This is an optimization exercise on Yosys and OpenROAD, whose aim is small area and a short achievable clock period, not a production implementation.
The RTL was checked by simulation tests, not by an equivalence proof against the original design.
The series may have gaps, and a smaller design here may also do less where the tests do not look.

### design.v
module cnt(
	input wire			clk,
	input wire			rst_n,
	output reg[3:0]		cnt
);
	always@(posedge clk or negedge rst_n)
	begin
		if(!rst_n)
			cnt <= 4'b1111;
		else begin
			cnt <= cnt + 1'b1;
			if (cnt == 4'b0111)
				cnt <= 4'b0;
		end
	end		
endmodule
module mul(
	input wire signed[7:0]    mul1,
	input wire signed[16:0]   mul2,
	output reg signed[16:0]  res
);
always@(*)
begin
	case (mul1)
	8'b1:
		res = mul2;
	8'b11101100:
	begin
		res = (mul2>>>1)+(mul2>>>2)+(mul2>>>3)+(mul2>>>5)+(mul2>>>6);
	end
	8'b01100001:
	begin
		res = (mul2>>>2)+(mul2>>>3)+(mul2>>>8);
	end
	8'b10110101:
	begin
		res = (mul2>>>1)+(mul2>>>3)+(mul2>>>4)+(mul2>>>6)+(mul2>>>8);
	end
	default
		res = mul2;
	endcase
end
endmodule
module butterfly1(
	input wire			clk,
	input wire			rst_n,
	input wire[16:0]	data_i0_R,
	input wire[16:0]	data_i0_I,
	input wire[16:0]	data_i1_R,
	input wire[16:0]	data_i1_I,
	input wire[16:0]	data_i2_R,
	input wire[16:0]	data_i2_I,
	input wire[16:0]	data_i3_R,
	input wire[16:0]	data_i3_I,
	input wire[16:0]	data_i4_R,
	input wire[16:0]	data_i4_I,
	input wire[16:0]	data_i5_R,
	input wire[16:0]	data_i5_I,
	input wire[16:0]	data_i6_R,
	input wire[16:0]	data_i6_I,
	input wire[16:0]	data_i7_R,
	input wire[16:0]	data_i7_I,
	input wire[16:0]	data_i8_R,
	input wire[16:0]	data_i8_I,
	input wire[16:0]	data_i9_R,
	input wire[16:0]	data_i9_I,
	input wire[16:0]	data_i10_R,
	input wire[16:0]	data_i10_I,
	input wire[16:0]	data_i11_R,
	input wire[16:0]	data_i11_I,
	input wire[16:0]	data_i12_R,
	input wire[16:0]	data_i12_I,
	input wire[16:0]	data_i13_R,
	input wire[16:0]	data_i13_I,
	input wire[16:0]	data_i14_R,
	input wire[16:0]	data_i14_I,
	input wire[16:0]	data_i15_R,
	input wire[16:0]	data_i15_I,
	output reg[16:0]	data_o0_R,
	output reg[16:0]	data_o0_I,
	output reg[16:0]	data_o1_R,
	output reg[16:0]	data_o1_I,
	output reg[16:0]	data_o2_R,
	output reg[16:0]	data_o2_I,
	output reg[16:0]	data_o3_R,
	output reg[16:0]	data_o3_I,
	output reg[16:0]	data_o4_R,
	output reg[16:0]	data_o4_I,
	output reg[16:0]	data_o5_R,
	output reg[16:0]	data_o5_I,
	output reg[16:0]	data_o6_R,
	output reg[16:0]	data_o6_I,
	output reg[16:0]	data_o7_R,
	output reg[16:0]	data_o7_I,
	output reg[16:0]	data_o8_R,
	output reg[16:0]	data_o8_I,
	output reg[16:0]	data_o9_R,
	output reg[16:0]	data_o9_I,
	output reg[16:0]	data_o10_R,
	output reg[16:0]	data_o10_I,
	output reg[16:0]	data_o11_R,
	output reg[16:0]	data_o11_I,
	output reg[16:0]	data_o12_R,
	output reg[16:0]	data_o12_I,
	output reg[16:0]	data_o13_R,
	output reg[16:0]	data_o13_I,
	output reg[16:0]	data_o14_R,
	output reg[16:0]	data_o14_I,
	output reg[16:0]	data_o15_R,
	output reg[16:0]	data_o15_I
);
reg	 signed	  [16:0]   far0;
reg	 signed	  [16:0]   fai0;
reg	 signed	  [16:0]   fbr0;
reg	 signed	  [16:0]   fbi0;
reg	 signed	  [16:0]   far1;
reg	 signed	  [16:0]   fai1;
reg	 signed	  [16:0]   fbr1;
reg	 signed	  [16:0]   fbi1;
reg	 signed	  [16:0]   far2;
reg	 signed	  [16:0]   fai2;
reg	 signed	  [16:0]   fbr2;
reg	 signed	  [16:0]   fbi2;
reg	 signed	  [16:0]   far3;
reg	 signed	  [16:0]   fai3;
reg	 signed	  [16:0]   fbr3;
reg	 signed	  [16:0]   fbi3;
reg	 signed	  [16:0]   far4;
reg	 signed	  [16:0]   fai4;
reg	 signed	  [16:0]   fbr4;
reg	 signed	  [16:0]   fbi4;
reg	 signed	  [16:0]   far5;
reg	 signed	  [16:0]   fai5;
reg	 signed	  [16:0]   fbr5;
reg	 signed	  [16:0]   fbi5;
reg	 signed	  [16:0]   far6;
reg	 signed	  [16:0]   fai6;
reg	 signed	  [16:0]   fbr6;
reg	 signed	  [16:0]   fbi6;
reg	 signed	  [16:0]   far7;
reg	 signed	  [16:0]   fai7;
reg	 signed	  [16:0]   fbr7;
reg	 signed	  [16:0]   fbi7;
always@(*)
begin
if(!rst_n)
			begin
				far0=0;
				fai0=0;
				fbr0=0;
				fbi0=0;
				far1=0;
				fai1=0;
				fbr1=0;
				fbi1=0;
				far2=0;
				fai2=0;
				fbr2=0;
				fbi2=0;
				far3=0;
				fai3=0;
				fbr3=0;
				fbi3=0;
				far4=0;
				fai4=0;
				fbr4=0;
				fbi4=0;
				far5=0;
				fai5=0;
				fbr5=0;
				fbi5=0;
				far6=0;
				fai6=0;
				fbr6=0;
				fbi6=0;
				far7=0;
				fai7=0;
				fbr7=0;
				fbi7=0;
			end
		else
	begin 
		far0  = data_i0_R + data_i8_R;
		fai0  = data_i0_I + data_i8_I;
		fbr0  = data_i0_R - data_i8_R;
		fbi0  = data_i0_I - data_i8_I;
		far1  = data_i4_R + data_i12_R;
		fai1  = data_i4_I + data_i12_I;
		fbr1  = data_i4_R - data_i12_R;
		fbi1  = data_i4_I - data_i12_I;
		far2  = data_i2_R + data_i10_R;
		fai2  = data_i2_I + data_i10_I;
		fbr2  = data_i2_R - data_i10_R;
		fbi2  = data_i2_I - data_i10_I;
		far3  = data_i6_R + data_i14_R;
		fai3  = data_i6_I + data_i14_I;
		fbr3  = data_i6_R - data_i14_R;
		fbi3  = data_i6_I - data_i14_I;
		far4  = data_i1_R + data_i9_R;
		fai4  = data_i1_I + data_i9_I;
		fbr4  = data_i1_R - data_i9_R;
		fbi4  = data_i1_I - data_i9_I;
		far5  = data_i5_R + data_i13_R;
		fai5  = data_i5_I + data_i13_I;
		fbr5  = data_i5_R - data_i13_R;
		fbi5  = data_i5_I - data_i13_I;
		far6  = data_i3_R + data_i11_R;
		fai6  = data_i3_I + data_i11_I;
		fbr6  = data_i3_R - data_i11_R;
		fbi6  = data_i3_I - data_i11_I;
		far7  = data_i7_R + data_i15_R;
		fai7  = data_i7_I + data_i15_I;
		fbr7  = data_i7_R - data_i15_R;
		fbi7  = data_i7_I - data_i15_I;
	end
end
always@(posedge clk or negedge rst_n)
	begin
		if(!rst_n)
		begin
			data_o0_R <= 0;
			data_o0_I <= 0;
			data_o1_R <= 0;
			data_o1_I <= 0;
			data_o2_R <= 0;
			data_o2_I <= 0;
			data_o3_R <= 0;
			data_o3_I <= 0;
			data_o4_R <= 0;
			data_o4_I <= 0;
			data_o5_R <= 0;
			data_o5_I <= 0;
			data_o6_R <= 0;
			data_o6_I <= 0;
			data_o7_R <= 0;
			data_o7_I <= 0;
			data_o8_R <= 0;
			data_o8_I <= 0;
			data_o9_R <= 0;
			data_o9_I <= 0;
			data_o10_R <= 0;
			data_o10_I <= 0;
			data_o11_R <= 0;
			data_o11_I <= 0;
			data_o12_R <= 0;
			data_o12_I <= 0;
			data_o13_R <= 0;
			data_o13_I <= 0;
			data_o14_R <= 0;
			data_o14_I <= 0;
			data_o15_R <= 0;
			data_o15_I <= 0;
		end
		else
			begin
			data_o0_R <= far0;
			data_o0_I <= fai0;
			data_o1_R <= far4;
			data_o1_I <= fai4;
			data_o2_R <= far2;
			data_o2_I <= fai2;
			data_o3_R <= far6;
			data_o3_I <= fai6;
			data_o4_R <= far1;
			data_o4_I <= fai1;
			data_o5_R <= far5;
			data_o5_I <= fai5;
			data_o6_R <= far3;
			data_o6_I <= fai3;
			data_o7_R <= far7;
			data_o7_I <= fai7;
			data_o8_R <= fbr0;
			data_o8_I <= fbi0;
			data_o9_R <= fbr4;
			data_o9_I <= fbi4;
			data_o10_R <= fbr2;
			data_o10_I <= fbi2;
			data_o11_R <= fbr6;
			data_o11_I <= fbi6;
			data_o12_R <= fbr1;
			data_o12_I <= fbi1;
			data_o13_R <= fbr5;
			data_o13_I <= fbi5;
			data_o14_R <= fbr3;
			data_o14_I <= fbi3;
			data_o15_R <= fbr7;
			data_o15_I <= fbi7;
			end
	end
endmodule
module butterfly2(
	input wire			clk,
	input wire			rst_n,
	input wire signed[16:0]	data_i0_R,
	input wire signed[16:0]	data_i0_I,
	input wire signed[16:0]	data_i1_R,
	input wire signed[16:0]	data_i1_I,
	input wire signed[16:0]	data_i2_R,
	input wire signed[16:0]	data_i2_I,
	input wire signed[16:0]	data_i3_R,
	input wire signed[16:0]	data_i3_I,
	input wire signed[16:0]	data_i4_R,
	input wire signed[16:0]	data_i4_I,
	input wire signed[16:0]	data_i5_R,
	input wire signed[16:0]	data_i5_I,
	input wire signed[16:0]	data_i6_R,
	input wire signed[16:0]	data_i6_I,
	input wire signed[16:0]	data_i7_R,
	input wire signed[16:0]	data_i7_I,
	input wire signed[16:0]	data_i8_R,
	input wire signed[16:0]	data_i8_I,
	input wire signed[16:0]	data_i9_R,
	input wire signed[16:0]	data_i9_I,
	input wire signed[16:0]	data_i10_R,
	input wire signed[16:0]	data_i10_I,
	input wire signed[16:0]	data_i11_R,
	input wire signed[16:0]	data_i11_I,
	input wire signed[16:0]	data_i12_R,
	input wire signed[16:0]	data_i12_I,
	input wire signed[16:0]	data_i13_R,
	input wire signed[16:0]	data_i13_I,
	input wire signed[16:0]	data_i14_R,
	input wire signed[16:0]	data_i14_I,
	input wire signed[16:0]	data_i15_R,
	input wire signed[16:0]	data_i15_I,
	input wire signed[16:0]    dick_re0,
	input wire signed[16:0]    dick_im0,
	input wire signed[16:0]    dick_re1,
	input wire signed[16:0]    dick_im1,
	input wire signed[16:0]    dick_re2,
	input wire signed[16:0]    dick_im2,
	input wire signed[16:0]    dick_re3,
	input wire signed[16:0]    dick_im3,
	output reg signed[7:0]     sin,
	output reg signed[7:0]     cos,
	output reg signed[16:0]	data_o0_R,
	output reg signed[16:0]	data_o0_I,
	output reg signed[16:0]	data_o1_R,
	output reg signed[16:0]	data_o1_I,
	output reg signed[16:0]	data_o2_R,
	output reg signed[16:0]	data_o2_I,
	output reg signed[16:0]	data_o3_R,
	output reg signed[16:0]	data_o3_I,
	output reg signed[16:0]	data_o4_R,
	output reg signed[16:0]	data_o4_I,
	output reg signed[16:0]	data_o5_R,
	output reg signed[16:0]	data_o5_I,
	output reg signed[16:0]	data_o6_R,
	output reg signed[16:0]	data_o6_I,
	output reg signed[16:0]	data_o7_R,
	output reg signed[16:0]	data_o7_I,
	output reg signed[16:0]	data_o8_R,
	output reg signed[16:0]	data_o8_I,
	output reg signed[16:0]	data_o9_R,
	output reg signed[16:0]	data_o9_I,
	output reg signed[16:0]	data_o10_R,
	output reg signed[16:0]	data_o10_I,
	output reg signed[16:0]	data_o11_R,
	output reg signed[16:0]	data_o11_I,
	output reg signed[16:0]	data_o12_R,
	output reg signed[16:0]	data_o12_I,
	output reg signed[16:0]	data_o13_R,
	output reg signed[16:0]	data_o13_I,
	output reg signed[16:0]	data_o14_R,
	output reg signed[16:0]	data_o14_I,
	output reg signed[16:0]	data_o15_R,
	output reg signed[16:0]	data_o15_I
);
reg	 signed	  [16:0]   far0;
reg	 signed	  [16:0]   fai0;
reg	 signed	  [16:0]   fbr0;
reg	 signed	  [16:0]   fbi0;
reg	 signed	  [16:0]   far1;
reg	 signed	  [16:0]   fai1;
reg	 signed	  [16:0]   fbr1;
reg	 signed	  [16:0]   fbi1;
reg	 signed	  [16:0]   far2;
reg	 signed	  [16:0]   fai2;
reg	 signed	  [16:0]   fbr2;
reg	 signed	  [16:0]   fbi2;
reg	 signed	  [16:0]   far3;
reg	 signed	  [16:0]   fai3;
reg	 signed	  [16:0]   fbr3;
reg	 signed	  [16:0]   fbi3;
reg	 signed	  [16:0]   far4;
reg	 signed	  [16:0]   fai4;
reg	 signed	  [16:0]   fbr4;
reg	 signed	  [16:0]   fbi4;
reg	 signed	  [16:0]   far5;
reg	 signed	  [16:0]   fai5;
reg	 signed	  [16:0]   fbr5;
reg	 signed	  [16:0]   fbi5;
reg	 signed	  [16:0]   far6;
reg	 signed	  [16:0]   fai6;
reg	 signed	  [16:0]   fbr6;
reg	 signed	  [16:0]   fbi6;
reg	 signed	  [16:0]   far7;
reg	 signed	  [16:0]   fai7;
reg	 signed	  [16:0]   fbr7;
reg	 signed	  [16:0]   fbi7;
always@(*)
begin
	sin = 8'b1;
	cos = 8'b0;
	if(!rst_n)
			begin
				far0=0;
				fai0=0;
				fbr0=0;
				fbi0=0;
				far1=0;
				fai1=0;
				fbr1=0;
				fbi1=0;
				far2=0;
				fai2=0;
				fbr2=0;
				fbi2=0;
				far3=0;
				fai3=0;
				fbr3=0;
				fbi3=0;
				far4=0;
				fai4=0;
				fbr4=0;
				fbi4=0;
				far5=0;
				fai5=0;
				fbr5=0;
				fbi5=0;
				far6=0;
				fai6=0;
				fbr6=0;
				fbi6=0;
				far7=0;
				fai7=0;
				fbr7=0;
				fbi7=0;
			end
		else
			begin
				sin = 8'b1; 
				cos = 8'b0;
				far0  = data_i0_R + data_i4_R;
				fai0  = data_i0_I + data_i4_I;
				fbr0  = data_i0_R - data_i4_R;
				fbi0  = data_i0_I - data_i4_I;
				far1  = data_i8_R + dick_re0;
				fai1  = data_i8_I - dick_im0;
				fbr1  = data_i8_R - dick_re0;
				fbi1  = data_i8_I + dick_im0;
				far2  = data_i2_R + data_i6_R;
				fai2  = data_i2_I + data_i6_I;
				fbr2  = data_i2_R - data_i6_R;
				fbi2  = data_i2_I - data_i6_I;
				far3  = data_i10_R + dick_re1;
				fai3  = data_i10_I - dick_im1;
				fbr3  = data_i10_R - dick_re1;
				fbi3  = data_i10_I + dick_im1;
				far4  = data_i1_R + data_i5_R;
				fai4  = data_i1_I + data_i5_I;
				fbr4  = data_i1_R - data_i5_R;
				fbi4  = data_i1_I - data_i5_I;
				far5  = data_i9_R + dick_re2;
				fai5  = data_i9_I - dick_im2;
				fbr5  = data_i9_R - dick_re2;
				fbi5  = data_i9_I + dick_im2;
				far6  = data_i3_R + data_i7_R;
				fai6  = data_i3_I + data_i7_I;
				fbr6  = data_i3_R - data_i7_R;
				fbi6  = data_i3_I - data_i7_I;
				far7  = data_i11_R + dick_re3;
				fai7  = data_i11_I - dick_im3;
				fbr7  = data_i11_R - dick_re3;
				fbi7  = data_i11_I + dick_im3;
			end
end
always@(posedge clk or negedge rst_n)
	begin
		if(!rst_n)
		begin
			data_o0_R <= 0;
			data_o0_I <= 0;
			data_o1_R <= 0;
			data_o1_I <= 0;
			data_o2_R <= 0;
			data_o2_I <= 0;
			data_o3_R <= 0;
			data_o3_I <= 0;
			data_o4_R <= 0;
			data_o4_I <= 0;
			data_o5_R <= 0;
			data_o5_I <= 0;
			data_o6_R <= 0;
			data_o6_I <= 0;
			data_o7_R <= 0;
			data_o7_I <= 0;
			data_o8_R <= 0;
			data_o8_I <= 0;
			data_o9_R <= 0;
			data_o9_I <= 0;
			data_o10_R <= 0;
			data_o10_I <= 0;
			data_o11_R <= 0;
			data_o11_I <= 0;
			data_o12_R <= 0;
			data_o12_I <= 0;
			data_o13_R <= 0;
			data_o13_I <= 0;
			data_o14_R <= 0;
			data_o14_I <= 0;
			data_o15_R <= 0;
			data_o15_I <= 0;
		end
		else
			begin
			data_o0_R <= far0;
			data_o0_I <= fai0;
			data_o1_R <= far4;
			data_o1_I <= fai4;
			data_o2_R <= far2;
			data_o2_I <= fai2;
			data_o3_R <= far6;
			data_o3_I <= fai6;
			data_o4_R <= fbr0;
			data_o4_I <= fbi0;
			data_o5_R <= fbr4;
			data_o5_I <= fbi4;
			data_o6_R <= fbr2;
			data_o6_I <= fbi2;
			data_o7_R <= fbr6;
			data_o7_I <= fbi6;
			data_o8_R <= far1;
			data_o8_I <= fai1;
			data_o9_R <= far5;
			data_o9_I <= fai5;
			data_o10_R <= far3;
			data_o10_I <= fai3;
			data_o11_R <= far7;
			data_o11_I <= fai7;
			data_o12_R <= fbr1;
			data_o12_I <= fbi1;
			data_o13_R <= fbr5;
			data_o13_I <= fbi5;
			data_o14_R <= fbr3;
			data_o14_I <= fbi3;
			data_o15_R <= fbr7;
			data_o15_I <= fbi7;
			end
	end
endmodule
module butterfly3(
	input wire			clk,
	input wire			rst_n,
	input wire[16:0]	data_i0_R,
	input wire[16:0]	data_i0_I,
	input wire[16:0]	data_i1_R,
	input wire[16:0]	data_i1_I,
	input wire[16:0]	data_i2_R,
	input wire[16:0]	data_i2_I,
	input wire[16:0]	data_i3_R,
	input wire[16:0]	data_i3_I,
	input wire[16:0]	data_i4_R,
	input wire[16:0]	data_i4_I,
	input wire[16:0]	data_i5_R,
	input wire[16:0]	data_i5_I,
	input wire[16:0]	data_i6_R,
	input wire[16:0]	data_i6_I,
	input wire[16:0]	data_i7_R,
	input wire[16:0]	data_i7_I,
	input wire[16:0]	data_i8_R,
	input wire[16:0]	data_i8_I,
	input wire[16:0]	data_i9_R,
	input wire[16:0]	data_i9_I,
	input wire[16:0]	data_i10_R,
	input wire[16:0]	data_i10_I,
	input wire[16:0]	data_i11_R,
	input wire[16:0]	data_i11_I,
	input wire[16:0]	data_i12_R,
	input wire[16:0]	data_i12_I,
	input wire[16:0]	data_i13_R,
	input wire[16:0]	data_i13_I,
	input wire[16:0]	data_i14_R,
	input wire[16:0]	data_i14_I,
	input wire[16:0]	data_i15_R,
	input wire[16:0]	data_i15_I,
	input wire[16:0]    dick_re0,
	input wire[16:0]    dick_im0,
	input wire[16:0]    dick_re1,
	input wire[16:0]    dick_im1,
	input wire[16:0]    dick_re2,
	input wire[16:0]    dick_im2,
	input wire[16:0]    dick_re3,
	input wire[16:0]    dick_im3,
	input wire[16:0]    dick_re4,
	input wire[16:0]    dick_im4,
	input wire[16:0]    dick_re5,
	input wire[16:0]    dick_im5,
	input wire[16:0]    dick_re6,
	input wire[16:0]    dick_im6,
	input wire[16:0]    dick_re7,
	input wire[16:0]    dick_im7,
	input wire[16:0]    dick_re8,
	input wire[16:0]    dick_im8,
	input wire[16:0]    dick_re9,
	input wire[16:0]    dick_im9,
	output reg[7:0]     sin31,
	output reg[7:0]     cos31,
	output reg[7:0]     sin32,
	output reg[7:0]     cos32,
	output reg[7:0]     sin33,
	output reg[7:0]     cos33,
	output reg[16:0]	data_o0_R,
	output reg[16:0]	data_o0_I,
	output reg[16:0]	data_o1_R,
	output reg[16:0]	data_o1_I,
	output reg[16:0]	data_o2_R,
	output reg[16:0]	data_o2_I,
	output reg[16:0]	data_o3_R,
	output reg[16:0]	data_o3_I,
	output reg[16:0]	data_o4_R,
	output reg[16:0]	data_o4_I,
	output reg[16:0]	data_o5_R,
	output reg[16:0]	data_o5_I,
	output reg[16:0]	data_o6_R,
	output reg[16:0]	data_o6_I,
	output reg[16:0]	data_o7_R,
	output reg[16:0]	data_o7_I,
	output reg[16:0]	data_o8_R,
	output reg[16:0]	data_o8_I,
	output reg[16:0]	data_o9_R,
	output reg[16:0]	data_o9_I,
	output reg[16:0]	data_o10_R,
	output reg[16:0]	data_o10_I,
	output reg[16:0]	data_o11_R,
	output reg[16:0]	data_o11_I,
	output reg[16:0]	data_o12_R,
	output reg[16:0]	data_o12_I,
	output reg[16:0]	data_o13_R,
	output reg[16:0]	data_o13_I,
	output reg[16:0]	data_o14_R,
	output reg[16:0]	data_o14_I,
	output reg[16:0]	data_o15_R,
	output reg[16:0]	data_o15_I
);
reg	 signed	  [16:0]   far0;
reg	 signed	  [16:0]   fai0;
reg	 signed	  [16:0]   fbr0;
reg	 signed	  [16:0]   fbi0;
reg	 signed	  [16:0]   far1;
reg	 signed	  [16:0]   fai1;
reg	 signed	  [16:0]   fbr1;
reg	 signed	  [16:0]   fbi1;
reg	 signed	  [16:0]   far2;
reg	 signed	  [16:0]   fai2;
reg	 signed	  [16:0]   fbr2;
reg	 signed	  [16:0]   fbi2;
reg	 signed	  [16:0]   far3;
reg	 signed	  [16:0]   fai3;
reg	 signed	  [16:0]   fbr3;
reg	 signed	  [16:0]   fbi3;
reg	 signed	  [16:0]   far4;
reg	 signed	  [16:0]   fai4;
reg	 signed	  [16:0]   fbr4;
reg	 signed	  [16:0]   fbi4;
reg	 signed	  [16:0]   far5;
reg	 signed	  [16:0]   fai5;
reg	 signed	  [16:0]   fbr5;
reg	 signed	  [16:0]   fbi5;
reg	 signed	  [16:0]   far6;
reg	 signed	  [16:0]   fai6;
reg	 signed	  [16:0]   fbr6;
reg	 signed	  [16:0]   fbi6;
reg	 signed	  [16:0]   far7;
reg	 signed	  [16:0]   fai7;
reg	 signed	  [16:0]   fbr7;
reg	 signed	  [16:0]   fbi7;
always@(*)
	begin
	sin31 = 8'b10110101;
	cos31 = 8'b10110101;
	sin32 = 8'b1;
	cos32 = 8'b0;
	sin33 = 8'b10110101;
	cos33 = 8'b10110101;
		if(!rst_n)
			begin
				far0=0;
				fai0=0;
				fbr0=0;
				fbi0=0;
				far1=0;
				fai1=0;
				fbr1=0;
				fbi1=0;
				far2=0;
				fai2=0;
				fbr2=0;
				fbi2=0;
				far3=0;
				fai3=0;
				fbr3=0;
				fbi3=0;
				far4=0;
				fai4=0;
				fbr4=0;
				fbi4=0;
				far5=0;
				fai5=0;
				fbr5=0;
				fbi5=0;
				far6=0;
				fai6=0;
				fbr6=0;
				fbi6=0;
				far7=0;
				fai7=0;
				fbr7=0;
				fbi7=0;
			end
		else
			begin 
				far0  = data_i0_R + data_i2_R;
				fai0  = data_i0_I + data_i2_I;
				fbr0  = data_i0_R - data_i2_R;
				fbi0  = data_i0_I - data_i2_I;
				sin31 = 8'b10110101; 
				cos31 = 8'b10110101;
				far1  = data_i8_R + dick_re0 + dick_re1;
				fai1  = data_i8_I - dick_im1 + dick_im0;
				fbr1  = data_i8_R - dick_re0 - dick_re1;
				fbi1  = data_i8_I + dick_im1 - dick_im0;				
				sin32 = 8'b1;
				cos32 = 8'b0;
				far2  = data_i4_R + dick_re2;
				fai2  = data_i4_I - dick_im2;
				fbr2  = data_i4_R - dick_re2;
				fbi2  = data_i4_I + dick_im2;
				sin33 = 8'b10110101; 
				cos33 = 8'b10110101; 
				far3  = data_i12_R - dick_re3 + dick_re4;
				fai3  = data_i12_I - dick_im4 - dick_im3;
				fbr3  = data_i12_R + dick_re3 - dick_re4;
				fbi3  = data_i12_I + dick_im4 + dick_im3;
				far4  = data_i1_R + data_i3_R;
				fai4  = data_i1_I + data_i3_I;
				fbr4  = data_i1_R - data_i3_R;
				fbi4  = data_i1_I - data_i3_I;
				sin31 = 8'b10110101; 
				cos31 = 8'b10110101;				
				far5  = data_i9_R + dick_re5 + dick_re6;
				fai5  = data_i9_I - dick_im6 + dick_im5;
				fbr5  = data_i9_R - dick_re5 - dick_re6;
				fbi5  = data_i9_I + dick_im6 - dick_im5;				
				sin32 = 8'b1;
				cos32 = 8'b0;
				far6  = data_i5_R + dick_re7;
				fai6  = data_i5_I - dick_im7;
				fbr6  = data_i5_R - dick_re7;
				fbi6  = data_i5_I + dick_im7;
				sin33 = 8'b10110101; 
				cos33 = 8'b10110101; 
				far7  = data_i13_R - dick_re8 + dick_re9;
				fai7  = data_i13_I - dick_im9 - dick_im8;
				fbr7  = data_i13_R + dick_re8 - dick_re9;
				fbi7  = data_i13_I + dick_im9 + dick_im8;
				end		
end
always@(posedge clk or negedge rst_n)
	begin
		if(!rst_n)
		begin
			data_o0_R <= 0;
			data_o0_I <= 0;
			data_o1_R <= 0;
			data_o1_I <= 0;
			data_o2_R <= 0;
			data_o2_I <= 0;
			data_o3_R <= 0;
			data_o3_I <= 0;
			data_o4_R <= 0;
			data_o4_I <= 0;
			data_o5_R <= 0;
			data_o5_I <= 0;
			data_o6_R <= 0;
			data_o6_I <= 0;
			data_o7_R <= 0;
			data_o7_I <= 0;
			data_o8_R <= 0;
			data_o8_I <= 0;
			data_o9_R <= 0;
			data_o9_I <= 0;
			data_o10_R <= 0;
			data_o10_I <= 0;
			data_o11_R <= 0;
			data_o11_I <= 0;
			data_o12_R <= 0;
			data_o12_I <= 0;
			data_o13_R <= 0;
			data_o13_I <= 0;
			data_o14_R <= 0;
			data_o14_I <= 0;
			data_o15_R <= 0;
			data_o15_I <= 0;
		end
		else
			begin
			data_o0_R <= far0;
			data_o0_I <= fai0;
			data_o1_R <= far4;
			data_o1_I <= fai4;
			data_o2_R <= fbr0;
			data_o2_I <= fbi0;
			data_o3_R <= fbr4;
			data_o3_I <= fbi4;
			data_o4_R <= far2;
			data_o4_I <= fai2;
			data_o5_R <= far6;
			data_o5_I <= fai6;
			data_o6_R <= fbr2;
			data_o6_I <= fbi2;
			data_o7_R <= fbr6;
			data_o7_I <= fbi6;
			data_o8_R <= far1;
			data_o8_I <= fai1;
			data_o9_R <= far5;
			data_o9_I <= fai5;
			data_o10_R <= fbr1;
			data_o10_I <= fbi1;
			data_o11_R <= fbr5;
			data_o11_I <= fbi5;
			data_o12_R <= far3;
			data_o12_I <= fai3;
			data_o13_R <= far7;
			data_o13_I <= fai7;
			data_o14_R <= fbr3;
			data_o14_I <= fbi3;
			data_o15_R <= fbr7;
			data_o15_I <= fbi7;
			end
	end
endmodule
module butterfly4(
	input wire			clk,
	input wire			rst_n,
	input wire[16:0]	data_i0_R,
	input wire[16:0]	data_i0_I,
	input wire[16:0]	data_i1_R,
	input wire[16:0]	data_i1_I,
	input wire[16:0]	data_i2_R,
	input wire[16:0]	data_i2_I,
	input wire[16:0]	data_i3_R,
	input wire[16:0]	data_i3_I,
	input wire[16:0]	data_i4_R,
	input wire[16:0]	data_i4_I,
	input wire[16:0]	data_i5_R,
	input wire[16:0]	data_i5_I,
	input wire[16:0]	data_i6_R,
	input wire[16:0]	data_i6_I,
	input wire[16:0]	data_i7_R,
	input wire[16:0]	data_i7_I,
	input wire[16:0]	data_i8_R,
	input wire[16:0]	data_i8_I,
	input wire[16:0]	data_i9_R,
	input wire[16:0]	data_i9_I,
	input wire[16:0]	data_i10_R,
	input wire[16:0]	data_i10_I,
	input wire[16:0]	data_i11_R,
	input wire[16:0]	data_i11_I,
	input wire[16:0]	data_i12_R,
	input wire[16:0]	data_i12_I,
	input wire[16:0]	data_i13_R,
	input wire[16:0]	data_i13_I,
	input wire[16:0]	data_i14_R,
	input wire[16:0]	data_i14_I,
	input wire[16:0]	data_i15_R,
	input wire[16:0]	data_i15_I,
	input wire[16:0]    dick_re0,
	input wire[16:0]    dick_im0,
	input wire[16:0]    dick_re1,
	input wire[16:0]    dick_im1,
	input wire[16:0]    dick_re2,
	input wire[16:0]    dick_im2,
	input wire[16:0]    dick_re3,
	input wire[16:0]    dick_im3,
	input wire[16:0]    dick_re4,
	input wire[16:0]    dick_im4,
	input wire[16:0]    dick_re5,
	input wire[16:0]    dick_im5,
	input wire[16:0]    dick_re6,
	input wire[16:0]    dick_im6,
	input wire[16:0]    dick_re7,
	input wire[16:0]    dick_im7,
	input wire[16:0]    dick_re8,
	input wire[16:0]    dick_im8,
	input wire[16:0]    dick_re9,
	input wire[16:0]    dick_im9,
	input wire[16:0]    dick_re10,
	input wire[16:0]    dick_im10,
	input wire[16:0]    dick_re11,
	input wire[16:0]    dick_im11,
	input wire[16:0]    dick_re12,
	input wire[16:0]    dick_im12,
	output reg[7:0]     sin41,
	output reg[7:0]     cos41,
	output reg[7:0]     sin42,
	output reg[7:0]     cos42,
	output reg[7:0]     sin43,
	output reg[7:0]     cos43,
	output reg[7:0]     sin44,
	output reg[7:0]     cos44,
	output reg[7:0]     sin45,
	output reg[7:0]     cos45,
	output reg[7:0]     sin46,
	output reg[7:0]     cos46,
	output reg[7:0]     sin47,
	output reg[7:0]     cos47,
	output reg[16:0]	data_o0_R,
	output reg[16:0]	data_o0_I,
	output reg[16:0]	data_o1_R,
	output reg[16:0]	data_o1_I,
	output reg[16:0]	data_o2_R,
	output reg[16:0]	data_o2_I,
	output reg[16:0]	data_o3_R,
	output reg[16:0]	data_o3_I,
	output reg[16:0]	data_o4_R,
	output reg[16:0]	data_o4_I,
	output reg[16:0]	data_o5_R,
	output reg[16:0]	data_o5_I,
	output reg[16:0]	data_o6_R,
	output reg[16:0]	data_o6_I,
	output reg[16:0]	data_o7_R,
	output reg[16:0]	data_o7_I,
	output reg[16:0]	data_o8_R,
	output reg[16:0]	data_o8_I,
	output reg[16:0]	data_o9_R,
	output reg[16:0]	data_o9_I,
	output reg[16:0]	data_o10_R,
	output reg[16:0]	data_o10_I,
	output reg[16:0]	data_o11_R,
	output reg[16:0]	data_o11_I,
	output reg[16:0]	data_o12_R,
	output reg[16:0]	data_o12_I,
	output reg[16:0]	data_o13_R,
	output reg[16:0]	data_o13_I,
	output reg[16:0]	data_o14_R,
	output reg[16:0]	data_o14_I,
	output reg[16:0]	data_o15_R,
	output reg[16:0]	data_o15_I
);
reg	 signed	  [16:0]   far0;
reg	 signed	  [16:0]   fai0;
reg	 signed	  [16:0]   fbr0;
reg	 signed	  [16:0]   fbi0;
reg	 signed	  [16:0]   far1;
reg	 signed	  [16:0]   fai1;
reg	 signed	  [16:0]   fbr1;
reg	 signed	  [16:0]   fbi1;
reg	 signed	  [16:0]   far2;
reg	 signed	  [16:0]   fai2;
reg	 signed	  [16:0]   fbr2;
reg	 signed	  [16:0]   fbi2;
reg	 signed	  [16:0]   far3;
reg	 signed	  [16:0]   fai3;
reg	 signed	  [16:0]   fbr3;
reg	 signed	  [16:0]   fbi3;
reg	 signed	  [16:0]   far4;
reg	 signed	  [16:0]   fai4;
reg	 signed	  [16:0]   fbr4;
reg	 signed	  [16:0]   fbi4;
reg	 signed	  [16:0]   far5;
reg	 signed	  [16:0]   fai5;
reg	 signed	  [16:0]   fbr5;
reg	 signed	  [16:0]   fbi5;
reg	 signed	  [16:0]   far6;
reg	 signed	  [16:0]   fai6;
reg	 signed	  [16:0]   fbr6;
reg	 signed	  [16:0]   fbi6;
reg	 signed	  [16:0]   far7;
reg	 signed	  [16:0]   fai7;
reg	 signed	  [16:0]   fbr7;
reg	 signed	  [16:0]   fbi7;
always@(*)
begin
	sin41 = 8'b01100001;
	cos41 = 8'b11101100;
	sin42 = 8'b10110101;
	cos42 = 8'b10110101;
	sin43 = 8'b11101100;
	cos43 = 8'b01100001;
	sin44 = 8'b1;
	cos44 = 8'b0;
	sin45 = 8'b11101100;
	cos45 = 8'b01100001;
	sin46 = 8'b10110101;
	cos46 = 8'b10110101;
	sin47 = 8'b01100001;
	cos47 = 8'b11101100;
	if(!rst_n)
			begin
				far0=0;
				fai0=0;
				fbr0=0;
				fbi0=0;
				far1=0;
				fai1=0;
				fbr1=0;
				fbi1=0;
				far2=0;
				fai2=0;
				fbr2=0;
				fbi2=0;
				far3=0;
				fai3=0;
				fbr3=0;
				fbi3=0;
				far4=0;
				fai4=0;
				fbr4=0;
				fbi4=0;
				far5=0;
				fai5=0;
				fbr5=0;
				fbi5=0;
				far6=0;
				fai6=0;
				fbr6=0;
				fbi6=0;
				far7=0;
				fai7=0;
				fbr7=0;
				fbi7=0;
			end
		else
		begin
				far0  = data_i0_R + data_i1_R;
				fai0  = data_i0_I + data_i1_I;
				fbr0  = data_i0_R - data_i1_R ;
				fbi0  = data_i0_I - data_i1_I;
				sin41 = 8'b01100001; 
				cos41 = 8'b11101100;
				far1  = data_i8_R + dick_re0 + dick_re1;
				fai1  = data_i8_I - dick_im1 + dick_im0;
				fbr1  = data_i8_R - dick_re0 - dick_re1;
				fbi1  = data_i8_I + dick_im1 - dick_im0;
				sin42 = 8'b10110101; 
				cos42 = 8'b10110101;
				far2  = data_i4_R + dick_re2 + dick_re3;
				fai2  = data_i4_I - dick_im3 + dick_im2;
				fbr2  = data_i4_R - dick_re2 - dick_re3;
				fbi2  = data_i4_I + dick_im3 - dick_im2;
				sin43 = 8'b11101100; 
				cos43 = 8'b01100001;
				far3  = data_i12_R + dick_re4 + dick_re5;
				fai3  = data_i12_I - dick_im5 + dick_im4;
				fbr3  = data_i12_R - dick_re4 - dick_re5;
				fbi3  = data_i12_I + dick_im5 - dick_im4;
				sin44 = 8'b1;
				cos44 = 8'b0;				
				far4  = data_i2_R + dick_re6;
				fai4  = data_i2_I - dick_im6;
				fbr4  = data_i2_R - dick_re6;
				fbi4  = data_i2_I + dick_im6;
				sin45 = 8'b11101100; 
				cos45 = 8'b01100001; 
				far5  = data_i10_R - dick_re7 + dick_re8;
				fai5  = data_i10_I - dick_im8 - dick_im7;
				fbr5  = data_i10_R + dick_re7 - dick_re8;
				fbi5  = data_i10_I + dick_im8 + dick_im7;
				sin46 = 8'b10110101; 
				cos46 = 8'b10110101; 
				far6  = data_i6_R - dick_re9 + dick_re10;
				fai6  = data_i6_I - dick_im10 - dick_im9;
				fbr6  = data_i6_R + dick_re9 - dick_re10;
				fbi6  = data_i6_I + dick_im10 + dick_im9;
				sin47 = 8'b01100001; 
				cos47 = 8'b11101100; 
				far7  = data_i14_R - dick_re11 + dick_re12;
				fai7  = data_i14_I - dick_im12 - dick_im11;
				fbr7  = data_i14_R + dick_re11 - dick_re12;
				fbi7  = data_i14_I + dick_im12 + dick_im11;
			end
	end
always@(posedge clk or negedge rst_n)
	begin
		if(!rst_n)
		begin
			data_o0_R <= 0;
			data_o0_I <= 0;
			data_o1_R <= 0;
			data_o1_I <= 0;
			data_o2_R <= 0;
			data_o2_I <= 0;
			data_o3_R <= 0;
			data_o3_I <= 0;
			data_o4_R <= 0;
			data_o4_I <= 0;
			data_o5_R <= 0;
			data_o5_I <= 0;
			data_o6_R <= 0;
			data_o6_I <= 0;
			data_o7_R <= 0;
			data_o7_I <= 0;
			data_o8_R <= 0;
			data_o8_I <= 0;
			data_o9_R <= 0;
			data_o9_I <= 0;
			data_o10_R <= 0;
			data_o10_I <= 0;
			data_o11_R <= 0;
			data_o11_I <= 0;
			data_o12_R <= 0;
			data_o12_I <= 0;
			data_o13_R <= 0;
			data_o13_I <= 0;
			data_o14_R <= 0;
			data_o14_I <= 0;
			data_o15_R <= 0;
			data_o15_I <= 0;
		end
		else
			begin
			data_o0_R <= far0;
			data_o0_I <= fai0;
			data_o1_R <= fbr0;
			data_o1_I <= fbi0;
			data_o2_R <= far4;
			data_o2_I <= fai4;
			data_o3_R <= fbr4;
			data_o3_I <= fbi4;
			data_o4_R <= far2;
			data_o4_I <= fai2;
			data_o5_R <= fbr2;
			data_o5_I <= fbi2;
			data_o6_R <= far6;
			data_o6_I <= fai6;
			data_o7_R <= fbr6;
			data_o7_I <= fbi6;
			data_o8_R <= far1;
			data_o8_I <= fai1;
			data_o9_R <= fbr1;
			data_o9_I <= fbi1;
			data_o10_R <= far5;
			data_o10_I <= fai5;
			data_o11_R <= fbr5;
			data_o11_I <= fbi5;
			data_o12_R <= far3;
			data_o12_I <= fai3;
			data_o13_R <= fbr3;
			data_o13_I <= fbi3;
			data_o14_R <= far7;
			data_o14_I <= fai7;
			data_o15_R <= fbr7;
			data_o15_I <= fbi7;
			end
	end
endmodule
module fft_core(
	input wire			clk,
	input wire			rst_n,
	input wire[16:0]	data_i0_R,
	input wire[16:0]	data_i0_I,
	input wire[16:0]	data_i1_R,
	input wire[16:0]	data_i1_I,
	input wire[16:0]	data_i2_R,
	input wire[16:0]	data_i2_I,
	input wire[16:0]	data_i3_R,
	input wire[16:0]	data_i3_I,
	input wire[16:0]	data_i4_R,
	input wire[16:0]	data_i4_I,
	input wire[16:0]	data_i5_R,
	input wire[16:0]	data_i5_I,
	input wire[16:0]	data_i6_R,
	input wire[16:0]	data_i6_I,
	input wire[16:0]	data_i7_R,
	input wire[16:0]	data_i7_I,
	input wire[16:0]	data_i8_R,
	input wire[16:0]	data_i8_I,
	input wire[16:0]	data_i9_R,
	input wire[16:0]	data_i9_I,
	input wire[16:0]	data_i10_R,
	input wire[16:0]	data_i10_I,
	input wire[16:0]	data_i11_R,
	input wire[16:0]	data_i11_I,
	input wire[16:0]	data_i12_R,
	input wire[16:0]	data_i12_I,
	input wire[16:0]	data_i13_R,
	input wire[16:0]	data_i13_I,
	input wire[16:0]	data_i14_R,
	input wire[16:0]	data_i14_I,
	input wire[16:0]	data_i15_R,
	input wire[16:0]	data_i15_I,
	output wire[16:0]	data_o0_R,
	output wire[16:0]	data_o0_I,
	output wire[16:0]	data_o1_R,
	output wire[16:0]	data_o1_I,
	output wire[16:0]	data_o2_R,
	output wire[16:0]	data_o2_I,
	output wire[16:0]	data_o3_R,
	output wire[16:0]	data_o3_I,
	output wire[16:0]	data_o4_R,
	output wire[16:0]	data_o4_I,
	output wire[16:0]	data_o5_R,
	output wire[16:0]	data_o5_I,
	output wire[16:0]	data_o6_R,
	output wire[16:0]	data_o6_I,
	output wire[16:0]	data_o7_R,
	output wire[16:0]	data_o7_I,
	output wire[16:0]	data_o8_R,
	output wire[16:0]	data_o8_I,
	output wire[16:0]	data_o9_R,
	output wire[16:0]	data_o9_I,
	output wire[16:0]	data_o10_R,
	output wire[16:0]	data_o10_I,
	output wire[16:0]	data_o11_R,
	output wire[16:0]	data_o11_I,
	output wire[16:0]	data_o12_R,
	output wire[16:0]	data_o12_I,
	output wire[16:0]	data_o13_R,
	output wire[16:0]	data_o13_I,
	output wire[16:0]	data_o14_R,
	output wire[16:0]	data_o14_I,
	output wire[16:0]	data_o15_R,
	output wire[16:0]	data_o15_I
);
	wire [16:0]    butterfly1o0_R;
	wire [16:0]    butterfly1o0_I;
	wire [16:0]    butterfly1o1_R;
	wire [16:0]    butterfly1o1_I;
	wire [16:0]    butterfly1o2_R;
	wire [16:0]    butterfly1o2_I;
	wire [16:0]    butterfly1o3_R;
	wire [16:0]    butterfly1o3_I;
	wire [16:0]    butterfly1o4_R;
	wire [16:0]    butterfly1o4_I;
	wire [16:0]    butterfly1o5_R;
	wire [16:0]    butterfly1o5_I;
	wire [16:0]    butterfly1o6_R;
	wire [16:0]    butterfly1o6_I;
	wire [16:0]    butterfly1o7_R;
	wire [16:0]    butterfly1o7_I;
	wire [16:0]    butterfly1o8_R;
	wire [16:0]    butterfly1o8_I;
	wire [16:0]    butterfly1o9_R;
	wire [16:0]    butterfly1o9_I;
	wire [16:0]    butterfly1o10_R;
	wire [16:0]    butterfly1o10_I;
	wire [16:0]    butterfly1o11_R;
	wire [16:0]    butterfly1o11_I;
	wire [16:0]    butterfly1o12_R;
	wire [16:0]    butterfly1o12_I;
	wire [16:0]    butterfly1o13_R;
	wire [16:0]    butterfly1o13_I;
	wire [16:0]    butterfly1o14_R;
	wire [16:0]    butterfly1o14_I;
	wire [16:0]    butterfly1o15_R;
	wire [16:0]    butterfly1o15_I;
	wire [16:0]    dick1_re0;
	wire [16:0]    dick1_im0;
	wire [16:0]    dick1_re1;
	wire [16:0]    dick1_im1;
	wire [16:0]    dick1_re2;
	wire [16:0]    dick1_im2;
	wire [16:0]    dick1_re3;
	wire [16:0]    dick1_im3;
	wire [16:0]    butterfly2o0_R;
	wire [16:0]    butterfly2o0_I;
	wire [16:0]    butterfly2o1_R;
	wire [16:0]    butterfly2o1_I;
	wire [16:0]    butterfly2o2_R;
	wire [16:0]    butterfly2o2_I;
	wire [16:0]    butterfly2o3_R;
	wire [16:0]    butterfly2o3_I;	
	wire [16:0]    butterfly2o4_R;
	wire [16:0]    butterfly2o4_I;
	wire [16:0]    butterfly2o5_R;
	wire [16:0]    butterfly2o5_I;
	wire [16:0]    butterfly2o6_R;
	wire [16:0]    butterfly2o6_I;
	wire [16:0]    butterfly2o7_R;
	wire [16:0]    butterfly2o7_I;
	wire [16:0]    butterfly2o8_R;
	wire [16:0]    butterfly2o8_I;
	wire [16:0]    butterfly2o9_R;
	wire [16:0]    butterfly2o9_I;
	wire [16:0]    butterfly2o10_R;
	wire [16:0]    butterfly2o10_I;
	wire [16:0]    butterfly2o11_R;
	wire [16:0]    butterfly2o11_I;
	wire [16:0]    butterfly2o12_R;
	wire [16:0]    butterfly2o12_I;
	wire [16:0]    butterfly2o13_R;
	wire [16:0]    butterfly2o13_I;	
	wire [16:0]    butterfly2o14_R;
	wire [16:0]    butterfly2o14_I;
	wire [16:0]    butterfly2o15_R;
	wire [16:0]    butterfly2o15_I;
	wire [16:0]    dick2_re0;
	wire [16:0]    dick2_im0;
	wire [16:0]    dick2_re1;
	wire [16:0]    dick2_im1;
	wire [16:0]    dick2_re2;
	wire [16:0]    dick2_im2;
	wire [16:0]    dick2_re3;
	wire [16:0]    dick2_im3;
	wire [16:0]    dick2_re4;
	wire [16:0]    dick2_im4;
	wire [16:0]    dick2_re5;
	wire [16:0]    dick2_im5;
	wire [16:0]    dick2_re6;
	wire [16:0]    dick2_im6;
	wire [16:0]    dick2_re7;
	wire [16:0]    dick2_im7;
	wire [16:0]    dick2_re8;
	wire [16:0]    dick2_im8;
	wire [16:0]    dick2_re9;
	wire [16:0]    dick2_im9;
	wire [7:0]     sin2;
	wire [7:0]     cos2;
	wire [16:0]    butterfly3o0_R;
	wire [16:0]    butterfly3o0_I;
	wire [16:0]    butterfly3o1_R;
	wire [16:0]    butterfly3o1_I;
	wire [16:0]    butterfly3o2_R;
	wire [16:0]    butterfly3o2_I;
	wire [16:0]    butterfly3o3_R;
	wire [16:0]    butterfly3o3_I;
	wire [16:0]    butterfly3o4_R;
	wire [16:0]    butterfly3o4_I;
	wire [16:0]    butterfly3o5_R;
	wire [16:0]    butterfly3o5_I;
	wire [16:0]    butterfly3o6_R;
	wire [16:0]    butterfly3o6_I;
	wire [16:0]    butterfly3o7_R;
	wire [16:0]    butterfly3o7_I;
	wire [16:0]    butterfly3o8_R;
	wire [16:0]    butterfly3o8_I;
	wire [16:0]    butterfly3o9_R;
	wire [16:0]    butterfly3o9_I;
	wire [16:0]    butterfly3o10_R;
	wire [16:0]    butterfly3o10_I;
	wire [16:0]    butterfly3o11_R;
	wire [16:0]    butterfly3o11_I;
	wire [16:0]    butterfly3o12_R;
	wire [16:0]    butterfly3o12_I;
	wire [16:0]    butterfly3o13_R;
	wire [16:0]    butterfly3o13_I;
	wire [16:0]    butterfly3o14_R;
	wire [16:0]    butterfly3o14_I;
	wire [16:0]    butterfly3o15_R;
	wire [16:0]    butterfly3o15_I;
	wire [16:0]    dick3_re0;
	wire [16:0]    dick3_im0;
	wire [16:0]    dick3_re1;
	wire [16:0]    dick3_im1;
	wire [16:0]    dick3_re2;
	wire [16:0]    dick3_im2;
	wire [16:0]    dick3_re3;
	wire [16:0]    dick3_im3;
	wire [16:0]    dick3_re4;
	wire [16:0]    dick3_im4;
	wire [16:0]    dick3_re5;
	wire [16:0]    dick3_im5;
	wire [16:0]    dick3_re6;
	wire [16:0]    dick3_im6;
	wire [16:0]    dick3_re7;
	wire [16:0]    dick3_im7;
	wire [16:0]    dick3_re8;
	wire [16:0]    dick3_im8;
	wire [16:0]    dick3_re9;
	wire [16:0]    dick3_im9;
	wire [16:0]    dick3_re10;
	wire [16:0]    dick3_im10;
	wire [16:0]    dick3_re11;
	wire [16:0]    dick3_im11;
	wire [16:0]    dick3_re12;
	wire [16:0]    dick3_im12;
	wire [7:0]     sin31;
	wire [7:0]     cos31;
	wire [7:0]     sin32;
	wire [7:0]     cos32;
	wire [7:0]     sin33;
	wire [7:0]     cos33;
	wire [7:0]     sin41;
	wire [7:0]     cos41;
	wire [7:0]     sin42;
	wire [7:0]     cos42;
	wire [7:0]     sin43;
	wire [7:0]     cos43;
	wire [7:0]     sin44;
	wire [7:0]     cos44;
	wire [7:0]     sin45;
	wire [7:0]     cos45;
	wire [7:0]     sin46;
	wire [7:0]     cos46;
	wire [7:0]     sin47;
	wire [7:0]     cos47;
	butterfly1 butterfly1(
		.clk(clk),
		.rst_n(rst_n),
		.data_i0_R(data_i0_R),
		.data_i0_I(data_i0_I),
		.data_i1_R(data_i1_R),
		.data_i1_I(data_i1_I),
		.data_i2_R(data_i2_R),
		.data_i2_I(data_i2_I),
		.data_i3_R(data_i3_R),
		.data_i3_I(data_i3_I),
		.data_i4_R(data_i4_R),
		.data_i4_I(data_i4_I),
		.data_i5_R(data_i5_R),
		.data_i5_I(data_i5_I),
		.data_i6_R(data_i6_R),
		.data_i6_I(data_i6_I),
		.data_i7_R(data_i7_R),
		.data_i7_I(data_i7_I),
		.data_i8_R(data_i8_R),
		.data_i8_I(data_i8_I),
		.data_i9_R(data_i9_R),
		.data_i9_I(data_i9_I),
		.data_i10_R(data_i10_R),
		.data_i10_I(data_i10_I),
		.data_i11_R(data_i11_R),
		.data_i11_I(data_i11_I),
		.data_i12_R(data_i12_R),
		.data_i12_I(data_i12_I),
		.data_i13_R(data_i13_R),
		.data_i13_I(data_i13_I),
		.data_i14_R(data_i14_R),
		.data_i14_I(data_i14_I),
		.data_i15_R(data_i15_R),
		.data_i15_I(data_i15_I),
		.data_o0_R(butterfly1o0_R),
		.data_o0_I(butterfly1o0_I),
		.data_o1_R(butterfly1o1_R),
		.data_o1_I(butterfly1o1_I),
		.data_o2_R(butterfly1o2_R),
		.data_o2_I(butterfly1o2_I),
		.data_o3_R(butterfly1o3_R),
		.data_o3_I(butterfly1o3_I),	
		.data_o4_R(butterfly1o4_R),
		.data_o4_I(butterfly1o4_I),
		.data_o5_R(butterfly1o5_R),
		.data_o5_I(butterfly1o5_I),
		.data_o6_R(butterfly1o6_R),
		.data_o6_I(butterfly1o6_I),
		.data_o7_R(butterfly1o7_R),
		.data_o7_I(butterfly1o7_I),
		.data_o8_R(butterfly1o8_R),
		.data_o8_I(butterfly1o8_I),
		.data_o9_R(butterfly1o9_R),
		.data_o9_I(butterfly1o9_I),
		.data_o10_R(butterfly1o10_R),
		.data_o10_I(butterfly1o10_I),
		.data_o11_R(butterfly1o11_R),
		.data_o11_I(butterfly1o11_I),
		.data_o12_R(butterfly1o12_R),
		.data_o12_I(butterfly1o12_I),
		.data_o13_R(butterfly1o13_R),
		.data_o13_I(butterfly1o13_I),	
		.data_o14_R(butterfly1o14_R),
		.data_o14_I(butterfly1o14_I),
		.data_o15_R(butterfly1o15_R),
		.data_o15_I(butterfly1o15_I)
	);
	butterfly2 butterfly2(
		.clk(clk),
		.rst_n(rst_n),
		.data_i0_R(butterfly1o0_R),
		.data_i0_I(butterfly1o0_I),
		.data_i1_R(butterfly1o1_R),
		.data_i1_I(butterfly1o1_I),
		.data_i2_R(butterfly1o2_R),
		.data_i2_I(butterfly1o2_I),
		.data_i3_R(butterfly1o3_R),
		.data_i3_I(butterfly1o3_I),
		.data_i4_R(butterfly1o4_R),
		.data_i4_I(butterfly1o4_I),
		.data_i5_R(butterfly1o5_R),
		.data_i5_I(butterfly1o5_I),
		.data_i6_R(butterfly1o6_R),
		.data_i6_I(butterfly1o6_I),
		.data_i7_R(butterfly1o7_R),
		.data_i7_I(butterfly1o7_I),
		.data_i8_R(butterfly1o8_R),
		.data_i8_I(butterfly1o8_I),
		.data_i9_R(butterfly1o9_R),
		.data_i9_I(butterfly1o9_I),
		.data_i10_R(butterfly1o10_R),
		.data_i10_I(butterfly1o10_I),
		.data_i11_R(butterfly1o11_R),
		.data_i11_I(butterfly1o11_I),
		.data_i12_R(butterfly1o12_R),
		.data_i12_I(butterfly1o12_I),
		.data_i13_R(butterfly1o13_R),
		.data_i13_I(butterfly1o13_I),
		.data_i14_R(butterfly1o14_R),
		.data_i14_I(butterfly1o14_I),
		.data_i15_R(butterfly1o15_R),
		.data_i15_I(butterfly1o15_I),
		.dick_re0(dick1_re0),
		.dick_im0(dick1_im0),
		.dick_re1(dick1_re1),
		.dick_im1(dick1_im1),
		.dick_re2(dick1_re2),
		.dick_im2(dick1_im2),
		.dick_re3(dick1_re3),
		.dick_im3(dick1_im3),
		.sin(sin2),
		.cos(cos2),
		.data_o0_R(butterfly2o0_R),
		.data_o0_I(butterfly2o0_I),
		.data_o1_R(butterfly2o1_R),
		.data_o1_I(butterfly2o1_I),
		.data_o2_R(butterfly2o2_R),
		.data_o2_I(butterfly2o2_I),
		.data_o3_R(butterfly2o3_R),
		.data_o3_I(butterfly2o3_I),	
		.data_o4_R(butterfly2o4_R),
		.data_o4_I(butterfly2o4_I),
		.data_o5_R(butterfly2o5_R),
		.data_o5_I(butterfly2o5_I),
		.data_o6_R(butterfly2o6_R),
		.data_o6_I(butterfly2o6_I),
		.data_o7_R(butterfly2o7_R),
		.data_o7_I(butterfly2o7_I),
		.data_o8_R(butterfly2o8_R),
		.data_o8_I(butterfly2o8_I),
		.data_o9_R(butterfly2o9_R),
		.data_o9_I(butterfly2o9_I),
		.data_o10_R(butterfly2o10_R),
		.data_o10_I(butterfly2o10_I),
		.data_o11_R(butterfly2o11_R),
		.data_o11_I(butterfly2o11_I),
		.data_o12_R(butterfly2o12_R),
		.data_o12_I(butterfly2o12_I),
		.data_o13_R(butterfly2o13_R),
		.data_o13_I(butterfly2o13_I),	
		.data_o14_R(butterfly2o14_R),
		.data_o14_I(butterfly2o14_I),
		.data_o15_R(butterfly2o15_R),
		.data_o15_I(butterfly2o15_I)
	);
	mul mul1(
		.mul1(sin2),
		.mul2(butterfly1o12_R),
		.res(dick1_im0)
	);
	mul mul2(
		.mul1(sin2),
		.mul2(butterfly1o12_I),
		.res(dick1_re0)
	);
	mul mul3(
		.mul1(sin2),
		.mul2(butterfly1o14_R),
		.res(dick1_im1)
	);
	mul mul4(
		.mul1(sin2),
		.mul2(butterfly1o14_I),
		.res(dick1_re1)
	);
	mul mul5(
		.mul1(sin2),
		.mul2(butterfly1o13_R),
		.res(dick1_im2)
	);
	mul mul6(
		.mul1(sin2),
		.mul2(butterfly1o13_I),
		.res(dick1_re2)
	);
	mul mul7(
		.mul1(sin2),
		.mul2(butterfly1o15_R),
		.res(dick1_im3)
	);
	mul mul8(
		.mul1(sin2),
		.mul2(butterfly1o15_I),
		.res(dick1_re3)
	);		
	butterfly3 butterfly3(
		.clk(clk),
		.rst_n(rst_n),
		.data_i0_R(butterfly2o0_R),
		.data_i0_I(butterfly2o0_I),
		.data_i1_R(butterfly2o1_R),
		.data_i1_I(butterfly2o1_I),
		.data_i2_R(butterfly2o2_R),
		.data_i2_I(butterfly2o2_I),
		.data_i3_R(butterfly2o3_R),
		.data_i3_I(butterfly2o3_I),
		.data_i4_R(butterfly2o4_R),
		.data_i4_I(butterfly2o4_I),
		.data_i5_R(butterfly2o5_R),
		.data_i5_I(butterfly2o5_I),
		.data_i6_R(butterfly2o6_R),
		.data_i6_I(butterfly2o6_I),
		.data_i7_R(butterfly2o7_R),
		.data_i7_I(butterfly2o7_I),
		.data_i8_R(butterfly2o8_R),
		.data_i8_I(butterfly2o8_I),
		.data_i9_R(butterfly2o9_R),
		.data_i9_I(butterfly2o9_I),
		.data_i10_R(butterfly2o10_R),
		.data_i10_I(butterfly2o10_I),
		.data_i11_R(butterfly2o11_R),
		.data_i11_I(butterfly2o11_I),
		.data_i12_R(butterfly2o12_R),
		.data_i12_I(butterfly2o12_I),
		.data_i13_R(butterfly2o13_R),
		.data_i13_I(butterfly2o13_I),
		.data_i14_R(butterfly2o14_R),
		.data_i14_I(butterfly2o14_I),
		.data_i15_R(butterfly2o15_R),
		.data_i15_I(butterfly2o15_I),
		.dick_re0(dick2_re0),
		.dick_im0(dick2_im0),
		.dick_re1(dick2_re1),
		.dick_im1(dick2_im1),
		.dick_re2(dick2_re2),
		.dick_im2(dick2_im2),
		.dick_re3(dick2_re3),
		.dick_im3(dick2_im3),
		.dick_re4(dick2_re4),
		.dick_im4(dick2_im4),
		.dick_re5(dick2_re5),
		.dick_im5(dick2_im5),
		.dick_re6(dick2_re6),
		.dick_im6(dick2_im6),
		.dick_re7(dick2_re7),
		.dick_im7(dick2_im7),
		.dick_re8(dick2_re8),
		.dick_im8(dick2_im8),
		.dick_re9(dick2_re9),
		.dick_im9(dick2_im9),
		.sin31(sin31),
		.cos31(cos31),
		.sin32(sin32),
		.cos32(cos32),
		.sin33(sin33),
		.cos33(cos33),
		.data_o0_R(butterfly3o0_R),
		.data_o0_I(butterfly3o0_I),
		.data_o1_R(butterfly3o1_R),
		.data_o1_I(butterfly3o1_I),
		.data_o2_R(butterfly3o2_R),
		.data_o2_I(butterfly3o2_I),
		.data_o3_R(butterfly3o3_R),
		.data_o3_I(butterfly3o3_I),	
		.data_o4_R(butterfly3o4_R),
		.data_o4_I(butterfly3o4_I),
		.data_o5_R(butterfly3o5_R),
		.data_o5_I(butterfly3o5_I),
		.data_o6_R(butterfly3o6_R),
		.data_o6_I(butterfly3o6_I),
		.data_o7_R(butterfly3o7_R),
		.data_o7_I(butterfly3o7_I),
		.data_o8_R(butterfly3o8_R),
		.data_o8_I(butterfly3o8_I),
		.data_o9_R(butterfly3o9_R),
		.data_o9_I(butterfly3o9_I),
		.data_o10_R(butterfly3o10_R),
		.data_o10_I(butterfly3o10_I),
		.data_o11_R(butterfly3o11_R),
		.data_o11_I(butterfly3o11_I),
		.data_o12_R(butterfly3o12_R),
		.data_o12_I(butterfly3o12_I),
		.data_o13_R(butterfly3o13_R),
		.data_o13_I(butterfly3o13_I),
		.data_o14_R(butterfly3o14_R),
		.data_o14_I(butterfly3o14_I),
		.data_o15_R(butterfly3o15_R),
		.data_o15_I(butterfly3o15_I)
	);
	mul mul9(
		.mul1(cos31),
		.mul2(butterfly2o10_R),
		.res(dick2_re0)
	);
	mul mul10(
		.mul1(sin31),
		.mul2(butterfly2o10_I),
		.res(dick2_re1)
	);
	mul mul11(
		.mul1(cos31),
		.mul2(butterfly2o10_I),
		.res(dick2_im0)
	);
	mul mul12(
		.mul1(sin31),
		.mul2(butterfly2o10_R),
		.res(dick2_im1)
	);
	mul mul13(
		.mul1(sin32),
		.mul2(butterfly2o6_I),
		.res(dick2_re2)
	);
	mul mul14(
		.mul1(sin32),
		.mul2(butterfly2o6_R),
		.res(dick2_im2)
	);
	mul mul15(
		.mul1(cos33),
		.mul2(butterfly2o14_R),
		.res(dick2_re3)
	);
	mul mul16(
		.mul1(sin33),
		.mul2(butterfly2o14_I),
		.res(dick2_re4)
	);
	mul mul17(
		.mul1(cos33),
		.mul2(butterfly2o14_I),
		.res(dick2_im3)
	);
	mul mul18(
		.mul1(sin33),
		.mul2(butterfly2o14_R),
		.res(dick2_im4)
	);
	mul mul19(
		.mul1(cos31),
		.mul2(butterfly2o11_R),
		.res(dick2_re5)
	);
	mul mul20(
		.mul1(sin31),
		.mul2(butterfly2o11_I),
		.res(dick2_re6)
	);
	mul mul21(
		.mul1(cos31),
		.mul2(butterfly2o11_I),
		.res(dick2_im5)
	);
	mul mul22(
		.mul1(sin31),
		.mul2(butterfly2o11_R),
		.res(dick2_im6)
	);
	mul mul23(
		.mul1(sin32),
		.mul2(butterfly2o7_I),
		.res(dick2_re7)
	);
	mul mul24(
		.mul1(sin32),
		.mul2(butterfly2o7_R),
		.res(dick2_im7)
	);
	mul mul25(
		.mul1(cos33),
		.mul2(butterfly2o15_R),
		.res(dick2_re8)
	);
	mul mul26(
		.mul1(sin33),
		.mul2(butterfly2o15_I),
		.res(dick2_re9)
	);
	mul mul27(
		.mul1(cos33),
		.mul2(butterfly2o15_I),
		.res(dick2_im8)
	);
	mul mul28(
		.mul1(sin33),
		.mul2(butterfly2o15_R),
		.res(dick2_im9)
	);
	butterfly4 butterfly4(
		.clk(clk),
		.rst_n(rst_n),
		.data_i0_R(butterfly3o0_R),
		.data_i0_I(butterfly3o0_I),
		.data_i1_R(butterfly3o1_R),
		.data_i1_I(butterfly3o1_I),
		.data_i2_R(butterfly3o2_R),
		.data_i2_I(butterfly3o2_I),
		.data_i3_R(butterfly3o3_R),
		.data_i3_I(butterfly3o3_I),
		.data_i4_R(butterfly3o4_R),
		.data_i4_I(butterfly3o4_I),
		.data_i5_R(butterfly3o5_R),
		.data_i5_I(butterfly3o5_I),
		.data_i6_R(butterfly3o6_R),
		.data_i6_I(butterfly3o6_I),
		.data_i7_R(butterfly3o7_R),
		.data_i7_I(butterfly3o7_I),
		.data_i8_R(butterfly3o8_R),
		.data_i8_I(butterfly3o8_I),
		.data_i9_R(butterfly3o9_R),
		.data_i9_I(butterfly3o9_I),
		.data_i10_R(butterfly3o10_R),
		.data_i10_I(butterfly3o10_I),
		.data_i11_R(butterfly3o11_R),
		.data_i11_I(butterfly3o11_I),
		.data_i12_R(butterfly3o12_R),
		.data_i12_I(butterfly3o12_I),
		.data_i13_R(butterfly3o13_R),
		.data_i13_I(butterfly3o13_I),
		.data_i14_R(butterfly3o14_R),
		.data_i14_I(butterfly3o14_I),
		.data_i15_R(butterfly3o15_R),
		.data_i15_I(butterfly3o15_I),
		.dick_re0(dick3_re0),
		.dick_im0(dick3_im0),
		.dick_re1(dick3_re1),
		.dick_im1(dick3_im1),
		.dick_re2(dick3_re2),
		.dick_im2(dick3_im2),
		.dick_re3(dick3_re3),
		.dick_im3(dick3_im3),
		.dick_re4(dick3_re4),
		.dick_im4(dick3_im4),
		.dick_re5(dick3_re5),
		.dick_im5(dick3_im5),
		.dick_re6(dick3_re6),
		.dick_im6(dick3_im6),
		.dick_re7(dick3_re7),
		.dick_im7(dick3_im7),
		.dick_re8(dick3_re8),
		.dick_im8(dick3_im8),
		.dick_re9(dick3_re9),
		.dick_im9(dick3_im9),
		.dick_re10(dick3_re10),
		.dick_im10(dick3_im10),
		.dick_re11(dick3_re11),
		.dick_im11(dick3_im11),
		.dick_re12(dick3_re12),
		.dick_im12(dick3_im12),
		.sin41(sin41),
		.cos41(cos41),
		.sin42(sin42),
		.cos42(cos42),
		.sin43(sin43),
		.cos43(cos43),
		.sin44(sin44),
		.cos44(cos44),
		.sin45(sin45),
		.cos45(cos45),
		.sin46(sin46),
		.cos46(cos46),
		.sin47(sin47),
		.cos47(cos47),
		.data_o0_R(data_o0_R),
		.data_o0_I(data_o0_I),
		.data_o1_R(data_o1_R),
		.data_o1_I(data_o1_I),
		.data_o2_R(data_o2_R),
		.data_o2_I(data_o2_I),
		.data_o3_R(data_o3_R),
		.data_o3_I(data_o3_I),	
		.data_o4_R(data_o4_R),
		.data_o4_I(data_o4_I),
		.data_o5_R(data_o5_R),
		.data_o5_I(data_o5_I),
		.data_o6_R(data_o6_R),
		.data_o6_I(data_o6_I),
		.data_o7_R(data_o7_R),
		.data_o7_I(data_o7_I),
		.data_o8_R(data_o8_R),
		.data_o8_I(data_o8_I),
		.data_o9_R(data_o9_R),
		.data_o9_I(data_o9_I),
		.data_o10_R(data_o10_R),
		.data_o10_I(data_o10_I),
		.data_o11_R(data_o11_R),
		.data_o11_I(data_o11_I),
		.data_o12_R(data_o12_R),
		.data_o12_I(data_o12_I),
		.data_o13_R(data_o13_R),
		.data_o13_I(data_o13_I),
		.data_o14_R(data_o14_R),
		.data_o14_I(data_o14_I),
		.data_o15_R(data_o15_R),
		.data_o15_I(data_o15_I)
	);
	mul mul29(
		.mul1(cos41),
		.mul2(butterfly3o9_R),
		.res(dick3_re0)
	);
	mul mul30(
		.mul1(sin41),
		.mul2(butterfly3o9_I),
		.res(dick3_re1)
	);
	mul mul31(
		.mul1(cos41),
		.mul2(butterfly3o9_I),
		.res(dick3_im0)
	);
	mul mul32(
		.mul1(sin41),
		.mul2(butterfly3o9_R),
		.res(dick3_im1)
	);
	mul mul33(
		.mul1(cos42),
		.mul2(butterfly3o5_R),
		.res(dick3_re2)
	);
	mul mul34(
		.mul1(sin42),
		.mul2(butterfly3o5_I),
		.res(dick3_re3)
	);
	mul mul135(
		.mul1(cos42),
		.mul2(butterfly3o5_I),
		.res(dick3_im2)
	);
	mul mul36(
		.mul1(sin42),
		.mul2(butterfly3o5_R),
		.res(dick3_im3)
	);
	mul mul37(
		.mul1(cos43),
		.mul2(butterfly3o13_R),
		.res(dick3_re4)
	);
	mul mul38(
		.mul1(sin43),
		.mul2(butterfly3o13_I),
		.res(dick3_re5)
	);
	mul mul39(
		.mul1(cos43),
		.mul2(butterfly3o13_I),
		.res(dick3_im4)
	);
	mul mul40(
		.mul1(sin43),
		.mul2(butterfly3o13_R),
		.res(dick3_im5)
	);
	mul mul41(
		.mul1(sin44),
		.mul2(butterfly3o3_I),
		.res(dick3_re6)
	);
	mul mul42(
		.mul1(sin44),
		.mul2(butterfly3o3_R),
		.res(dick3_im6)
	);
	mul mul43(
		.mul1(cos45),
		.mul2(butterfly3o11_R),
		.res(dick3_re7)
	);
	mul mul44(
		.mul1(sin45),
		.mul2(butterfly3o11_I),
		.res(dick3_re8)
	);
	mul mul45(
		.mul1(cos45),
		.mul2(butterfly3o11_I),
		.res(dick3_im7)
	);
	mul mul46(
		.mul1(sin45),
		.mul2(butterfly3o11_R),
		.res(dick3_im8)
	);
	mul mul47(
		.mul1(cos46),
		.mul2(butterfly3o7_R),
		.res(dick3_re9)
	);
	mul mul48(
		.mul1(sin46),
		.mul2(butterfly3o7_I),
		.res(dick3_re10)
	);
	mul mul49(
		.mul1(cos46),
		.mul2(butterfly3o7_I),
		.res(dick3_im9)
	);
	mul mul50(
		.mul1(sin46),
		.mul2(butterfly3o7_R),
		.res(dick3_im10)
	);
	mul mul51(
		.mul1(cos47),
		.mul2(butterfly3o15_R),
		.res(dick3_re11)
	);
	mul mul52(
		.mul1(sin47),
		.mul2(butterfly3o15_I),
		.res(dick3_re12)
	);
	mul mul53(
		.mul1(cos47),
		.mul2(butterfly3o15_I),
		.res(dick3_im11)
	);
	mul mul54(
		.mul1(sin47),
		.mul2(butterfly3o15_R),
		.res(dick3_im12)
	);
endmodule
module ser2par(
	input wire			clk,
	input wire			rst_n,
	input wire[3:0]		cnt,
	input wire[16:0]	data_i0_R,
	input wire[16:0]	data_i0_I,
	input wire[16:0]	data_i1_R,
	input wire[16:0]	data_i1_I,
	output reg[16:0]	data_o0_R,
	output reg[16:0]	data_o0_I,
	output reg[16:0]	data_o1_R,
	output reg[16:0]	data_o1_I,
	output reg[16:0]	data_o2_R,
	output reg[16:0]	data_o2_I,
	output reg[16:0]	data_o3_R,
	output reg[16:0]	data_o3_I,
	output reg[16:0]	data_o4_R,
	output reg[16:0]	data_o4_I,
	output reg[16:0]	data_o5_R,
	output reg[16:0]	data_o5_I,
	output reg[16:0]	data_o6_R,
	output reg[16:0]	data_o6_I,
	output reg[16:0]	data_o7_R,
	output reg[16:0]	data_o7_I,
	output reg[16:0]	data_o8_R,
	output reg[16:0]	data_o8_I,
	output reg[16:0]	data_o9_R,
	output reg[16:0]	data_o9_I,
	output reg[16:0]	data_o10_R,
	output reg[16:0]	data_o10_I,
	output reg[16:0]	data_o11_R,
	output reg[16:0]	data_o11_I,
	output reg[16:0]	data_o12_R,
	output reg[16:0]	data_o12_I,
	output reg[16:0]	data_o13_R,
	output reg[16:0]	data_o13_I,
	output reg[16:0]	data_o14_R,
	output reg[16:0]	data_o14_I,
	output reg[16:0]	data_o15_R,
	output reg[16:0]	data_o15_I
);
	reg[16:0]  data[0:31];
	integer i;
	always@(posedge clk or negedge rst_n)
	begin
		if(!rst_n) begin
			for(i = 0; i < 32; i = i + 1)
				data[i] <= 17'b0;
		end
		else begin
			case(cnt)
			4'd0: begin
				data[0] <= data_i0_R;
				data[1] <= data_i0_I;
				data[2] <= data_i1_R;
				data[3] <= data_i1_I;
			end
			4'd1: begin
				data[4] <= data_i0_R;
				data[5] <= data_i0_I;
				data[6] <= data_i1_R;
				data[7] <= data_i1_I;
			end
			4'd2: begin
				data[8] <= data_i0_R;
				data[9] <= data_i0_I;
				data[10] <= data_i1_R;
				data[11] <= data_i1_I;
			end
			4'd3: begin
				data[12] <= data_i0_R;
				data[13] <= data_i0_I;
				data[14] <= data_i1_R;
				data[15] <= data_i1_I;
			end
			4'd4: begin
				data[16] <= data_i0_R;
				data[17] <= data_i0_I;
				data[18] <= data_i1_R;
				data[19] <= data_i1_I;
			end
			4'd5: begin
				data[20] <= data_i0_R;
				data[21] <= data_i0_I;
				data[22] <= data_i1_R;
				data[23] <= data_i1_I;
			end
			4'd6: begin
				data[24] <= data_i0_R;
				data[25] <= data_i0_I;
				data[26] <= data_i1_R;
				data[27] <= data_i1_I;
			end
			4'd7: ;
			default:
				for(i = 0; i < 32; i = i + 1)
					data[i] <= 17'b0;
			endcase
		end
	end
	always@(posedge clk or negedge rst_n)
	begin
		if(!rst_n) begin
			data_o0_R <= 17'b0;
			data_o0_I <= 17'b0;
			data_o1_R <= 17'b0;
			data_o1_I <= 17'b0;
			data_o2_R <= 17'b0;
			data_o2_I <= 17'b0;
			data_o3_R <= 17'b0;
			data_o3_I <= 17'b0;
			data_o4_R <= 17'b0;
			data_o4_I <= 17'b0;
			data_o5_R <= 17'b0;
			data_o5_I <= 17'b0;
			data_o6_R <= 17'b0;
			data_o6_I <= 17'b0;
			data_o7_R <= 17'b0;
			data_o7_I <= 17'b0;
			data_o8_R <= 17'b0;
			data_o8_I <= 17'b0;
			data_o9_R <= 17'b0;
			data_o9_I <= 17'b0;
			data_o10_R <= 17'b0;
			data_o10_I <= 17'b0;
			data_o11_R <= 17'b0;
			data_o11_I <= 17'b0;
			data_o12_R <= 17'b0;
			data_o12_I <= 17'b0;
			data_o13_R <= 17'b0;
			data_o13_I <= 17'b0;
			data_o14_R <= 17'b0;
			data_o14_I <= 17'b0;
			data_o15_R <= 17'b0;
			data_o15_I <= 17'b0;
		end
		else if(cnt != 4'b0111) begin
			data_o0_R <= 17'b0;
			data_o0_I <= 17'b0;
			data_o1_R <= 17'b0;
			data_o1_I <= 17'b0;
			data_o2_R <= 17'b0;
			data_o2_I <= 17'b0;
			data_o3_R <= 17'b0;
			data_o3_I <= 17'b0;
			data_o4_R <= 17'b0;
			data_o4_I <= 17'b0;
			data_o5_R <= 17'b0;
			data_o5_I <= 17'b0;
			data_o6_R <= 17'b0;
			data_o6_I <= 17'b0;
			data_o7_R <= 17'b0;
			data_o7_I <= 17'b0;
			data_o8_R <= 17'b0;
			data_o8_I <= 17'b0;
			data_o9_R <= 17'b0;
			data_o9_I <= 17'b0;
			data_o10_R <= 17'b0;
			data_o10_I <= 17'b0;
			data_o11_R <= 17'b0;
			data_o11_I <= 17'b0;
			data_o12_R <= 17'b0;
			data_o12_I <= 17'b0;
			data_o13_R <= 17'b0;
			data_o13_I <= 17'b0;
			data_o14_R <= 17'b0;
			data_o14_I <= 17'b0;
			data_o15_R <= 17'b0;
			data_o15_I <= 17'b0;
		end
		else begin
			data_o0_R <= data[0];
			data_o0_I <= data[1];
			data_o1_R <= data[2];
			data_o1_I <= data[3];
			data_o2_R <= data[4];
			data_o2_I <= data[5];
			data_o3_R <= data[6];
			data_o3_I <= data[7];
			data_o4_R <= data[8];
			data_o4_I <= data[9];
			data_o5_R <= data[10];
			data_o5_I <= data[11];
			data_o6_R <= data[12];
			data_o6_I <= data[13];
			data_o7_R <= data[14];
			data_o7_I <= data[15];
			data_o8_R <= data[16];
			data_o8_I <= data[17];
			data_o9_R <= data[18];
			data_o9_I <= data[19];
			data_o10_R <= data[20];
			data_o10_I <= data[21];
			data_o11_R <= data[22];
			data_o11_I <= data[23];
			data_o12_R <= data[24];
			data_o12_I <= data[25];
			data_o13_R <= data[26];
			data_o13_I <= data[27];
			data_o14_R <= data_i0_R;
			data_o14_I <= data_i0_I;
			data_o15_R <= data_i1_R;
			data_o15_I <= data_i1_I;
		end
	end
endmodule
module par2ser(
	input wire			clk,
	input wire			rst_n,
	input wire[3:0]		cnt,
	input wire[16:0]	data_i0_R,
	input wire[16:0]	data_i0_I,
	input wire[16:0]	data_i1_R,
	input wire[16:0]	data_i1_I,
	input wire[16:0]	data_i2_R,
	input wire[16:0]	data_i2_I,
	input wire[16:0]	data_i3_R,
	input wire[16:0]	data_i3_I,
	input wire[16:0]	data_i4_R,
	input wire[16:0]	data_i4_I,
	input wire[16:0]	data_i5_R,
	input wire[16:0]	data_i5_I,
	input wire[16:0]	data_i6_R,
	input wire[16:0]	data_i6_I,
	input wire[16:0]	data_i7_R,
	input wire[16:0]	data_i7_I,
	input wire[16:0]	data_i8_R,
	input wire[16:0]	data_i8_I,
	input wire[16:0]	data_i9_R,
	input wire[16:0]	data_i9_I,
	input wire[16:0]	data_i10_R,
	input wire[16:0]	data_i10_I,
	input wire[16:0]	data_i11_R,
	input wire[16:0]	data_i11_I,
	input wire[16:0]	data_i12_R,
	input wire[16:0]	data_i12_I,
	input wire[16:0]	data_i13_R,
	input wire[16:0]	data_i13_I,
	input wire[16:0]	data_i14_R,
	input wire[16:0]	data_i14_I,
	input wire[16:0]	data_i15_R,
	input wire[16:0]	data_i15_I,
	output reg[16:0]	data_o0_R,
	output reg[16:0]	data_o0_I,
	output reg[16:0]	data_o1_R,
	output reg[16:0]	data_o1_I
);
	reg[16:0]  data[0:31];
	integer i;
	always@(posedge clk or negedge rst_n)
	begin
		if(!rst_n) begin
			for(i = 0; i < 32; i = i + 1)
				data[i] <= 17'b0;
		end
		else if(cnt == 4'b0100) begin
			data[0] <= data_i0_R;
			data[1] <= data_i0_I;
			data[2] <= data_i1_R;
			data[3] <= data_i1_I;
			data[4] <= data_i2_R;
			data[5] <= data_i2_I;
			data[6] <= data_i3_R;
			data[7] <= data_i3_I;
			data[8] <= data_i4_R;
			data[9] <= data_i4_I;
			data[10] <= data_i5_R;
			data[11] <= data_i5_I;
			data[12] <= data_i6_R;
			data[13] <= data_i6_I;
			data[14] <= data_i7_R;
			data[15] <= data_i7_I;
			data[16] <= data_i8_R;
			data[17] <= data_i8_I;
			data[18] <= data_i9_R;
			data[19] <= data_i9_I;
			data[20] <= data_i10_R;
			data[21] <= data_i10_I;
			data[22] <= data_i11_R;
			data[23] <= data_i11_I;
			data[24] <= data_i12_R;
			data[25] <= data_i12_I;
			data[26] <= data_i13_R;
			data[27] <= data_i13_I;
			data[28] <= data_i14_R;
			data[29] <= data_i14_I;
			data[30] <= data_i15_R;
			data[31] <= data_i15_I;
		end
	end
	always@(posedge clk or negedge rst_n)
	begin
		if(!rst_n) begin
			data_o0_R <= 17'b0;
			data_o0_I <= 17'b0;
			data_o1_R <= 17'b0;
			data_o1_I <= 17'b0;
		end
		else begin
			case(cnt)
			4'b0100:
			begin
				data_o0_R <= data_i0_R;
				data_o0_I <= data_i0_I;
				data_o1_R <= data_i8_R;
				data_o1_I <= data_i8_I;
			end
			4'b0101:
			begin
				data_o0_R <= data[8];
				data_o0_I <= data[9];
				data_o1_R <= data[24];
				data_o1_I <= data[25];
			end
			4'b0110:
			begin
				data_o0_R <= data[4];
				data_o0_I <= data[5];
				data_o1_R <= data[20];
				data_o1_I <= data[21];
			end
			4'b0111:
			begin
				data_o0_R <= data[12];
				data_o0_I <= data[13];
				data_o1_R <= data[28];
				data_o1_I <= data[29];
			end
			4'b0000:
			begin
				data_o0_R <= data[2];
				data_o0_I <= data[3];
				data_o1_R <= data[18];
				data_o1_I <= data[19];
			end
			4'b0001:
			begin
				data_o0_R <= data[10];
				data_o0_I <= data[11];
				data_o1_R <= data[26];
				data_o1_I <= data[27];
			end
			4'b0010:
			begin
				data_o0_R <= data[6];
				data_o0_I <= data[7];
				data_o1_R <= data[22];
				data_o1_I <= data[23];
			end
			4'b0011:
			begin
				data_o0_R <= data[14];
				data_o0_I <= data[15];
				data_o1_R <= data[30];
				data_o1_I <= data[31];
			end
			default:
			begin
				data_o0_R <= 17'b0;
				data_o0_I <= 17'b0;
				data_o1_R <= 17'b0;
				data_o1_I <= 17'b0;
			end
			endcase
		end
	end
endmodule
module fft(
	input wire			clk,
	input wire			rst_n,
	input wire[16:0]	data_i0_R,
	input wire[16:0]	data_i0_I,
	input wire[16:0]	data_i1_R,
	input wire[16:0]	data_i1_I,
	output wire[16:0]	data_o0_R,
	output wire[16:0]	data_o0_I,
	output wire[16:0]	data_o1_R,
	output wire[16:0]	data_o1_I
);
	wire [3:0]	cnt;
	wire [16:0]	ser2par_data_o0_R;
	wire [16:0]	ser2par_data_o0_I;
	wire [16:0]	ser2par_data_o1_R;
	wire [16:0]	ser2par_data_o1_I;
	wire [16:0]	ser2par_data_o2_R;
	wire [16:0]	ser2par_data_o2_I;
	wire [16:0]	ser2par_data_o3_R;
	wire [16:0]	ser2par_data_o3_I;
	wire [16:0]	ser2par_data_o4_R;
	wire [16:0]	ser2par_data_o4_I;
	wire [16:0]	ser2par_data_o5_R;
	wire [16:0]	ser2par_data_o5_I;
	wire [16:0]	ser2par_data_o6_R;
	wire [16:0]	ser2par_data_o6_I;
	wire [16:0]	ser2par_data_o7_R;
	wire [16:0]	ser2par_data_o7_I;
	wire [16:0]	ser2par_data_o8_R;
	wire [16:0]	ser2par_data_o8_I;
	wire [16:0]	ser2par_data_o9_R;
	wire [16:0]	ser2par_data_o9_I;
	wire [16:0]	ser2par_data_o10_R;
	wire [16:0]	ser2par_data_o10_I;
	wire [16:0]	ser2par_data_o11_R;
	wire [16:0]	ser2par_data_o11_I;
	wire [16:0]	ser2par_data_o12_R;
	wire [16:0]	ser2par_data_o12_I;
	wire [16:0]	ser2par_data_o13_R;
	wire [16:0]	ser2par_data_o13_I;
	wire [16:0]	ser2par_data_o14_R;
	wire [16:0]	ser2par_data_o14_I;
	wire [16:0]	ser2par_data_o15_R;
	wire [16:0]	ser2par_data_o15_I;
	wire [16:0]	fft_data_o0_R;
	wire [16:0]	fft_data_o0_I;
	wire [16:0]	fft_data_o1_R;
	wire [16:0]	fft_data_o1_I;
	wire [16:0]	fft_data_o2_R;
	wire [16:0]	fft_data_o2_I;
	wire [16:0]	fft_data_o3_R;
	wire [16:0]	fft_data_o3_I;
	wire [16:0]	fft_data_o4_R;
	wire [16:0]	fft_data_o4_I;
	wire [16:0]	fft_data_o5_R;
	wire [16:0]	fft_data_o5_I;
	wire [16:0]	fft_data_o6_R;
	wire [16:0]	fft_data_o6_I;
	wire [16:0]	fft_data_o7_R;
	wire [16:0]	fft_data_o7_I;
	wire [16:0]	fft_data_o8_R;
	wire [16:0]	fft_data_o8_I;
	wire [16:0]	fft_data_o9_R;
	wire [16:0]	fft_data_o9_I;
	wire [16:0]	fft_data_o10_R;
	wire [16:0]	fft_data_o10_I;
	wire [16:0]	fft_data_o11_R;
	wire [16:0]	fft_data_o11_I;
	wire [16:0]	fft_data_o12_R;
	wire [16:0]	fft_data_o12_I;
	wire [16:0]	fft_data_o13_R;
	wire [16:0]	fft_data_o13_I;
	wire [16:0]	fft_data_o14_R;
	wire [16:0]	fft_data_o14_I;
	wire [16:0]	fft_data_o15_R;
	wire [16:0]	fft_data_o15_I;
	cnt cnt0(
		.clk(clk),
		.rst_n(rst_n),
		.cnt(cnt)
	);
	ser2par ser2par0(
		.clk(clk),
		.rst_n(rst_n),
		.cnt(cnt),
		.data_i0_R(data_i0_R),
		.data_i0_I(data_i0_I),
		.data_i1_R(data_i1_R),
		.data_i1_I(data_i1_I),
		.data_o0_R(ser2par_data_o0_R),
		.data_o0_I(ser2par_data_o0_I),
		.data_o1_R(ser2par_data_o1_R),
		.data_o1_I(ser2par_data_o1_I),
		.data_o2_R(ser2par_data_o2_R),
		.data_o2_I(ser2par_data_o2_I),
		.data_o3_R(ser2par_data_o3_R),
		.data_o3_I(ser2par_data_o3_I),	
		.data_o4_R(ser2par_data_o4_R),
		.data_o4_I(ser2par_data_o4_I),
		.data_o5_R(ser2par_data_o5_R),
		.data_o5_I(ser2par_data_o5_I),
		.data_o6_R(ser2par_data_o6_R),
		.data_o6_I(ser2par_data_o6_I),
		.data_o7_R(ser2par_data_o7_R),
		.data_o7_I(ser2par_data_o7_I),
		.data_o8_R(ser2par_data_o8_R),
		.data_o8_I(ser2par_data_o8_I),
		.data_o9_R(ser2par_data_o9_R),
		.data_o9_I(ser2par_data_o9_I),
		.data_o10_R(ser2par_data_o10_R),
		.data_o10_I(ser2par_data_o10_I),
		.data_o11_R(ser2par_data_o11_R),
		.data_o11_I(ser2par_data_o11_I),
		.data_o12_R(ser2par_data_o12_R),
		.data_o12_I(ser2par_data_o12_I),
		.data_o13_R(ser2par_data_o13_R),
		.data_o13_I(ser2par_data_o13_I),	
		.data_o14_R(ser2par_data_o14_R),
		.data_o14_I(ser2par_data_o14_I),
		.data_o15_R(ser2par_data_o15_R),
		.data_o15_I(ser2par_data_o15_I)
	);
	fft_core fft_core0(
		.clk(clk),
		.rst_n(rst_n),
		.data_i0_R(ser2par_data_o0_R),
		.data_i0_I(ser2par_data_o0_I),
		.data_i1_R(ser2par_data_o1_R),
		.data_i1_I(ser2par_data_o1_I),
		.data_i2_R(ser2par_data_o2_R),
		.data_i2_I(ser2par_data_o2_I),
		.data_i3_R(ser2par_data_o3_R),
		.data_i3_I(ser2par_data_o3_I),
		.data_i4_R(ser2par_data_o4_R),
		.data_i4_I(ser2par_data_o4_I),
		.data_i5_R(ser2par_data_o5_R),
		.data_i5_I(ser2par_data_o5_I),
		.data_i6_R(ser2par_data_o6_R),
		.data_i6_I(ser2par_data_o6_I),
		.data_i7_R(ser2par_data_o7_R),
		.data_i7_I(ser2par_data_o7_I),
		.data_i8_R(ser2par_data_o8_R),
		.data_i8_I(ser2par_data_o8_I),
		.data_i9_R(ser2par_data_o9_R),
		.data_i9_I(ser2par_data_o9_I),
		.data_i10_R(ser2par_data_o10_R),
		.data_i10_I(ser2par_data_o10_I),
		.data_i11_R(ser2par_data_o11_R),
		.data_i11_I(ser2par_data_o11_I),
		.data_i12_R(ser2par_data_o12_R),
		.data_i12_I(ser2par_data_o12_I),
		.data_i13_R(ser2par_data_o13_R),
		.data_i13_I(ser2par_data_o13_I),
		.data_i14_R(ser2par_data_o14_R),
		.data_i14_I(ser2par_data_o14_I),
		.data_i15_R(ser2par_data_o15_R),
		.data_i15_I(ser2par_data_o15_I),
		.data_o0_R(fft_data_o0_R),
		.data_o0_I(fft_data_o0_I),
		.data_o1_R(fft_data_o1_R),
		.data_o1_I(fft_data_o1_I),
		.data_o2_R(fft_data_o2_R),
		.data_o2_I(fft_data_o2_I),
		.data_o3_R(fft_data_o3_R),
		.data_o3_I(fft_data_o3_I),	
		.data_o4_R(fft_data_o4_R),
		.data_o4_I(fft_data_o4_I),
		.data_o5_R(fft_data_o5_R),
		.data_o5_I(fft_data_o5_I),
		.data_o6_R(fft_data_o6_R),
		.data_o6_I(fft_data_o6_I),
		.data_o7_R(fft_data_o7_R),
		.data_o7_I(fft_data_o7_I),
		.data_o8_R(fft_data_o8_R),
		.data_o8_I(fft_data_o8_I),
		.data_o9_R(fft_data_o9_R),
		.data_o9_I(fft_data_o9_I),
		.data_o10_R(fft_data_o10_R),
		.data_o10_I(fft_data_o10_I),
		.data_o11_R(fft_data_o11_R),
		.data_o11_I(fft_data_o11_I),
		.data_o12_R(fft_data_o12_R),
		.data_o12_I(fft_data_o12_I),
		.data_o13_R(fft_data_o13_R),
		.data_o13_I(fft_data_o13_I),	
		.data_o14_R(fft_data_o14_R),
		.data_o14_I(fft_data_o14_I),
		.data_o15_R(fft_data_o15_R),
		.data_o15_I(fft_data_o15_I)
	);
	par2ser par2ser0(
		.clk(clk),
		.rst_n(rst_n),
		.cnt(cnt),
		.data_i0_R(fft_data_o0_R),
		.data_i0_I(fft_data_o0_I),
		.data_i1_R(fft_data_o1_R),
		.data_i1_I(fft_data_o1_I),
		.data_i2_R(fft_data_o2_R),
		.data_i2_I(fft_data_o2_I),
		.data_i3_R(fft_data_o3_R),
		.data_i3_I(fft_data_o3_I),	
		.data_i4_R(fft_data_o4_R),
		.data_i4_I(fft_data_o4_I),
		.data_i5_R(fft_data_o5_R),
		.data_i5_I(fft_data_o5_I),
		.data_i6_R(fft_data_o6_R),
		.data_i6_I(fft_data_o6_I),
		.data_i7_R(fft_data_o7_R),
		.data_i7_I(fft_data_o7_I),
		.data_i8_R(fft_data_o8_R),
		.data_i8_I(fft_data_o8_I),
		.data_i9_R(fft_data_o9_R),
		.data_i9_I(fft_data_o9_I),
		.data_i10_R(fft_data_o10_R),
		.data_i10_I(fft_data_o10_I),
		.data_i11_R(fft_data_o11_R),
		.data_i11_I(fft_data_o11_I),
		.data_i12_R(fft_data_o12_R),
		.data_i12_I(fft_data_o12_I),
		.data_i13_R(fft_data_o13_R),
		.data_i13_I(fft_data_o13_I),	
		.data_i14_R(fft_data_o14_R),
		.data_i14_I(fft_data_o14_I),
		.data_i15_R(fft_data_o15_R),
		.data_i15_I(fft_data_o15_I),
		.data_o0_R(data_o0_R),
		.data_o0_I(data_o0_I),
		.data_o1_R(data_o1_R),
		.data_o1_I(data_o1_I)
	);
endmodule	
### run.sh
#!/bin/bash
# synth_recipe.tcl (not shown) runs the flow's synth.tcl, then flattens the netlist and writes it again
# the make line also repeats each setting of config.mk as NAME=value (left out here)
make -C /OpenROAD-flow-scripts/flow DESIGN_CONFIG=/design/flow/config.mk WORK_HOME=/design/flow/orfs CLKGATE_MAP_FILE= SYNTH_SCRIPT=/design/flow/synth_recipe.tcl finish
### config.mk
export PLATFORM = sky130hd
export DESIGN_NAME = fft
export DESIGN_NICKNAME = fft
export VERILOG_FILES = /design/flow/design.v
export SDC_FILE = /design/flow/constraint.sdc
export NUM_CORES = 8
export LEC_CHECK = 0
export CAP_MARGIN = 20
export CORE_MARGIN = 2
export CORE_UTILIZATION = 40
export SLEW_MARGIN = 20
### constraint.sdc
create_clock -name core_clock -period 7.5 [get_ports {clk}]
set_input_delay 1.5000 -clock core_clock [delete_from_list [all_inputs] [get_ports {clk}]]
set_output_delay 1.5000 -clock core_clock [all_outputs]
set_load 0.01 [all_outputs]
Run 1, pin map:
Pins as bars across the die edge, other pins in grey.
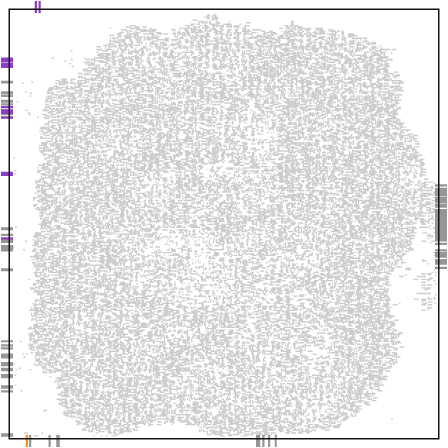
- clk: orange (pins 1; direction input; edge bottom)
- data_i1_I: purple (pins 17; direction input; edge 15 left, 2 top)
input/output buffers: 137
Die X: 826 microns
die height: 826 microns

Run 1, finished layout with every layer on:
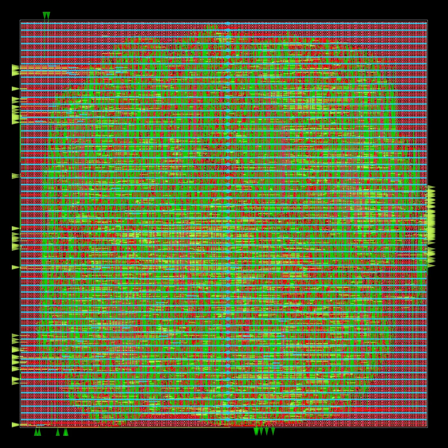
Final Util: 44.0%
Layout Cells excl Fill: 38718
cell row count: 301
Top-Level Pins: 138

Run 1, where the registers sit:
Other sequential cells in the stronger grey, the rest of the logic in the fainter grey.
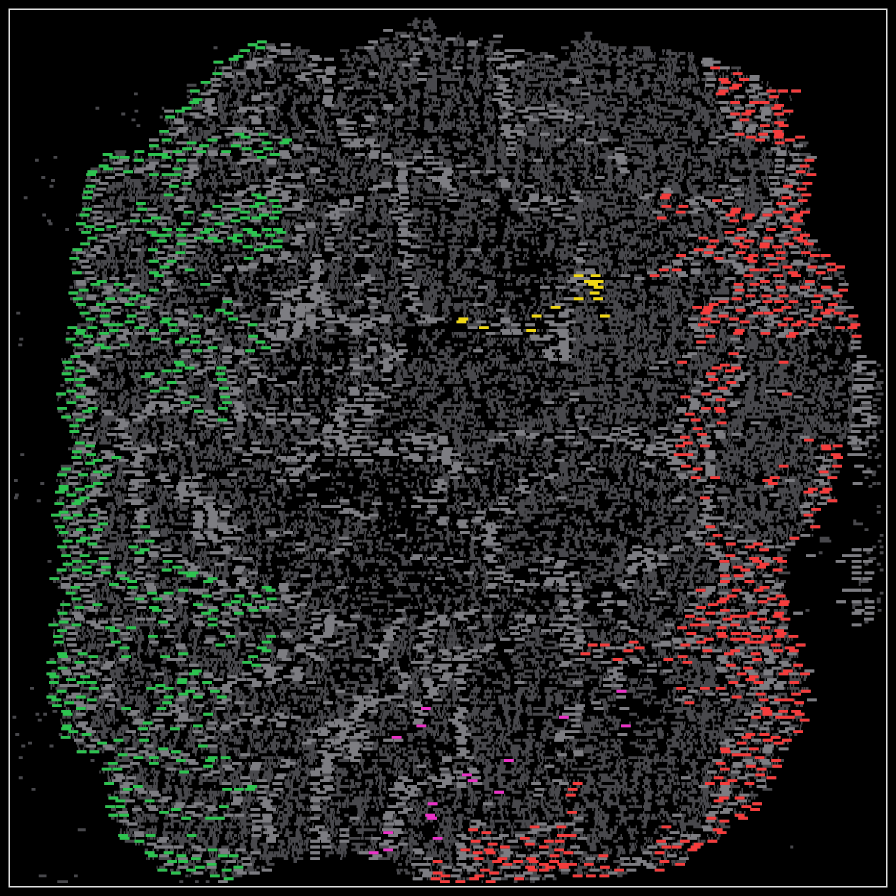
- par2ser0.data: red (flops 474)
- fft_core0.butterfly3.data_o6_I: magenta (flops 17; where bottom centre)
- fft_core0.butterfly3.data_o13_I: yellow (flops 16)
- ser2par0.data: green (flops 476; where a column on the left)
Sequential cell area: 92200 sq um

Run 1, M3 wires:
Scale bar: 200 microns.
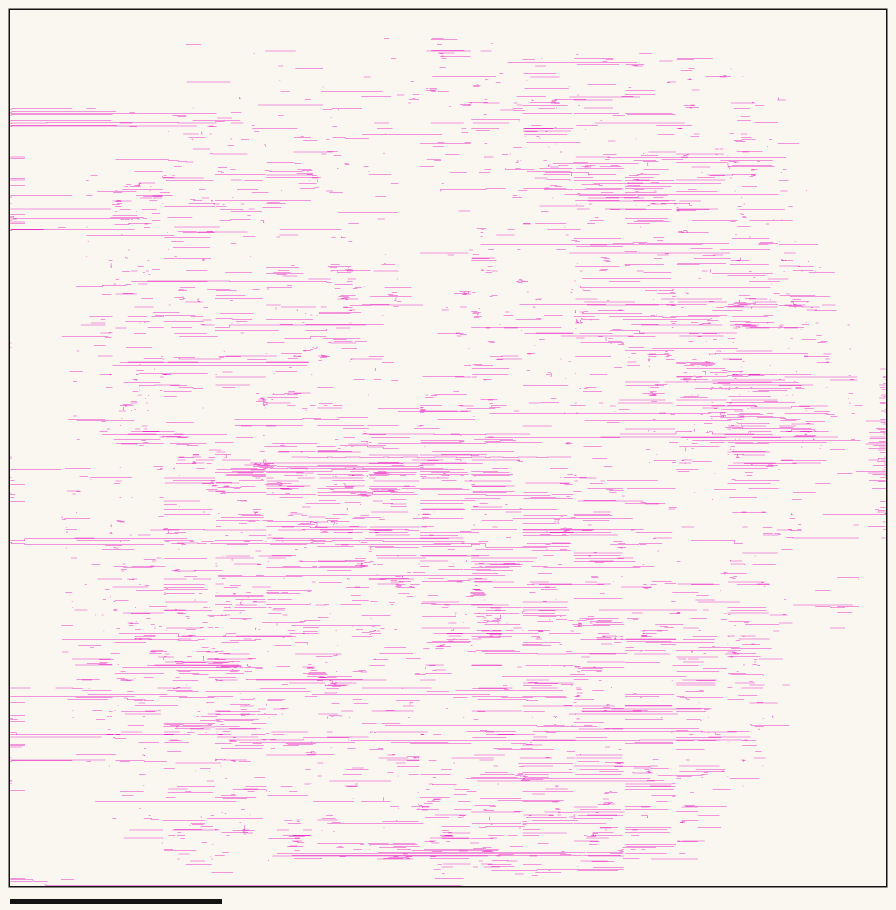
- wire length on this layer: 64.1 mm
- nets with wire on the layer: 2431
Routed Wire Length: 959000 microns
met3 Resource Use GR: 3.73%
via count: 210374

==> impl_metrics.yaml, run 1 <==
grt:
  grt_max_degree: 226
  antenna_found_initial: 169
  grt_pass1_vias: 200021
  global_route.usage.met1_pct: 40.9
  track_usage_pct: 27.4
  grt_pass1_wl_microns: 1390000
  grt_overflow: 0
  met2_usage_pct: 41.4
  top_usage_layer: "met2"
cts:
  cts_buffers: 417
  clockBufferDepth: 4
  root_buffer: "clkbuf_16"
  htreeDepth: 5
  clk_latency_ns: 1.10
  clock-sinks: 3684
  cts_tree: "built"
  path_clk_slew_ns: 0.06
  postCtsHoldBufs: 0
  cts_resized: 0
  post-cts-setup-buffers: 0
yosys:
  yosysTopAreaCell: "dfrtp_1"
  synth_simple_gate_area_share_pct: 16.4
  yosys.cell_count.top_type: "inv_1"
  synth_edf_count: 0
  synth_common_cells: "inv_1 (3900), dfrtp_1 (3680), nand2_1 (3310)"
  synth_compound_area_share_pct: 12.8
  syn_inst: 29728
  ys_top_cells_by_area: "dfrtp_1 (34%), ha_1 (13%), fa_1 (10%), inv_1 (5.4%), nand2_1 (4.6%)"
  synth_top_family_by_area: "adder cells"
  synth_xor_area_share_pct: 6.03
  yosysSeqAreaShare_pct: 34.1
  synthMuxAreaShare_pct: 0.265
  syn-cell-area_sq_um: 270000
  synth_warnings: 10
  synth_top_area_share_pct: 34.1
  postSynth.asyncResetShare_pct: 100
  yosysUniqueCellTypes: 87
  avgSynthCellArea_sq_um: 9.08
  synth_flop_cell: "dfrtp_1"
  synth_fa_ha_area_share_pct: 23.3
  ys_ff_latch: 3684
  syn_nets: 33996
layout:
  n_fill_cell: 65135
  nonClockBufferCount: 365
  nets: 33603
  seq-cell-share_pct: 31.2
  clock_buffers: 560
  buffer_area_share_pct: 1.29
  multi_input_area_sq_um: 159000
  regMostFlops: "ser2par0.data"
  largest_class: "multi-input gates"
  multi_input_gates: 20967
  reg_top3: "ser2par0.data: 476 flops, par2ser0.data: 474 flops"
  largest_reg_flops: 476
  drive_above_1_share_pct: 3.76
  fin_area_sq_um: 296000
  clkCellAreaFrac_pct: 4.96
  area_growth_pct: 9.52
  final_cell_mix: "inv_1 (3899), dfrtp_1 (3679), nand2_1 (3309)"
  n_antenna_cell: 91
  multi_input_area_share_pct: 53.8
  final_common_cell: "inv_1"
  inverters: 3900
  nFlopsAndLatches: 3684
timing:
  skew_ns: 0.0977
  worstMarginPinSlew_ns: 1.21
  setup_ws_ns: 0.421
  setup-violations-final: 0
  finalCritPeriodShare_pct: 94.4
  hold_ws_ns: 0.284
  tns_ns: 0
  min_period_ns: 7.08
  fmax_mhz: 141
  slew_headroom_pct: 18.6
  slew_viol_final: 0
  hold_viol_final: 0
  grt_setup_unrepaired: "no"
critical_path:
  worst-path-buf-inv: 4
  cp.arrival_ns: 7.95
  critPathTopFamily: "adder cells"
  endpoint_kind: "register"
  rr_startpoint: "fft_core0.butterfly2.data_o15_I[5]"
  r2r_slack_ns: 0.42
  criticalPathCategory: "reg2reg"
  r2r_end: "fft_core0.butterfly3.data_o15_R[15]"
  startpoint_type: "register"
  reg2regPathDepth: 22
  timing.critical_path.to: "fft_core0.butterfly3.data_o15_R[15]"
  startpoint: "fft_core0.butterfly2.data_o15_I[5]"
  path_cells: "inv_1 -> fa_1 -> fa_1 -> fa_1 -> inv_1 -> ha_1 -> fa_1 -> a21oi_1 -> nor2_1 -> or4_1 -> a31oi_1 -> o21bai_1 -> xor2_1 -> inv_1 -> fa_1 -> inv_1 -> ha_1 -> nand3_1 -> a211oi_1 -> o31a_1 -> o21ai_0 -> o311ai_0"
  critPathSlowestCell: "or4_1"
  crit_required_ns: 8.37
  crit_path_max_incr_delay_ns: 0.62
  worst-path-stages: 22
  crit_top_cell: "fa_1"
  critPathMaxFanout: 7
floorplan:
  dieArea_sq_um: 682000
  start_util_pct: 40.2
  core_sq_um: 672000
  nWellTaps: 8938
job:
  cap_violations: 0
detailed_routing:
  top_layer: "met5"
  viasPerCell: 5.43
  wl_met2_microns: 413000
  postRouteAntennaNets: 0
  drcViolationCount: 0
  wl_met3_microns: 64100
  drt_pass1_iterations: 6
  m1WireLength_microns: 448000
  drt_iter0_drc: 21255
  wl_per_cell_microns: 24.8
place:
  pre_cts_ws_ns: 0.382
  place_inst: 37854
  hpwl_microns: 778000
  dpl-instance-area_sq_um: 281000
  gp_congestion: 0.983
worst_hold_path:
  hold_path.class: "in2async"
outcome:
  status: "timing/DRC/antenna clean"
Run 1, placed cells, one colour a class:
Scale bar: 200 microns. Fill, decap, tap and diode cells in grey.
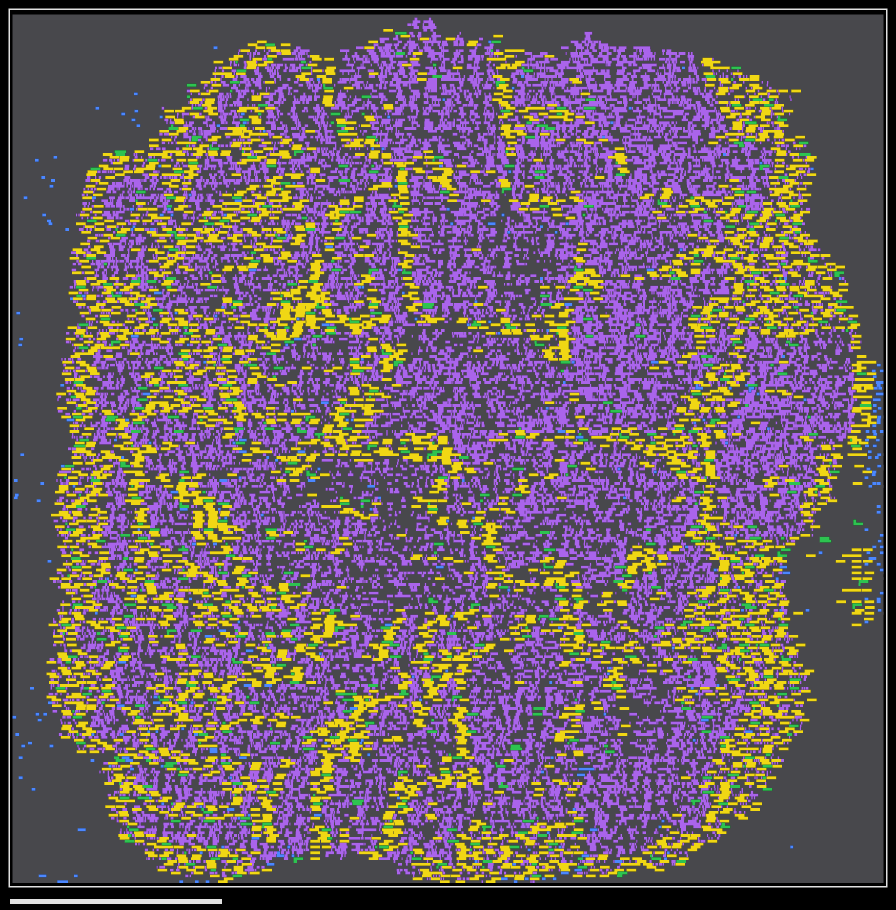

==> run 2: a larger rewrite; changed files in full <==
==> design.v <==
module fft(
	input wire			clk,
	input wire			rst_n,
	input wire[16:0]	data_i0_R,
	input wire[16:0]	data_i0_I,
	input wire[16:0]	data_i1_R,
	input wire[16:0]	data_i1_I,
	output reg[16:0]	data_o0_R,
	output reg[16:0]	data_o0_I,
	output reg[16:0]	data_o1_R,
	output reg[16:0]	data_o1_I
);
  reg [2:0] ph;
  reg [1:0] fd;
  wire [2:0] pn = ph + 3'd1;
  wire [1:0] fdn = (ph == 3'd7 && fd != 2'd3) ? fd + 2'd1 : fd;
  reg [3:0] oplus, ominus;
  wire vnext = (fdn == 2'd3) || (fdn == 2'd2 && pn[2]);
  always @(posedge clk or negedge rst_n)
    if (!rst_n) begin ph <= 3'd7; fd <= 2'd0; oplus <= 4'd0; ominus <= 4'd0; end
    else begin ph <= pn; fd <= fdn; oplus <= {4{vnext & pn[2]}}; ominus <= {4{vnext & ~pn[2]}}; end
  reg [16:0] XA0_0_R, XA0_0_I;
  reg [16:0] XA1_0_R, XA1_0_I;
  reg [16:0] XA2_0_R, XA2_0_I;
  reg [16:0] PU_0_R, PU_0_I;
  reg [16:0] PV_0_R, PV_0_I;
  reg [16:0] PP_0_R, PP_0_I;
  reg [16:0] R0_0_R, R0_0_I;
  reg [16:0] R1_0_R, R1_0_I;
  reg [16:0] QP_0_R, QP_0_I;
  reg [16:0] QU_0_R, QU_0_I;
  reg [16:0] M0_0_R, M0_0_I;
  reg [16:0] M1_0_R, M1_0_I;
  reg [16:0] M2_0_R, M2_0_I;
  reg [16:0] M3_0_R, M3_0_I;
  reg [16:0] QT_0_x0, QT_0_x1, QT_0_x2, QT_0_y0, QT_0_y1, QT_0_y2;
  reg [16:0] XA0_1_R, XA0_1_I;
  reg [16:0] XA1_1_R, XA1_1_I;
  reg [16:0] XA2_1_R, XA2_1_I;
  reg [16:0] PU_1_R, PU_1_I;
  reg [16:0] PV_1_R, PV_1_I;
  reg [16:0] R0_1_R, R0_1_I;
  reg [16:0] R1_1_R, R1_1_I;
  reg [16:0] QP_1_R, QP_1_I;
  reg [16:0] QU_1_R, QU_1_I;
  reg [16:0] HV_1_R, HV_1_I;
  reg [16:0] M0_1_R, M0_1_I;
  reg [16:0] M1_1_R, M1_1_I;
  reg [16:0] M2_1_R, M2_1_I;
  reg [16:0] M3_1_R, M3_1_I;
  reg [16:0] QT_1_x0, QT_1_x1, QT_1_x2, QT_1_y0, QT_1_y1, QT_1_y2;
  reg s_w3a;
  reg s_w3b;
  reg s_Ppin0;
  reg s_mP0;
  reg s_mQ0;
  reg s_Ppin1;
  reg s_mP1;
  reg s_mQ1;
  reg s_XA0_0_R_0;
  reg s_XA0_0_R_1;
  reg s_PU_0_R_0;
  reg s_PU_0_R_1;
  reg s_PU_0_R_2;
  reg s_PV_0_R_0;
  reg s_PV_0_R_1;
  reg s_PV_0_R_2;
  reg s_PP_0_R_0;
  reg s_PP_0_R_1;
  reg s_PP_0_R_2;
  reg s_QP_0_R_0;
  reg s_QP_0_R_1;
  reg s_QP_0_R_2;
  reg s_QU_0_R_0;
  reg s_QU_0_R_1;
  reg s_QU_0_R_2;
  reg s_QU_0_R_3;
  reg s_QU_0_R_4;
  reg s_XA0_0_I_0;
  reg s_XA0_0_I_1;
  reg s_PU_0_I_0;
  reg s_PU_0_I_1;
  reg s_PU_0_I_2;
  reg s_PV_0_I_0;
  reg s_PV_0_I_1;
  reg s_PV_0_I_2;
  reg s_PP_0_I_0;
  reg s_PP_0_I_1;
  reg s_PP_0_I_2;
  reg s_QP_0_I_0;
  reg s_QP_0_I_1;
  reg s_QP_0_I_2;
  reg s_QU_0_I_0;
  reg s_QU_0_I_1;
  reg s_QU_0_I_2;
  reg s_QU_0_I_3;
  reg s_QU_0_I_4;
  reg s_QT_0_x0_0;
  reg s_QT_0_x0_1;
  reg s_QT_0_x0_2;
  reg s_QT_0_x0_3;
  reg s_QT_0_x0_4;
  reg s_QT_0_x0_5;
  reg s_QT_0_x1_0;
  reg s_QT_0_x1_1;
  reg s_QT_0_x1_2;
  reg s_QT_0_x1_3;
  reg s_QT_0_x1_4;
  reg s_QT_0_x2_0;
  reg s_QT_0_x2_1;
  reg s_QT_0_x2_2;
  reg s_QT_0_x2_3;
  reg s_QT_0_x2_4;
  reg s_QT_0_y0_0;
  reg s_QT_0_y0_1;
  reg s_QT_0_y0_2;
  reg s_QT_0_y0_3;
  reg s_QT_0_y0_4;
  reg s_QT_0_y0_5;
  reg s_QT_0_y0_6;
  reg s_QT_0_y1_0;
  reg s_QT_0_y1_1;
  reg s_QT_0_y1_2;
  reg s_QT_0_y1_3;
  reg s_QT_0_y1_4;
  reg s_QT_0_y1_5;
  reg s_QT_0_y2_0;
  reg s_QT_0_y2_1;
  reg s_QT_0_y2_2;
  reg s_QT_0_y2_3;
  reg s_QT_0_y2_4;
  reg s_QT_0_y2_5;
  reg s_XA0_1_R_0;
  reg s_XA0_1_R_1;
  reg s_PU_1_R_0;
  reg s_PU_1_R_1;
  reg s_PU_1_R_2;
  reg s_PV_1_R_0;
  reg s_PV_1_R_1;
  reg s_PV_1_R_2;
  reg s_QP_1_R_0;
  reg s_QP_1_R_1;
  reg s_QP_1_R_2;
  reg s_QP_1_R_3;
  reg s_QP_1_R_4;
  reg s_QU_1_R_0;
  reg s_QU_1_R_1;
  reg s_QU_1_R_2;
  reg s_QU_1_R_3;
  reg s_QU_1_R_4;
  reg s_HV_1_R_0;
  reg s_HV_1_R_1;
  reg s_HV_1_R_2;
  reg s_HV_1_R_3;
  reg s_HV_1_R_4;
  reg s_XA0_1_I_0;
  reg s_XA0_1_I_1;
  reg s_PU_1_I_0;
  reg s_PU_1_I_1;
  reg s_PU_1_I_2;
  reg s_PV_1_I_0;
  reg s_PV_1_I_1;
  reg s_PV_1_I_2;
  reg s_QP_1_I_0;
  reg s_QP_1_I_1;
  reg s_QP_1_I_2;
  reg s_QP_1_I_3;
  reg s_QP_1_I_4;
  reg s_QU_1_I_0;
  reg s_QU_1_I_1;
  reg s_QU_1_I_2;
  reg s_QU_1_I_3;
  reg s_QU_1_I_4;
  reg s_HV_1_I_0;
  reg s_HV_1_I_1;
  reg s_HV_1_I_2;
  reg s_HV_1_I_3;
  reg s_HV_1_I_4;
  reg s_QT_1_x0_0;
  reg s_QT_1_x0_1;
  reg s_QT_1_x0_2;
  reg s_QT_1_x0_3;
  reg s_QT_1_x1_0;
  reg s_QT_1_x1_1;
  reg s_QT_1_x1_2;
  reg s_QT_1_x1_3;
  reg s_QT_1_x1_4;
  reg s_QT_1_x2_0;
  reg s_QT_1_x2_1;
  reg s_QT_1_x2_2;
  reg s_QT_1_x2_3;
  reg s_QT_1_x2_4;
  reg s_QT_1_y0_0;
  reg s_QT_1_y0_1;
  reg s_QT_1_y0_2;
  reg s_QT_1_y0_3;
  reg s_QT_1_y0_4;
  reg s_QT_1_y1_0;
  reg s_QT_1_y1_1;
  reg s_QT_1_y1_2;
  reg s_QT_1_y1_3;
  reg s_QT_1_y1_4;
  reg s_QT_1_y1_5;
  reg s_QT_1_y2_0;
  reg s_QT_1_y2_1;
  reg s_QT_1_y2_2;
  reg s_QT_1_y2_3;
  reg s_QT_1_y2_4;
  reg s_QT_1_y2_5;
  wire [16:0] h0rs1 = {{1{QP_0_R[16]}}, QP_0_R[16:1]} ^ {{3{QP_0_R[16]}}, QP_0_R[16:3]} ^ {{4{QP_0_R[16]}}, QP_0_R[16:4]};
  wire [16:0] h0rm2 = (({{1{QP_0_R[16]}}, QP_0_R[16:1]} & {{3{QP_0_R[16]}}, QP_0_R[16:3]}) | ({{1{QP_0_R[16]}}, QP_0_R[16:1]} & {{4{QP_0_R[16]}}, QP_0_R[16:4]}) | ({{3{QP_0_R[16]}}, QP_0_R[16:3]} & {{4{QP_0_R[16]}}, QP_0_R[16:4]}));
  wire [16:0] h0rs3 = h0rs1 ^ {h0rm2[15:0], 1'b0} ^ {{6{QP_0_R[16]}}, QP_0_R[16:6]};
  wire [16:0] h0rm4 = ((h0rs1 & {h0rm2[15:0], 1'b0}) | (h0rs1 & {{6{QP_0_R[16]}}, QP_0_R[16:6]}) | ({h0rm2[15:0], 1'b0} & {{6{QP_0_R[16]}}, QP_0_R[16:6]}));
  wire [16:0] h0rs5 = h0rs3 ^ {h0rm4[15:0], 1'b0} ^ {{8{QP_0_R[16]}}, QP_0_R[16:8]};
  wire [16:0] h0rm6 = ((h0rs3 & {h0rm4[15:0], 1'b0}) | (h0rs3 & {{8{QP_0_R[16]}}, QP_0_R[16:8]}) | ({h0rm4[15:0], 1'b0} & {{8{QP_0_R[16]}}, QP_0_R[16:8]}));
  wire [16:0] h0is7 = {{1{QP_0_I[16]}}, QP_0_I[16:1]} ^ {{3{QP_0_I[16]}}, QP_0_I[16:3]} ^ {{4{QP_0_I[16]}}, QP_0_I[16:4]};
  wire [16:0] h0im8 = (({{1{QP_0_I[16]}}, QP_0_I[16:1]} & {{3{QP_0_I[16]}}, QP_0_I[16:3]}) | ({{1{QP_0_I[16]}}, QP_0_I[16:1]} & {{4{QP_0_I[16]}}, QP_0_I[16:4]}) | ({{3{QP_0_I[16]}}, QP_0_I[16:3]} & {{4{QP_0_I[16]}}, QP_0_I[16:4]}));
  wire [16:0] h0is9 = h0is7 ^ {h0im8[15:0], 1'b0} ^ {{6{QP_0_I[16]}}, QP_0_I[16:6]};
  wire [16:0] h0im10 = ((h0is7 & {h0im8[15:0], 1'b0}) | (h0is7 & {{6{QP_0_I[16]}}, QP_0_I[16:6]}) | ({h0im8[15:0], 1'b0} & {{6{QP_0_I[16]}}, QP_0_I[16:6]}));
  wire [16:0] h0is11 = h0is9 ^ {h0im10[15:0], 1'b0} ^ {{8{QP_0_I[16]}}, QP_0_I[16:8]};
  wire [16:0] h0im12 = ((h0is9 & {h0im10[15:0], 1'b0}) | (h0is9 & {{8{QP_0_I[16]}}, QP_0_I[16:8]}) | ({h0im10[15:0], 1'b0} & {{8{QP_0_I[16]}}, QP_0_I[16:8]}));
  wire [16:0] h0na13 = ~h0rs5;
  wire [16:0] h0nb14 = ~{h0rm6[15:0], 1'b0};
  wire [16:0] h0tras15 = h0rs5 ^ {h0rm6[15:0], 1'b0} ^ h0is11;
  wire [16:0] h0tram16 = ((h0rs5 & {h0rm6[15:0], 1'b0}) | (h0rs5 & h0is11) | ({h0rm6[15:0], 1'b0} & h0is11));
  wire [16:0] h0tias17 = h0is11 ^ h0na13 ^ h0nb14;
  wire [16:0] h0tiam18 = ((h0is11 & h0na13) | (h0is11 & h0nb14) | (h0na13 & h0nb14));
  wire [16:0] h1rs19 = {{1{HV_1_R[16]}}, HV_1_R[16:1]} ^ {{3{HV_1_R[16]}}, HV_1_R[16:3]} ^ {{4{HV_1_R[16]}}, HV_1_R[16:4]};
  wire [16:0] h1rm20 = (({{1{HV_1_R[16]}}, HV_1_R[16:1]} & {{3{HV_1_R[16]}}, HV_1_R[16:3]}) | ({{1{HV_1_R[16]}}, HV_1_R[16:1]} & {{4{HV_1_R[16]}}, HV_1_R[16:4]}) | ({{3{HV_1_R[16]}}, HV_1_R[16:3]} & {{4{HV_1_R[16]}}, HV_1_R[16:4]}));
  wire [16:0] h1rs21 = h1rs19 ^ {h1rm20[15:0], 1'b0} ^ {{6{HV_1_R[16]}}, HV_1_R[16:6]};
  wire [16:0] h1rm22 = ((h1rs19 & {h1rm20[15:0], 1'b0}) | (h1rs19 & {{6{HV_1_R[16]}}, HV_1_R[16:6]}) | ({h1rm20[15:0], 1'b0} & {{6{HV_1_R[16]}}, HV_1_R[16:6]}));
  wire [16:0] h1rs23 = h1rs21 ^ {h1rm22[15:0], 1'b0} ^ {{8{HV_1_R[16]}}, HV_1_R[16:8]};
  wire [16:0] h1rm24 = ((h1rs21 & {h1rm22[15:0], 1'b0}) | (h1rs21 & {{8{HV_1_R[16]}}, HV_1_R[16:8]}) | ({h1rm22[15:0], 1'b0} & {{8{HV_1_R[16]}}, HV_1_R[16:8]}));
  wire [16:0] h1is25 = {{1{HV_1_I[16]}}, HV_1_I[16:1]} ^ {{3{HV_1_I[16]}}, HV_1_I[16:3]} ^ {{4{HV_1_I[16]}}, HV_1_I[16:4]};
  wire [16:0] h1im26 = (({{1{HV_1_I[16]}}, HV_1_I[16:1]} & {{3{HV_1_I[16]}}, HV_1_I[16:3]}) | ({{1{HV_1_I[16]}}, HV_1_I[16:1]} & {{4{HV_1_I[16]}}, HV_1_I[16:4]}) | ({{3{HV_1_I[16]}}, HV_1_I[16:3]} & {{4{HV_1_I[16]}}, HV_1_I[16:4]}));
  wire [16:0] h1is27 = h1is25 ^ {h1im26[15:0], 1'b0} ^ {{6{HV_1_I[16]}}, HV_1_I[16:6]};
  wire [16:0] h1im28 = ((h1is25 & {h1im26[15:0], 1'b0}) | (h1is25 & {{6{HV_1_I[16]}}, HV_1_I[16:6]}) | ({h1im26[15:0], 1'b0} & {{6{HV_1_I[16]}}, HV_1_I[16:6]}));
  wire [16:0] h1is29 = h1is27 ^ {h1im28[15:0], 1'b0} ^ {{8{HV_1_I[16]}}, HV_1_I[16:8]};
  wire [16:0] h1im30 = ((h1is27 & {h1im28[15:0], 1'b0}) | (h1is27 & {{8{HV_1_I[16]}}, HV_1_I[16:8]}) | ({h1im28[15:0], 1'b0} & {{8{HV_1_I[16]}}, HV_1_I[16:8]}));
  wire [16:0] h1na31 = ~h1rs23;
  wire [16:0] h1nb32 = ~{h1rm24[15:0], 1'b0};
  wire [16:0] h1tras33 = h1rs23 ^ {h1rm24[15:0], 1'b0} ^ h1is29;
  wire [16:0] h1tram34 = ((h1rs23 & {h1rm24[15:0], 1'b0}) | (h1rs23 & h1is29) | ({h1rm24[15:0], 1'b0} & h1is29));
  wire [16:0] h1tias35 = h1is29 ^ h1na31 ^ h1nb32;
  wire [16:0] h1tiam36 = ((h1is29 & h1na31) | (h1is29 & h1nb32) | (h1na31 & h1nb32));
  wire [16:0] cpR = QP_1_R;
  wire [16:0] spR = QP_1_I;
  wire [16:0] cpI = QP_1_I;
  wire [16:0] spI = QP_1_R;
  wire [16:0] ucrs37 = {{1{cpR[16]}}, cpR[16:1]} ^ {{2{cpR[16]}}, cpR[16:2]} ^ {{3{cpR[16]}}, cpR[16:3]};
  wire [16:0] ucrm38 = (({{1{cpR[16]}}, cpR[16:1]} & {{2{cpR[16]}}, cpR[16:2]}) | ({{1{cpR[16]}}, cpR[16:1]} & {{3{cpR[16]}}, cpR[16:3]}) | ({{2{cpR[16]}}, cpR[16:2]} & {{3{cpR[16]}}, cpR[16:3]}));
  wire [16:0] ucrs39 = ucrs37 ^ {ucrm38[15:0], 1'b0} ^ {{5{cpR[16]}}, cpR[16:5]};
  wire [16:0] ucrm40 = ((ucrs37 & {ucrm38[15:0], 1'b0}) | (ucrs37 & {{5{cpR[16]}}, cpR[16:5]}) | ({ucrm38[15:0], 1'b0} & {{5{cpR[16]}}, cpR[16:5]}));
  wire [16:0] ucrs41 = ucrs39 ^ {ucrm40[15:0], 1'b0} ^ {{6{cpR[16]}}, cpR[16:6]};
  wire [16:0] ucrm42 = ((ucrs39 & {ucrm40[15:0], 1'b0}) | (ucrs39 & {{6{cpR[16]}}, cpR[16:6]}) | ({ucrm40[15:0], 1'b0} & {{6{cpR[16]}}, cpR[16:6]}));
  wire [16:0] usrs43 = {{2{spR[16]}}, spR[16:2]} ^ {{3{spR[16]}}, spR[16:3]} ^ {{8{spR[16]}}, spR[16:8]};
  wire [16:0] usrm44 = (({{2{spR[16]}}, spR[16:2]} & {{3{spR[16]}}, spR[16:3]}) | ({{2{spR[16]}}, spR[16:2]} & {{8{spR[16]}}, spR[16:8]}) | ({{3{spR[16]}}, spR[16:3]} & {{8{spR[16]}}, spR[16:8]}));
  wire [16:0] utras45 = ucrs41 ^ {ucrm42[15:0], 1'b0} ^ usrs43;
  wire [16:0] utram46 = ((ucrs41 & {ucrm42[15:0], 1'b0}) | (ucrs41 & usrs43) | ({ucrm42[15:0], 1'b0} & usrs43));
  wire [16:0] ucis47 = {{1{cpI[16]}}, cpI[16:1]} ^ {{2{cpI[16]}}, cpI[16:2]} ^ {{3{cpI[16]}}, cpI[16:3]};
  wire [16:0] ucim48 = (({{1{cpI[16]}}, cpI[16:1]} & {{2{cpI[16]}}, cpI[16:2]}) | ({{1{cpI[16]}}, cpI[16:1]} & {{3{cpI[16]}}, cpI[16:3]}) | ({{2{cpI[16]}}, cpI[16:2]} & {{3{cpI[16]}}, cpI[16:3]}));
  wire [16:0] ucis49 = ucis47 ^ {ucim48[15:0], 1'b0} ^ {{5{cpI[16]}}, cpI[16:5]};
  wire [16:0] ucim50 = ((ucis47 & {ucim48[15:0], 1'b0}) | (ucis47 & {{5{cpI[16]}}, cpI[16:5]}) | ({ucim48[15:0], 1'b0} & {{5{cpI[16]}}, cpI[16:5]}));
  wire [16:0] ucis51 = ucis49 ^ {ucim50[15:0], 1'b0} ^ {{6{cpI[16]}}, cpI[16:6]};
  wire [16:0] ucim52 = ((ucis49 & {ucim50[15:0], 1'b0}) | (ucis49 & {{6{cpI[16]}}, cpI[16:6]}) | ({ucim50[15:0], 1'b0} & {{6{cpI[16]}}, cpI[16:6]}));
  wire [16:0] usis53 = {{2{spI[16]}}, spI[16:2]} ^ {{3{spI[16]}}, spI[16:3]} ^ {{8{spI[16]}}, spI[16:8]};
  wire [16:0] usim54 = (({{2{spI[16]}}, spI[16:2]} & {{3{spI[16]}}, spI[16:3]}) | ({{2{spI[16]}}, spI[16:2]} & {{8{spI[16]}}, spI[16:8]}) | ({{3{spI[16]}}, spI[16:3]} & {{8{spI[16]}}, spI[16:8]}));
  wire [16:0] uA55 = ucis51 ^ {17{s_w3b}};
  wire [16:0] uB56 = ({ucim52[15:0], 1'b0} ^ {17{s_w3b}}) | 17'd1;
  wire [16:0] uC57 = usis53 ^ {17{~s_w3b}};
  wire [16:0] uD58 = ({usim54[15:0], 1'b0} ^ {17{~s_w3b}}) | 17'd1;
  wire [16:0] utias59 = uA55 ^ uB56 ^ uC57;
  wire [16:0] utiam60 = ((uA55 & uB56) | (uA55 & uC57) | (uB56 & uC57));
  wire [16:0] vP0_R = s_Ppin0 ? data_i0_R : PV_0_R;
  wire [16:0] vP0_I = s_Ppin0 ? data_i0_I : PV_0_I;
  wire [16:0] plusP0_R = PU_0_R + vP0_R;
  wire [16:0] minusP0_R = PU_0_R - vP0_R;
  wire [17:0] sumP0_I = {PU_0_I, 1'b1} + {vP0_I, s_mP0};
  wire [17:0] difP0_I = {PU_0_I, 1'b1} + {~vP0_I, ~s_mP0};
  wire [16:0] plusP0_I = sumP0_I[17:1];
  wire [16:0] minusP0_I = difP0_I[17:1];
  wire mQc0 = s_mQ0;
  wire [16:0] nQU_0_R = ~QU_0_R;
  wire [16:0] nQU_0_I = ~QU_0_I;
  wire [16:0] q0xs61 = QT_0_x0 ^ QT_0_x1 ^ QT_0_x2;
  wire [16:0] q0xm62 = ((QT_0_x0 & QT_0_x1) | (QT_0_x0 & QT_0_x2) | (QT_0_x1 & QT_0_x2));
  wire [16:0] q0ys63 = QT_0_y0 ^ QT_0_y1 ^ QT_0_y2;
  wire [16:0] q0ym64 = ((QT_0_y0 & QT_0_y1) | (QT_0_y0 & QT_0_y2) | (QT_0_y1 & QT_0_y2));
  wire [16:0] q0prs65 = QU_0_R ^ q0xs61 ^ {q0xm62[15:0], 1'b0};
  wire [16:0] q0prm66 = ((QU_0_R & q0xs61) | (QU_0_R & {q0xm62[15:0], 1'b0}) | (q0xs61 & {q0xm62[15:0], 1'b0}));
  wire [16:0] q0mrs67 = nQU_0_R ^ q0xs61 ^ {q0xm62[15:0], 1'b0};
  wire [16:0] q0mrm68 = ((nQU_0_R & q0xs61) | (nQU_0_R & {q0xm62[15:0], 1'b0}) | (q0xs61 & {q0xm62[15:0], 1'b0}));
  wire [16:0] q0pis69 = QU_0_I ^ q0ys63 ^ {q0ym64[15:0], mQc0};
  wire [16:0] q0pim70 = ((QU_0_I & q0ys63) | (QU_0_I & {q0ym64[15:0], mQc0}) | (q0ys63 & {q0ym64[15:0], mQc0}));
  wire [16:0] q0mis71 = nQU_0_I ^ q0ys63 ^ {q0ym64[15:0], mQc0};
  wire [16:0] q0mim72 = ((nQU_0_I & q0ys63) | (nQU_0_I & {q0ym64[15:0], mQc0}) | (q0ys63 & {q0ym64[15:0], mQc0}));
  wire [16:0] plusQ0_R = q0prs65 + {q0prm66[15:0], 1'b0};
  wire [16:0] minusQ0_R = ~(q0mrs67 + {q0mrm68[15:0], 1'b0});
  wire [17:0] ysum0_p = {q0pis69, 1'b1} + {{q0pim70[15:0], mQc0}, mQc0};
  wire [17:0] ysum0_m = {q0mis71, 1'b1} + {{q0mim72[15:0], mQc0}, mQc0};
  wire [16:0] plusQ0_I = ysum0_p[17:1];
  wire [16:0] minusQ0_I = ~ysum0_m[17:1];
  wire [16:0] vP1_R = s_Ppin1 ? data_i1_R : PV_1_R;
  wire [16:0] vP1_I = s_Ppin1 ? data_i1_I : PV_1_I;
  wire [16:0] plusP1_R = PU_1_R + vP1_R;
  wire [16:0] minusP1_R = PU_1_R - vP1_R;
  wire [17:0] sumP1_I = {PU_1_I, 1'b1} + {vP1_I, s_mP1};
  wire [17:0] difP1_I = {PU_1_I, 1'b1} + {~vP1_I, ~s_mP1};
  wire [16:0] plusP1_I = sumP1_I[17:1];
  wire [16:0] minusP1_I = difP1_I[17:1];
  wire mQc1 = s_mQ1;
  wire [16:0] nQU_1_R = ~QU_1_R;
  wire [16:0] nQU_1_I = ~QU_1_I;
  wire [16:0] q1xs73 = QT_1_x0 ^ QT_1_x1 ^ QT_1_x2;
  wire [16:0] q1xm74 = ((QT_1_x0 & QT_1_x1) | (QT_1_x0 & QT_1_x2) | (QT_1_x1 & QT_1_x2));
  wire [16:0] q1ys75 = QT_1_y0 ^ QT_1_y1 ^ QT_1_y2;
  wire [16:0] q1ym76 = ((QT_1_y0 & QT_1_y1) | (QT_1_y0 & QT_1_y2) | (QT_1_y1 & QT_1_y2));
  wire [16:0] q1prs77 = QU_1_R ^ q1xs73 ^ {q1xm74[15:0], 1'b0};
  wire [16:0] q1prm78 = ((QU_1_R & q1xs73) | (QU_1_R & {q1xm74[15:0], 1'b0}) | (q1xs73 & {q1xm74[15:0], 1'b0}));
  wire [16:0] q1mrs79 = nQU_1_R ^ q1xs73 ^ {q1xm74[15:0], 1'b0};
  wire [16:0] q1mrm80 = ((nQU_1_R & q1xs73) | (nQU_1_R & {q1xm74[15:0], 1'b0}) | (q1xs73 & {q1xm74[15:0], 1'b0}));
  wire [16:0] q1pis81 = QU_1_I ^ q1ys75 ^ {q1ym76[15:0], mQc1};
  wire [16:0] q1pim82 = ((QU_1_I & q1ys75) | (QU_1_I & {q1ym76[15:0], mQc1}) | (q1ys75 & {q1ym76[15:0], mQc1}));
  wire [16:0] q1mis83 = nQU_1_I ^ q1ys75 ^ {q1ym76[15:0], mQc1};
  wire [16:0] q1mim84 = ((nQU_1_I & q1ys75) | (nQU_1_I & {q1ym76[15:0], mQc1}) | (q1ys75 & {q1ym76[15:0], mQc1}));
  wire [16:0] plusQ1_R = q1prs77 + {q1prm78[15:0], 1'b0};
  wire [16:0] minusQ1_R = ~(q1mrs79 + {q1mrm80[15:0], 1'b0});
  wire [17:0] ysum1_p = {q1pis81, 1'b1} + {{q1pim82[15:0], mQc1}, mQc1};
  wire [17:0] ysum1_m = {q1mis83, 1'b1} + {{q1mim84[15:0], mQc1}, mQc1};
  wire [16:0] plusQ1_I = ysum1_p[17:1];
  wire [16:0] minusQ1_I = ~ysum1_m[17:1];
  always @(posedge clk) begin
    s_w3a <= (pn == 3'd4) | (pn == 3'd6);
    s_w3b <= (pn == 3'd4) | (pn == 3'd6);
    s_Ppin0 <= (pn == 3'd4) | (pn == 3'd5) | (pn == 3'd6) | (pn == 3'd7);
    s_mP0 <= (pn == 3'd3);
    s_mQ0 <= (pn == 3'd0) | (pn == 3'd1) | (pn == 3'd3) | (pn == 3'd6) | (pn == 3'd7);
    s_Ppin1 <= (pn == 3'd4) | (pn == 3'd5) | (pn == 3'd6) | (pn == 3'd7);
    s_mP1 <= (pn == 3'd3);
    s_mQ1 <= (pn == 3'd0) | (pn == 3'd1) | (pn == 3'd3) | (pn == 3'd6) | (pn == 3'd7);
    s_XA0_0_R_0 <= (pn == 3'd4) | (pn == 3'd5) | (pn == 3'd6) | (pn == 3'd7);
    s_XA0_0_R_1 <= (pn == 3'd0) | (pn == 3'd1) | (pn == 3'd2) | (pn == 3'd3);
    s_PU_0_R_0 <= (pn == 3'd0) | (pn == 3'd3) | (pn == 3'd4) | (pn == 3'd5) | (pn == 3'd6) | (pn == 3'd7);
    s_PU_0_R_1 <= (pn == 3'd1);
    s_PU_0_R_2 <= (pn == 3'd2);
    s_PV_0_R_0 <= (pn == 3'd0) | (pn == 3'd7);
    s_PV_0_R_1 <= (pn == 3'd1);
    s_PV_0_R_2 <= (pn == 3'd2);
    s_PP_0_R_0 <= (pn == 3'd0) | (pn == 3'd1) | (pn == 3'd2) | (pn == 3'd3);
    s_PP_0_R_1 <= (pn == 3'd4) | (pn == 3'd5) | (pn == 3'd6);
    s_PP_0_R_2 <= (pn == 3'd7);
    s_QP_0_R_0 <= (pn == 3'd0) | (pn == 3'd2) | (pn == 3'd3);
    s_QP_0_R_1 <= (pn == 3'd1);
    s_QP_0_R_2 <= (pn == 3'd4) | (pn == 3'd5) | (pn == 3'd6) | (pn == 3'd7);
    s_QU_0_R_0 <= (pn == 3'd7);
    s_QU_0_R_1 <= (pn == 3'd0);
    s_QU_0_R_2 <= (pn == 3'd1);
    s_QU_0_R_3 <= (pn == 3'd2);
    s_QU_0_R_4 <= (pn == 3'd3) | (pn == 3'd4) | (pn == 3'd5) | (pn == 3'd6);
    s_XA0_0_I_0 <= (pn == 3'd4) | (pn == 3'd5) | (pn == 3'd6) | (pn == 3'd7);
    s_XA0_0_I_1 <= (pn == 3'd0) | (pn == 3'd1) | (pn == 3'd2) | (pn == 3'd3);
    s_PU_0_I_0 <= (pn == 3'd0) | (pn == 3'd3) | (pn == 3'd4) | (pn == 3'd5) | (pn == 3'd6) | (pn == 3'd7);
    s_PU_0_I_1 <= (pn == 3'd1);
    s_PU_0_I_2 <= (pn == 3'd2);
    s_PV_0_I_0 <= (pn == 3'd0) | (pn == 3'd7);
    s_PV_0_I_1 <= (pn == 3'd1);
    s_PV_0_I_2 <= (pn == 3'd2);
    s_PP_0_I_0 <= (pn == 3'd0) | (pn == 3'd1) | (pn == 3'd2) | (pn == 3'd3);
    s_PP_0_I_1 <= (pn == 3'd4) | (pn == 3'd5) | (pn == 3'd6);
    s_PP_0_I_2 <= (pn == 3'd7);
    s_QP_0_I_0 <= (pn == 3'd0) | (pn == 3'd2) | (pn == 3'd3);
    s_QP_0_I_1 <= (pn == 3'd1);
    s_QP_0_I_2 <= (pn == 3'd4) | (pn == 3'd5) | (pn == 3'd6) | (pn == 3'd7);
    s_QU_0_I_0 <= (pn == 3'd7);
    s_QU_0_I_1 <= (pn == 3'd0);
    s_QU_0_I_2 <= (pn == 3'd1);
    s_QU_0_I_3 <= (pn == 3'd2);
    s_QU_0_I_4 <= (pn == 3'd3) | (pn == 3'd4) | (pn == 3'd5) | (pn == 3'd6);
    s_QT_0_x0_0 <= (pn == 3'd1);
    s_QT_0_x0_1 <= (pn == 3'd2);
    s_QT_0_x0_2 <= (pn == 3'd3);
    s_QT_0_x0_3 <= (pn == 3'd4);
    s_QT_0_x0_4 <= (pn == 3'd5);
    s_QT_0_x0_5 <= (pn == 3'd6);
    s_QT_0_x1_0 <= (pn == 3'd7);
    s_QT_0_x1_1 <= (pn == 3'd1);
    s_QT_0_x1_2 <= (pn == 3'd2);
    s_QT_0_x1_3 <= (pn == 3'd4);
    s_QT_0_x1_4 <= (pn == 3'd6);
    s_QT_0_x2_0 <= (pn == 3'd0);
    s_QT_0_x2_1 <= (pn == 3'd1);
    s_QT_0_x2_2 <= (pn == 3'd2);
    s_QT_0_x2_3 <= (pn == 3'd4);
    s_QT_0_x2_4 <= (pn == 3'd6);
    s_QT_0_y0_0 <= (pn == 3'd1);
    s_QT_0_y0_1 <= (pn == 3'd2);
    s_QT_0_y0_2 <= (pn == 3'd3);
    s_QT_0_y0_3 <= (pn == 3'd4);
    s_QT_0_y0_4 <= (pn == 3'd5);
    s_QT_0_y0_5 <= (pn == 3'd6);
    s_QT_0_y0_6 <= (pn == 3'd0) | (pn == 3'd7);
    s_QT_0_y1_0 <= (pn == 3'd7);
    s_QT_0_y1_1 <= (pn == 3'd1);
    s_QT_0_y1_2 <= (pn == 3'd2);
    s_QT_0_y1_3 <= (pn == 3'd4);
    s_QT_0_y1_4 <= (pn == 3'd6);
    s_QT_0_y1_5 <= (pn == 3'd0) | (pn == 3'd5);
    s_QT_0_y2_0 <= (pn == 3'd0);
    s_QT_0_y2_1 <= (pn == 3'd1);
    s_QT_0_y2_2 <= (pn == 3'd2);
    s_QT_0_y2_3 <= (pn == 3'd4);
    s_QT_0_y2_4 <= (pn == 3'd6);
    s_QT_0_y2_5 <= (pn == 3'd5) | (pn == 3'd7);
    s_XA0_1_R_0 <= (pn == 3'd4) | (pn == 3'd5) | (pn == 3'd6) | (pn == 3'd7);
    s_XA0_1_R_1 <= (pn == 3'd0) | (pn == 3'd1) | (pn == 3'd2) | (pn == 3'd3);
    s_PU_1_R_0 <= (pn == 3'd0) | (pn == 3'd3) | (pn == 3'd4) | (pn == 3'd5) | (pn == 3'd6) | (pn == 3'd7);
    s_PU_1_R_1 <= (pn == 3'd1);
    s_PU_1_R_2 <= (pn == 3'd2);
    s_PV_1_R_0 <= (pn == 3'd0) | (pn == 3'd7);
    s_PV_1_R_1 <= (pn == 3'd1);
    s_PV_1_R_2 <= (pn == 3'd2);
    s_QP_1_R_0 <= (pn == 3'd0);
    s_QP_1_R_1 <= (pn == 3'd2);
    s_QP_1_R_2 <= (pn == 3'd3);
    s_QP_1_R_3 <= (pn == 3'd4);
    s_QP_1_R_4 <= (pn == 3'd5);
    s_QU_1_R_0 <= (pn == 3'd7);
    s_QU_1_R_1 <= (pn == 3'd0);
    s_QU_1_R_2 <= (pn == 3'd1);
    s_QU_1_R_3 <= (pn == 3'd2);
    s_QU_1_R_4 <= (pn == 3'd3) | (pn == 3'd4) | (pn == 3'd5) | (pn == 3'd6);
    s_HV_1_R_0 <= (pn == 3'd0);
    s_HV_1_R_1 <= (pn == 3'd1);
    s_HV_1_R_2 <= (pn == 3'd2) | (pn == 3'd3);
    s_HV_1_R_3 <= (pn == 3'd4) | (pn == 3'd5) | (pn == 3'd6);
    s_HV_1_R_4 <= (pn == 3'd7);
    s_XA0_1_I_0 <= (pn == 3'd4) | (pn == 3'd5) | (pn == 3'd6) | (pn == 3'd7);
    s_XA0_1_I_1 <= (pn == 3'd0) | (pn == 3'd1) | (pn == 3'd2) | (pn == 3'd3);
    s_PU_1_I_0 <= (pn == 3'd0) | (pn == 3'd3) | (pn == 3'd4) | (pn == 3'd5) | (pn == 3'd6) | (pn == 3'd7);
    s_PU_1_I_1 <= (pn == 3'd1);
    s_PU_1_I_2 <= (pn == 3'd2);
    s_PV_1_I_0 <= (pn == 3'd0) | (pn == 3'd7);
    s_PV_1_I_1 <= (pn == 3'd1);
    s_PV_1_I_2 <= (pn == 3'd2);
    s_QP_1_I_0 <= (pn == 3'd0);
    s_QP_1_I_1 <= (pn == 3'd2);
    s_QP_1_I_2 <= (pn == 3'd3);
    s_QP_1_I_3 <= (pn == 3'd4);
    s_QP_1_I_4 <= (pn == 3'd5);
    s_QU_1_I_0 <= (pn == 3'd7);
    s_QU_1_I_1 <= (pn == 3'd0);
    s_QU_1_I_2 <= (pn == 3'd1);
    s_QU_1_I_3 <= (pn == 3'd2);
    s_QU_1_I_4 <= (pn == 3'd3) | (pn == 3'd4) | (pn == 3'd5) | (pn == 3'd6);
    s_HV_1_I_0 <= (pn == 3'd0);
    s_HV_1_I_1 <= (pn == 3'd1);
    s_HV_1_I_2 <= (pn == 3'd2) | (pn == 3'd3);
    s_HV_1_I_3 <= (pn == 3'd4) | (pn == 3'd5) | (pn == 3'd6);
    s_HV_1_I_4 <= (pn == 3'd7);
    s_QT_1_x0_0 <= (pn == 3'd1);
    s_QT_1_x0_1 <= (pn == 3'd2);
    s_QT_1_x0_2 <= (pn == 3'd3) | (pn == 3'd4);
    s_QT_1_x0_3 <= (pn == 3'd5) | (pn == 3'd6);
    s_QT_1_x1_0 <= (pn == 3'd7);
    s_QT_1_x1_1 <= (pn == 3'd1);
    s_QT_1_x1_2 <= (pn == 3'd2);
    s_QT_1_x1_3 <= (pn == 3'd3) | (pn == 3'd4);
    s_QT_1_x1_4 <= (pn == 3'd5) | (pn == 3'd6);
    s_QT_1_x2_0 <= (pn == 3'd0);
    s_QT_1_x2_1 <= (pn == 3'd1);
    s_QT_1_x2_2 <= (pn == 3'd2);
    s_QT_1_x2_3 <= (pn == 3'd3) | (pn == 3'd4);
    s_QT_1_x2_4 <= (pn == 3'd5) | (pn == 3'd6);
    s_QT_1_y0_0 <= (pn == 3'd1);
    s_QT_1_y0_1 <= (pn == 3'd2);
    s_QT_1_y0_2 <= (pn == 3'd3) | (pn == 3'd4);
    s_QT_1_y0_3 <= (pn == 3'd5) | (pn == 3'd6);
    s_QT_1_y0_4 <= (pn == 3'd0) | (pn == 3'd7);
    s_QT_1_y1_0 <= (pn == 3'd7);
    s_QT_1_y1_1 <= (pn == 3'd1);
    s_QT_1_y1_2 <= (pn == 3'd2);
    s_QT_1_y1_3 <= (pn == 3'd3) | (pn == 3'd4);
    s_QT_1_y1_4 <= (pn == 3'd5) | (pn == 3'd6);
    s_QT_1_y1_5 <= (pn == 3'd0);
    s_QT_1_y2_0 <= (pn == 3'd0);
    s_QT_1_y2_1 <= (pn == 3'd1);
    s_QT_1_y2_2 <= (pn == 3'd2);
    s_QT_1_y2_3 <= (pn == 3'd3) | (pn == 3'd4);
    s_QT_1_y2_4 <= (pn == 3'd5) | (pn == 3'd6);
    s_QT_1_y2_5 <= (pn == 3'd7);
    XA0_0_R <= ({17{s_XA0_0_R_0}} & plusP0_R) | ({17{s_XA0_0_R_1}} & data_i0_R);
    XA1_0_R <= XA0_0_R; XA2_0_R <= XA1_0_R;
    PU_0_R <= ({17{s_PU_0_R_0}} & XA2_0_R) | ({17{s_PU_0_R_1}} & PP_0_R) | ({17{s_PU_0_R_2}} & R1_0_R);
    PV_0_R <= ({17{s_PV_0_R_0}} & XA0_0_R) | ({17{s_PV_0_R_1}} & plusP0_R) | ({17{s_PV_0_R_2}} & R0_0_I);
    PP_0_R <= ({17{s_PP_0_R_0}} & plusP0_R) | ({17{s_PP_0_R_1}} & R1_0_R) | ({17{s_PP_0_R_2}} & PP_0_R);
    R0_0_R <= minusP0_R; R1_0_R <= R0_0_R;
    QP_0_R <= ({17{s_QP_0_R_0}} & plusQ0_R) | ({17{s_QP_0_R_1}} & M0_0_R) | ({17{s_QP_0_R_2}} & M1_0_R);
    QU_0_R <= ({17{s_QU_0_R_0}} & R1_0_R) | ({17{s_QU_0_R_1}} & PP_0_R) | ({17{s_QU_0_R_2}} & plusQ0_R) | ({17{s_QU_0_R_3}} & M0_0_R) | ({17{s_QU_0_R_4}} & PP_0_R);
    M0_0_R <= minusQ0_R; M1_0_R <= M0_0_R; M2_0_R <= M1_0_R; M3_0_R <= M2_0_R;
    XA0_0_I <= ({17{s_XA0_0_I_0}} & plusP0_I) | ({17{s_XA0_0_I_1}} & data_i0_I);
    XA1_0_I <= XA0_0_I; XA2_0_I <= XA1_0_I;
    PU_0_I <= ({17{s_PU_0_I_0}} & XA2_0_I) | ({17{s_PU_0_I_1}} & PP_0_I) | ({17{s_PU_0_I_2}} & R1_0_I);
    PV_0_I <= ({17{s_PV_0_I_0}} & XA0_0_I) | ({17{s_PV_0_I_1}} & plusP0_I) | ({17{s_PV_0_I_2}} & (~R0_0_R));
    PP_0_I <= ({17{s_PP_0_I_0}} & plusP0_I) | ({17{s_PP_0_I_1}} & R1_0_I) | ({17{s_PP_0_I_2}} & PP_0_I);
    R0_0_I <= minusP0_I; R1_0_I <= R0_0_I;
    QP_0_I <= ({17{s_QP_0_I_0}} & plusQ0_I) | ({17{s_QP_0_I_1}} & M0_0_I) | ({17{s_QP_0_I_2}} & M1_0_I);
    QU_0_I <= ({17{s_QU_0_I_0}} & R1_0_I) | ({17{s_QU_0_I_1}} & PP_0_I) | ({17{s_QU_0_I_2}} & plusQ0_I) | ({17{s_QU_0_I_3}} & M0_0_I) | ({17{s_QU_0_I_4}} & PP_0_I);
    M0_0_I <= minusQ0_I; M1_0_I <= M0_0_I; M2_0_I <= M1_0_I; M3_0_I <= M2_0_I;
    QT_0_x0 <= ({17{s_QT_0_x0_0}} & h0tras15) | ({17{s_QT_0_x0_1}} & h0tias17) | ({17{s_QT_0_x0_2}} & HV_1_R) | ({17{s_QT_0_x0_3}} & h1tras33) | ({17{s_QT_0_x0_4}} & HV_1_I) | ({17{s_QT_0_x0_5}} & h1tias35);
    QT_0_x1 <= ({17{s_QT_0_x1_0}} & minusP0_I) | ({17{s_QT_0_x1_1}} & {h0tram16[15:0], 1'b0}) | ({17{s_QT_0_x1_2}} & {h0tiam18[15:0], 1'b1}) | ({17{s_QT_0_x1_3}} & {h1tram34[15:0], 1'b0}) | ({17{s_QT_0_x1_4}} & {h1tiam36[15:0], 1'b1});
    QT_0_x2 <= ({17{s_QT_0_x2_0}} & R1_0_I) | ({17{s_QT_0_x2_1}} & {h0im12[15:0], 1'b0}) | ({17{s_QT_0_x2_2}} & ({h0im12[15:0], 1'b0} | 17'd1)) | ({17{s_QT_0_x2_3}} & {h1im30[15:0], 1'b0}) | ({17{s_QT_0_x2_4}} & ({h1im30[15:0], 1'b0} | 17'd1));
    QT_0_y0 <= ({17{s_QT_0_y0_0}} & h0tias17) | ({17{s_QT_0_y0_1}} & (~h0tras15)) | ({17{s_QT_0_y0_2}} & HV_1_I) | ({17{s_QT_0_y0_3}} & h1tias35) | ({17{s_QT_0_y0_4}} & (~HV_1_R)) | ({17{s_QT_0_y0_5}} & (~h1tras33)) | ({17{s_QT_0_y0_6}} & 17'h1ffff);
    QT_0_y1 <= ({17{s_QT_0_y1_0}} & (~minusP0_R)) | ({17{s_QT_0_y1_1}} & {h0tiam18[15:0], 1'b1}) | ({17{s_QT_0_y1_2}} & (~{h0tram16[15:0], 1'b0})) | ({17{s_QT_0_y1_3}} & {h1tiam36[15:0], 1'b1}) | ({17{s_QT_0_y1_4}} & (~{h1tram34[15:0], 1'b0})) | ({17{s_QT_0_y1_5}} & 17'h1ffff);
    QT_0_y2 <= ({17{s_QT_0_y2_0}} & (~R1_0_R)) | ({17{s_QT_0_y2_1}} & ({h0im12[15:0], 1'b0} | 17'd1)) | ({17{s_QT_0_y2_2}} & (~{h0im12[15:0], 1'b0})) | ({17{s_QT_0_y2_3}} & ({h1im30[15:0], 1'b0} | 17'd1)) | ({17{s_QT_0_y2_4}} & (~{h1im30[15:0], 1'b0})) | ({17{s_QT_0_y2_5}} & 17'h1ffff);
    XA0_1_R <= ({17{s_XA0_1_R_0}} & plusP1_R) | ({17{s_XA0_1_R_1}} & data_i1_R);
    XA1_1_R <= XA0_1_R; XA2_1_R <= XA1_1_R;
    PU_1_R <= ({17{s_PU_1_R_0}} & XA2_1_R) | ({17{s_PU_1_R_1}} & QP_1_R) | ({17{s_PU_1_R_2}} & R1_1_R);
    PV_1_R <= ({17{s_PV_1_R_0}} & XA0_1_R) | ({17{s_PV_1_R_1}} & plusP1_R) | ({17{s_PV_1_R_2}} & R0_1_I);
    R0_1_R <= minusP1_R; R1_1_R <= R0_1_R;
    QP_1_R <= ({17{s_QP_1_R_0}} & plusP1_R) | ({17{s_QP_1_R_1}} & plusQ1_R) | ({17{s_QP_1_R_2}} & plusQ1_I) | ({17{s_QP_1_R_3}} & M1_1_R) | ({17{s_QP_1_R_4}} & M1_1_I);
    QU_1_R <= ({17{s_QU_1_R_0}} & R1_1_R) | ({17{s_QU_1_R_1}} & HV_1_R) | ({17{s_QU_1_R_2}} & plusQ1_R) | ({17{s_QU_1_R_3}} & M0_1_R) | ({17{s_QU_1_R_4}} & QP_0_R);
    HV_1_R <= ({17{s_HV_1_R_0}} & plusQ1_R) | ({17{s_HV_1_R_1}} & M0_1_R) | ({17{s_HV_1_R_2}} & plusP1_R) | ({17{s_HV_1_R_3}} & R1_1_R) | ({17{s_HV_1_R_4}} & HV_1_R);
    M0_1_R <= minusQ1_R; M1_1_R <= M0_1_R; M2_1_R <= M1_1_R; M3_1_R <= M2_1_R;
    XA0_1_I <= ({17{s_XA0_1_I_0}} & plusP1_I) | ({17{s_XA0_1_I_1}} & data_i1_I);
    XA1_1_I <= XA0_1_I; XA2_1_I <= XA1_1_I;
    PU_1_I <= ({17{s_PU_1_I_0}} & XA2_1_I) | ({17{s_PU_1_I_1}} & QP_1_I) | ({17{s_PU_1_I_2}} & R1_1_I);
    PV_1_I <= ({17{s_PV_1_I_0}} & XA0_1_I) | ({17{s_PV_1_I_1}} & plusP1_I) | ({17{s_PV_1_I_2}} & (~R0_1_R));
    R0_1_I <= minusP1_I; R1_1_I <= R0_1_I;
    QP_1_I <= ({17{s_QP_1_I_0}} & plusP1_I) | ({17{s_QP_1_I_1}} & plusQ1_I) | ({17{s_QP_1_I_2}} & plusQ1_R) | ({17{s_QP_1_I_3}} & M1_1_I) | ({17{s_QP_1_I_4}} & M1_1_R);
    QU_1_I <= ({17{s_QU_1_I_0}} & R1_1_I) | ({17{s_QU_1_I_1}} & HV_1_I) | ({17{s_QU_1_I_2}} & plusQ1_I) | ({17{s_QU_1_I_3}} & M0_1_I) | ({17{s_QU_1_I_4}} & QP_0_I);
    HV_1_I <= ({17{s_HV_1_I_0}} & plusQ1_I) | ({17{s_HV_1_I_1}} & M0_1_I) | ({17{s_HV_1_I_2}} & plusP1_I) | ({17{s_HV_1_I_3}} & R1_1_I) | ({17{s_HV_1_I_4}} & HV_1_I);
    M0_1_I <= minusQ1_I; M1_1_I <= M0_1_I; M2_1_I <= M1_1_I; M3_1_I <= M2_1_I;
    QT_1_x0 <= ({17{s_QT_1_x0_0}} & h1tras33) | ({17{s_QT_1_x0_1}} & h1tias35) | ({17{s_QT_1_x0_2}} & utras45) | ({17{s_QT_1_x0_3}} & utias59);
    QT_1_x1 <= ({17{s_QT_1_x1_0}} & minusP1_I) | ({17{s_QT_1_x1_1}} & {h1tram34[15:0], 1'b0}) | ({17{s_QT_1_x1_2}} & {h1tiam36[15:0], 1'b1}) | ({17{s_QT_1_x1_3}} & {utram46[15:0], 1'b0}) | ({17{s_QT_1_x1_4}} & {utiam60[15:0], 1'b1});
    QT_1_x2 <= ({17{s_QT_1_x2_0}} & R1_1_I) | ({17{s_QT_1_x2_1}} & {h1im30[15:0], 1'b0}) | ({17{s_QT_1_x2_2}} & ({h1im30[15:0], 1'b0} | 17'd1)) | ({17{s_QT_1_x2_3}} & {usrm44[15:0], 1'b0}) | ({17{s_QT_1_x2_4}} & uD58);
    QT_1_y0 <= ({17{s_QT_1_y0_0}} & h1tias35) | ({17{s_QT_1_y0_1}} & (~h1tras33)) | ({17{s_QT_1_y0_2}} & utias59) | ({17{s_QT_1_y0_3}} & (~utras45)) | ({17{s_QT_1_y0_4}} & 17'h1ffff);
    QT_1_y1 <= ({17{s_QT_1_y1_0}} & (~minusP1_R)) | ({17{s_QT_1_y1_1}} & {h1tiam36[15:0], 1'b1}) | ({17{s_QT_1_y1_2}} & (~{h1tram34[15:0], 1'b0})) | ({17{s_QT_1_y1_3}} & {utiam60[15:0], 1'b1}) | ({17{s_QT_1_y1_4}} & (~{utram46[15:0], 1'b0})) | ({17{s_QT_1_y1_5}} & 17'h1ffff);
    QT_1_y2 <= ({17{s_QT_1_y2_0}} & (~R1_1_R)) | ({17{s_QT_1_y2_1}} & ({h1im30[15:0], 1'b0} | 17'd1)) | ({17{s_QT_1_y2_2}} & (~{h1im30[15:0], 1'b0})) | ({17{s_QT_1_y2_3}} & uD58) | ({17{s_QT_1_y2_4}} & (~{usrm44[15:0], 1'b0})) | ({17{s_QT_1_y2_5}} & 17'h1ffff);
  end
  always @(posedge clk or negedge rst_n)
    if (!rst_n) begin
      data_o0_R <= 17'd0; data_o0_I <= 17'd0; data_o1_R <= 17'd0; data_o1_I <= 17'd0;
    end else begin
      data_o0_R <= ({17{oplus[0]}} & plusQ0_R) | ({17{ominus[0]}} & M3_0_R);
      data_o0_I <= ({17{oplus[1]}} & plusQ0_I) | ({17{ominus[1]}} & M3_0_I);
      data_o1_R <= ({17{oplus[2]}} & plusQ1_R) | ({17{ominus[2]}} & M3_1_R);
      data_o1_I <= ({17{oplus[3]}} & plusQ1_I) | ({17{ominus[3]}} & M3_1_I);
    end
endmodule
==> config.mk <==
export PLATFORM = sky130hd
export DESIGN_NAME = fft
export DESIGN_NICKNAME = fft
export VERILOG_FILES = /design/flow/design.v
export SDC_FILE = /design/flow/constraint.sdc
export NUM_CORES = 8
export LEC_CHECK = 0
export CAP_MARGIN = 20
export CORE_MARGIN = 2
export CORE_UTILIZATION = 50
export CTS_CLUSTER_DIAMETER = 100
export CTS_CLUSTER_SIZE = 20
export SETUP_SLACK_MARGIN = 3.5
export SLEW_MARGIN = 20
Run 2, placed cells, one colour a class:
Scale bar: 100 microns. Fill, decap, tap and diode cells in grey.
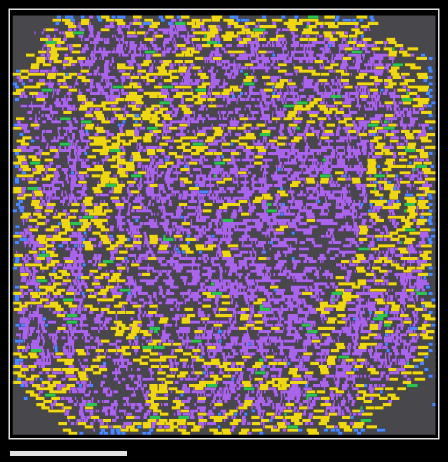
- other buffers and delay cells: blue (cells 255; share of their area 3.3%)
- all other logic: purple (cells 4858; share of their area 57%)
- clock drivers and dummy loads: green (cells 106; share of their area 3.0%)
- flip-flops: yellow (cells 1253; share of their area 36%)
Final Util: 55.6%
cell row count: 132
Seq/total area: 35.3%
final instance area: 72300 sq um

Run 2, pin map:
Pins as bars across the die edge, other pins in grey.
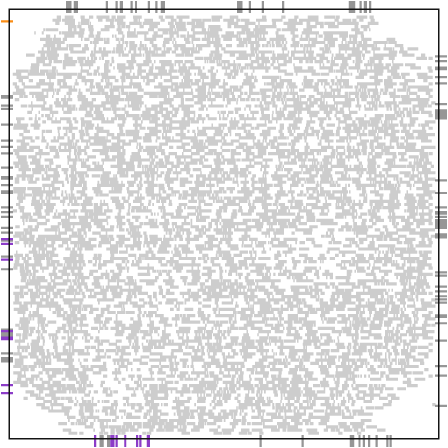
- clk: orange (pins 1; direction input; edge left)
- data_i1_I: purple (pins 17; direction input; edge 9 bottom, 8 left)
- all pins by edge: 42 right, 39 left, 33 top, 24 bottom
die height: 366 microns
Die X: 366 microns

Run 2, M3 wires:
Scale bar: 100 microns.
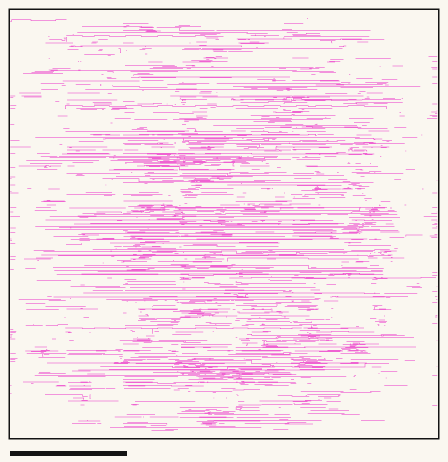
- main direction: horizontal
- longest straight run: 286 microns
- wire length on this layer: 32.7 mm
- nets with wire on the layer: 783
- share of all routed wire: 13%
Routed Wire Length: 253000 microns
via count: 51245
met3 Resource Use GR: 11.9%

Run 2, clock wires, drivers and flops:
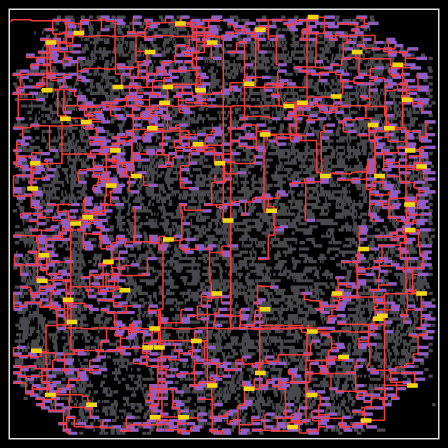
- flip-flops: purple (count 1253)
- clock wires: red (length 15100 microns)
- cells driving clock nets: yellow (count 74)
- flops lie: all over the die
clock latency on the worst-skew pair: 0.74 ns
Clock Skew: 0.0478 ns

==> impl_metrics.yaml, run 2 <==
layout:
  largest_class: "multi-input gates"
  nFlopsAndLatches: 1253
  multi_input_area_sq_um: 36800
  final_common_cell: "dfxtp_1"
  buffer_area_share_pct: 3.18
  n_fill_cell: 11668
  inverters: 909
  fin_cells: 8220
  clock_buffers: 94
  n_antenna_cell: 6
detailed_routing:
  drt_pass1_iterations: 10
  viasPerCell: 6.23
  wl_per_cell_microns: 30.8
  wl_met3_microns: 32700
  drcViolationCount: 0
  postRouteAntennaNets: 0
  top_layer: "met5"
critical_path:
  critPathSlowestCell: "xnor2_1"
  criticalPathCategory: "in2reg"
  worst-path-buf-inv: 3
  path_cells: "clkdlybuf4s50_1 -> mux2i_1 -> inv_1 -> fa_1 -> nor2b_4 -> o21ai_2 -> a21oi_2 -> o41ai_4 -> buf_4 -> xnor2_1 -> nand2_1 -> nand3_1"
  crit_path_max_incr_delay_ns: 0.58
  cp.arrival_ns: 4.67
  startpoint_type: "input port"
  endpoint_kind: "register"
  r2r_slack_ns: 3.47
  startpoint: "data_i1_I[0]"
  crit_required_ns: 8.14
timing:
  finalCritPeriodShare_pct: 53.8
  setup-violations-final: 0
  worstMarginPinSlew_ns: 1.21
  hold_viol_final: 0
  hold_ws_ns: 0.313
  slew_viol_final: 0
place:
  port_buffers: 137
  place_inst: 8080
  dpl-instance-area_sq_um: 68700
  pre_cts_ws_ns: 2.39
yosys:
  ys_top_cells_by_area: "dfxtp_1 (36%), fa_1 (16%), ha_1 (6.0%), inv_1 (5.1%), a222oi_1 (4.0%)"
  synth_flop_cell: "dfxtp_1"
  syn_nets: 7356
  yosysSeqAreaShare_pct: 38.8
  synth_edf_count: 0
  yosysTopAreaCell: "dfxtp_1"
  avgSynthCellArea_sq_um: 10.2
  synth_top_family_by_area: "adder cells"
  syn-cell-area_sq_um: 65700
  synth_compound_area_share_pct: 17.9
  synth_fa_ha_area_share_pct: 22.0
grt:
  global_route.usage.met1_pct: 51.9
  met2_usage_pct: 52.3
  grt_pass1_wl_microns: 359000
  top_usage_layer: "met2"
floorplan:
  nWellTaps: 1742
  pin_count: 138
  core_sq_um: 130000
cts:
  cts_tree: "built"
  root_buffer: "clkbuf_16"
  postCtsHoldBufs: 0
  clockBufferDepth: 3
  clock-sinks: 1253
outcome:
  status: "timing/DRC/antenna clean"
Run 2, finished layout with every layer on:
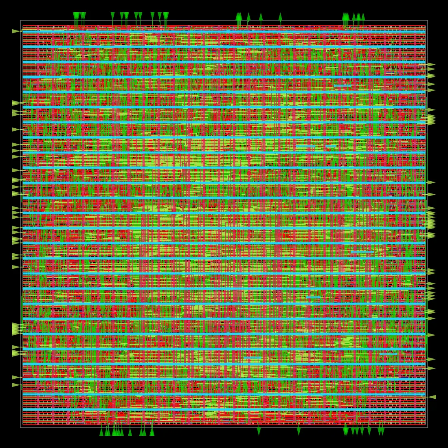

==> run 3, diff against run 2 <==
--- a/design.v
+++ b/design.v
@@ -108,2 +108,3 @@
   reg s_QT_0_x1_4;
+  reg s_QT_0_x1_5;
   reg s_QT_0_x2_0;
@@ -112,3 +113,2 @@
   reg s_QT_0_x2_3;
-  reg s_QT_0_x2_4;
   reg s_QT_0_y0_0;
@@ -126,2 +126,3 @@
   reg s_QT_0_y1_5;
+  reg s_QT_0_y1_6;
   reg s_QT_0_y2_0;
@@ -131,3 +132,2 @@
   reg s_QT_0_y2_4;
-  reg s_QT_0_y2_5;
   reg s_XA0_1_R_0;
@@ -187,2 +187,3 @@
   reg s_QT_1_x1_4;
+  reg s_QT_1_x1_5;
   reg s_QT_1_x2_0;
@@ -191,3 +192,2 @@
   reg s_QT_1_x2_3;
-  reg s_QT_1_x2_4;
   reg s_QT_1_y0_0;
@@ -208,3 +208,2 @@
   reg s_QT_1_y2_4;
-  reg s_QT_1_y2_5;
   wire [16:0] h0rs1 = {{1{QP_0_R[16]}}, QP_0_R[16:1]} ^ {{3{QP_0_R[16]}}, QP_0_R[16:3]} ^ {{4{QP_0_R[16]}}, QP_0_R[16:4]};
@@ -284,2 +283,4 @@
   wire [16:0] nQU_0_I = ~QU_0_I;
+  wire nmQc0 = ~mQc0;
+  wire [16:0] nxs0 = ~q0xs61, nxk0 = ~{q0xm62[15:0], 1'b0}, nys0 = ~q0ys63, nyk0 = ~{q0ym64[15:0], mQc0};
   wire [16:0] q0xs61 = QT_0_x0 ^ QT_0_x1 ^ QT_0_x2;
@@ -290,14 +291,15 @@
   wire [16:0] q0prm66 = ((QU_0_R & q0xs61) | (QU_0_R & {q0xm62[15:0], 1'b0}) | (q0xs61 & {q0xm62[15:0], 1'b0}));
-  wire [16:0] q0mrs67 = nQU_0_R ^ q0xs61 ^ {q0xm62[15:0], 1'b0};
-  wire [16:0] q0mrm68 = ((nQU_0_R & q0xs61) | (nQU_0_R & {q0xm62[15:0], 1'b0}) | (q0xs61 & {q0xm62[15:0], 1'b0}));
+  wire [16:0] q0mrs67 = QU_0_R ^ nxs0 ^ nxk0;
+  wire [16:0] q0mrm68 = ((QU_0_R & nxs0) | (QU_0_R & nxk0) | (nxs0 & nxk0));
   wire [16:0] q0pis69 = QU_0_I ^ q0ys63 ^ {q0ym64[15:0], mQc0};
   wire [16:0] q0pim70 = ((QU_0_I & q0ys63) | (QU_0_I & {q0ym64[15:0], mQc0}) | (q0ys63 & {q0ym64[15:0], mQc0}));
-  wire [16:0] q0mis71 = nQU_0_I ^ q0ys63 ^ {q0ym64[15:0], mQc0};
-  wire [16:0] q0mim72 = ((nQU_0_I & q0ys63) | (nQU_0_I & {q0ym64[15:0], mQc0}) | (q0ys63 & {q0ym64[15:0], mQc0}));
+  wire [16:0] q0mis71 = QU_0_I ^ nys0 ^ nyk0;
+  wire [16:0] q0mim72 = ((QU_0_I & nys0) | (QU_0_I & nyk0) | (nys0 & nyk0));
   wire [16:0] plusQ0_R = q0prs65 + {q0prm66[15:0], 1'b0};
-  wire [16:0] minusQ0_R = ~(q0mrs67 + {q0mrm68[15:0], 1'b0});
+  wire [17:0] msumR0 = {q0mrs67, 1'b1} + {{q0mrm68[15:0], 1'b1}, 1'b1};
+  wire [16:0] minusQ0_R = msumR0[17:1];
   wire [17:0] ysum0_p = {q0pis69, 1'b1} + {{q0pim70[15:0], mQc0}, mQc0};
-  wire [17:0] ysum0_m = {q0mis71, 1'b1} + {{q0mim72[15:0], mQc0}, mQc0};
+  wire [17:0] ysum0_m = {q0mis71, 1'b1} + {{q0mim72[15:0], nmQc0}, nmQc0};
   wire [16:0] plusQ0_I = ysum0_p[17:1];
-  wire [16:0] minusQ0_I = ~ysum0_m[17:1];
+  wire [16:0] minusQ0_I = ysum0_m[17:1];
   wire [16:0] vP1_R = s_Ppin1 ? data_i1_R : PV_1_R;
@@ -313,2 +315,4 @@
   wire [16:0] nQU_1_I = ~QU_1_I;
+  wire nmQc1 = ~mQc1;
+  wire [16:0] nxs1 = ~q1xs73, nxk1 = ~{q1xm74[15:0], 1'b0}, nys1 = ~q1ys75, nyk1 = ~{q1ym76[15:0], mQc1};
   wire [16:0] q1xs73 = QT_1_x0 ^ QT_1_x1 ^ QT_1_x2;
@@ -319,14 +323,15 @@
   wire [16:0] q1prm78 = ((QU_1_R & q1xs73) | (QU_1_R & {q1xm74[15:0], 1'b0}) | (q1xs73 & {q1xm74[15:0], 1'b0}));
-  wire [16:0] q1mrs79 = nQU_1_R ^ q1xs73 ^ {q1xm74[15:0], 1'b0};
-  wire [16:0] q1mrm80 = ((nQU_1_R & q1xs73) | (nQU_1_R & {q1xm74[15:0], 1'b0}) | (q1xs73 & {q1xm74[15:0], 1'b0}));
+  wire [16:0] q1mrs79 = QU_1_R ^ nxs1 ^ nxk1;
+  wire [16:0] q1mrm80 = ((QU_1_R & nxs1) | (QU_1_R & nxk1) | (nxs1 & nxk1));
   wire [16:0] q1pis81 = QU_1_I ^ q1ys75 ^ {q1ym76[15:0], mQc1};
   wire [16:0] q1pim82 = ((QU_1_I & q1ys75) | (QU_1_I & {q1ym76[15:0], mQc1}) | (q1ys75 & {q1ym76[15:0], mQc1}));
-  wire [16:0] q1mis83 = nQU_1_I ^ q1ys75 ^ {q1ym76[15:0], mQc1};
-  wire [16:0] q1mim84 = ((nQU_1_I & q1ys75) | (nQU_1_I & {q1ym76[15:0], mQc1}) | (q1ys75 & {q1ym76[15:0], mQc1}));
+  wire [16:0] q1mis83 = QU_1_I ^ nys1 ^ nyk1;
+  wire [16:0] q1mim84 = ((QU_1_I & nys1) | (QU_1_I & nyk1) | (nys1 & nyk1));
   wire [16:0] plusQ1_R = q1prs77 + {q1prm78[15:0], 1'b0};
-  wire [16:0] minusQ1_R = ~(q1mrs79 + {q1mrm80[15:0], 1'b0});
+  wire [17:0] msumR1 = {q1mrs79, 1'b1} + {{q1mrm80[15:0], 1'b1}, 1'b1};
+  wire [16:0] minusQ1_R = msumR1[17:1];
   wire [17:0] ysum1_p = {q1pis81, 1'b1} + {{q1pim82[15:0], mQc1}, mQc1};
-  wire [17:0] ysum1_m = {q1mis83, 1'b1} + {{q1mim84[15:0], mQc1}, mQc1};
+  wire [17:0] ysum1_m = {q1mis83, 1'b1} + {{q1mim84[15:0], nmQc1}, nmQc1};
   wire [16:0] plusQ1_I = ysum1_p[17:1];
-  wire [16:0] minusQ1_I = ~ysum1_m[17:1];
+  wire [16:0] minusQ1_I = ysum1_m[17:1];
   always @(posedge clk) begin
@@ -385,11 +390,11 @@
     s_QT_0_x1_0 <= (pn == 3'd7);
-    s_QT_0_x1_1 <= (pn == 3'd1);
-    s_QT_0_x1_2 <= (pn == 3'd2);
-    s_QT_0_x1_3 <= (pn == 3'd4);
-    s_QT_0_x1_4 <= (pn == 3'd6);
-    s_QT_0_x2_0 <= (pn == 3'd0);
-    s_QT_0_x2_1 <= (pn == 3'd1);
-    s_QT_0_x2_2 <= (pn == 3'd2);
-    s_QT_0_x2_3 <= (pn == 3'd4);
-    s_QT_0_x2_4 <= (pn == 3'd6);
+    s_QT_0_x1_1 <= (pn == 3'd0);
+    s_QT_0_x1_2 <= (pn == 3'd1);
+    s_QT_0_x1_3 <= (pn == 3'd2);
+    s_QT_0_x1_4 <= (pn == 3'd4);
+    s_QT_0_x1_5 <= (pn == 3'd6);
+    s_QT_0_x2_0 <= (pn == 3'd1);
+    s_QT_0_x2_1 <= (pn == 3'd2);
+    s_QT_0_x2_2 <= (pn == 3'd4);
+    s_QT_0_x2_3 <= (pn == 3'd6);
     s_QT_0_y0_0 <= (pn == 3'd1);
@@ -402,13 +407,13 @@
     s_QT_0_y1_0 <= (pn == 3'd7);
-    s_QT_0_y1_1 <= (pn == 3'd1);
-    s_QT_0_y1_2 <= (pn == 3'd2);
-    s_QT_0_y1_3 <= (pn == 3'd4);
-    s_QT_0_y1_4 <= (pn == 3'd6);
-    s_QT_0_y1_5 <= (pn == 3'd0) | (pn == 3'd5);
-    s_QT_0_y2_0 <= (pn == 3'd0);
-    s_QT_0_y2_1 <= (pn == 3'd1);
-    s_QT_0_y2_2 <= (pn == 3'd2);
-    s_QT_0_y2_3 <= (pn == 3'd4);
-    s_QT_0_y2_4 <= (pn == 3'd6);
-    s_QT_0_y2_5 <= (pn == 3'd5) | (pn == 3'd7);
+    s_QT_0_y1_1 <= (pn == 3'd0);
+    s_QT_0_y1_2 <= (pn == 3'd1);
+    s_QT_0_y1_3 <= (pn == 3'd2);
+    s_QT_0_y1_4 <= (pn == 3'd4);
+    s_QT_0_y1_5 <= (pn == 3'd6);
+    s_QT_0_y1_6 <= (pn == 3'd5);
+    s_QT_0_y2_0 <= (pn == 3'd1);
+    s_QT_0_y2_1 <= (pn == 3'd2);
+    s_QT_0_y2_2 <= (pn == 3'd4);
+    s_QT_0_y2_3 <= (pn == 3'd6);
+    s_QT_0_y2_4 <= (pn == 3'd0) | (pn == 3'd5) | (pn == 3'd7);
     s_XA0_1_R_0 <= (pn == 3'd4) | (pn == 3'd5) | (pn == 3'd6) | (pn == 3'd7);
@@ -464,11 +469,11 @@
     s_QT_1_x1_0 <= (pn == 3'd7);
-    s_QT_1_x1_1 <= (pn == 3'd1);
-    s_QT_1_x1_2 <= (pn == 3'd2);
-    s_QT_1_x1_3 <= (pn == 3'd3) | (pn == 3'd4);
-    s_QT_1_x1_4 <= (pn == 3'd5) | (pn == 3'd6);
-    s_QT_1_x2_0 <= (pn == 3'd0);
-    s_QT_1_x2_1 <= (pn == 3'd1);
-    s_QT_1_x2_2 <= (pn == 3'd2);
-    s_QT_1_x2_3 <= (pn == 3'd3) | (pn == 3'd4);
-    s_QT_1_x2_4 <= (pn == 3'd5) | (pn == 3'd6);
+    s_QT_1_x1_1 <= (pn == 3'd0);
+    s_QT_1_x1_2 <= (pn == 3'd1);
+    s_QT_1_x1_3 <= (pn == 3'd2);
+    s_QT_1_x1_4 <= (pn == 3'd3) | (pn == 3'd4);
+    s_QT_1_x1_5 <= (pn == 3'd5) | (pn == 3'd6);
+    s_QT_1_x2_0 <= (pn == 3'd1);
+    s_QT_1_x2_1 <= (pn == 3'd2);
+    s_QT_1_x2_2 <= (pn == 3'd3) | (pn == 3'd4);
+    s_QT_1_x2_3 <= (pn == 3'd5) | (pn == 3'd6);
     s_QT_1_y0_0 <= (pn == 3'd1);
@@ -479,13 +484,12 @@
     s_QT_1_y1_0 <= (pn == 3'd7);
-    s_QT_1_y1_1 <= (pn == 3'd1);
-    s_QT_1_y1_2 <= (pn == 3'd2);
-    s_QT_1_y1_3 <= (pn == 3'd3) | (pn == 3'd4);
-    s_QT_1_y1_4 <= (pn == 3'd5) | (pn == 3'd6);
-    s_QT_1_y1_5 <= (pn == 3'd0);
-    s_QT_1_y2_0 <= (pn == 3'd0);
-    s_QT_1_y2_1 <= (pn == 3'd1);
-    s_QT_1_y2_2 <= (pn == 3'd2);
-    s_QT_1_y2_3 <= (pn == 3'd3) | (pn == 3'd4);
-    s_QT_1_y2_4 <= (pn == 3'd5) | (pn == 3'd6);
-    s_QT_1_y2_5 <= (pn == 3'd7);
+    s_QT_1_y1_1 <= (pn == 3'd0);
+    s_QT_1_y1_2 <= (pn == 3'd1);
+    s_QT_1_y1_3 <= (pn == 3'd2);
+    s_QT_1_y1_4 <= (pn == 3'd3) | (pn == 3'd4);
+    s_QT_1_y1_5 <= (pn == 3'd5) | (pn == 3'd6);
+    s_QT_1_y2_0 <= (pn == 3'd1);
+    s_QT_1_y2_1 <= (pn == 3'd2);
+    s_QT_1_y2_2 <= (pn == 3'd3) | (pn == 3'd4);
+    s_QT_1_y2_3 <= (pn == 3'd5) | (pn == 3'd6);
+    s_QT_1_y2_4 <= (pn == 3'd0) | (pn == 3'd7);
     XA0_0_R <= ({17{s_XA0_0_R_0}} & plusP0_R) | ({17{s_XA0_0_R_1}} & data_i0_R);
@@ -509,7 +513,7 @@
     QT_0_x0 <= ({17{s_QT_0_x0_0}} & h0tras15) | ({17{s_QT_0_x0_1}} & h0tias17) | ({17{s_QT_0_x0_2}} & HV_1_R) | ({17{s_QT_0_x0_3}} & h1tras33) | ({17{s_QT_0_x0_4}} & HV_1_I) | ({17{s_QT_0_x0_5}} & h1tias35);
-    QT_0_x1 <= ({17{s_QT_0_x1_0}} & minusP0_I) | ({17{s_QT_0_x1_1}} & {h0tram16[15:0], 1'b0}) | ({17{s_QT_0_x1_2}} & {h0tiam18[15:0], 1'b1}) | ({17{s_QT_0_x1_3}} & {h1tram34[15:0], 1'b0}) | ({17{s_QT_0_x1_4}} & {h1tiam36[15:0], 1'b1});
-    QT_0_x2 <= ({17{s_QT_0_x2_0}} & R1_0_I) | ({17{s_QT_0_x2_1}} & {h0im12[15:0], 1'b0}) | ({17{s_QT_0_x2_2}} & ({h0im12[15:0], 1'b0} | 17'd1)) | ({17{s_QT_0_x2_3}} & {h1im30[15:0], 1'b0}) | ({17{s_QT_0_x2_4}} & ({h1im30[15:0], 1'b0} | 17'd1));
+    QT_0_x1 <= ({17{s_QT_0_x1_0}} & minusP0_I) | ({17{s_QT_0_x1_1}} & R1_0_I) | ({17{s_QT_0_x1_2}} & {h0tram16[15:0], 1'b0}) | ({17{s_QT_0_x1_3}} & {h0tiam18[15:0], 1'b1}) | ({17{s_QT_0_x1_4}} & {h1tram34[15:0], 1'b0}) | ({17{s_QT_0_x1_5}} & {h1tiam36[15:0], 1'b1});
+    QT_0_x2 <= ({17{s_QT_0_x2_0}} & {h0im12[15:0], 1'b0}) | ({17{s_QT_0_x2_1}} & ({h0im12[15:0], 1'b0} | 17'd1)) | ({17{s_QT_0_x2_2}} & {h1im30[15:0], 1'b0}) | ({17{s_QT_0_x2_3}} & ({h1im30[15:0], 1'b0} | 17'd1));
     QT_0_y0 <= ({17{s_QT_0_y0_0}} & h0tias17) | ({17{s_QT_0_y0_1}} & (~h0tras15)) | ({17{s_QT_0_y0_2}} & HV_1_I) | ({17{s_QT_0_y0_3}} & h1tias35) | ({17{s_QT_0_y0_4}} & (~HV_1_R)) | ({17{s_QT_0_y0_5}} & (~h1tras33)) | ({17{s_QT_0_y0_6}} & 17'h1ffff);
-    QT_0_y1 <= ({17{s_QT_0_y1_0}} & (~minusP0_R)) | ({17{s_QT_0_y1_1}} & {h0tiam18[15:0], 1'b1}) | ({17{s_QT_0_y1_2}} & (~{h0tram16[15:0], 1'b0})) | ({17{s_QT_0_y1_3}} & {h1tiam36[15:0], 1'b1}) | ({17{s_QT_0_y1_4}} & (~{h1tram34[15:0], 1'b0})) | ({17{s_QT_0_y1_5}} & 17'h1ffff);
-    QT_0_y2 <= ({17{s_QT_0_y2_0}} & (~R1_0_R)) | ({17{s_QT_0_y2_1}} & ({h0im12[15:0], 1'b0} | 17'd1)) | ({17{s_QT_0_y2_2}} & (~{h0im12[15:0], 1'b0})) | ({17{s_QT_0_y2_3}} & ({h1im30[15:0], 1'b0} | 17'd1)) | ({17{s_QT_0_y2_4}} & (~{h1im30[15:0], 1'b0})) | ({17{s_QT_0_y2_5}} & 17'h1ffff);
+    QT_0_y1 <= ({17{s_QT_0_y1_0}} & (~minusP0_R)) | ({17{s_QT_0_y1_1}} & (~R1_0_R)) | ({17{s_QT_0_y1_2}} & {h0tiam18[15:0], 1'b1}) | ({17{s_QT_0_y1_3}} & (~{h0tram16[15:0], 1'b0})) | ({17{s_QT_0_y1_4}} & {h1tiam36[15:0], 1'b1}) | ({17{s_QT_0_y1_5}} & (~{h1tram34[15:0], 1'b0})) | ({17{s_QT_0_y1_6}} & 17'h1ffff);
+    QT_0_y2 <= ({17{s_QT_0_y2_0}} & ({h0im12[15:0], 1'b0} | 17'd1)) | ({17{s_QT_0_y2_1}} & (~{h0im12[15:0], 1'b0})) | ({17{s_QT_0_y2_2}} & ({h1im30[15:0], 1'b0} | 17'd1)) | ({17{s_QT_0_y2_3}} & (~{h1im30[15:0], 1'b0})) | ({17{s_QT_0_y2_4}} & 17'h1ffff);
     XA0_1_R <= ({17{s_XA0_1_R_0}} & plusP1_R) | ({17{s_XA0_1_R_1}} & data_i1_R);
@@ -533,17 +537,14 @@
     QT_1_x0 <= ({17{s_QT_1_x0_0}} & h1tras33) | ({17{s_QT_1_x0_1}} & h1tias35) | ({17{s_QT_1_x0_2}} & utras45) | ({17{s_QT_1_x0_3}} & utias59);
-    QT_1_x1 <= ({17{s_QT_1_x1_0}} & minusP1_I) | ({17{s_QT_1_x1_1}} & {h1tram34[15:0], 1'b0}) | ({17{s_QT_1_x1_2}} & {h1tiam36[15:0], 1'b1}) | ({17{s_QT_1_x1_3}} & {utram46[15:0], 1'b0}) | ({17{s_QT_1_x1_4}} & {utiam60[15:0], 1'b1});
-    QT_1_x2 <= ({17{s_QT_1_x2_0}} & R1_1_I) | ({17{s_QT_1_x2_1}} & {h1im30[15:0], 1'b0}) | ({17{s_QT_1_x2_2}} & ({h1im30[15:0], 1'b0} | 17'd1)) | ({17{s_QT_1_x2_3}} & {usrm44[15:0], 1'b0}) | ({17{s_QT_1_x2_4}} & uD58);
+    QT_1_x1 <= ({17{s_QT_1_x1_0}} & minusP1_I) | ({17{s_QT_1_x1_1}} & R1_1_I) | ({17{s_QT_1_x1_2}} & {h1tram34[15:0], 1'b0}) | ({17{s_QT_1_x1_3}} & {h1tiam36[15:0], 1'b1}) | ({17{s_QT_1_x1_4}} & {utram46[15:0], 1'b0}) | ({17{s_QT_1_x1_5}} & {utiam60[15:0], 1'b1});
+    QT_1_x2 <= ({17{s_QT_1_x2_0}} & {h1im30[15:0], 1'b0}) | ({17{s_QT_1_x2_1}} & ({h1im30[15:0], 1'b0} | 17'd1)) | ({17{s_QT_1_x2_2}} & {usrm44[15:0], 1'b0}) | ({17{s_QT_1_x2_3}} & uD58);
     QT_1_y0 <= ({17{s_QT_1_y0_0}} & h1tias35) | ({17{s_QT_1_y0_1}} & (~h1tras33)) | ({17{s_QT_1_y0_2}} & utias59) | ({17{s_QT_1_y0_3}} & (~utras45)) | ({17{s_QT_1_y0_4}} & 17'h1ffff);
-    QT_1_y1 <= ({17{s_QT_1_y1_0}} & (~minusP1_R)) | ({17{s_QT_1_y1_1}} & {h1tiam36[15:0], 1'b1}) | ({17{s_QT_1_y1_2}} & (~{h1tram34[15:0], 1'b0})) | ({17{s_QT_1_y1_3}} & {utiam60[15:0], 1'b1}) | ({17{s_QT_1_y1_4}} & (~{utram46[15:0], 1'b0})) | ({17{s_QT_1_y1_5}} & 17'h1ffff);
-    QT_1_y2 <= ({17{s_QT_1_y2_0}} & (~R1_1_R)) | ({17{s_QT_1_y2_1}} & ({h1im30[15:0], 1'b0} | 17'd1)) | ({17{s_QT_1_y2_2}} & (~{h1im30[15:0], 1'b0})) | ({17{s_QT_1_y2_3}} & uD58) | ({17{s_QT_1_y2_4}} & (~{usrm44[15:0], 1'b0})) | ({17{s_QT_1_y2_5}} & 17'h1ffff);
+    QT_1_y1 <= ({17{s_QT_1_y1_0}} & (~minusP1_R)) | ({17{s_QT_1_y1_1}} & (~R1_1_R)) | ({17{s_QT_1_y1_2}} & {h1tiam36[15:0], 1'b1}) | ({17{s_QT_1_y1_3}} & (~{h1tram34[15:0], 1'b0})) | ({17{s_QT_1_y1_4}} & {utiam60[15:0], 1'b1}) | ({17{s_QT_1_y1_5}} & (~{utram46[15:0], 1'b0}));
+    QT_1_y2 <= ({17{s_QT_1_y2_0}} & ({h1im30[15:0], 1'b0} | 17'd1)) | ({17{s_QT_1_y2_1}} & (~{h1im30[15:0], 1'b0})) | ({17{s_QT_1_y2_2}} & uD58) | ({17{s_QT_1_y2_3}} & (~{usrm44[15:0], 1'b0})) | ({17{s_QT_1_y2_4}} & 17'h1ffff);
+  end
+  always @(posedge clk) begin
+    data_o0_R <= ({17{oplus[0]}} & plusQ0_R) | ({17{ominus[0]}} & M3_0_R);
+    data_o0_I <= ({17{oplus[1]}} & plusQ0_I) | ({17{ominus[1]}} & M3_0_I);
+    data_o1_R <= ({17{oplus[2]}} & plusQ1_R) | ({17{ominus[2]}} & M3_1_R);
+    data_o1_I <= ({17{oplus[3]}} & plusQ1_I) | ({17{ominus[3]}} & M3_1_I);
   end
-  always @(posedge clk or negedge rst_n)
-    if (!rst_n) begin
-      data_o0_R <= 17'd0; data_o0_I <= 17'd0; data_o1_R <= 17'd0; data_o1_I <= 17'd0;
-    end else begin
-      data_o0_R <= ({17{oplus[0]}} & plusQ0_R) | ({17{ominus[0]}} & M3_0_R);
-      data_o0_I <= ({17{oplus[1]}} & plusQ0_I) | ({17{ominus[1]}} & M3_0_I);
-      data_o1_R <= ({17{oplus[2]}} & plusQ1_R) | ({17{ominus[2]}} & M3_1_R);
-      data_o1_I <= ({17{oplus[3]}} & plusQ1_I) | ({17{ominus[3]}} & M3_1_I);
-    end
 endmodule
Run 3, finished layout with every layer on:
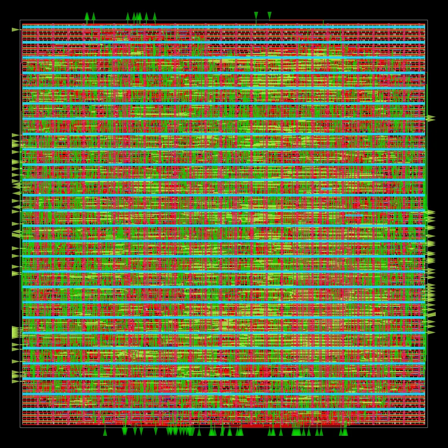
final instance area: 71400 sq um
Routed Wire Length: 237000 microns

Run 3, M3 wires:
Scale bar: 100 microns.
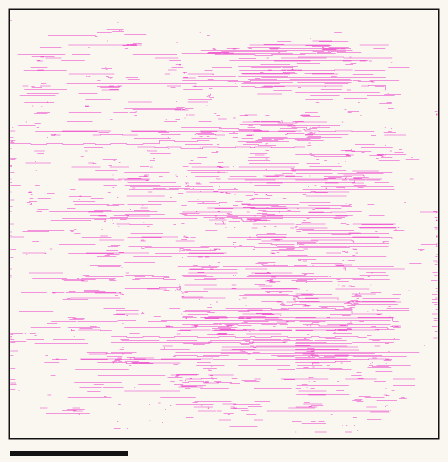
- nets with wire on the layer: 793
- wire length on this layer: 22.0 mm
- main direction: horizontal
- longest straight run: 194 microns
via count: 49750
met3 Resource Use GR: 7.18%

==> impl_metrics.yaml, run 3 <==
outcome:
  status: "timing/DRC/antenna clean"
yosys:
  synth_flop_cell: "dfxtp_1"
  synth_common_cells: "dfxtp_1 (1245), inv_1 (697), fa_1 (523)"
  yosysUniqueCellTypes: 78
  ys_top_cells_by_area: "dfxtp_1 (39%), fa_1 (16%), ha_1 (6.2%), a222oi_1 (4.1%), inv_1 (4.1%)"
  yosysTopAreaCell: "dfxtp_1"
  synth_edf_count: 0
  synth_compound_area_share_pct: 18.1
  synth_xor_area_share_pct: 5.12
  synth_fa_ha_area_share_pct: 22.5
  yosys.cell_count.top_type: "dfxtp_1"
timing:
  hold_ws_ns: 0.320
  finalCritPeriodShare_pct: 56.1
  fmax_mhz: 238
  worstMarginPinSlew_ns: 1.19
  min_period_ns: 4.21
  slew_headroom_pct: 20.7
  tns_ns: 0
  slew_viol_final: 0
critical_path:
  rr_startpoint: "QT_0_x1[1]"
  cp.arrival_ns: 4.79
  crit_path_max_incr_delay_ns: 0.64
  worst-path-stages: 14
  startpoint: "QT_0_x1[1]"
  endpoint_kind: "register"
  path_cells: "fa_2 -> inv_2 -> fa_2 -> ha_4 -> fa_2 -> a21o_1 -> a21oi_2 -> o21bai_1 -> a211o_2 -> a311oi_4 -> buf_6 -> xnor2_4 -> a222oi_1 -> inv_1"
  critPathMaxFanout: 3
  timing.critical_path.to: "QP_0_R[11]"
layout:
  nFlopsAndLatches: 1252
  seq-cell-share_pct: 35.3
  nonClockBufferCount: 300
  final_cell_mix: "dfxtp_1 (1206), inv_1 (690), fa_1 (502)"
  clkCellAreaFrac_pct: 2.93
  multi_input_area_share_pct: 51.3
job:
  cap_violations: 0
floorplan:
  dieArea_sq_um: 131000
place:
  gp_congestion: 1.03
  place_inst: 7750
  dpl-instance-area_sq_um: 67300
  pre_cts_ws_ns: 2.01
  port_buffers: 137
  hpwl_microns: 176000
grt:
  top_usage_layer: "met2"
  grt_pass1_vias: 49441
  met2_usage_pct: 55.5
cts:
  path_clk_slew_ns: 0.09
  cts_buffers: 74
  clockBufferDepth: 3
  postCtsHoldBufs: 0
detailed_routing:
  viasPerCell: 6.27
  top_layer: "met5"
  wl_met3_microns: 22000
Run 3, clock wires, drivers and flops:
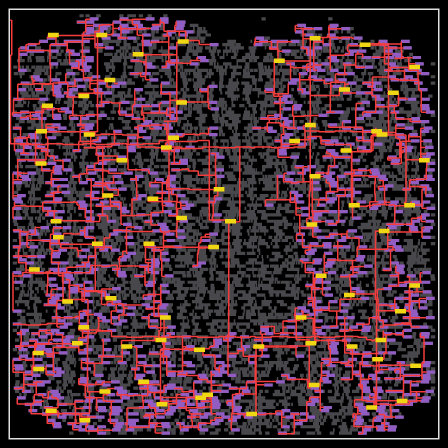
- flip-flops: purple (count 1252)
- cells driving clock nets: yellow (count 74)
- clock wires: red (length 14600 microns)
- routed clock nets: 75
Clock Skew: 0.0331 ns
clock latency on the worst-skew pair: 0.73 ns

Run 3, pin map:
Pins as bars across the die edge, other pins in grey.
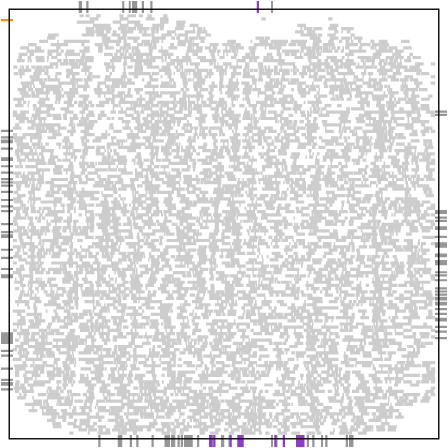
- data_i1_I: purple (pins 17; direction input; edge 16 bottom, 1 top)
- clk: orange (pins 1; direction input; edge left)
Die X: 363 microns
die height: 363 microns

Run 3, placed cells, one colour a class:
Scale bar: 100 microns. Fill, decap, tap and diode cells in grey.
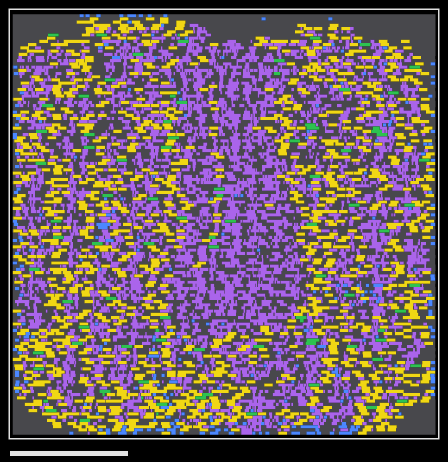

--- run 4: outline of the changes from run 3 ---
design.v: 550 -> 511 lines; modules unchanged: 0
  fft: edited, 550 -> 511 lines
Run 4, placed cells, one colour a class:
Scale bar: 100 microns. Fill, decap, tap and diode cells in grey.
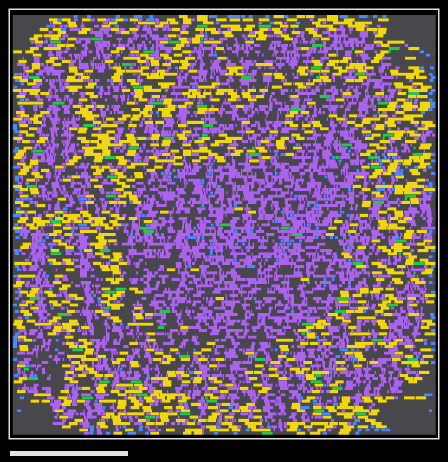
- other buffers and delay cells: blue (cells 303; share of their area 4.0%)
- clock drivers and dummy loads: green (cells 105; share of their area 3.0%)
- all other logic: purple (cells 5028; share of their area 58%)
- flip-flops: yellow (cells 1183; share of their area 35%)
Core ar.: 128000 sq um
cell row count: 131
Final Util: 56.1%
Seq/total area: 33.9%
final instance area: 71700 sq um

Run 4, finished layout with every layer on:
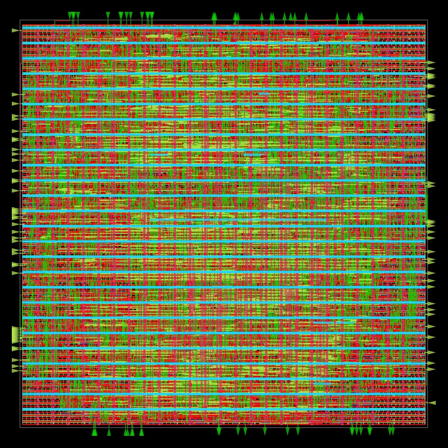
Routed Wire Length: 244000 microns
Die X: 363 microns
Layout Cells excl Fill: 8287

==> impl_metrics.yaml, run 4 <==
layout:
  final_cell_mix: "inv_1 (1047), dfxtp_1 (1016), fa_1 (496)"
  buffer_area_share_pct: 3.85
  inverters: 1074
  nets: 7502
  clock_buffers: 93
  largest_class: "multi-input gates"
  area_growth_pct: 11.1
  multi_input_area_share_pct: 50.8
  n_antenna_cell: 6
  drive_above_1_share_pct: 9.10
  nFlopsAndLatches: 1183
  clkCellAreaFrac_pct: 2.89
detailed_routing:
  drcViolationCount: 0
  postRouteAntennaNets: 0
  drt_iter0_drc: 7189
  wl_met3_microns: 31800
  wl_per_cell_microns: 29.4
  wl_met2_microns: 98700
  viasPerCell: 6.14
  drt_pass1_iterations: 14
timing:
  fmax_mhz: 249
  hold_ws_ns: 0.298
  finalCritPeriodShare_pct: 53.6
  slew_viol_final: 0
  setup-violations-final: 0
  slew_headroom_pct: 18.5
  hold_viol_final: 0
  min_period_ns: 4.02
yosys:
  postSynth.asyncResetShare_pct: 6.34
  synth_simple_gate_area_share_pct: 7.61
  yosysSeqAreaShare_pct: 37.3
  synth_warnings: 1
  synth_flop_cell: "dfxtp_1"
  synth_compound_area_share_pct: 17.7
  syn_inst: 6529
  ys_top_cells_by_area: "dfxtp_1 (34%), fa_1 (16%), ha_1 (6.2%), inv_1 (6.2%), a222oi_1 (4.1%)"
  synth_xor_area_share_pct: 5.59
place:
  hpwl_microns: 184000
  pre_cts_ws_ns: 2.32
  dpl-instance-area_sq_um: 67500
  place_inst: 8088
critical_path:
  path_cells: "fa_1 -> fa_1 -> inv_2 -> fa_1 -> inv_1 -> fa_1 -> inv_2 -> fa_1 -> o22ai_1 -> or4b_4"
  critPathTopFamily: "adder cells"
  endpoint_kind: "register"
  reg2regPathDepth: 10
  r2r_end: "QT_0_y0[1]"
  cp.arrival_ns: 4.60
  worst-path-buf-inv: 3
  timing.critical_path.to: "QT_0_y0[1]"
  crit_path_max_incr_delay_ns: 0.61
  critPathMaxFanout: 6
  critPathSlowestCell: "fa_1"
  startpoint: "HV_1_I[5]"
  rr_startpoint: "HV_1_I[5]"
cts:
  cts_tree: "built"
  clock-sinks: 1183
  cts_buffers: 72
  cts_resized: 201
  root_buffer: "clkbuf_16"
grt:
  grt_max_degree: 127
  antenna_found_initial: 17
  top_usage_layer: "met1"
  track_usage_pct: 36.5
  global_route.usage.met1_pct: 51.3
  use_met3_pct: 12.1
  grt_pass1_vias: 48458
outcome:
  status: "timing/DRC/antenna clean"
floorplan:
  pin_count: 138
  start_util_pct: 50.5
  dieArea_sq_um: 132000
Run 4, clock wires, drivers and flops:
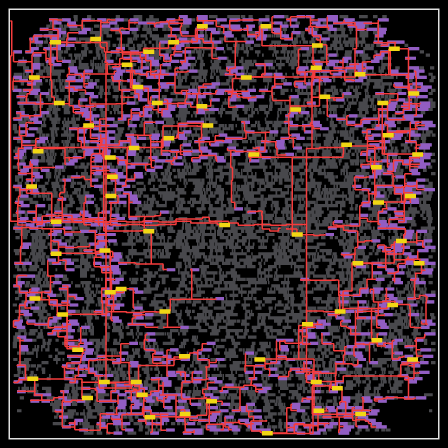
- flip-flops: purple (count 1183)
- cells driving clock nets: yellow (count 72)
- clock wires: red (length 14000 microns)
- routed clock nets: 73
- flops lie: all over the die
Clock Skew: 0.0465 ns

Run 4, pin map:
Pins as bars across the die edge, other pins in grey.
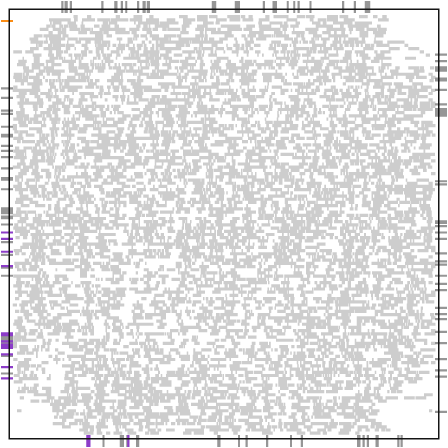
- clk: orange (pins 1; direction input; edge left)
- data_i1_I: purple (pins 17; direction input; edge 13 left, 4 bottom)
die height: 363 microns

Run 4, M3 wires:
Scale bar: 100 microns.
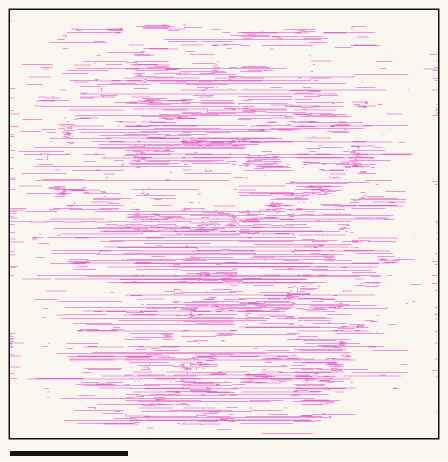

==> run 5, diff against run 4 <==
--- a/config.mk
+++ b/config.mk
@@ -12,3 +12,3 @@
 export CTS_CLUSTER_SIZE = 20
-export SETUP_SLACK_MARGIN = 3.5
+export SETUP_SLACK_MARGIN = 3.3
 export SLEW_MARGIN = 20
Run 5, M3 wires:
Scale bar: 100 microns.
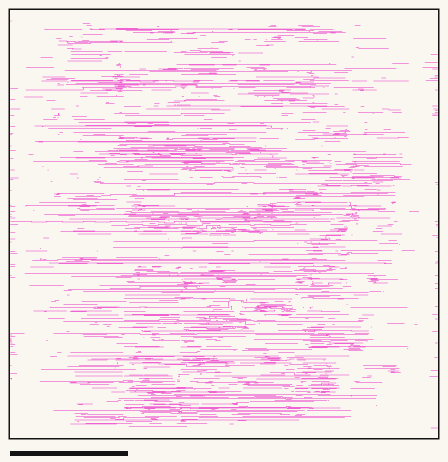
- main direction: horizontal
- longest straight run: 296 microns
- wire length on this layer: 30.2 mm
Routed Wire Length: 241000 microns
via count: 50673
met3 Resource Use GR: 11.0%

Run 5, placed cells, one colour a class:
Scale bar: 100 microns. Fill, decap, tap and diode cells in grey.
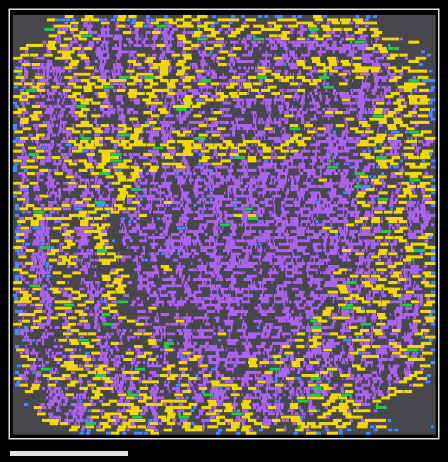
- other buffers and delay cells: blue (cells 247; share of their area 3.4%)
- clock drivers and dummy loads: green (cells 104; share of their area 3.0%)
- flip-flops: yellow (cells 1183; share of their area 35%)
- all other logic: purple (cells 5028; share of their area 58%)
Seq/total area: 34.4%
final instance area: 70500 sq um
Final Util: 55.2%

Run 5, clock wires, drivers and flops:
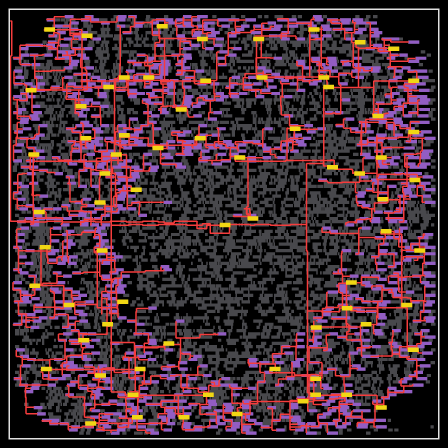
- flip-flops: purple (count 1183)
- cells driving clock nets: yellow (count 71)
- clock wires: red (length 13700 microns)
- flops lie: all over the die
- routed clock nets: 72
Clock Skew: 0.0440 ns

Run 5, pin map:
Pins as bars across the die edge, other pins in grey.
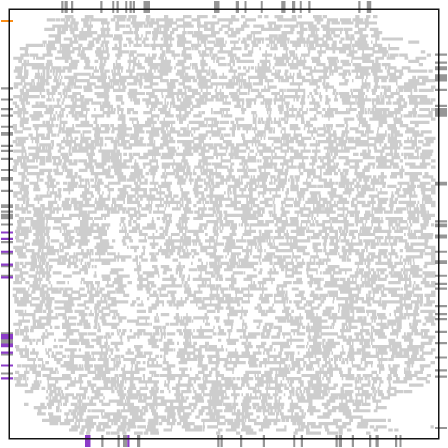
- data_i1_I: purple (pins 17; direction input; edge 13 left, 4 bottom)
- clk: orange (pins 1; direction input; edge left)

==> impl_metrics.yaml, run 5 <==
critical_path:
  timing.critical_path.to: "QT_0_x0[5]"
  critPathTopFamily: "adder cells"
  worst-path-buf-inv: 4
  r2r_slack_ns: 3.34
  r2r_end: "QT_0_x0[5]"
  startpoint_type: "register"
  rr_startpoint: "HV_1_I[9]"
  critPathSlowestCell: "fa_1"
  reg2regPathDepth: 12
  crit_required_ns: 7.98
  path_cells: "buf_6 -> fa_1 -> inv_1 -> fa_1 -> fa_1 -> inv_1 -> fa_1 -> inv_1 -> fa_1 -> o22ai_1 -> nor2_1 -> o221ai_1"
  criticalPathCategory: "reg2reg"
  crit_path_max_incr_delay_ns: 0.69
  critPathMaxFanout: 8
  cp.arrival_ns: 4.64
  worst-path-stages: 12
  endpoint_kind: "register"
  startpoint: "HV_1_I[9]"
floorplan:
  nWellTaps: 1662
  pin_count: 138
  die_height_microns: 363
  die_w_microns: 363
  core_sq_um: 128000
  start_util_pct: 50.5
  dieArea_sq_um: 132000
  rows: 131
grt:
  grt_pass1_wl_microns: 341000
  grt_max_degree: 113
  track_usage_pct: 36.0
  antenna_found_initial: 22
  global_route.usage.met1_pct: 51.6
  top_usage_layer: "met1"
  met2_usage_pct: 50.1
yosys:
  synth_flop_cell: "dfxtp_1"
  yosysTopAreaCell: "dfxtp_1"
  yosysSeqAreaShare_pct: 37.3
  yosys.cell_count.top_type: "dfxtp_1"
  synth_edf_count: 0
  synth_common_cells: "dfxtp_1 (1108), inv_1 (1073), fa_1 (522)"
  ys_top_cells_by_area: "dfxtp_1 (34%), fa_1 (16%), ha_1 (6.2%), inv_1 (6.2%), a222oi_1 (4.1%)"
  synth_compound_area_share_pct: 17.7
  syn_inst: 6529
  synth_top_area_share_pct: 34.4
  avgSynthCellArea_sq_um: 9.88
  synth_warnings: 1
  synth_xor_area_share_pct: 5.59
  syn_nets: 7443
  postSynth.asyncResetShare_pct: 6.34
  ys_ff_latch: 1183
  synth_simple_gate_area_share_pct: 7.61
  synth_top_family_by_area: "adder cells"
  syn-cell-area_sq_um: 64500
  synth_fa_ha_area_share_pct: 22.4
layout:
  nets: 7445
  n_fill_cell: 11491
  buffer_area_share_pct: 3.27
  seqCellArea_sq_um: 24200
  clock_buffers: 94
  fin_cells: 8233
  nonClockBufferCount: 247
  inverters: 1074
  final_common_cell: "inv_1"
  final_cell_mix: "inv_1 (1063), dfxtp_1 (1030), fa_1 (510)"
  multi_input_gates: 3954
  n_antenna_cell: 9
  nFlopsAndLatches: 1183
  largest_class: "multi-input gates"
timing:
  fmax_mhz: 240
  tns_ns: 0
  hold_ws_ns: 0.321
  setup-violations-final: 0
  setup_ws_ns: 3.34
  worstMarginPinSlew_ns: 1.24
  hold_viol_final: 0
  finalCritPeriodShare_pct: 55.5
  grt_setup_unrepaired: "yes"
cts:
  cts_buffers: 71
  path_clk_slew_ns: 0.09
  clock-sinks: 1183
  post-cts-setup-buffers: 6
  postCtsHoldBufs: 0
  clk_latency_ns: 0.73
  htreeDepth: 3
  root_buffer: "clkbuf_16"
  clockBufferDepth: 3
  cts_resized: 112
place:
  place_inst: 8089
  pre_cts_ws_ns: 2.13
  port_buffers: 137
  gp_congestion: 1.01
  hpwl_microns: 182000
  dpl-instance-area_sq_um: 67500
detailed_routing:
  drt_iter0_drc: 7364
  viasPerCell: 6.15
  top_layer: "met5"
  m1WireLength_microns: 102000
  wl_met3_microns: 30200
  wl_met2_microns: 97100
  postRouteAntennaNets: 0
  wl_per_cell_microns: 29.2
  drt_pass1_iterations: 13
  drcViolationCount: 0
outcome:
  status: "timing/DRC/antenna clean"
job:
  cap_violations: 0
worst_hold_path:
  hold_path.class: "reg2reg"
Run 5, finished layout with every layer on:
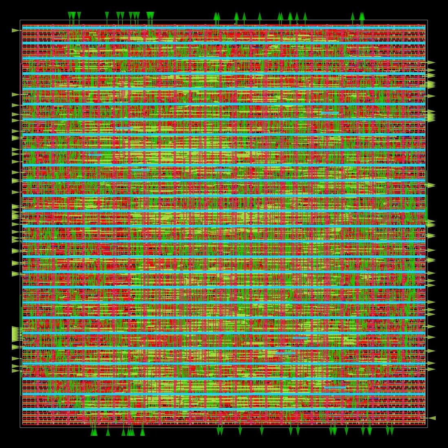

==> run 6, diff against run 5 <==
--- a/config.mk
+++ b/config.mk
@@ -9,6 +9,6 @@
 export CORE_MARGIN = 2
-export CORE_UTILIZATION = 50
+export CORE_UTILIZATION = 55
 export CTS_CLUSTER_DIAMETER = 100
 export CTS_CLUSTER_SIZE = 20
-export SETUP_SLACK_MARGIN = 3.3
+export SETUP_SLACK_MARGIN = 3.6
 export SLEW_MARGIN = 20
Run 6, finished layout with every layer on:
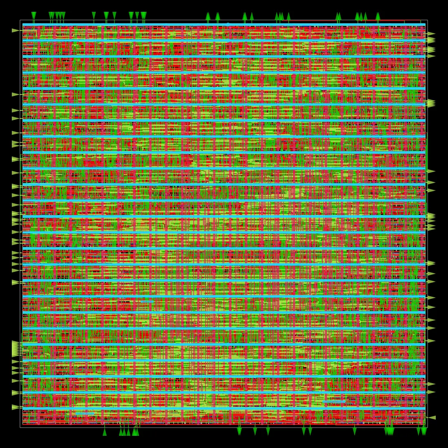
Die X: 347 microns
Routed Wire Length: 244000 microns

Run 6, pin map:
Pins as bars across the die edge, other pins in grey.
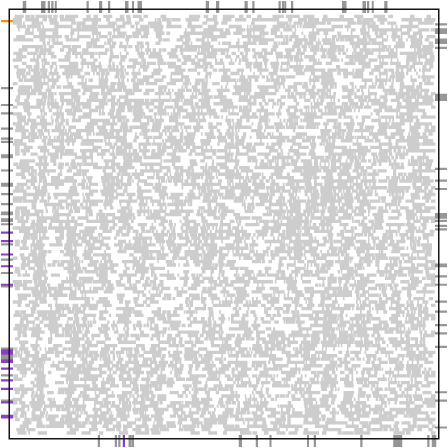
- data_i1_I: purple (pins 17; direction input; edge 16 left, 1 bottom)
- clk: orange (pins 1; direction input; edge left)
- all pins by edge: 45 left, 36 top, 33 right, 24 bottom
die height: 347 microns

Run 6, M3 wires:
Scale bar: 100 microns.
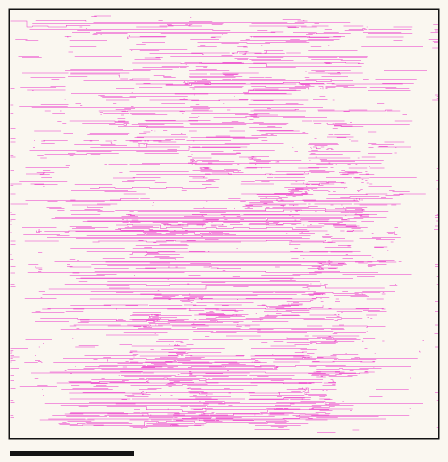
- main direction: horizontal
- share of all routed wire: 14%
- wire length on this layer: 34.1 mm
- nets with wire on the layer: 880
- longest straight run: 269 microns
met3 Resource Use GR: 13.3%
via count: 51647

Run 6, placed cells, one colour a class:
Scale bar: 100 microns. Fill, decap, tap and diode cells in grey.
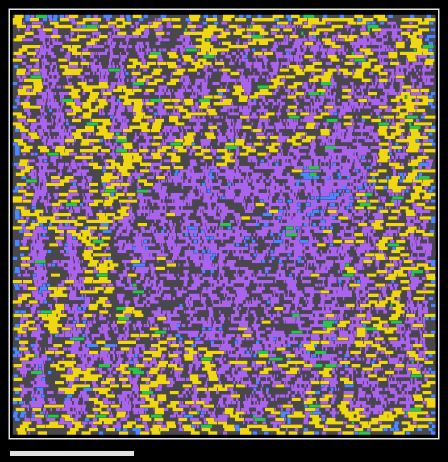
- all other logic: purple (cells 5028; share of their area 58%)
- other buffers and delay cells: blue (cells 388; share of their area 5.0%)
- clock drivers and dummy loads: green (cells 108; share of their area 3.0%)
- flip-flops: yellow (cells 1183; share of their area 34%)
final instance area: 72900 sq um
Seq/total area: 33.4%
Core ar.: 116000 sq um
Final Util: 62.6%
cell row count: 125

==> impl_metrics.yaml, run 6 <==
timing:
  setup_ws_ns: 3.48
  finalCritPeriodShare_pct: 53.5
  setup-violations-final: 0
  grt_setup_unrepaired: "yes"
  hold_ws_ns: 0.304
  slew_viol_final: 0
  slew_headroom_pct: 21.1
  fmax_mhz: 249
  worstMarginPinSlew_ns: 1.18
  hold_viol_final: 0
  min_period_ns: 4.02
  skew_ns: 0.0509
  tns_ns: 0
detailed_routing:
  drcViolationCount: 0
  wl_met3_microns: 34100
  top_layer: "met5"
  wl_per_cell_microns: 29.7
  wl_met2_microns: 98600
  m1WireLength_microns: 99000
  drt_iter0_drc: 7922
  drt_pass1_iterations: 14
  viasPerCell: 6.27
  postRouteAntennaNets: 0
yosys:
  syn_inst: 6529
  syn_nets: 7443
  synth_simple_gate_area_share_pct: 7.61
  synth_common_cells: "dfxtp_1 (1108), inv_1 (1073), fa_1 (522)"
  yosysSeqAreaShare_pct: 37.3
  ys_ff_latch: 1183
  synthMuxAreaShare_pct: 1.28
  ys_top_cells_by_area: "dfxtp_1 (34%), fa_1 (16%), ha_1 (6.2%), inv_1 (6.2%), a222oi_1 (4.1%)"
  synth_edf_count: 0
  synth_top_family_by_area: "adder cells"
  avgSynthCellArea_sq_um: 9.88
  syn-cell-area_sq_um: 64500
  synth_fa_ha_area_share_pct: 22.4
  synth_warnings: 1
  yosysTopAreaCell: "dfxtp_1"
  synth_xor_area_share_pct: 5.59
  postSynth.asyncResetShare_pct: 6.34
  synth_compound_area_share_pct: 17.7
  yosys.cell_count.top_type: "dfxtp_1"
  synth_flop_cell: "dfxtp_1"
  yosysUniqueCellTypes: 73
  synth_top_area_share_pct: 34.4
layout:
  nFlopsAndLatches: 1183
  drive_above_1_share_pct: 11.9
  final_cell_mix: "inv_1 (1029), dfxtp_1 (1013), fa_1 (490)"
  n_fill_cell: 9818
  area_growth_pct: 12.9
  nonClockBufferCount: 388
  seqCellArea_sq_um: 24300
  largest_class: "multi-input gates"
  clock_buffers: 95
  n_antenna_cell: 4
  multi_input_area_sq_um: 36900
  fin_cells: 8235
  multi_input_area_share_pct: 50.6
  clkCellAreaFrac_pct: 2.91
  final_common_cell: "inv_1"
  inverters: 1074
  multi_input_gates: 3954
  nets: 7587
  buffer_area_share_pct: 4.85
cts:
  clockBufferDepth: 3
  cts_buffers: 72
  htreeDepth: 3
  cts_tree: "built"
  postCtsHoldBufs: 0
  path_clk_slew_ns: 0.09
  clock-sinks: 1183
  cts_resized: 273
  root_buffer: "clkbuf_16"
  clk_latency_ns: 0.72
  post-cts-setup-buffers: 69
place:
  hpwl_microns: 183000
  port_buffers: 137
  pre_cts_ws_ns: 2.37
  gp_congestion: 1.01
  dpl-instance-area_sq_um: 67400
  place_inst: 7954
job:
  cap_violations: 0
critical_path:
  worst-path-stages: 10
  timing.critical_path.to: "QT_0_y0[4]"
  critPathMaxFanout: 6
  crit_top_cell: "fa_1"
  startpoint_type: "register"
  path_cells: "fa_1 -> inv_1 -> fa_1 -> fa_1 -> inv_2 -> fa_1 -> inv_2 -> fa_2 -> a222oi_1 -> or4b_4"
  crit_path_max_incr_delay_ns: 0.55
  startpoint: "HV_1_I[5]"
  rr_startpoint: "HV_1_I[5]"
  worst-path-buf-inv: 3
  endpoint_kind: "register"
  crit_required_ns: 8.10
  r2r_slack_ns: 3.48
  critPathTopFamily: "adder cells"
  reg2regPathDepth: 10
  critPathSlowestCell: "fa_1"
  cp.arrival_ns: 4.62
  criticalPathCategory: "reg2reg"
  r2r_end: "QT_0_y0[4]"
floorplan:
  dieArea_sq_um: 120000
  nWellTaps: 1524
  pin_count: 138
  start_util_pct: 55.5
outcome:
  status: "timing/DRC/antenna clean"
grt:
  top_usage_layer: "met1"
  grt_max_degree: 116
  track_usage_pct: 39.9
  grt_overflow: 0
  grt_pass1_vias: 48959
  antenna_found_initial: 25
  met2_usage_pct: 55.3
  grt_pass1_wl_microns: 344000
  global_route.usage.met1_pct: 56.2
worst_hold_path:
  hold_start: "M2_0_I[6]"
  hold_path.class: "reg2reg"
  min_to: "M3_0_I[6]"
  worstHoldPathCells: 0
Run 6, clock wires, drivers and flops:
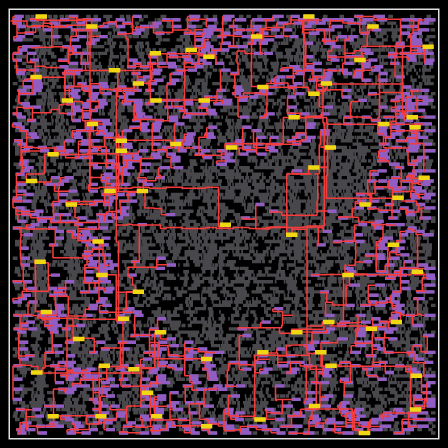

==> run 7, diff against run 6 <==
--- a/design.v
+++ b/design.v
@@ -501,11 +501,8 @@
   end
-  always @(posedge clk or negedge rst_n)
-    if (!rst_n) begin
-      data_o0_R <= 17'd0; data_o0_I <= 17'd0; data_o1_R <= 17'd0; data_o1_I <= 17'd0;
-    end else begin
-      data_o0_R <= ({17{oplus[0]}} & plusQ0_R) | ({17{ominus[0]}} & M3_0_R);
-      data_o0_I <= ({17{oplus[1]}} & plusQ0_I) | ({17{ominus[1]}} & M3_0_I);
-      data_o1_R <= ({17{oplus[2]}} & plusQ1_R) | ({17{ominus[2]}} & M3_1_R);
-      data_o1_I <= ({17{oplus[3]}} & plusQ1_I) | ({17{ominus[3]}} & M3_1_I);
-    end
+  always @(posedge clk) begin
+    data_o0_R <= ({17{oplus[0]}} & plusQ0_R) | ({17{ominus[0]}} & M3_0_R);
+    data_o0_I <= ({17{oplus[1]}} & plusQ0_I) | ({17{ominus[1]}} & M3_0_I);
+    data_o1_R <= ({17{oplus[2]}} & plusQ1_R) | ({17{ominus[2]}} & M3_1_R);
+    data_o1_I <= ({17{oplus[3]}} & plusQ1_I) | ({17{ominus[3]}} & M3_1_I);
+  end
 endmodule
--- a/config.mk
+++ b/config.mk
@@ -9,6 +9,6 @@
 export CORE_MARGIN = 2
-export CORE_UTILIZATION = 55
+export CORE_UTILIZATION = 50
 export CTS_CLUSTER_DIAMETER = 100
 export CTS_CLUSTER_SIZE = 20
-export SETUP_SLACK_MARGIN = 3.6
+export SETUP_SLACK_MARGIN = 3.5
 export SLEW_MARGIN = 20
Run 7, clock wires, drivers and flops:
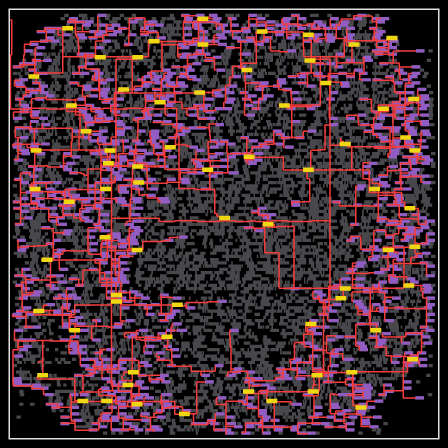
- flip-flops: purple (count 1183)
- cells driving clock nets: yellow (count 71)
- clock wires: red (length 14000 microns)
- flops lie: all over the die
- routed clock nets: 72
clock latency on the worst-skew pair: 0.74 ns
Clock Skew: 0.0252 ns

Run 7, placed cells, one colour a class:
Scale bar: 100 microns. Fill, decap, tap and diode cells in grey.
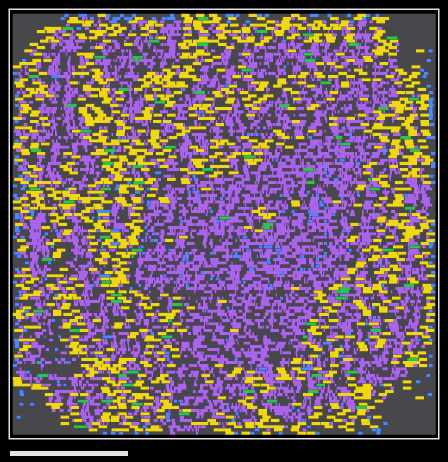
- other buffers and delay cells: blue (cells 302; share of their area 4.1%)
- clock drivers and dummy loads: green (cells 89; share of their area 2.9%)
- all other logic: purple (cells 5028; share of their area 58%)
- flip-flops: yellow (cells 1183; share of their area 35%)
cell row count: 131
Seq/total area: 33.6%
final instance area: 71400 sq um
Final Util: 56.0%

==> impl_metrics.yaml, run 7 <==
critical_path:
  crit_top_cell: "fa_1"
  startpoint_type: "register"
  crit_path_max_incr_delay_ns: 0.67
  reg2regPathDepth: 11
  timing.critical_path.to: "QT_0_y0[12]"
  criticalPathCategory: "reg2reg"
  worst-path-buf-inv: 3
  worst-path-stages: 11
  r2r_slack_ns: 3.38
  rr_startpoint: "HV_1_I[12]"
  cp.arrival_ns: 4.72
  startpoint: "HV_1_I[12]"
  crit_required_ns: 8.09
  critPathSlowestCell: "or4b_2"
  critPathTopFamily: "adder cells"
  critPathMaxFanout: 7
  path_cells: "buf_12 -> fa_1 -> inv_1 -> fa_1 -> xnor2_1 -> xnor2_1 -> inv_1 -> fa_1 -> fa_2 -> a222oi_1 -> or4b_2"
  endpoint_kind: "register"
  r2r_end: "QT_0_y0[12]"
layout:
  final_common_cell: "dfxtp_1"
  clkCellAreaFrac_pct: 2.84
  n_fill_cell: 11444
  buffer_area_share_pct: 3.99
  drive_above_1_share_pct: 9.16
  clock_buffers: 76
  inverters: 1074
  seqCellArea_sq_um: 24000
  multi_input_gates: 3954
  nonClockBufferCount: 302
  multi_input_area_share_pct: 51.0
  final_cell_mix: "dfxtp_1 (1086), inv_1 (1038), fa_1 (492)"
  nets: 7500
  area_growth_pct: 11.2
  n_antenna_cell: 11
  fin_cells: 8275
  largest_class: "multi-input gates"
  nFlopsAndLatches: 1183
  multi_input_area_sq_um: 36400
detailed_routing:
  drt_pass1_iterations: 10
  wl_per_cell_microns: 29.6
  m1WireLength_microns: 99900
  wl_met2_microns: 98400
  postRouteAntennaNets: 0
  wirelength_microns: 245000
  drcViolationCount: 0
  top_layer: "met5"
  viasPerCell: 6.19
  wl_met3_microns: 34000
  drt_iter0_drc: 7346
yosys:
  syn_nets: 7443
  synth_warnings: 1
  synth_simple_gate_area_share_pct: 7.65
  synth_flop_cell: "dfxtp_1"
  synth_edf_count: 0
  synth_common_cells: "dfxtp_1 (1176), inv_1 (1073), fa_1 (522)"
  synth_top_family_by_area: "adder cells"
  synth_fa_ha_area_share_pct: 22.6
  postSynth.asyncResetShare_pct: 0.592
  syn-cell-area_sq_um: 64200
  yosys.cell_count.top_type: "dfxtp_1"
  avgSynthCellArea_sq_um: 9.83
  synth_xor_area_share_pct: 5.62
  synth_compound_area_share_pct: 17.8
  synthMuxAreaShare_pct: 1.29
  yosysTopAreaCell: "dfxtp_1"
  yosysUniqueCellTypes: 73
  ys_top_cells_by_area: "dfxtp_1 (37%), fa_1 (16%), ha_1 (6.3%), inv_1 (6.3%), a222oi_1 (4.1%)"
  syn_inst: 6529
  synth_top_area_share_pct: 36.7
  ys_ff_latch: 1183
  yosysSeqAreaShare_pct: 37.0
worst_hold_path:
  hold_path.class: "reg2reg"
  worstHoldPathCells: 0
  hold_start: "M2_1_R[12]"
  min_to: "M3_1_R[12]"
timing:
  min_period_ns: 4.12
  worstMarginPinSlew_ns: 1.16
  finalCritPeriodShare_pct: 55.0
  fmax_mhz: 242
  hold_viol_final: 0
  setup-violations-final: 0
  grt_setup_unrepaired: "yes"
  slew_headroom_pct: 22.5
  hold_ws_ns: 0.323
  slew_viol_final: 0
  setup_ws_ns: 3.38
  tns_ns: 0
grt:
  global_route.usage.met1_pct: 51.1
  top_usage_layer: "met2"
  grt_pass1_vias: 48669
  grt_max_degree: 134
  grt_pass1_wl_microns: 346000
  grt_overflow: 0
  track_usage_pct: 36.7
  antenna_found_initial: 29
  met2_usage_pct: 51.2
cts:
  clock-sinks: 1183
  cts_resized: 192
  path_clk_slew_ns: 0.09
  cts_tree: "built"
  clockBufferDepth: 3
  post-cts-setup-buffers: 39
  cts_buffers: 71
  root_buffer: "clkbuf_16"
  postCtsHoldBufs: 0
  htreeDepth: 3
job:
  cap_violations: 0
place:
  port_buffers: 137
  pre_cts_ws_ns: 2.33
  hpwl_microns: 184000
  place_inst: 8086
  dpl-instance-area_sq_um: 67200
  gp_congestion: 0.992
floorplan:
  nWellTaps: 1662
  core_sq_um: 128000
  dieArea_sq_um: 131000
  start_util_pct: 50.3
  pin_count: 138
outcome:
  status: "timing/DRC/antenna clean"
Run 7, M3 wires:
Scale bar: 100 microns.
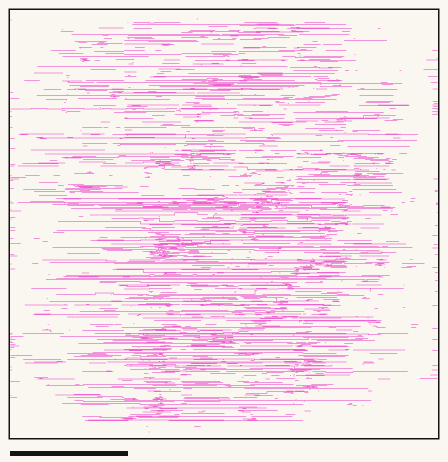
- longest straight run: 270 microns
- nets with wire on the layer: 843
- share of all routed wire: 14%
- wire length on this layer: 34.0 mm
- main direction: horizontal
met3 Resource Use GR: 12.7%
via count: 51235

Run 7, pin map:
Pins as bars across the die edge, other pins in grey.
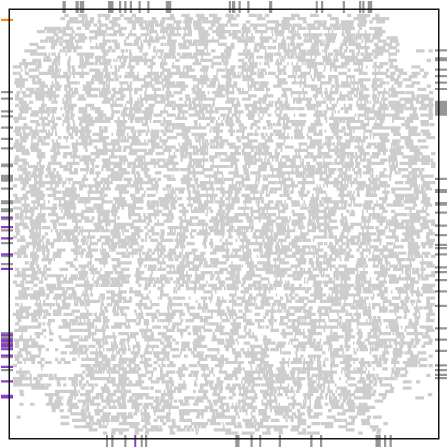
- data_i1_I: purple (pins 17; direction input; edge 16 left, 1 bottom)
- clk: orange (pins 1; direction input; edge left)
die height: 362 microns
Die X: 362 microns

Run 7, finished layout with every layer on:
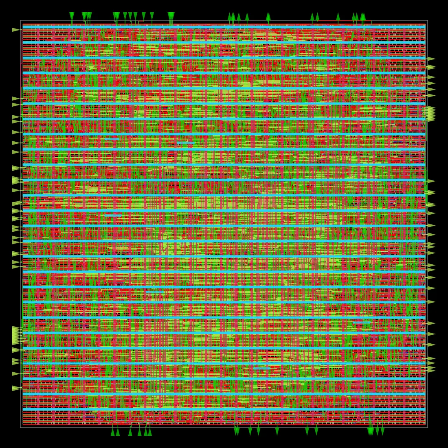

==> run 8, diff against run 7 <==
--- a/design.v
+++ b/design.v
@@ -277,16 +277,19 @@
   wire [16:0] nQU_0_I = ~QU_0_I;
+  wire [16:0] nQTx0_0 = ~QT_0_x0, nQTx1_0 = ~QT_0_x1, nQTy0_0 = ~QT_0_y0, nQTy1_0 = ~QT_0_y1;
+  wire nmQc0 = ~mQc0;
   wire [16:0] q0prs73 = QU_0_R ^ QT_0_x0 ^ QT_0_x1;
   wire [16:0] q0prm74 = ((QU_0_R & QT_0_x0) | (QU_0_R & QT_0_x1) | (QT_0_x0 & QT_0_x1));
-  wire [16:0] q0mrs75 = nQU_0_R ^ QT_0_x0 ^ QT_0_x1;
-  wire [16:0] q0mrm76 = ((nQU_0_R & QT_0_x0) | (nQU_0_R & QT_0_x1) | (QT_0_x0 & QT_0_x1));
+  wire [16:0] q0mrs75 = QU_0_R ^ nQTx0_0 ^ nQTx1_0;
+  wire [16:0] q0mrm76 = ((QU_0_R & nQTx0_0) | (QU_0_R & nQTx1_0) | (nQTx0_0 & nQTx1_0));
   wire [16:0] q0pis77 = QU_0_I ^ QT_0_y0 ^ QT_0_y1;
   wire [16:0] q0pim78 = ((QU_0_I & QT_0_y0) | (QU_0_I & QT_0_y1) | (QT_0_y0 & QT_0_y1));
-  wire [16:0] q0mis79 = nQU_0_I ^ QT_0_y0 ^ QT_0_y1;
-  wire [16:0] q0mim80 = ((nQU_0_I & QT_0_y0) | (nQU_0_I & QT_0_y1) | (QT_0_y0 & QT_0_y1));
+  wire [16:0] q0mis79 = QU_0_I ^ nQTy0_0 ^ nQTy1_0;
+  wire [16:0] q0mim80 = ((QU_0_I & nQTy0_0) | (QU_0_I & nQTy1_0) | (nQTy0_0 & nQTy1_0));
   wire [16:0] plusQ0_R = q0prs73 + {q0prm74[15:0], 1'b0};
-  wire [16:0] minusQ0_R = ~(q0mrs75 + {q0mrm76[15:0], 1'b0});
+  wire [17:0] msumR0 = {q0mrs75, 1'b1} + {{q0mrm76[15:0], 1'b1}, 1'b1};
+  wire [16:0] minusQ0_R = msumR0[17:1];
   wire [17:0] ysum0_p = {q0pis77, 1'b1} + {{q0pim78[15:0], mQc0}, mQc0};
-  wire [17:0] ysum0_m = {q0mis79, 1'b1} + {{q0mim80[15:0], mQc0}, mQc0};
+  wire [17:0] ysum0_m = {q0mis79, 1'b1} + {{q0mim80[15:0], nmQc0}, nmQc0};
   wire [16:0] plusQ0_I = ysum0_p[17:1];
-  wire [16:0] minusQ0_I = ~ysum0_m[17:1];
+  wire [16:0] minusQ0_I = ysum0_m[17:1];
   wire [16:0] vP1_R = s_Ppin1 ? data_i1_R : PV_1_R;
@@ -302,16 +305,19 @@
   wire [16:0] nQU_1_I = ~QU_1_I;
+  wire [16:0] nQTx0_1 = ~QT_1_x0, nQTx1_1 = ~QT_1_x1, nQTy0_1 = ~QT_1_y0, nQTy1_1 = ~QT_1_y1;
+  wire nmQc1 = ~mQc1;
   wire [16:0] q1prs81 = QU_1_R ^ QT_1_x0 ^ QT_1_x1;
   wire [16:0] q1prm82 = ((QU_1_R & QT_1_x0) | (QU_1_R & QT_1_x1) | (QT_1_x0 & QT_1_x1));
-  wire [16:0] q1mrs83 = nQU_1_R ^ QT_1_x0 ^ QT_1_x1;
-  wire [16:0] q1mrm84 = ((nQU_1_R & QT_1_x0) | (nQU_1_R & QT_1_x1) | (QT_1_x0 & QT_1_x1));
+  wire [16:0] q1mrs83 = QU_1_R ^ nQTx0_1 ^ nQTx1_1;
+  wire [16:0] q1mrm84 = ((QU_1_R & nQTx0_1) | (QU_1_R & nQTx1_1) | (nQTx0_1 & nQTx1_1));
   wire [16:0] q1pis85 = QU_1_I ^ QT_1_y0 ^ QT_1_y1;
   wire [16:0] q1pim86 = ((QU_1_I & QT_1_y0) | (QU_1_I & QT_1_y1) | (QT_1_y0 & QT_1_y1));
-  wire [16:0] q1mis87 = nQU_1_I ^ QT_1_y0 ^ QT_1_y1;
-  wire [16:0] q1mim88 = ((nQU_1_I & QT_1_y0) | (nQU_1_I & QT_1_y1) | (QT_1_y0 & QT_1_y1));
+  wire [16:0] q1mis87 = QU_1_I ^ nQTy0_1 ^ nQTy1_1;
+  wire [16:0] q1mim88 = ((QU_1_I & nQTy0_1) | (QU_1_I & nQTy1_1) | (nQTy0_1 & nQTy1_1));
   wire [16:0] plusQ1_R = q1prs81 + {q1prm82[15:0], 1'b0};
-  wire [16:0] minusQ1_R = ~(q1mrs83 + {q1mrm84[15:0], 1'b0});
+  wire [17:0] msumR1 = {q1mrs83, 1'b1} + {{q1mrm84[15:0], 1'b1}, 1'b1};
+  wire [16:0] minusQ1_R = msumR1[17:1];
   wire [17:0] ysum1_p = {q1pis85, 1'b1} + {{q1pim86[15:0], mQc1}, mQc1};
-  wire [17:0] ysum1_m = {q1mis87, 1'b1} + {{q1mim88[15:0], mQc1}, mQc1};
+  wire [17:0] ysum1_m = {q1mis87, 1'b1} + {{q1mim88[15:0], nmQc1}, nmQc1};
   wire [16:0] plusQ1_I = ysum1_p[17:1];
-  wire [16:0] minusQ1_I = ~ysum1_m[17:1];
+  wire [16:0] minusQ1_I = ysum1_m[17:1];
   always @(posedge clk) begin
Run 8, finished layout with every layer on:
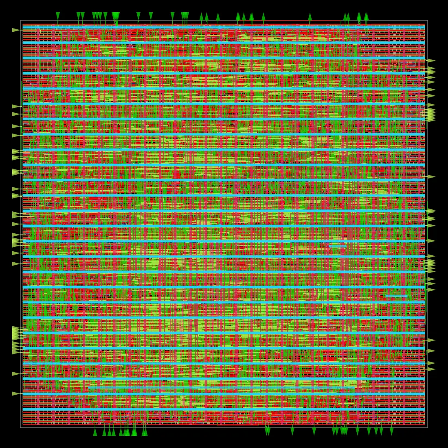
Layout Cells excl Fill: 8130
Die X: 363 microns

Run 8, pin map:
Pins as bars across the die edge, other pins in grey.
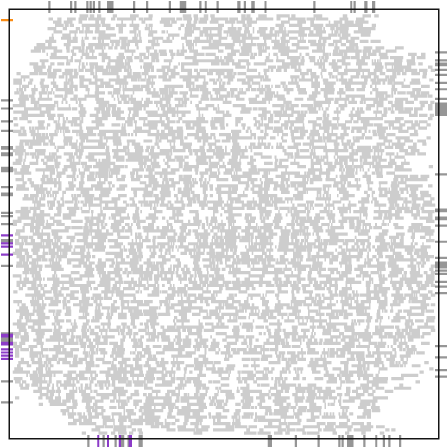
- clk: orange (pins 1; direction input; edge left)
- data_i1_I: purple (pins 17; direction input; edge 12 left, 5 bottom)
- all pins by edge: 39 left, 38 right, 34 top, 27 bottom
die height: 363 microns

==> impl_metrics.yaml, run 8 <==
outcome:
  status: "timing/DRC/antenna clean"
critical_path:
  r2r_slack_ns: 3.41
  critPathSlowestCell: "a222oi_1"
  crit_required_ns: 8.08
  startpoint_type: "register"
  criticalPathCategory: "reg2reg"
  r2r_end: "QT_1_y1[12]"
  worst-path-buf-inv: 3
  crit_path_max_incr_delay_ns: 0.60
  path_cells: "fa_1 -> inv_1 -> fa_1 -> xnor2_2 -> xnor2_2 -> fa_1 -> inv_1 -> fa_1 -> inv_1 -> a222oi_1 -> o221ai_1 -> o21bai_1"
  startpoint: "HV_1_R[14]"
  rr_startpoint: "HV_1_R[14]"
  cp.arrival_ns: 4.66
  worst-path-stages: 12
  reg2regPathDepth: 12
  crit_top_cell: "fa_1"
  critPathTopFamily: "adder cells"
  critPathMaxFanout: 4
  timing.critical_path.to: "QT_1_y1[12]"
  endpoint_kind: "register"
floorplan:
  dieArea_sq_um: 131000
  start_util_pct: 50.4
  rows: 131
  nWellTaps: 1662
  core_sq_um: 128000
  pin_count: 138
cts:
  post-cts-setup-buffers: 28
  path_clk_slew_ns: 0.09
  root_buffer: "clkbuf_16"
  clock-sinks: 1183
  clockBufferDepth: 3
  clk_latency_ns: 0.72
  cts_buffers: 71
  cts_tree: "built"
  cts_resized: 132
  postCtsHoldBufs: 0
  htreeDepth: 3
layout:
  n_antenna_cell: 9
  clock_buffers: 81
  final_cell_mix: "dfxtp_1 (1085), inv_1 (819), fa_1 (499)"
  area_growth_pct: 10.1
  seqCellArea_sq_um: 24000
  multi_input_area_sq_um: 36900
  largest_class: "multi-input gates"
  inverters: 846
  final_common_cell: "dfxtp_1"
  nFlopsAndLatches: 1183
  multi_input_area_share_pct: 52.1
  fin_area_sq_um: 70800
  multi_input_gates: 4050
  n_fill_cell: 11338
  nonClockBufferCount: 292
  drive_above_1_share_pct: 8.44
  buffer_area_share_pct: 3.76
  clkCellAreaFrac_pct: 2.83
  nets: 7357
detailed_routing:
  wl_per_cell_microns: 30.4
  viasPerCell: 6.30
  top_layer: "met5"
  postRouteAntennaNets: 0
  drt_iter0_drc: 7335
  wl_met2_microns: 99700
  m1WireLength_microns: 102000
  drcViolationCount: 0
  wl_met3_microns: 32400
  drt_pass1_iterations: 10
yosys:
  synth_common_cells: "dfxtp_1 (1176), inv_1 (842), fa_1 (522)"
  yosysTopAreaCell: "dfxtp_1"
  synth_simple_gate_area_share_pct: 8.26
  syn_nets: 7321
  syn_inst: 6408
  syn-cell-area_sq_um: 64300
  postSynth.asyncResetShare_pct: 0.592
  ys_ff_latch: 1183
  ys_top_cells_by_area: "dfxtp_1 (37%), fa_1 (16%), ha_1 (6.2%), inv_1 (4.9%), a222oi_1 (4.0%)"
  synth_compound_area_share_pct: 18.8
  yosysUniqueCellTypes: 93
  synth_xor_area_share_pct: 5.34
  synth_fa_ha_area_share_pct: 22.5
  yosys.cell_count.top_type: "dfxtp_1"
  synth_top_area_share_pct: 36.6
  synth_edf_count: 0
  synth_flop_cell: "dfxtp_1"
  avgSynthCellArea_sq_um: 10.0
  synthMuxAreaShare_pct: 1.33
  synth_warnings: 1
  synth_top_family_by_area: "adder cells"
  yosysSeqAreaShare_pct: 36.9
timing:
  worstMarginPinSlew_ns: 1.21
  min_period_ns: 4.09
  slew_viol_final: 0
  hold_ws_ns: 0.321
  tns_ns: 0
  skew_ns: 0.0393
  fmax_mhz: 245
  setup-violations-final: 0
  setup_ws_ns: 3.41
  finalCritPeriodShare_pct: 54.5
  hold_viol_final: 0
  grt_setup_unrepaired: "yes"
  slew_headroom_pct: 19.3
place:
  hpwl_microns: 185000
  pre_cts_ws_ns: 2.55
  dpl-instance-area_sq_um: 67200
  gp_congestion: 1.02
  port_buffers: 137
  place_inst: 7956
grt:
  top_usage_layer: "met1"
  grt_pass1_wl_microns: 347000
  antenna_found_initial: 22
  met2_usage_pct: 51.1
  grt_max_degree: 79
  global_route.usage.met1_pct: 52.6
  grt_pass1_vias: 48174
  track_usage_pct: 36.9
  grt_overflow: 0
worst_hold_path:
  hold_path.class: "reg2reg"
  worstHoldPathCells: 0
  min_to: "M3_0_R[7]"
  hold_start: "M2_0_R[7]"
job:
  cap_violations: 0
Run 8, placed cells, one colour a class:
Scale bar: 100 microns. Fill, decap, tap and diode cells in grey.
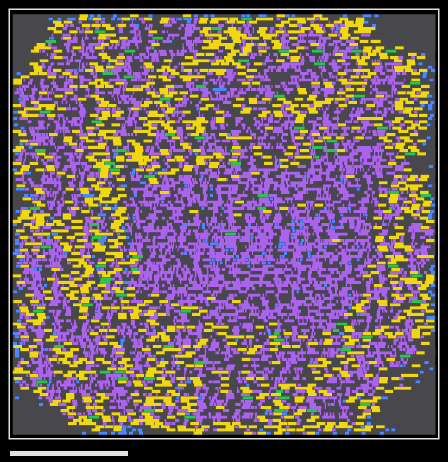
- clock drivers and dummy loads: green (cells 88; share of their area 2.9%)
- all other logic: purple (cells 4896; share of their area 58%)
- other buffers and delay cells: blue (cells 292; share of their area 3.9%)
- flip-flops: yellow (cells 1183; share of their area 35%)
Seq/total area: 33.9%
Final Util: 55.5%

Run 8, M3 wires:
Scale bar: 100 microns.
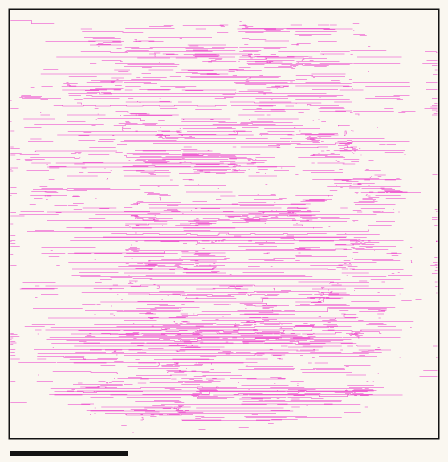
- wire length on this layer: 32.4 mm
- longest straight run: 289 microns
Routed Wire Length: 247000 microns
met3 Resource Use GR: 11.3%
via count: 51181

Run 8, clock wires, drivers and flops:
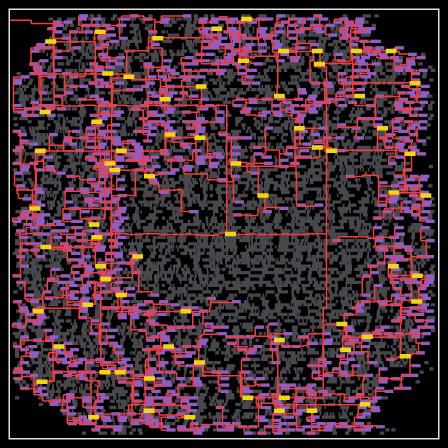

==> run 9, diff against run 8 <==
--- a/config.mk
+++ b/config.mk
@@ -9,3 +9,3 @@
 export CORE_MARGIN = 2
-export CORE_UTILIZATION = 50
+export CORE_UTILIZATION = 45
 export CTS_CLUSTER_DIAMETER = 100
Run 9, clock wires, drivers and flops:
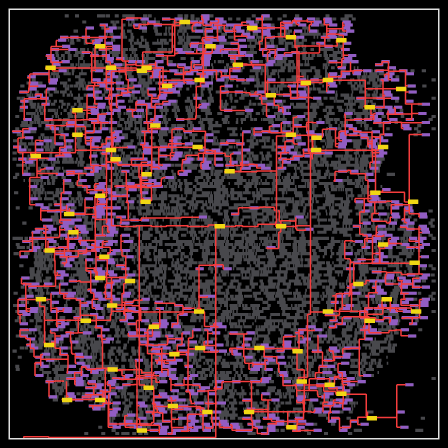
- flip-flops: purple (count 1183)
- cells driving clock nets: yellow (count 73)
- clock wires: red (length 14300 microns)
- flops lie: all over the die
- routed clock nets: 74

Run 9, pin map:
Pins as bars across the die edge, other pins in grey.
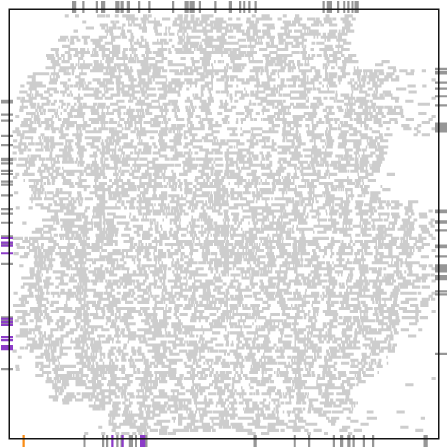
- data_i1_I: purple (pins 17; direction input; edge 12 left, 5 bottom)
- clk: orange (pins 1; direction input; edge bottom)
Die X: 382 microns
die height: 382 microns

Run 9, placed cells, one colour a class:
Scale bar: 100 microns. Fill, decap, tap and diode cells in grey.
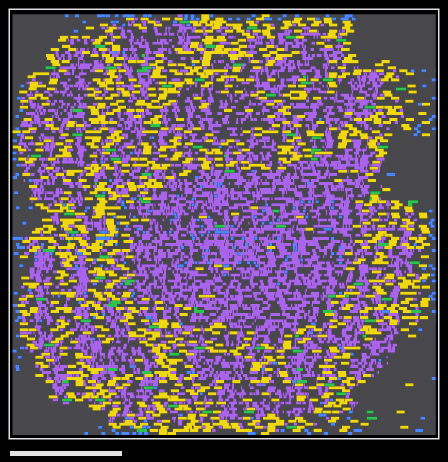
- clock drivers and dummy loads: green (cells 98; share of their area 3.1%)
- all other logic: purple (cells 4896; share of their area 58%)
- other buffers and delay cells: blue (cells 297; share of their area 3.9%)
- flip-flops: yellow (cells 1183; share of their area 35%)
final instance area: 71200 sq um
Final Util: 50.2%
Core ar.: 142000 sq um
cell row count: 138

Run 9, M3 wires:
Scale bar: 100 microns.
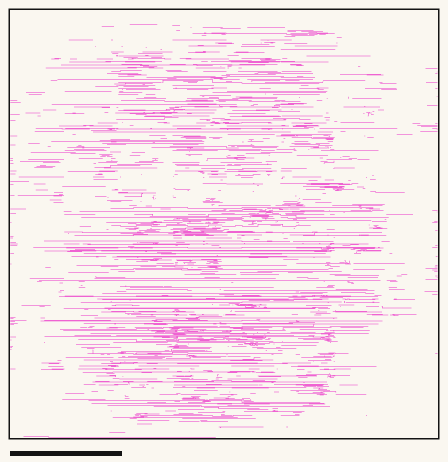
- wire length on this layer: 30.5 mm
- share of all routed wire: 13%
- main direction: horizontal
- nets with wire on the layer: 783
via count: 50843
met3 Resource Use GR: 11.0%

==> impl_metrics.yaml, run 9 <==
layout:
  multi_input_area_sq_um: 36900
  n_fill_cell: 12897
  inverters: 846
  fin_cells: 8373
  clkCellAreaFrac_pct: 2.95
  n_antenna_cell: 9
  clock_buffers: 83
  multi_input_gates: 4050
  area_growth_pct: 10.8
  nFlopsAndLatches: 1183
  nonClockBufferCount: 297
  final_cell_mix: "dfxtp_1 (1084), inv_1 (814), fa_1 (494)"
  drive_above_1_share_pct: 8.59
  seq-cell-share_pct: 33.6
  largest_class: "multi-input gates"
  final_common_cell: "dfxtp_1"
  buffer_area_share_pct: 3.81
yosys:
  synth_warnings: 1
  yosysTopAreaCell: "dfxtp_1"
  syn_inst: 6408
  synth_simple_gate_area_share_pct: 8.26
  synthMuxAreaShare_pct: 1.33
  yosysSeqAreaShare_pct: 36.9
  postSynth.asyncResetShare_pct: 0.592
  synth_compound_area_share_pct: 18.8
  syn-cell-area_sq_um: 64300
  synth_flop_cell: "dfxtp_1"
  synth_top_area_share_pct: 36.6
  avgSynthCellArea_sq_um: 10.0
  synth_xor_area_share_pct: 5.34
  synth_fa_ha_area_share_pct: 22.5
critical_path:
  reg2regPathDepth: 12
  crit_required_ns: 8.12
  startpoint: "HV_1_I[12]"
  cp.arrival_ns: 4.77
  crit_path_max_incr_delay_ns: 0.63
  criticalPathCategory: "reg2reg"
  path_cells: "fa_1 -> inv_1 -> fa_1 -> xnor2_1 -> xnor2_1 -> fa_1 -> inv_2 -> fa_2 -> inv_4 -> a222oi_1 -> o221ai_1 -> o21bai_1"
  rr_startpoint: "HV_1_I[12]"
  critPathSlowestCell: "a222oi_1"
  r2r_end: "QT_1_y1[12]"
  worst-path-buf-inv: 3
  r2r_slack_ns: 3.35
  worst-path-stages: 12
  critPathMaxFanout: 8
  timing.critical_path.to: "QT_1_y1[12]"
timing:
  finalCritPeriodShare_pct: 55.3
  slew_viol_final: 0
  setup-violations-final: 0
  tns_ns: 0
  hold_viol_final: 0
  skew_ns: 0.0407
  fmax_mhz: 241
  worstMarginPinSlew_ns: 1.22
  min_period_ns: 4.15
  hold_ws_ns: 0.312
  slew_headroom_pct: 18.1
cts:
  post-cts-setup-buffers: 24
  clock-sinks: 1183
  clk_latency_ns: 0.74
  htreeDepth: 3
  root_buffer: "clkbuf_16"
  path_clk_slew_ns: 0.09
  clockBufferDepth: 3
  cts_buffers: 73
  postCtsHoldBufs: 0
place:
  place_inst: 8182
  pre_cts_ws_ns: 2.53
  gp_congestion: 1.01
  hpwl_microns: 184000
  port_buffers: 137
  dpl-instance-area_sq_um: 67400
worst_hold_path:
  hold_start: "XA1_1_I[9]"
  hold_path.class: "reg2reg"
  min_to: "XA2_1_I[9]"
  worstHoldPathCells: 0
detailed_routing:
  drcViolationCount: 0
  postRouteAntennaNets: 0
  wl_per_cell_microns: 29.0
  top_layer: "met5"
  wl_met2_microns: 101000
  m1WireLength_microns: 100000
  wirelength_microns: 243000
  viasPerCell: 6.07
  drt_pass1_iterations: 11
  drt_iter0_drc: 7221
grt:
  grt_pass1_wl_microns: 345000
  antenna_found_initial: 25
  grt_pass1_vias: 48925
  met2_usage_pct: 46.9
  top_usage_layer: "met2"
  grt_overflow: 0
  global_route.usage.met1_pct: 44.5
floorplan:
  start_util_pct: 45.4
  dieArea_sq_um: 146000
  pin_count: 138
  nWellTaps: 1890
outcome:
  status: "timing/DRC/antenna clean"
job:
  cap_violations: 0
Run 9, finished layout with every layer on:
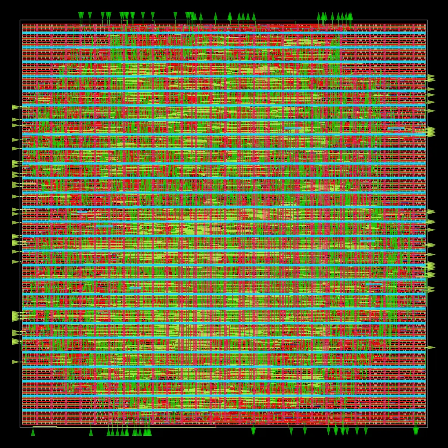

==> run 10, diff against run 9 <==
--- a/config.mk
+++ b/config.mk
@@ -9,6 +9,7 @@
 export CORE_MARGIN = 2
-export CORE_UTILIZATION = 45
+export CORE_UTILIZATION = 50
 export CTS_CLUSTER_DIAMETER = 100
 export CTS_CLUSTER_SIZE = 20
-export SETUP_SLACK_MARGIN = 3.5
+export PLACE_DENSITY = 0.65
+export SETUP_SLACK_MARGIN = 3.6
 export SLEW_MARGIN = 20
Run 10, finished layout with every layer on:
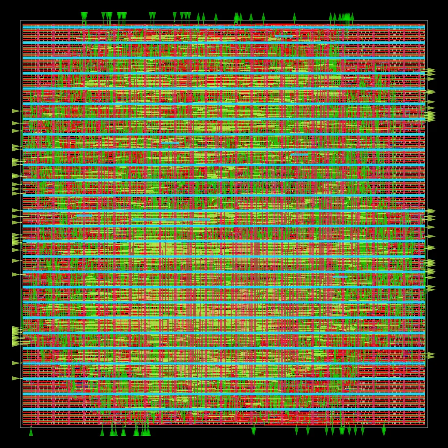
Final Util: 56.4%
Die X: 363 microns
Layout Cells excl Fill: 8204
Routed Wire Length: 241000 microns

Run 10, M3 wires:
Scale bar: 100 microns.
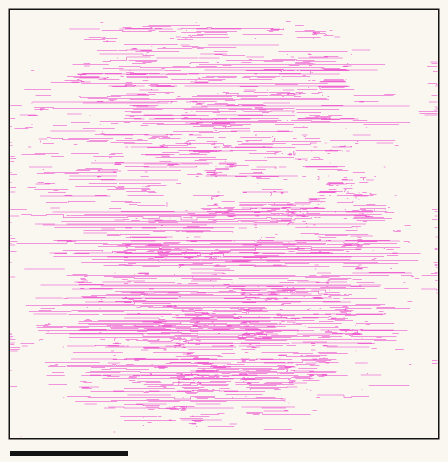
- main direction: horizontal
- share of all routed wire: 14%
met3 Resource Use GR: 12.9%
via count: 51866

Run 10, pin map:
Pins as bars across the die edge, other pins in grey.
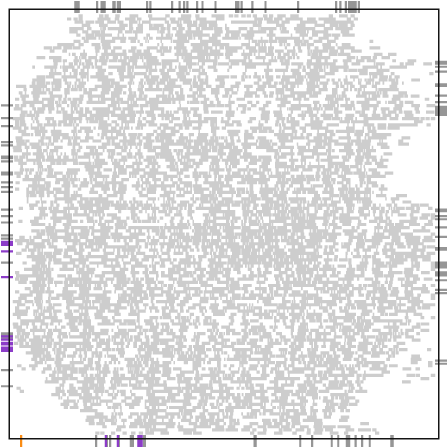
- data_i1_I: purple (pins 17; direction input; edge 12 left, 5 bottom)
- clk: orange (pins 1; direction input; edge bottom)
die height: 363 microns

Run 10, clock wires, drivers and flops:
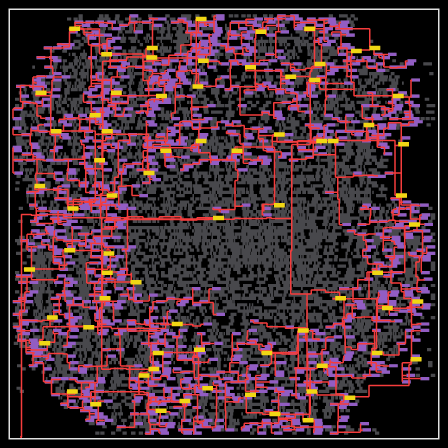
- clock wires: red (length 13900 microns)
- flip-flops: purple (count 1183)
- cells driving clock nets: yellow (count 72)
- flops lie: all over the die
Clock Skew: 0.0405 ns

==> impl_metrics.yaml, run 10 <==
timing:
  hold_ws_ns: 0.314
  slew_viol_final: 0
  slew_headroom_pct: 18.8
  setup_ws_ns: 3.38
  worstMarginPinSlew_ns: 1.22
  fmax_mhz: 243
  tns_ns: 0
  setup-violations-final: 0
  min_period_ns: 4.12
  hold_viol_final: 0
  finalCritPeriodShare_pct: 54.9
  grt_setup_unrepaired: "yes"
grt:
  track_usage_pct: 35.8
  grt_max_degree: 167
  antenna_found_initial: 21
  global_route.usage.met1_pct: 48.3
  grt_overflow: 0
  grt_pass1_wl_microns: 340000
  grt_pass1_vias: 48709
  top_usage_layer: "met2"
  met2_usage_pct: 50.1
detailed_routing:
  drt_pass1_iterations: 10
  postRouteAntennaNets: 0
  drt_iter0_drc: 8115
  wl_met2_microns: 98000
  top_layer: "met5"
  viasPerCell: 6.32
  wl_met3_microns: 34300
  drcViolationCount: 0
  wl_per_cell_microns: 29.4
  m1WireLength_microns: 94300
critical_path:
  crit_top_cell: "fa_1"
  critPathTopFamily: "adder cells"
  endpoint_kind: "register"
  criticalPathCategory: "reg2reg"
  r2r_end: "QT_1_y1[9]"
  worst-path-stages: 11
  crit_required_ns: 8.09
  reg2regPathDepth: 11
  cp.arrival_ns: 4.71
  critPathMaxFanout: 5
  startpoint_type: "register"
  path_cells: "fa_1 -> inv_1 -> fa_1 -> fa_1 -> inv_1 -> fa_1 -> inv_2 -> fa_2 -> a222oi_1 -> o221ai_1 -> o21bai_1"
  rr_startpoint: "HV_1_I[9]"
  crit_path_max_incr_delay_ns: 0.55
  worst-path-buf-inv: 3
  startpoint: "HV_1_I[9]"
  critPathSlowestCell: "a222oi_1"
  timing.critical_path.to: "QT_1_y1[9]"
  r2r_slack_ns: 3.38
yosys:
  syn_nets: 7321
  synth_simple_gate_area_share_pct: 8.26
  synth_top_family_by_area: "adder cells"
  postSynth.asyncResetShare_pct: 0.592
  synth_edf_count: 0
  synth_fa_ha_area_share_pct: 22.5
  ys_ff_latch: 1183
  yosysSeqAreaShare_pct: 36.9
  yosys.cell_count.top_type: "dfxtp_1"
  synth_warnings: 1
  synth_top_area_share_pct: 36.6
  yosysUniqueCellTypes: 93
  synth_compound_area_share_pct: 18.8
  yosysTopAreaCell: "dfxtp_1"
  ys_top_cells_by_area: "dfxtp_1 (37%), fa_1 (16%), ha_1 (6.2%), inv_1 (4.9%), a222oi_1 (4.0%)"
  avgSynthCellArea_sq_um: 10.0
  syn-cell-area_sq_um: 64300
  synth_xor_area_share_pct: 5.34
  syn_inst: 6408
  synthMuxAreaShare_pct: 1.33
  synth_common_cells: "dfxtp_1 (1176), inv_1 (842), fa_1 (522)"
  synth_flop_cell: "dfxtp_1"
job:
  cap_violations: 0
cts:
  cts_tree: "built"
  clockBufferDepth: 3
  clock-sinks: 1183
  root_buffer: "clkbuf_16"
  clk_latency_ns: 0.74
  cts_resized: 208
  path_clk_slew_ns: 0.09
  cts_buffers: 72
  post-cts-setup-buffers: 57
  postCtsHoldBufs: 0
  htreeDepth: 3
layout:
  nonClockBufferCount: 366
  inverters: 846
  seqCellArea_sq_um: 24000
  clkCellAreaFrac_pct: 2.85
  n_fill_cell: 11097
  final_common_cell: "dfxtp_1"
  multi_input_area_sq_um: 37300
  multi_input_gates: 4050
  n_antenna_cell: 4
  area_growth_pct: 12.0
  largest_class: "multi-input gates"
  buffer_area_share_pct: 4.66
  seq-cell-share_pct: 33.3
  drive_above_1_share_pct: 10.9
  multi_input_area_share_pct: 51.8
  nFlopsAndLatches: 1183
  nets: 7432
  final_cell_mix: "dfxtp_1 (1081), inv_1 (796), fa_1 (490)"
  fin_area_sq_um: 72000
  clock_buffers: 80
floorplan:
  start_util_pct: 50.4
  nWellTaps: 1662
  core_sq_um: 128000
  pin_count: 138
  rows: 131
  dieArea_sq_um: 131000
worst_hold_path:
  hold_start: "XA1_1_R[6]"
  hold_path.class: "reg2reg"
  min_to: "XA2_1_R[6]"
  worstHoldPathCells: 0
place:
  dpl-instance-area_sq_um: 67100
  pre_cts_ws_ns: 2.63
  hpwl_microns: 179000
  place_inst: 7947
  gp_congestion: 1.04
  port_buffers: 137
outcome:
  status: "timing/DRC/antenna clean"
Run 10, placed cells, one colour a class:
Scale bar: 100 microns. Fill, decap, tap and diode cells in grey.
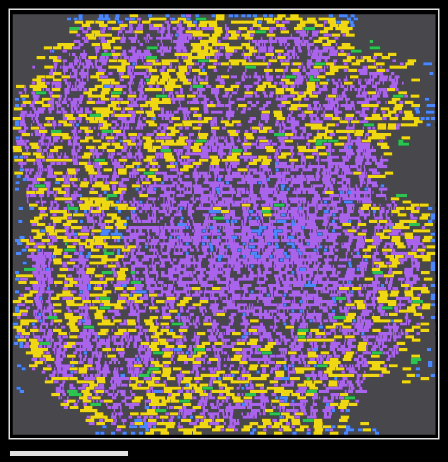

==> run 11, diff against run 10 <==
--- a/config.mk
+++ b/config.mk
@@ -12,4 +12,3 @@
 export CTS_CLUSTER_SIZE = 20
-export PLACE_DENSITY = 0.65
-export SETUP_SLACK_MARGIN = 3.6
+export SETUP_SLACK_MARGIN = 3.55
 export SLEW_MARGIN = 20
Run 11, placed cells, one colour a class:
Scale bar: 100 microns. Fill, decap, tap and diode cells in grey.
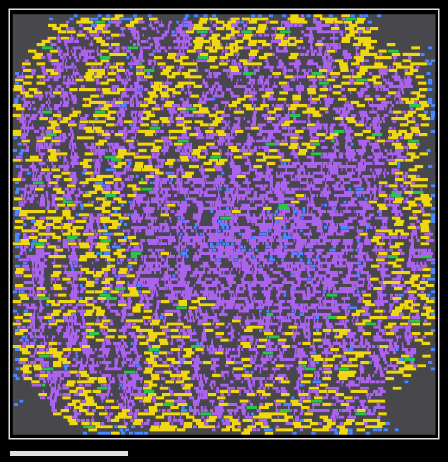
- all other logic: purple (cells 4896; share of their area 58%)
- clock drivers and dummy loads: green (cells 89; share of their area 2.9%)
- other buffers and delay cells: blue (cells 334; share of their area 4.4%)
- flip-flops: yellow (cells 1183; share of their area 35%)
Seq/total area: 33.5%
Final Util: 56.1%
cell row count: 131

Run 11, pin map:
Pins as bars across the die edge, other pins in grey.
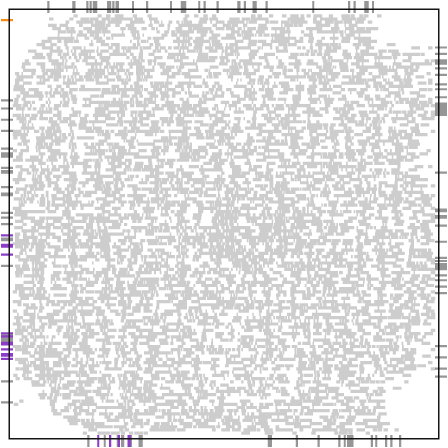
- data_i1_I: purple (pins 17; direction input; edge 12 left, 5 bottom)
- clk: orange (pins 1; direction input; edge left)

Run 11, clock wires, drivers and flops:
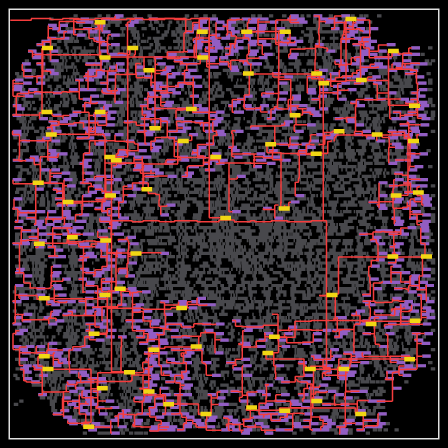
- flip-flops: purple (count 1183)
- cells driving clock nets: yellow (count 72)
- clock wires: red (length 14100 microns)
- routed clock nets: 73
Clock Skew: 0.0371 ns
clock latency on the worst-skew pair: 0.72 ns

Run 11, finished layout with every layer on:
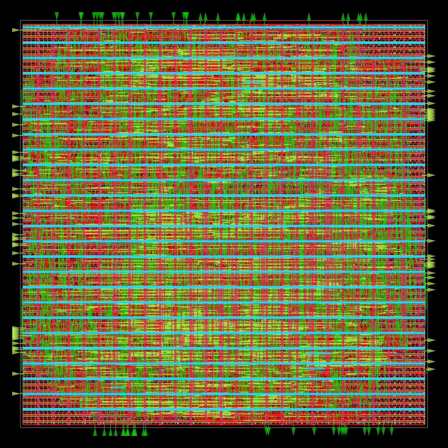
final instance area: 71500 sq um
DIE AREA: 131000 sq um
Layout Cells excl Fill: 8172

==> impl_metrics.yaml, run 11 <==
outcome:
  status: "timing/DRC/antenna clean"
grt:
  grt_max_degree: 149
  grt_pass1_vias: 48844
  grt_overflow: 0
  track_usage_pct: 36.7
  global_route.usage.met1_pct: 51.2
  use_met3_pct: 12.4
  antenna_found_initial: 28
  grt_pass1_wl_microns: 347000
  top_usage_layer: "met1"
yosys:
  syn_nets: 7321
  yosysSeqAreaShare_pct: 36.9
  syn-cell-area_sq_um: 64300
  ys_ff_latch: 1183
  ys_top_cells_by_area: "dfxtp_1 (37%), fa_1 (16%), ha_1 (6.2%), inv_1 (4.9%), a222oi_1 (4.0%)"
  avgSynthCellArea_sq_um: 10.0
  yosys.cell_count.top_type: "dfxtp_1"
  yosysTopAreaCell: "dfxtp_1"
  synthMuxAreaShare_pct: 1.33
  synth_simple_gate_area_share_pct: 8.26
  synth_common_cells: "dfxtp_1 (1176), inv_1 (842), fa_1 (522)"
  synth_top_area_share_pct: 36.6
  synth_xor_area_share_pct: 5.34
  synth_top_family_by_area: "adder cells"
  synth_flop_cell: "dfxtp_1"
  syn_inst: 6408
  synth_edf_count: 0
  yosysUniqueCellTypes: 93
  synth_fa_ha_area_share_pct: 22.5
  postSynth.asyncResetShare_pct: 0.592
  synth_warnings: 1
timing:
  slew_headroom_pct: 14.6
  worstMarginPinSlew_ns: 1.27
  hold_viol_final: 0
  hold_ws_ns: 0.324
  grt_setup_unrepaired: "yes"
  tns_ns: 0
  setup-violations-final: 0
  slew_viol_final: 0
worst_hold_path:
  hold_start: "XA1_1_R[11]"
  hold_path.class: "reg2reg"
  min_to: "XA2_1_R[11]"
  worstHoldPathCells: 0
cts:
  cts_buffers: 72
  clock-sinks: 1183
  cts_resized: 175
  path_clk_slew_ns: 0.09
  htreeDepth: 3
  clockBufferDepth: 3
  post-cts-setup-buffers: 44
critical_path:
  timing.critical_path.to: "QT_1_y1[12]"
  r2r_slack_ns: 3.45
  endpoint_kind: "register"
  critPathMaxFanout: 4
  path_cells: "buf_8 -> fa_1 -> inv_2 -> fa_1 -> xnor2_2 -> xnor2_2 -> fa_1 -> inv_2 -> fa_2 -> a222oi_1 -> o221ai_1 -> o21bai_1"
  startpoint_type: "register"
  r2r_end: "QT_1_y1[12]"
  critPathSlowestCell: "fa_1"
  criticalPathCategory: "reg2reg"
  worst-path-buf-inv: 3
  crit_top_cell: "fa_1"
  crit_required_ns: 8.08
  rr_startpoint: "HV_1_R[14]"
  startpoint: "HV_1_R[14]"
detailed_routing:
  top_layer: "met5"
  wl_met2_microns: 99000
  postRouteAntennaNets: 0
  wirelength_microns: 245000
  vias: 51460
  m1WireLength_microns: 101000
  drt_pass1_iterations: 13
  wl_met3_microns: 32400
  drcViolationCount: 0
  wl_per_cell_microns: 30.0
  drt_iter0_drc: 7160
layout:
  nets: 7400
  final_cell_mix: "dfxtp_1 (1085), inv_1 (802), fa_1 (492)"
  nonClockBufferCount: 334
  n_fill_cell: 11173
  nFlopsAndLatches: 1183
  inverters: 846
  largest_class: "multi-input gates"
  n_antenna_cell: 8
  drive_above_1_share_pct: 10.0
  multi_input_gates: 4050
  buffer_area_share_pct: 4.29
  final_common_cell: "dfxtp_1"
  clkCellAreaFrac_pct: 2.77
  seqCellArea_sq_um: 24000
  multi_input_area_sq_um: 37200
floorplan:
  die_height_microns: 363
  die_w_microns: 363
  pin_count: 138
  start_util_pct: 50.4
  core_sq_um: 128000
  nWellTaps: 1662
job:
  cap_violations: 0
place:
  dpl-instance-area_sq_um: 67200
  pre_cts_ws_ns: 2.62
  hpwl_microns: 183000
  gp_congestion: 1.02
Run 11, M3 wires:
Scale bar: 100 microns.
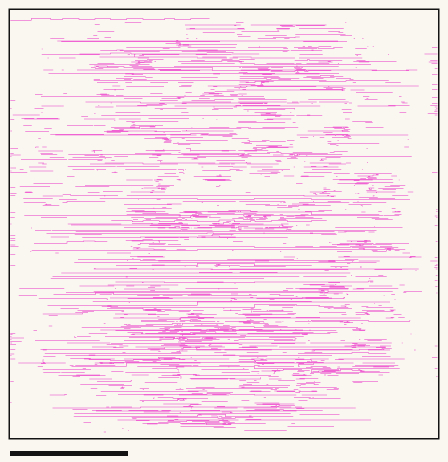

==> run 12, diff against run 11 <==
--- a/config.mk
+++ b/config.mk
@@ -9,6 +9,6 @@
 export CORE_MARGIN = 2
-export CORE_UTILIZATION = 50
+export CORE_UTILIZATION = 52
 export CTS_CLUSTER_DIAMETER = 100
 export CTS_CLUSTER_SIZE = 20
-export SETUP_SLACK_MARGIN = 3.55
+export SETUP_SLACK_MARGIN = 3.45
 export SLEW_MARGIN = 20
Run 12, M3 wires:
Scale bar: 100 microns.
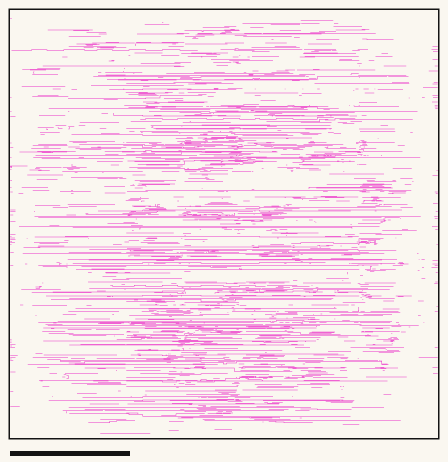
- wire length on this layer: 33.0 mm
- nets with wire on the layer: 828
- share of all routed wire: 14%
- longest straight run: 321 microns
- main direction: horizontal
met3 Resource Use GR: 14.5%
via count: 50739
Routed Wire Length: 243000 microns

Run 12, finished layout with every layer on:
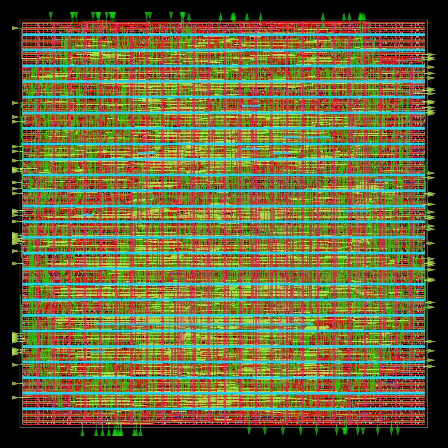
Final Util: 57.2%
Die X: 356 microns
die height: 356 microns
DIE AREA: 126000 sq um

Run 12, pin map:
Pins as bars across the die edge, other pins in grey.
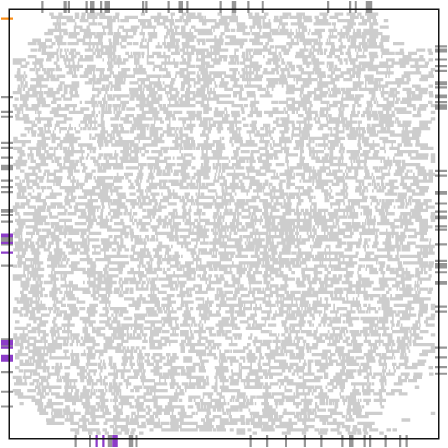
- data_i1_I: purple (pins 17; direction input; edge 12 left, 5 bottom)
- clk: orange (pins 1; direction input; edge left)

Run 12, placed cells, one colour a class:
Scale bar: 100 microns. Fill, decap, tap and diode cells in grey.
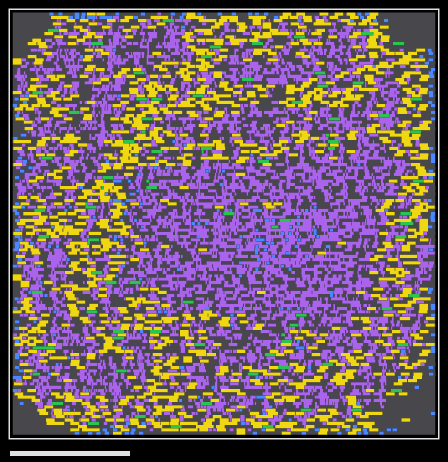
- all other logic: purple (cells 4896; share of their area 58%)
- clock drivers and dummy loads: green (cells 86; share of their area 2.9%)
- other buffers and delay cells: blue (cells 277; share of their area 3.7%)
- flip-flops: yellow (cells 1183; share of their area 35%)
Seq/total area: 34.0%
cell row count: 129

==> impl_metrics.yaml, run 12 <==
place:
  hpwl_microns: 183000
  pre_cts_ws_ns: 2.61
  gp_congestion: 1.02
critical_path:
  worst-path-stages: 11
  critPathSlowestCell: "fa_1"
  startpoint: "HV_1_R[16]"
  r2r_end: "QT_1_y1[14]"
  r2r_slack_ns: 3.39
  critPathMaxFanout: 18
  crit_path_max_incr_delay_ns: 0.57
  rr_startpoint: "HV_1_R[16]"
yosys:
  synth_top_area_share_pct: 36.6
  synth_warnings: 1
  ys_ff_latch: 1183
  avgSynthCellArea_sq_um: 10.0
  synth_compound_area_share_pct: 18.8
  synth_simple_gate_area_share_pct: 8.26
  syn_inst: 6408
  synth_top_family_by_area: "adder cells"
cts:
  clockBufferDepth: 3
  cts_buffers: 71
  cts_tree: "built"
  htreeDepth: 3
  root_buffer: "clkbuf_16"
  clock-sinks: 1183
  cts_resized: 105
detailed_routing:
  viasPerCell: 6.27
  postRouteAntennaNets: 0
  drt_iter0_drc: 7877
  m1WireLength_microns: 98800
grt:
  track_usage_pct: 37.8
  top_usage_layer: "met2"
  grt_overflow: 0
timing:
  slew_viol_final: 0
  min_period_ns: 4.11
  finalCritPeriodShare_pct: 54.8
  fmax_mhz: 243
  setup_ws_ns: 3.39
  grt_setup_unrepaired: "yes"
  worstMarginPinSlew_ns: 1.21
  setup-violations-final: 0
  slew_headroom_pct: 19.6
outcome:
  status: "timing/DRC/antenna clean"
floorplan:
  nWellTaps: 1637
layout:
  nets: 7342
  seqCellArea_sq_um: 23900
  n_antenna_cell: 7
  nFlopsAndLatches: 1183
  clock_buffers: 76
  drive_above_1_share_pct: 7.68
  fin_area_sq_um: 70400
  final_common_cell: "dfxtp_1"
  area_growth_pct: 9.55
  inverters: 846
worst_hold_path:
  min_to: "M3_1_R[13]"
job:
  cap_violations: 0

[port drivers added, routing unchanged]
The flow's constraints put no driver on any port. The routed layouts listed below were extracted and timed again, unchanged, in two steps. Step 1 assumes that a clkbuf_16 drives the clock port and a buf_2 every other input. Step 2 also shifts input and output timing later by t, the mid clock arrival at the registers, as if the neighbouring blocks saw the same clock. Slacks: ideal ports / drivers / drivers and shift; pairs: ideal ports / drivers.
| run | t (ns) | slack for setup (ns) | slew at the worst register clock pin (ns) |
|---|---|---|---|
| run 1 | 1.188 | 0.421 / 0.421 / 0.421 | 0.08 / 0.08 |
| run 2 | 0.806 | 3.468 / 3.468 / 2.724 | 0.10 / 0.10 |
| run 3 | 0.797 | 3.291 / 3.291 / 2.760 | 0.09 / 0.09 |
| run 4 | 0.791 | 3.483 / 3.483 / 2.766 | 0.10 / 0.10 |
| run 5 | 0.786 | 3.335 / 3.335 / 2.695 | 0.10 / 0.10 |
| run 6 | 0.784 | 3.485 / 3.485 / 2.878 | 0.09 / 0.09 |
| run 7 | 0.804 | 3.375 / 3.375 / 2.825 | 0.09 / 0.09 |
| run 8 | 0.788 | 3.415 / 3.415 / 2.806 | 0.09 / 0.09 |
| run 9 | 0.792 | 3.349 / 3.349 / 2.787 | 0.09 / 0.09 |
| run 10 | 0.799 | 3.382 / 3.382 / 2.865 | 0.10 / 0.10 |
| run 11 | 0.786 | 3.454 / 3.454 / 2.852 | 0.09 / 0.09 |
| run 12 | 0.764 | 3.389 / 3.389 / 2.748 | 0.10 / 0.10 |
After both steps setup and hold are still met in every run listed. For run 2, which loses most, drivers alone change the setup slack by 0.000 ns; drivers and shift together by -0.744 ns.
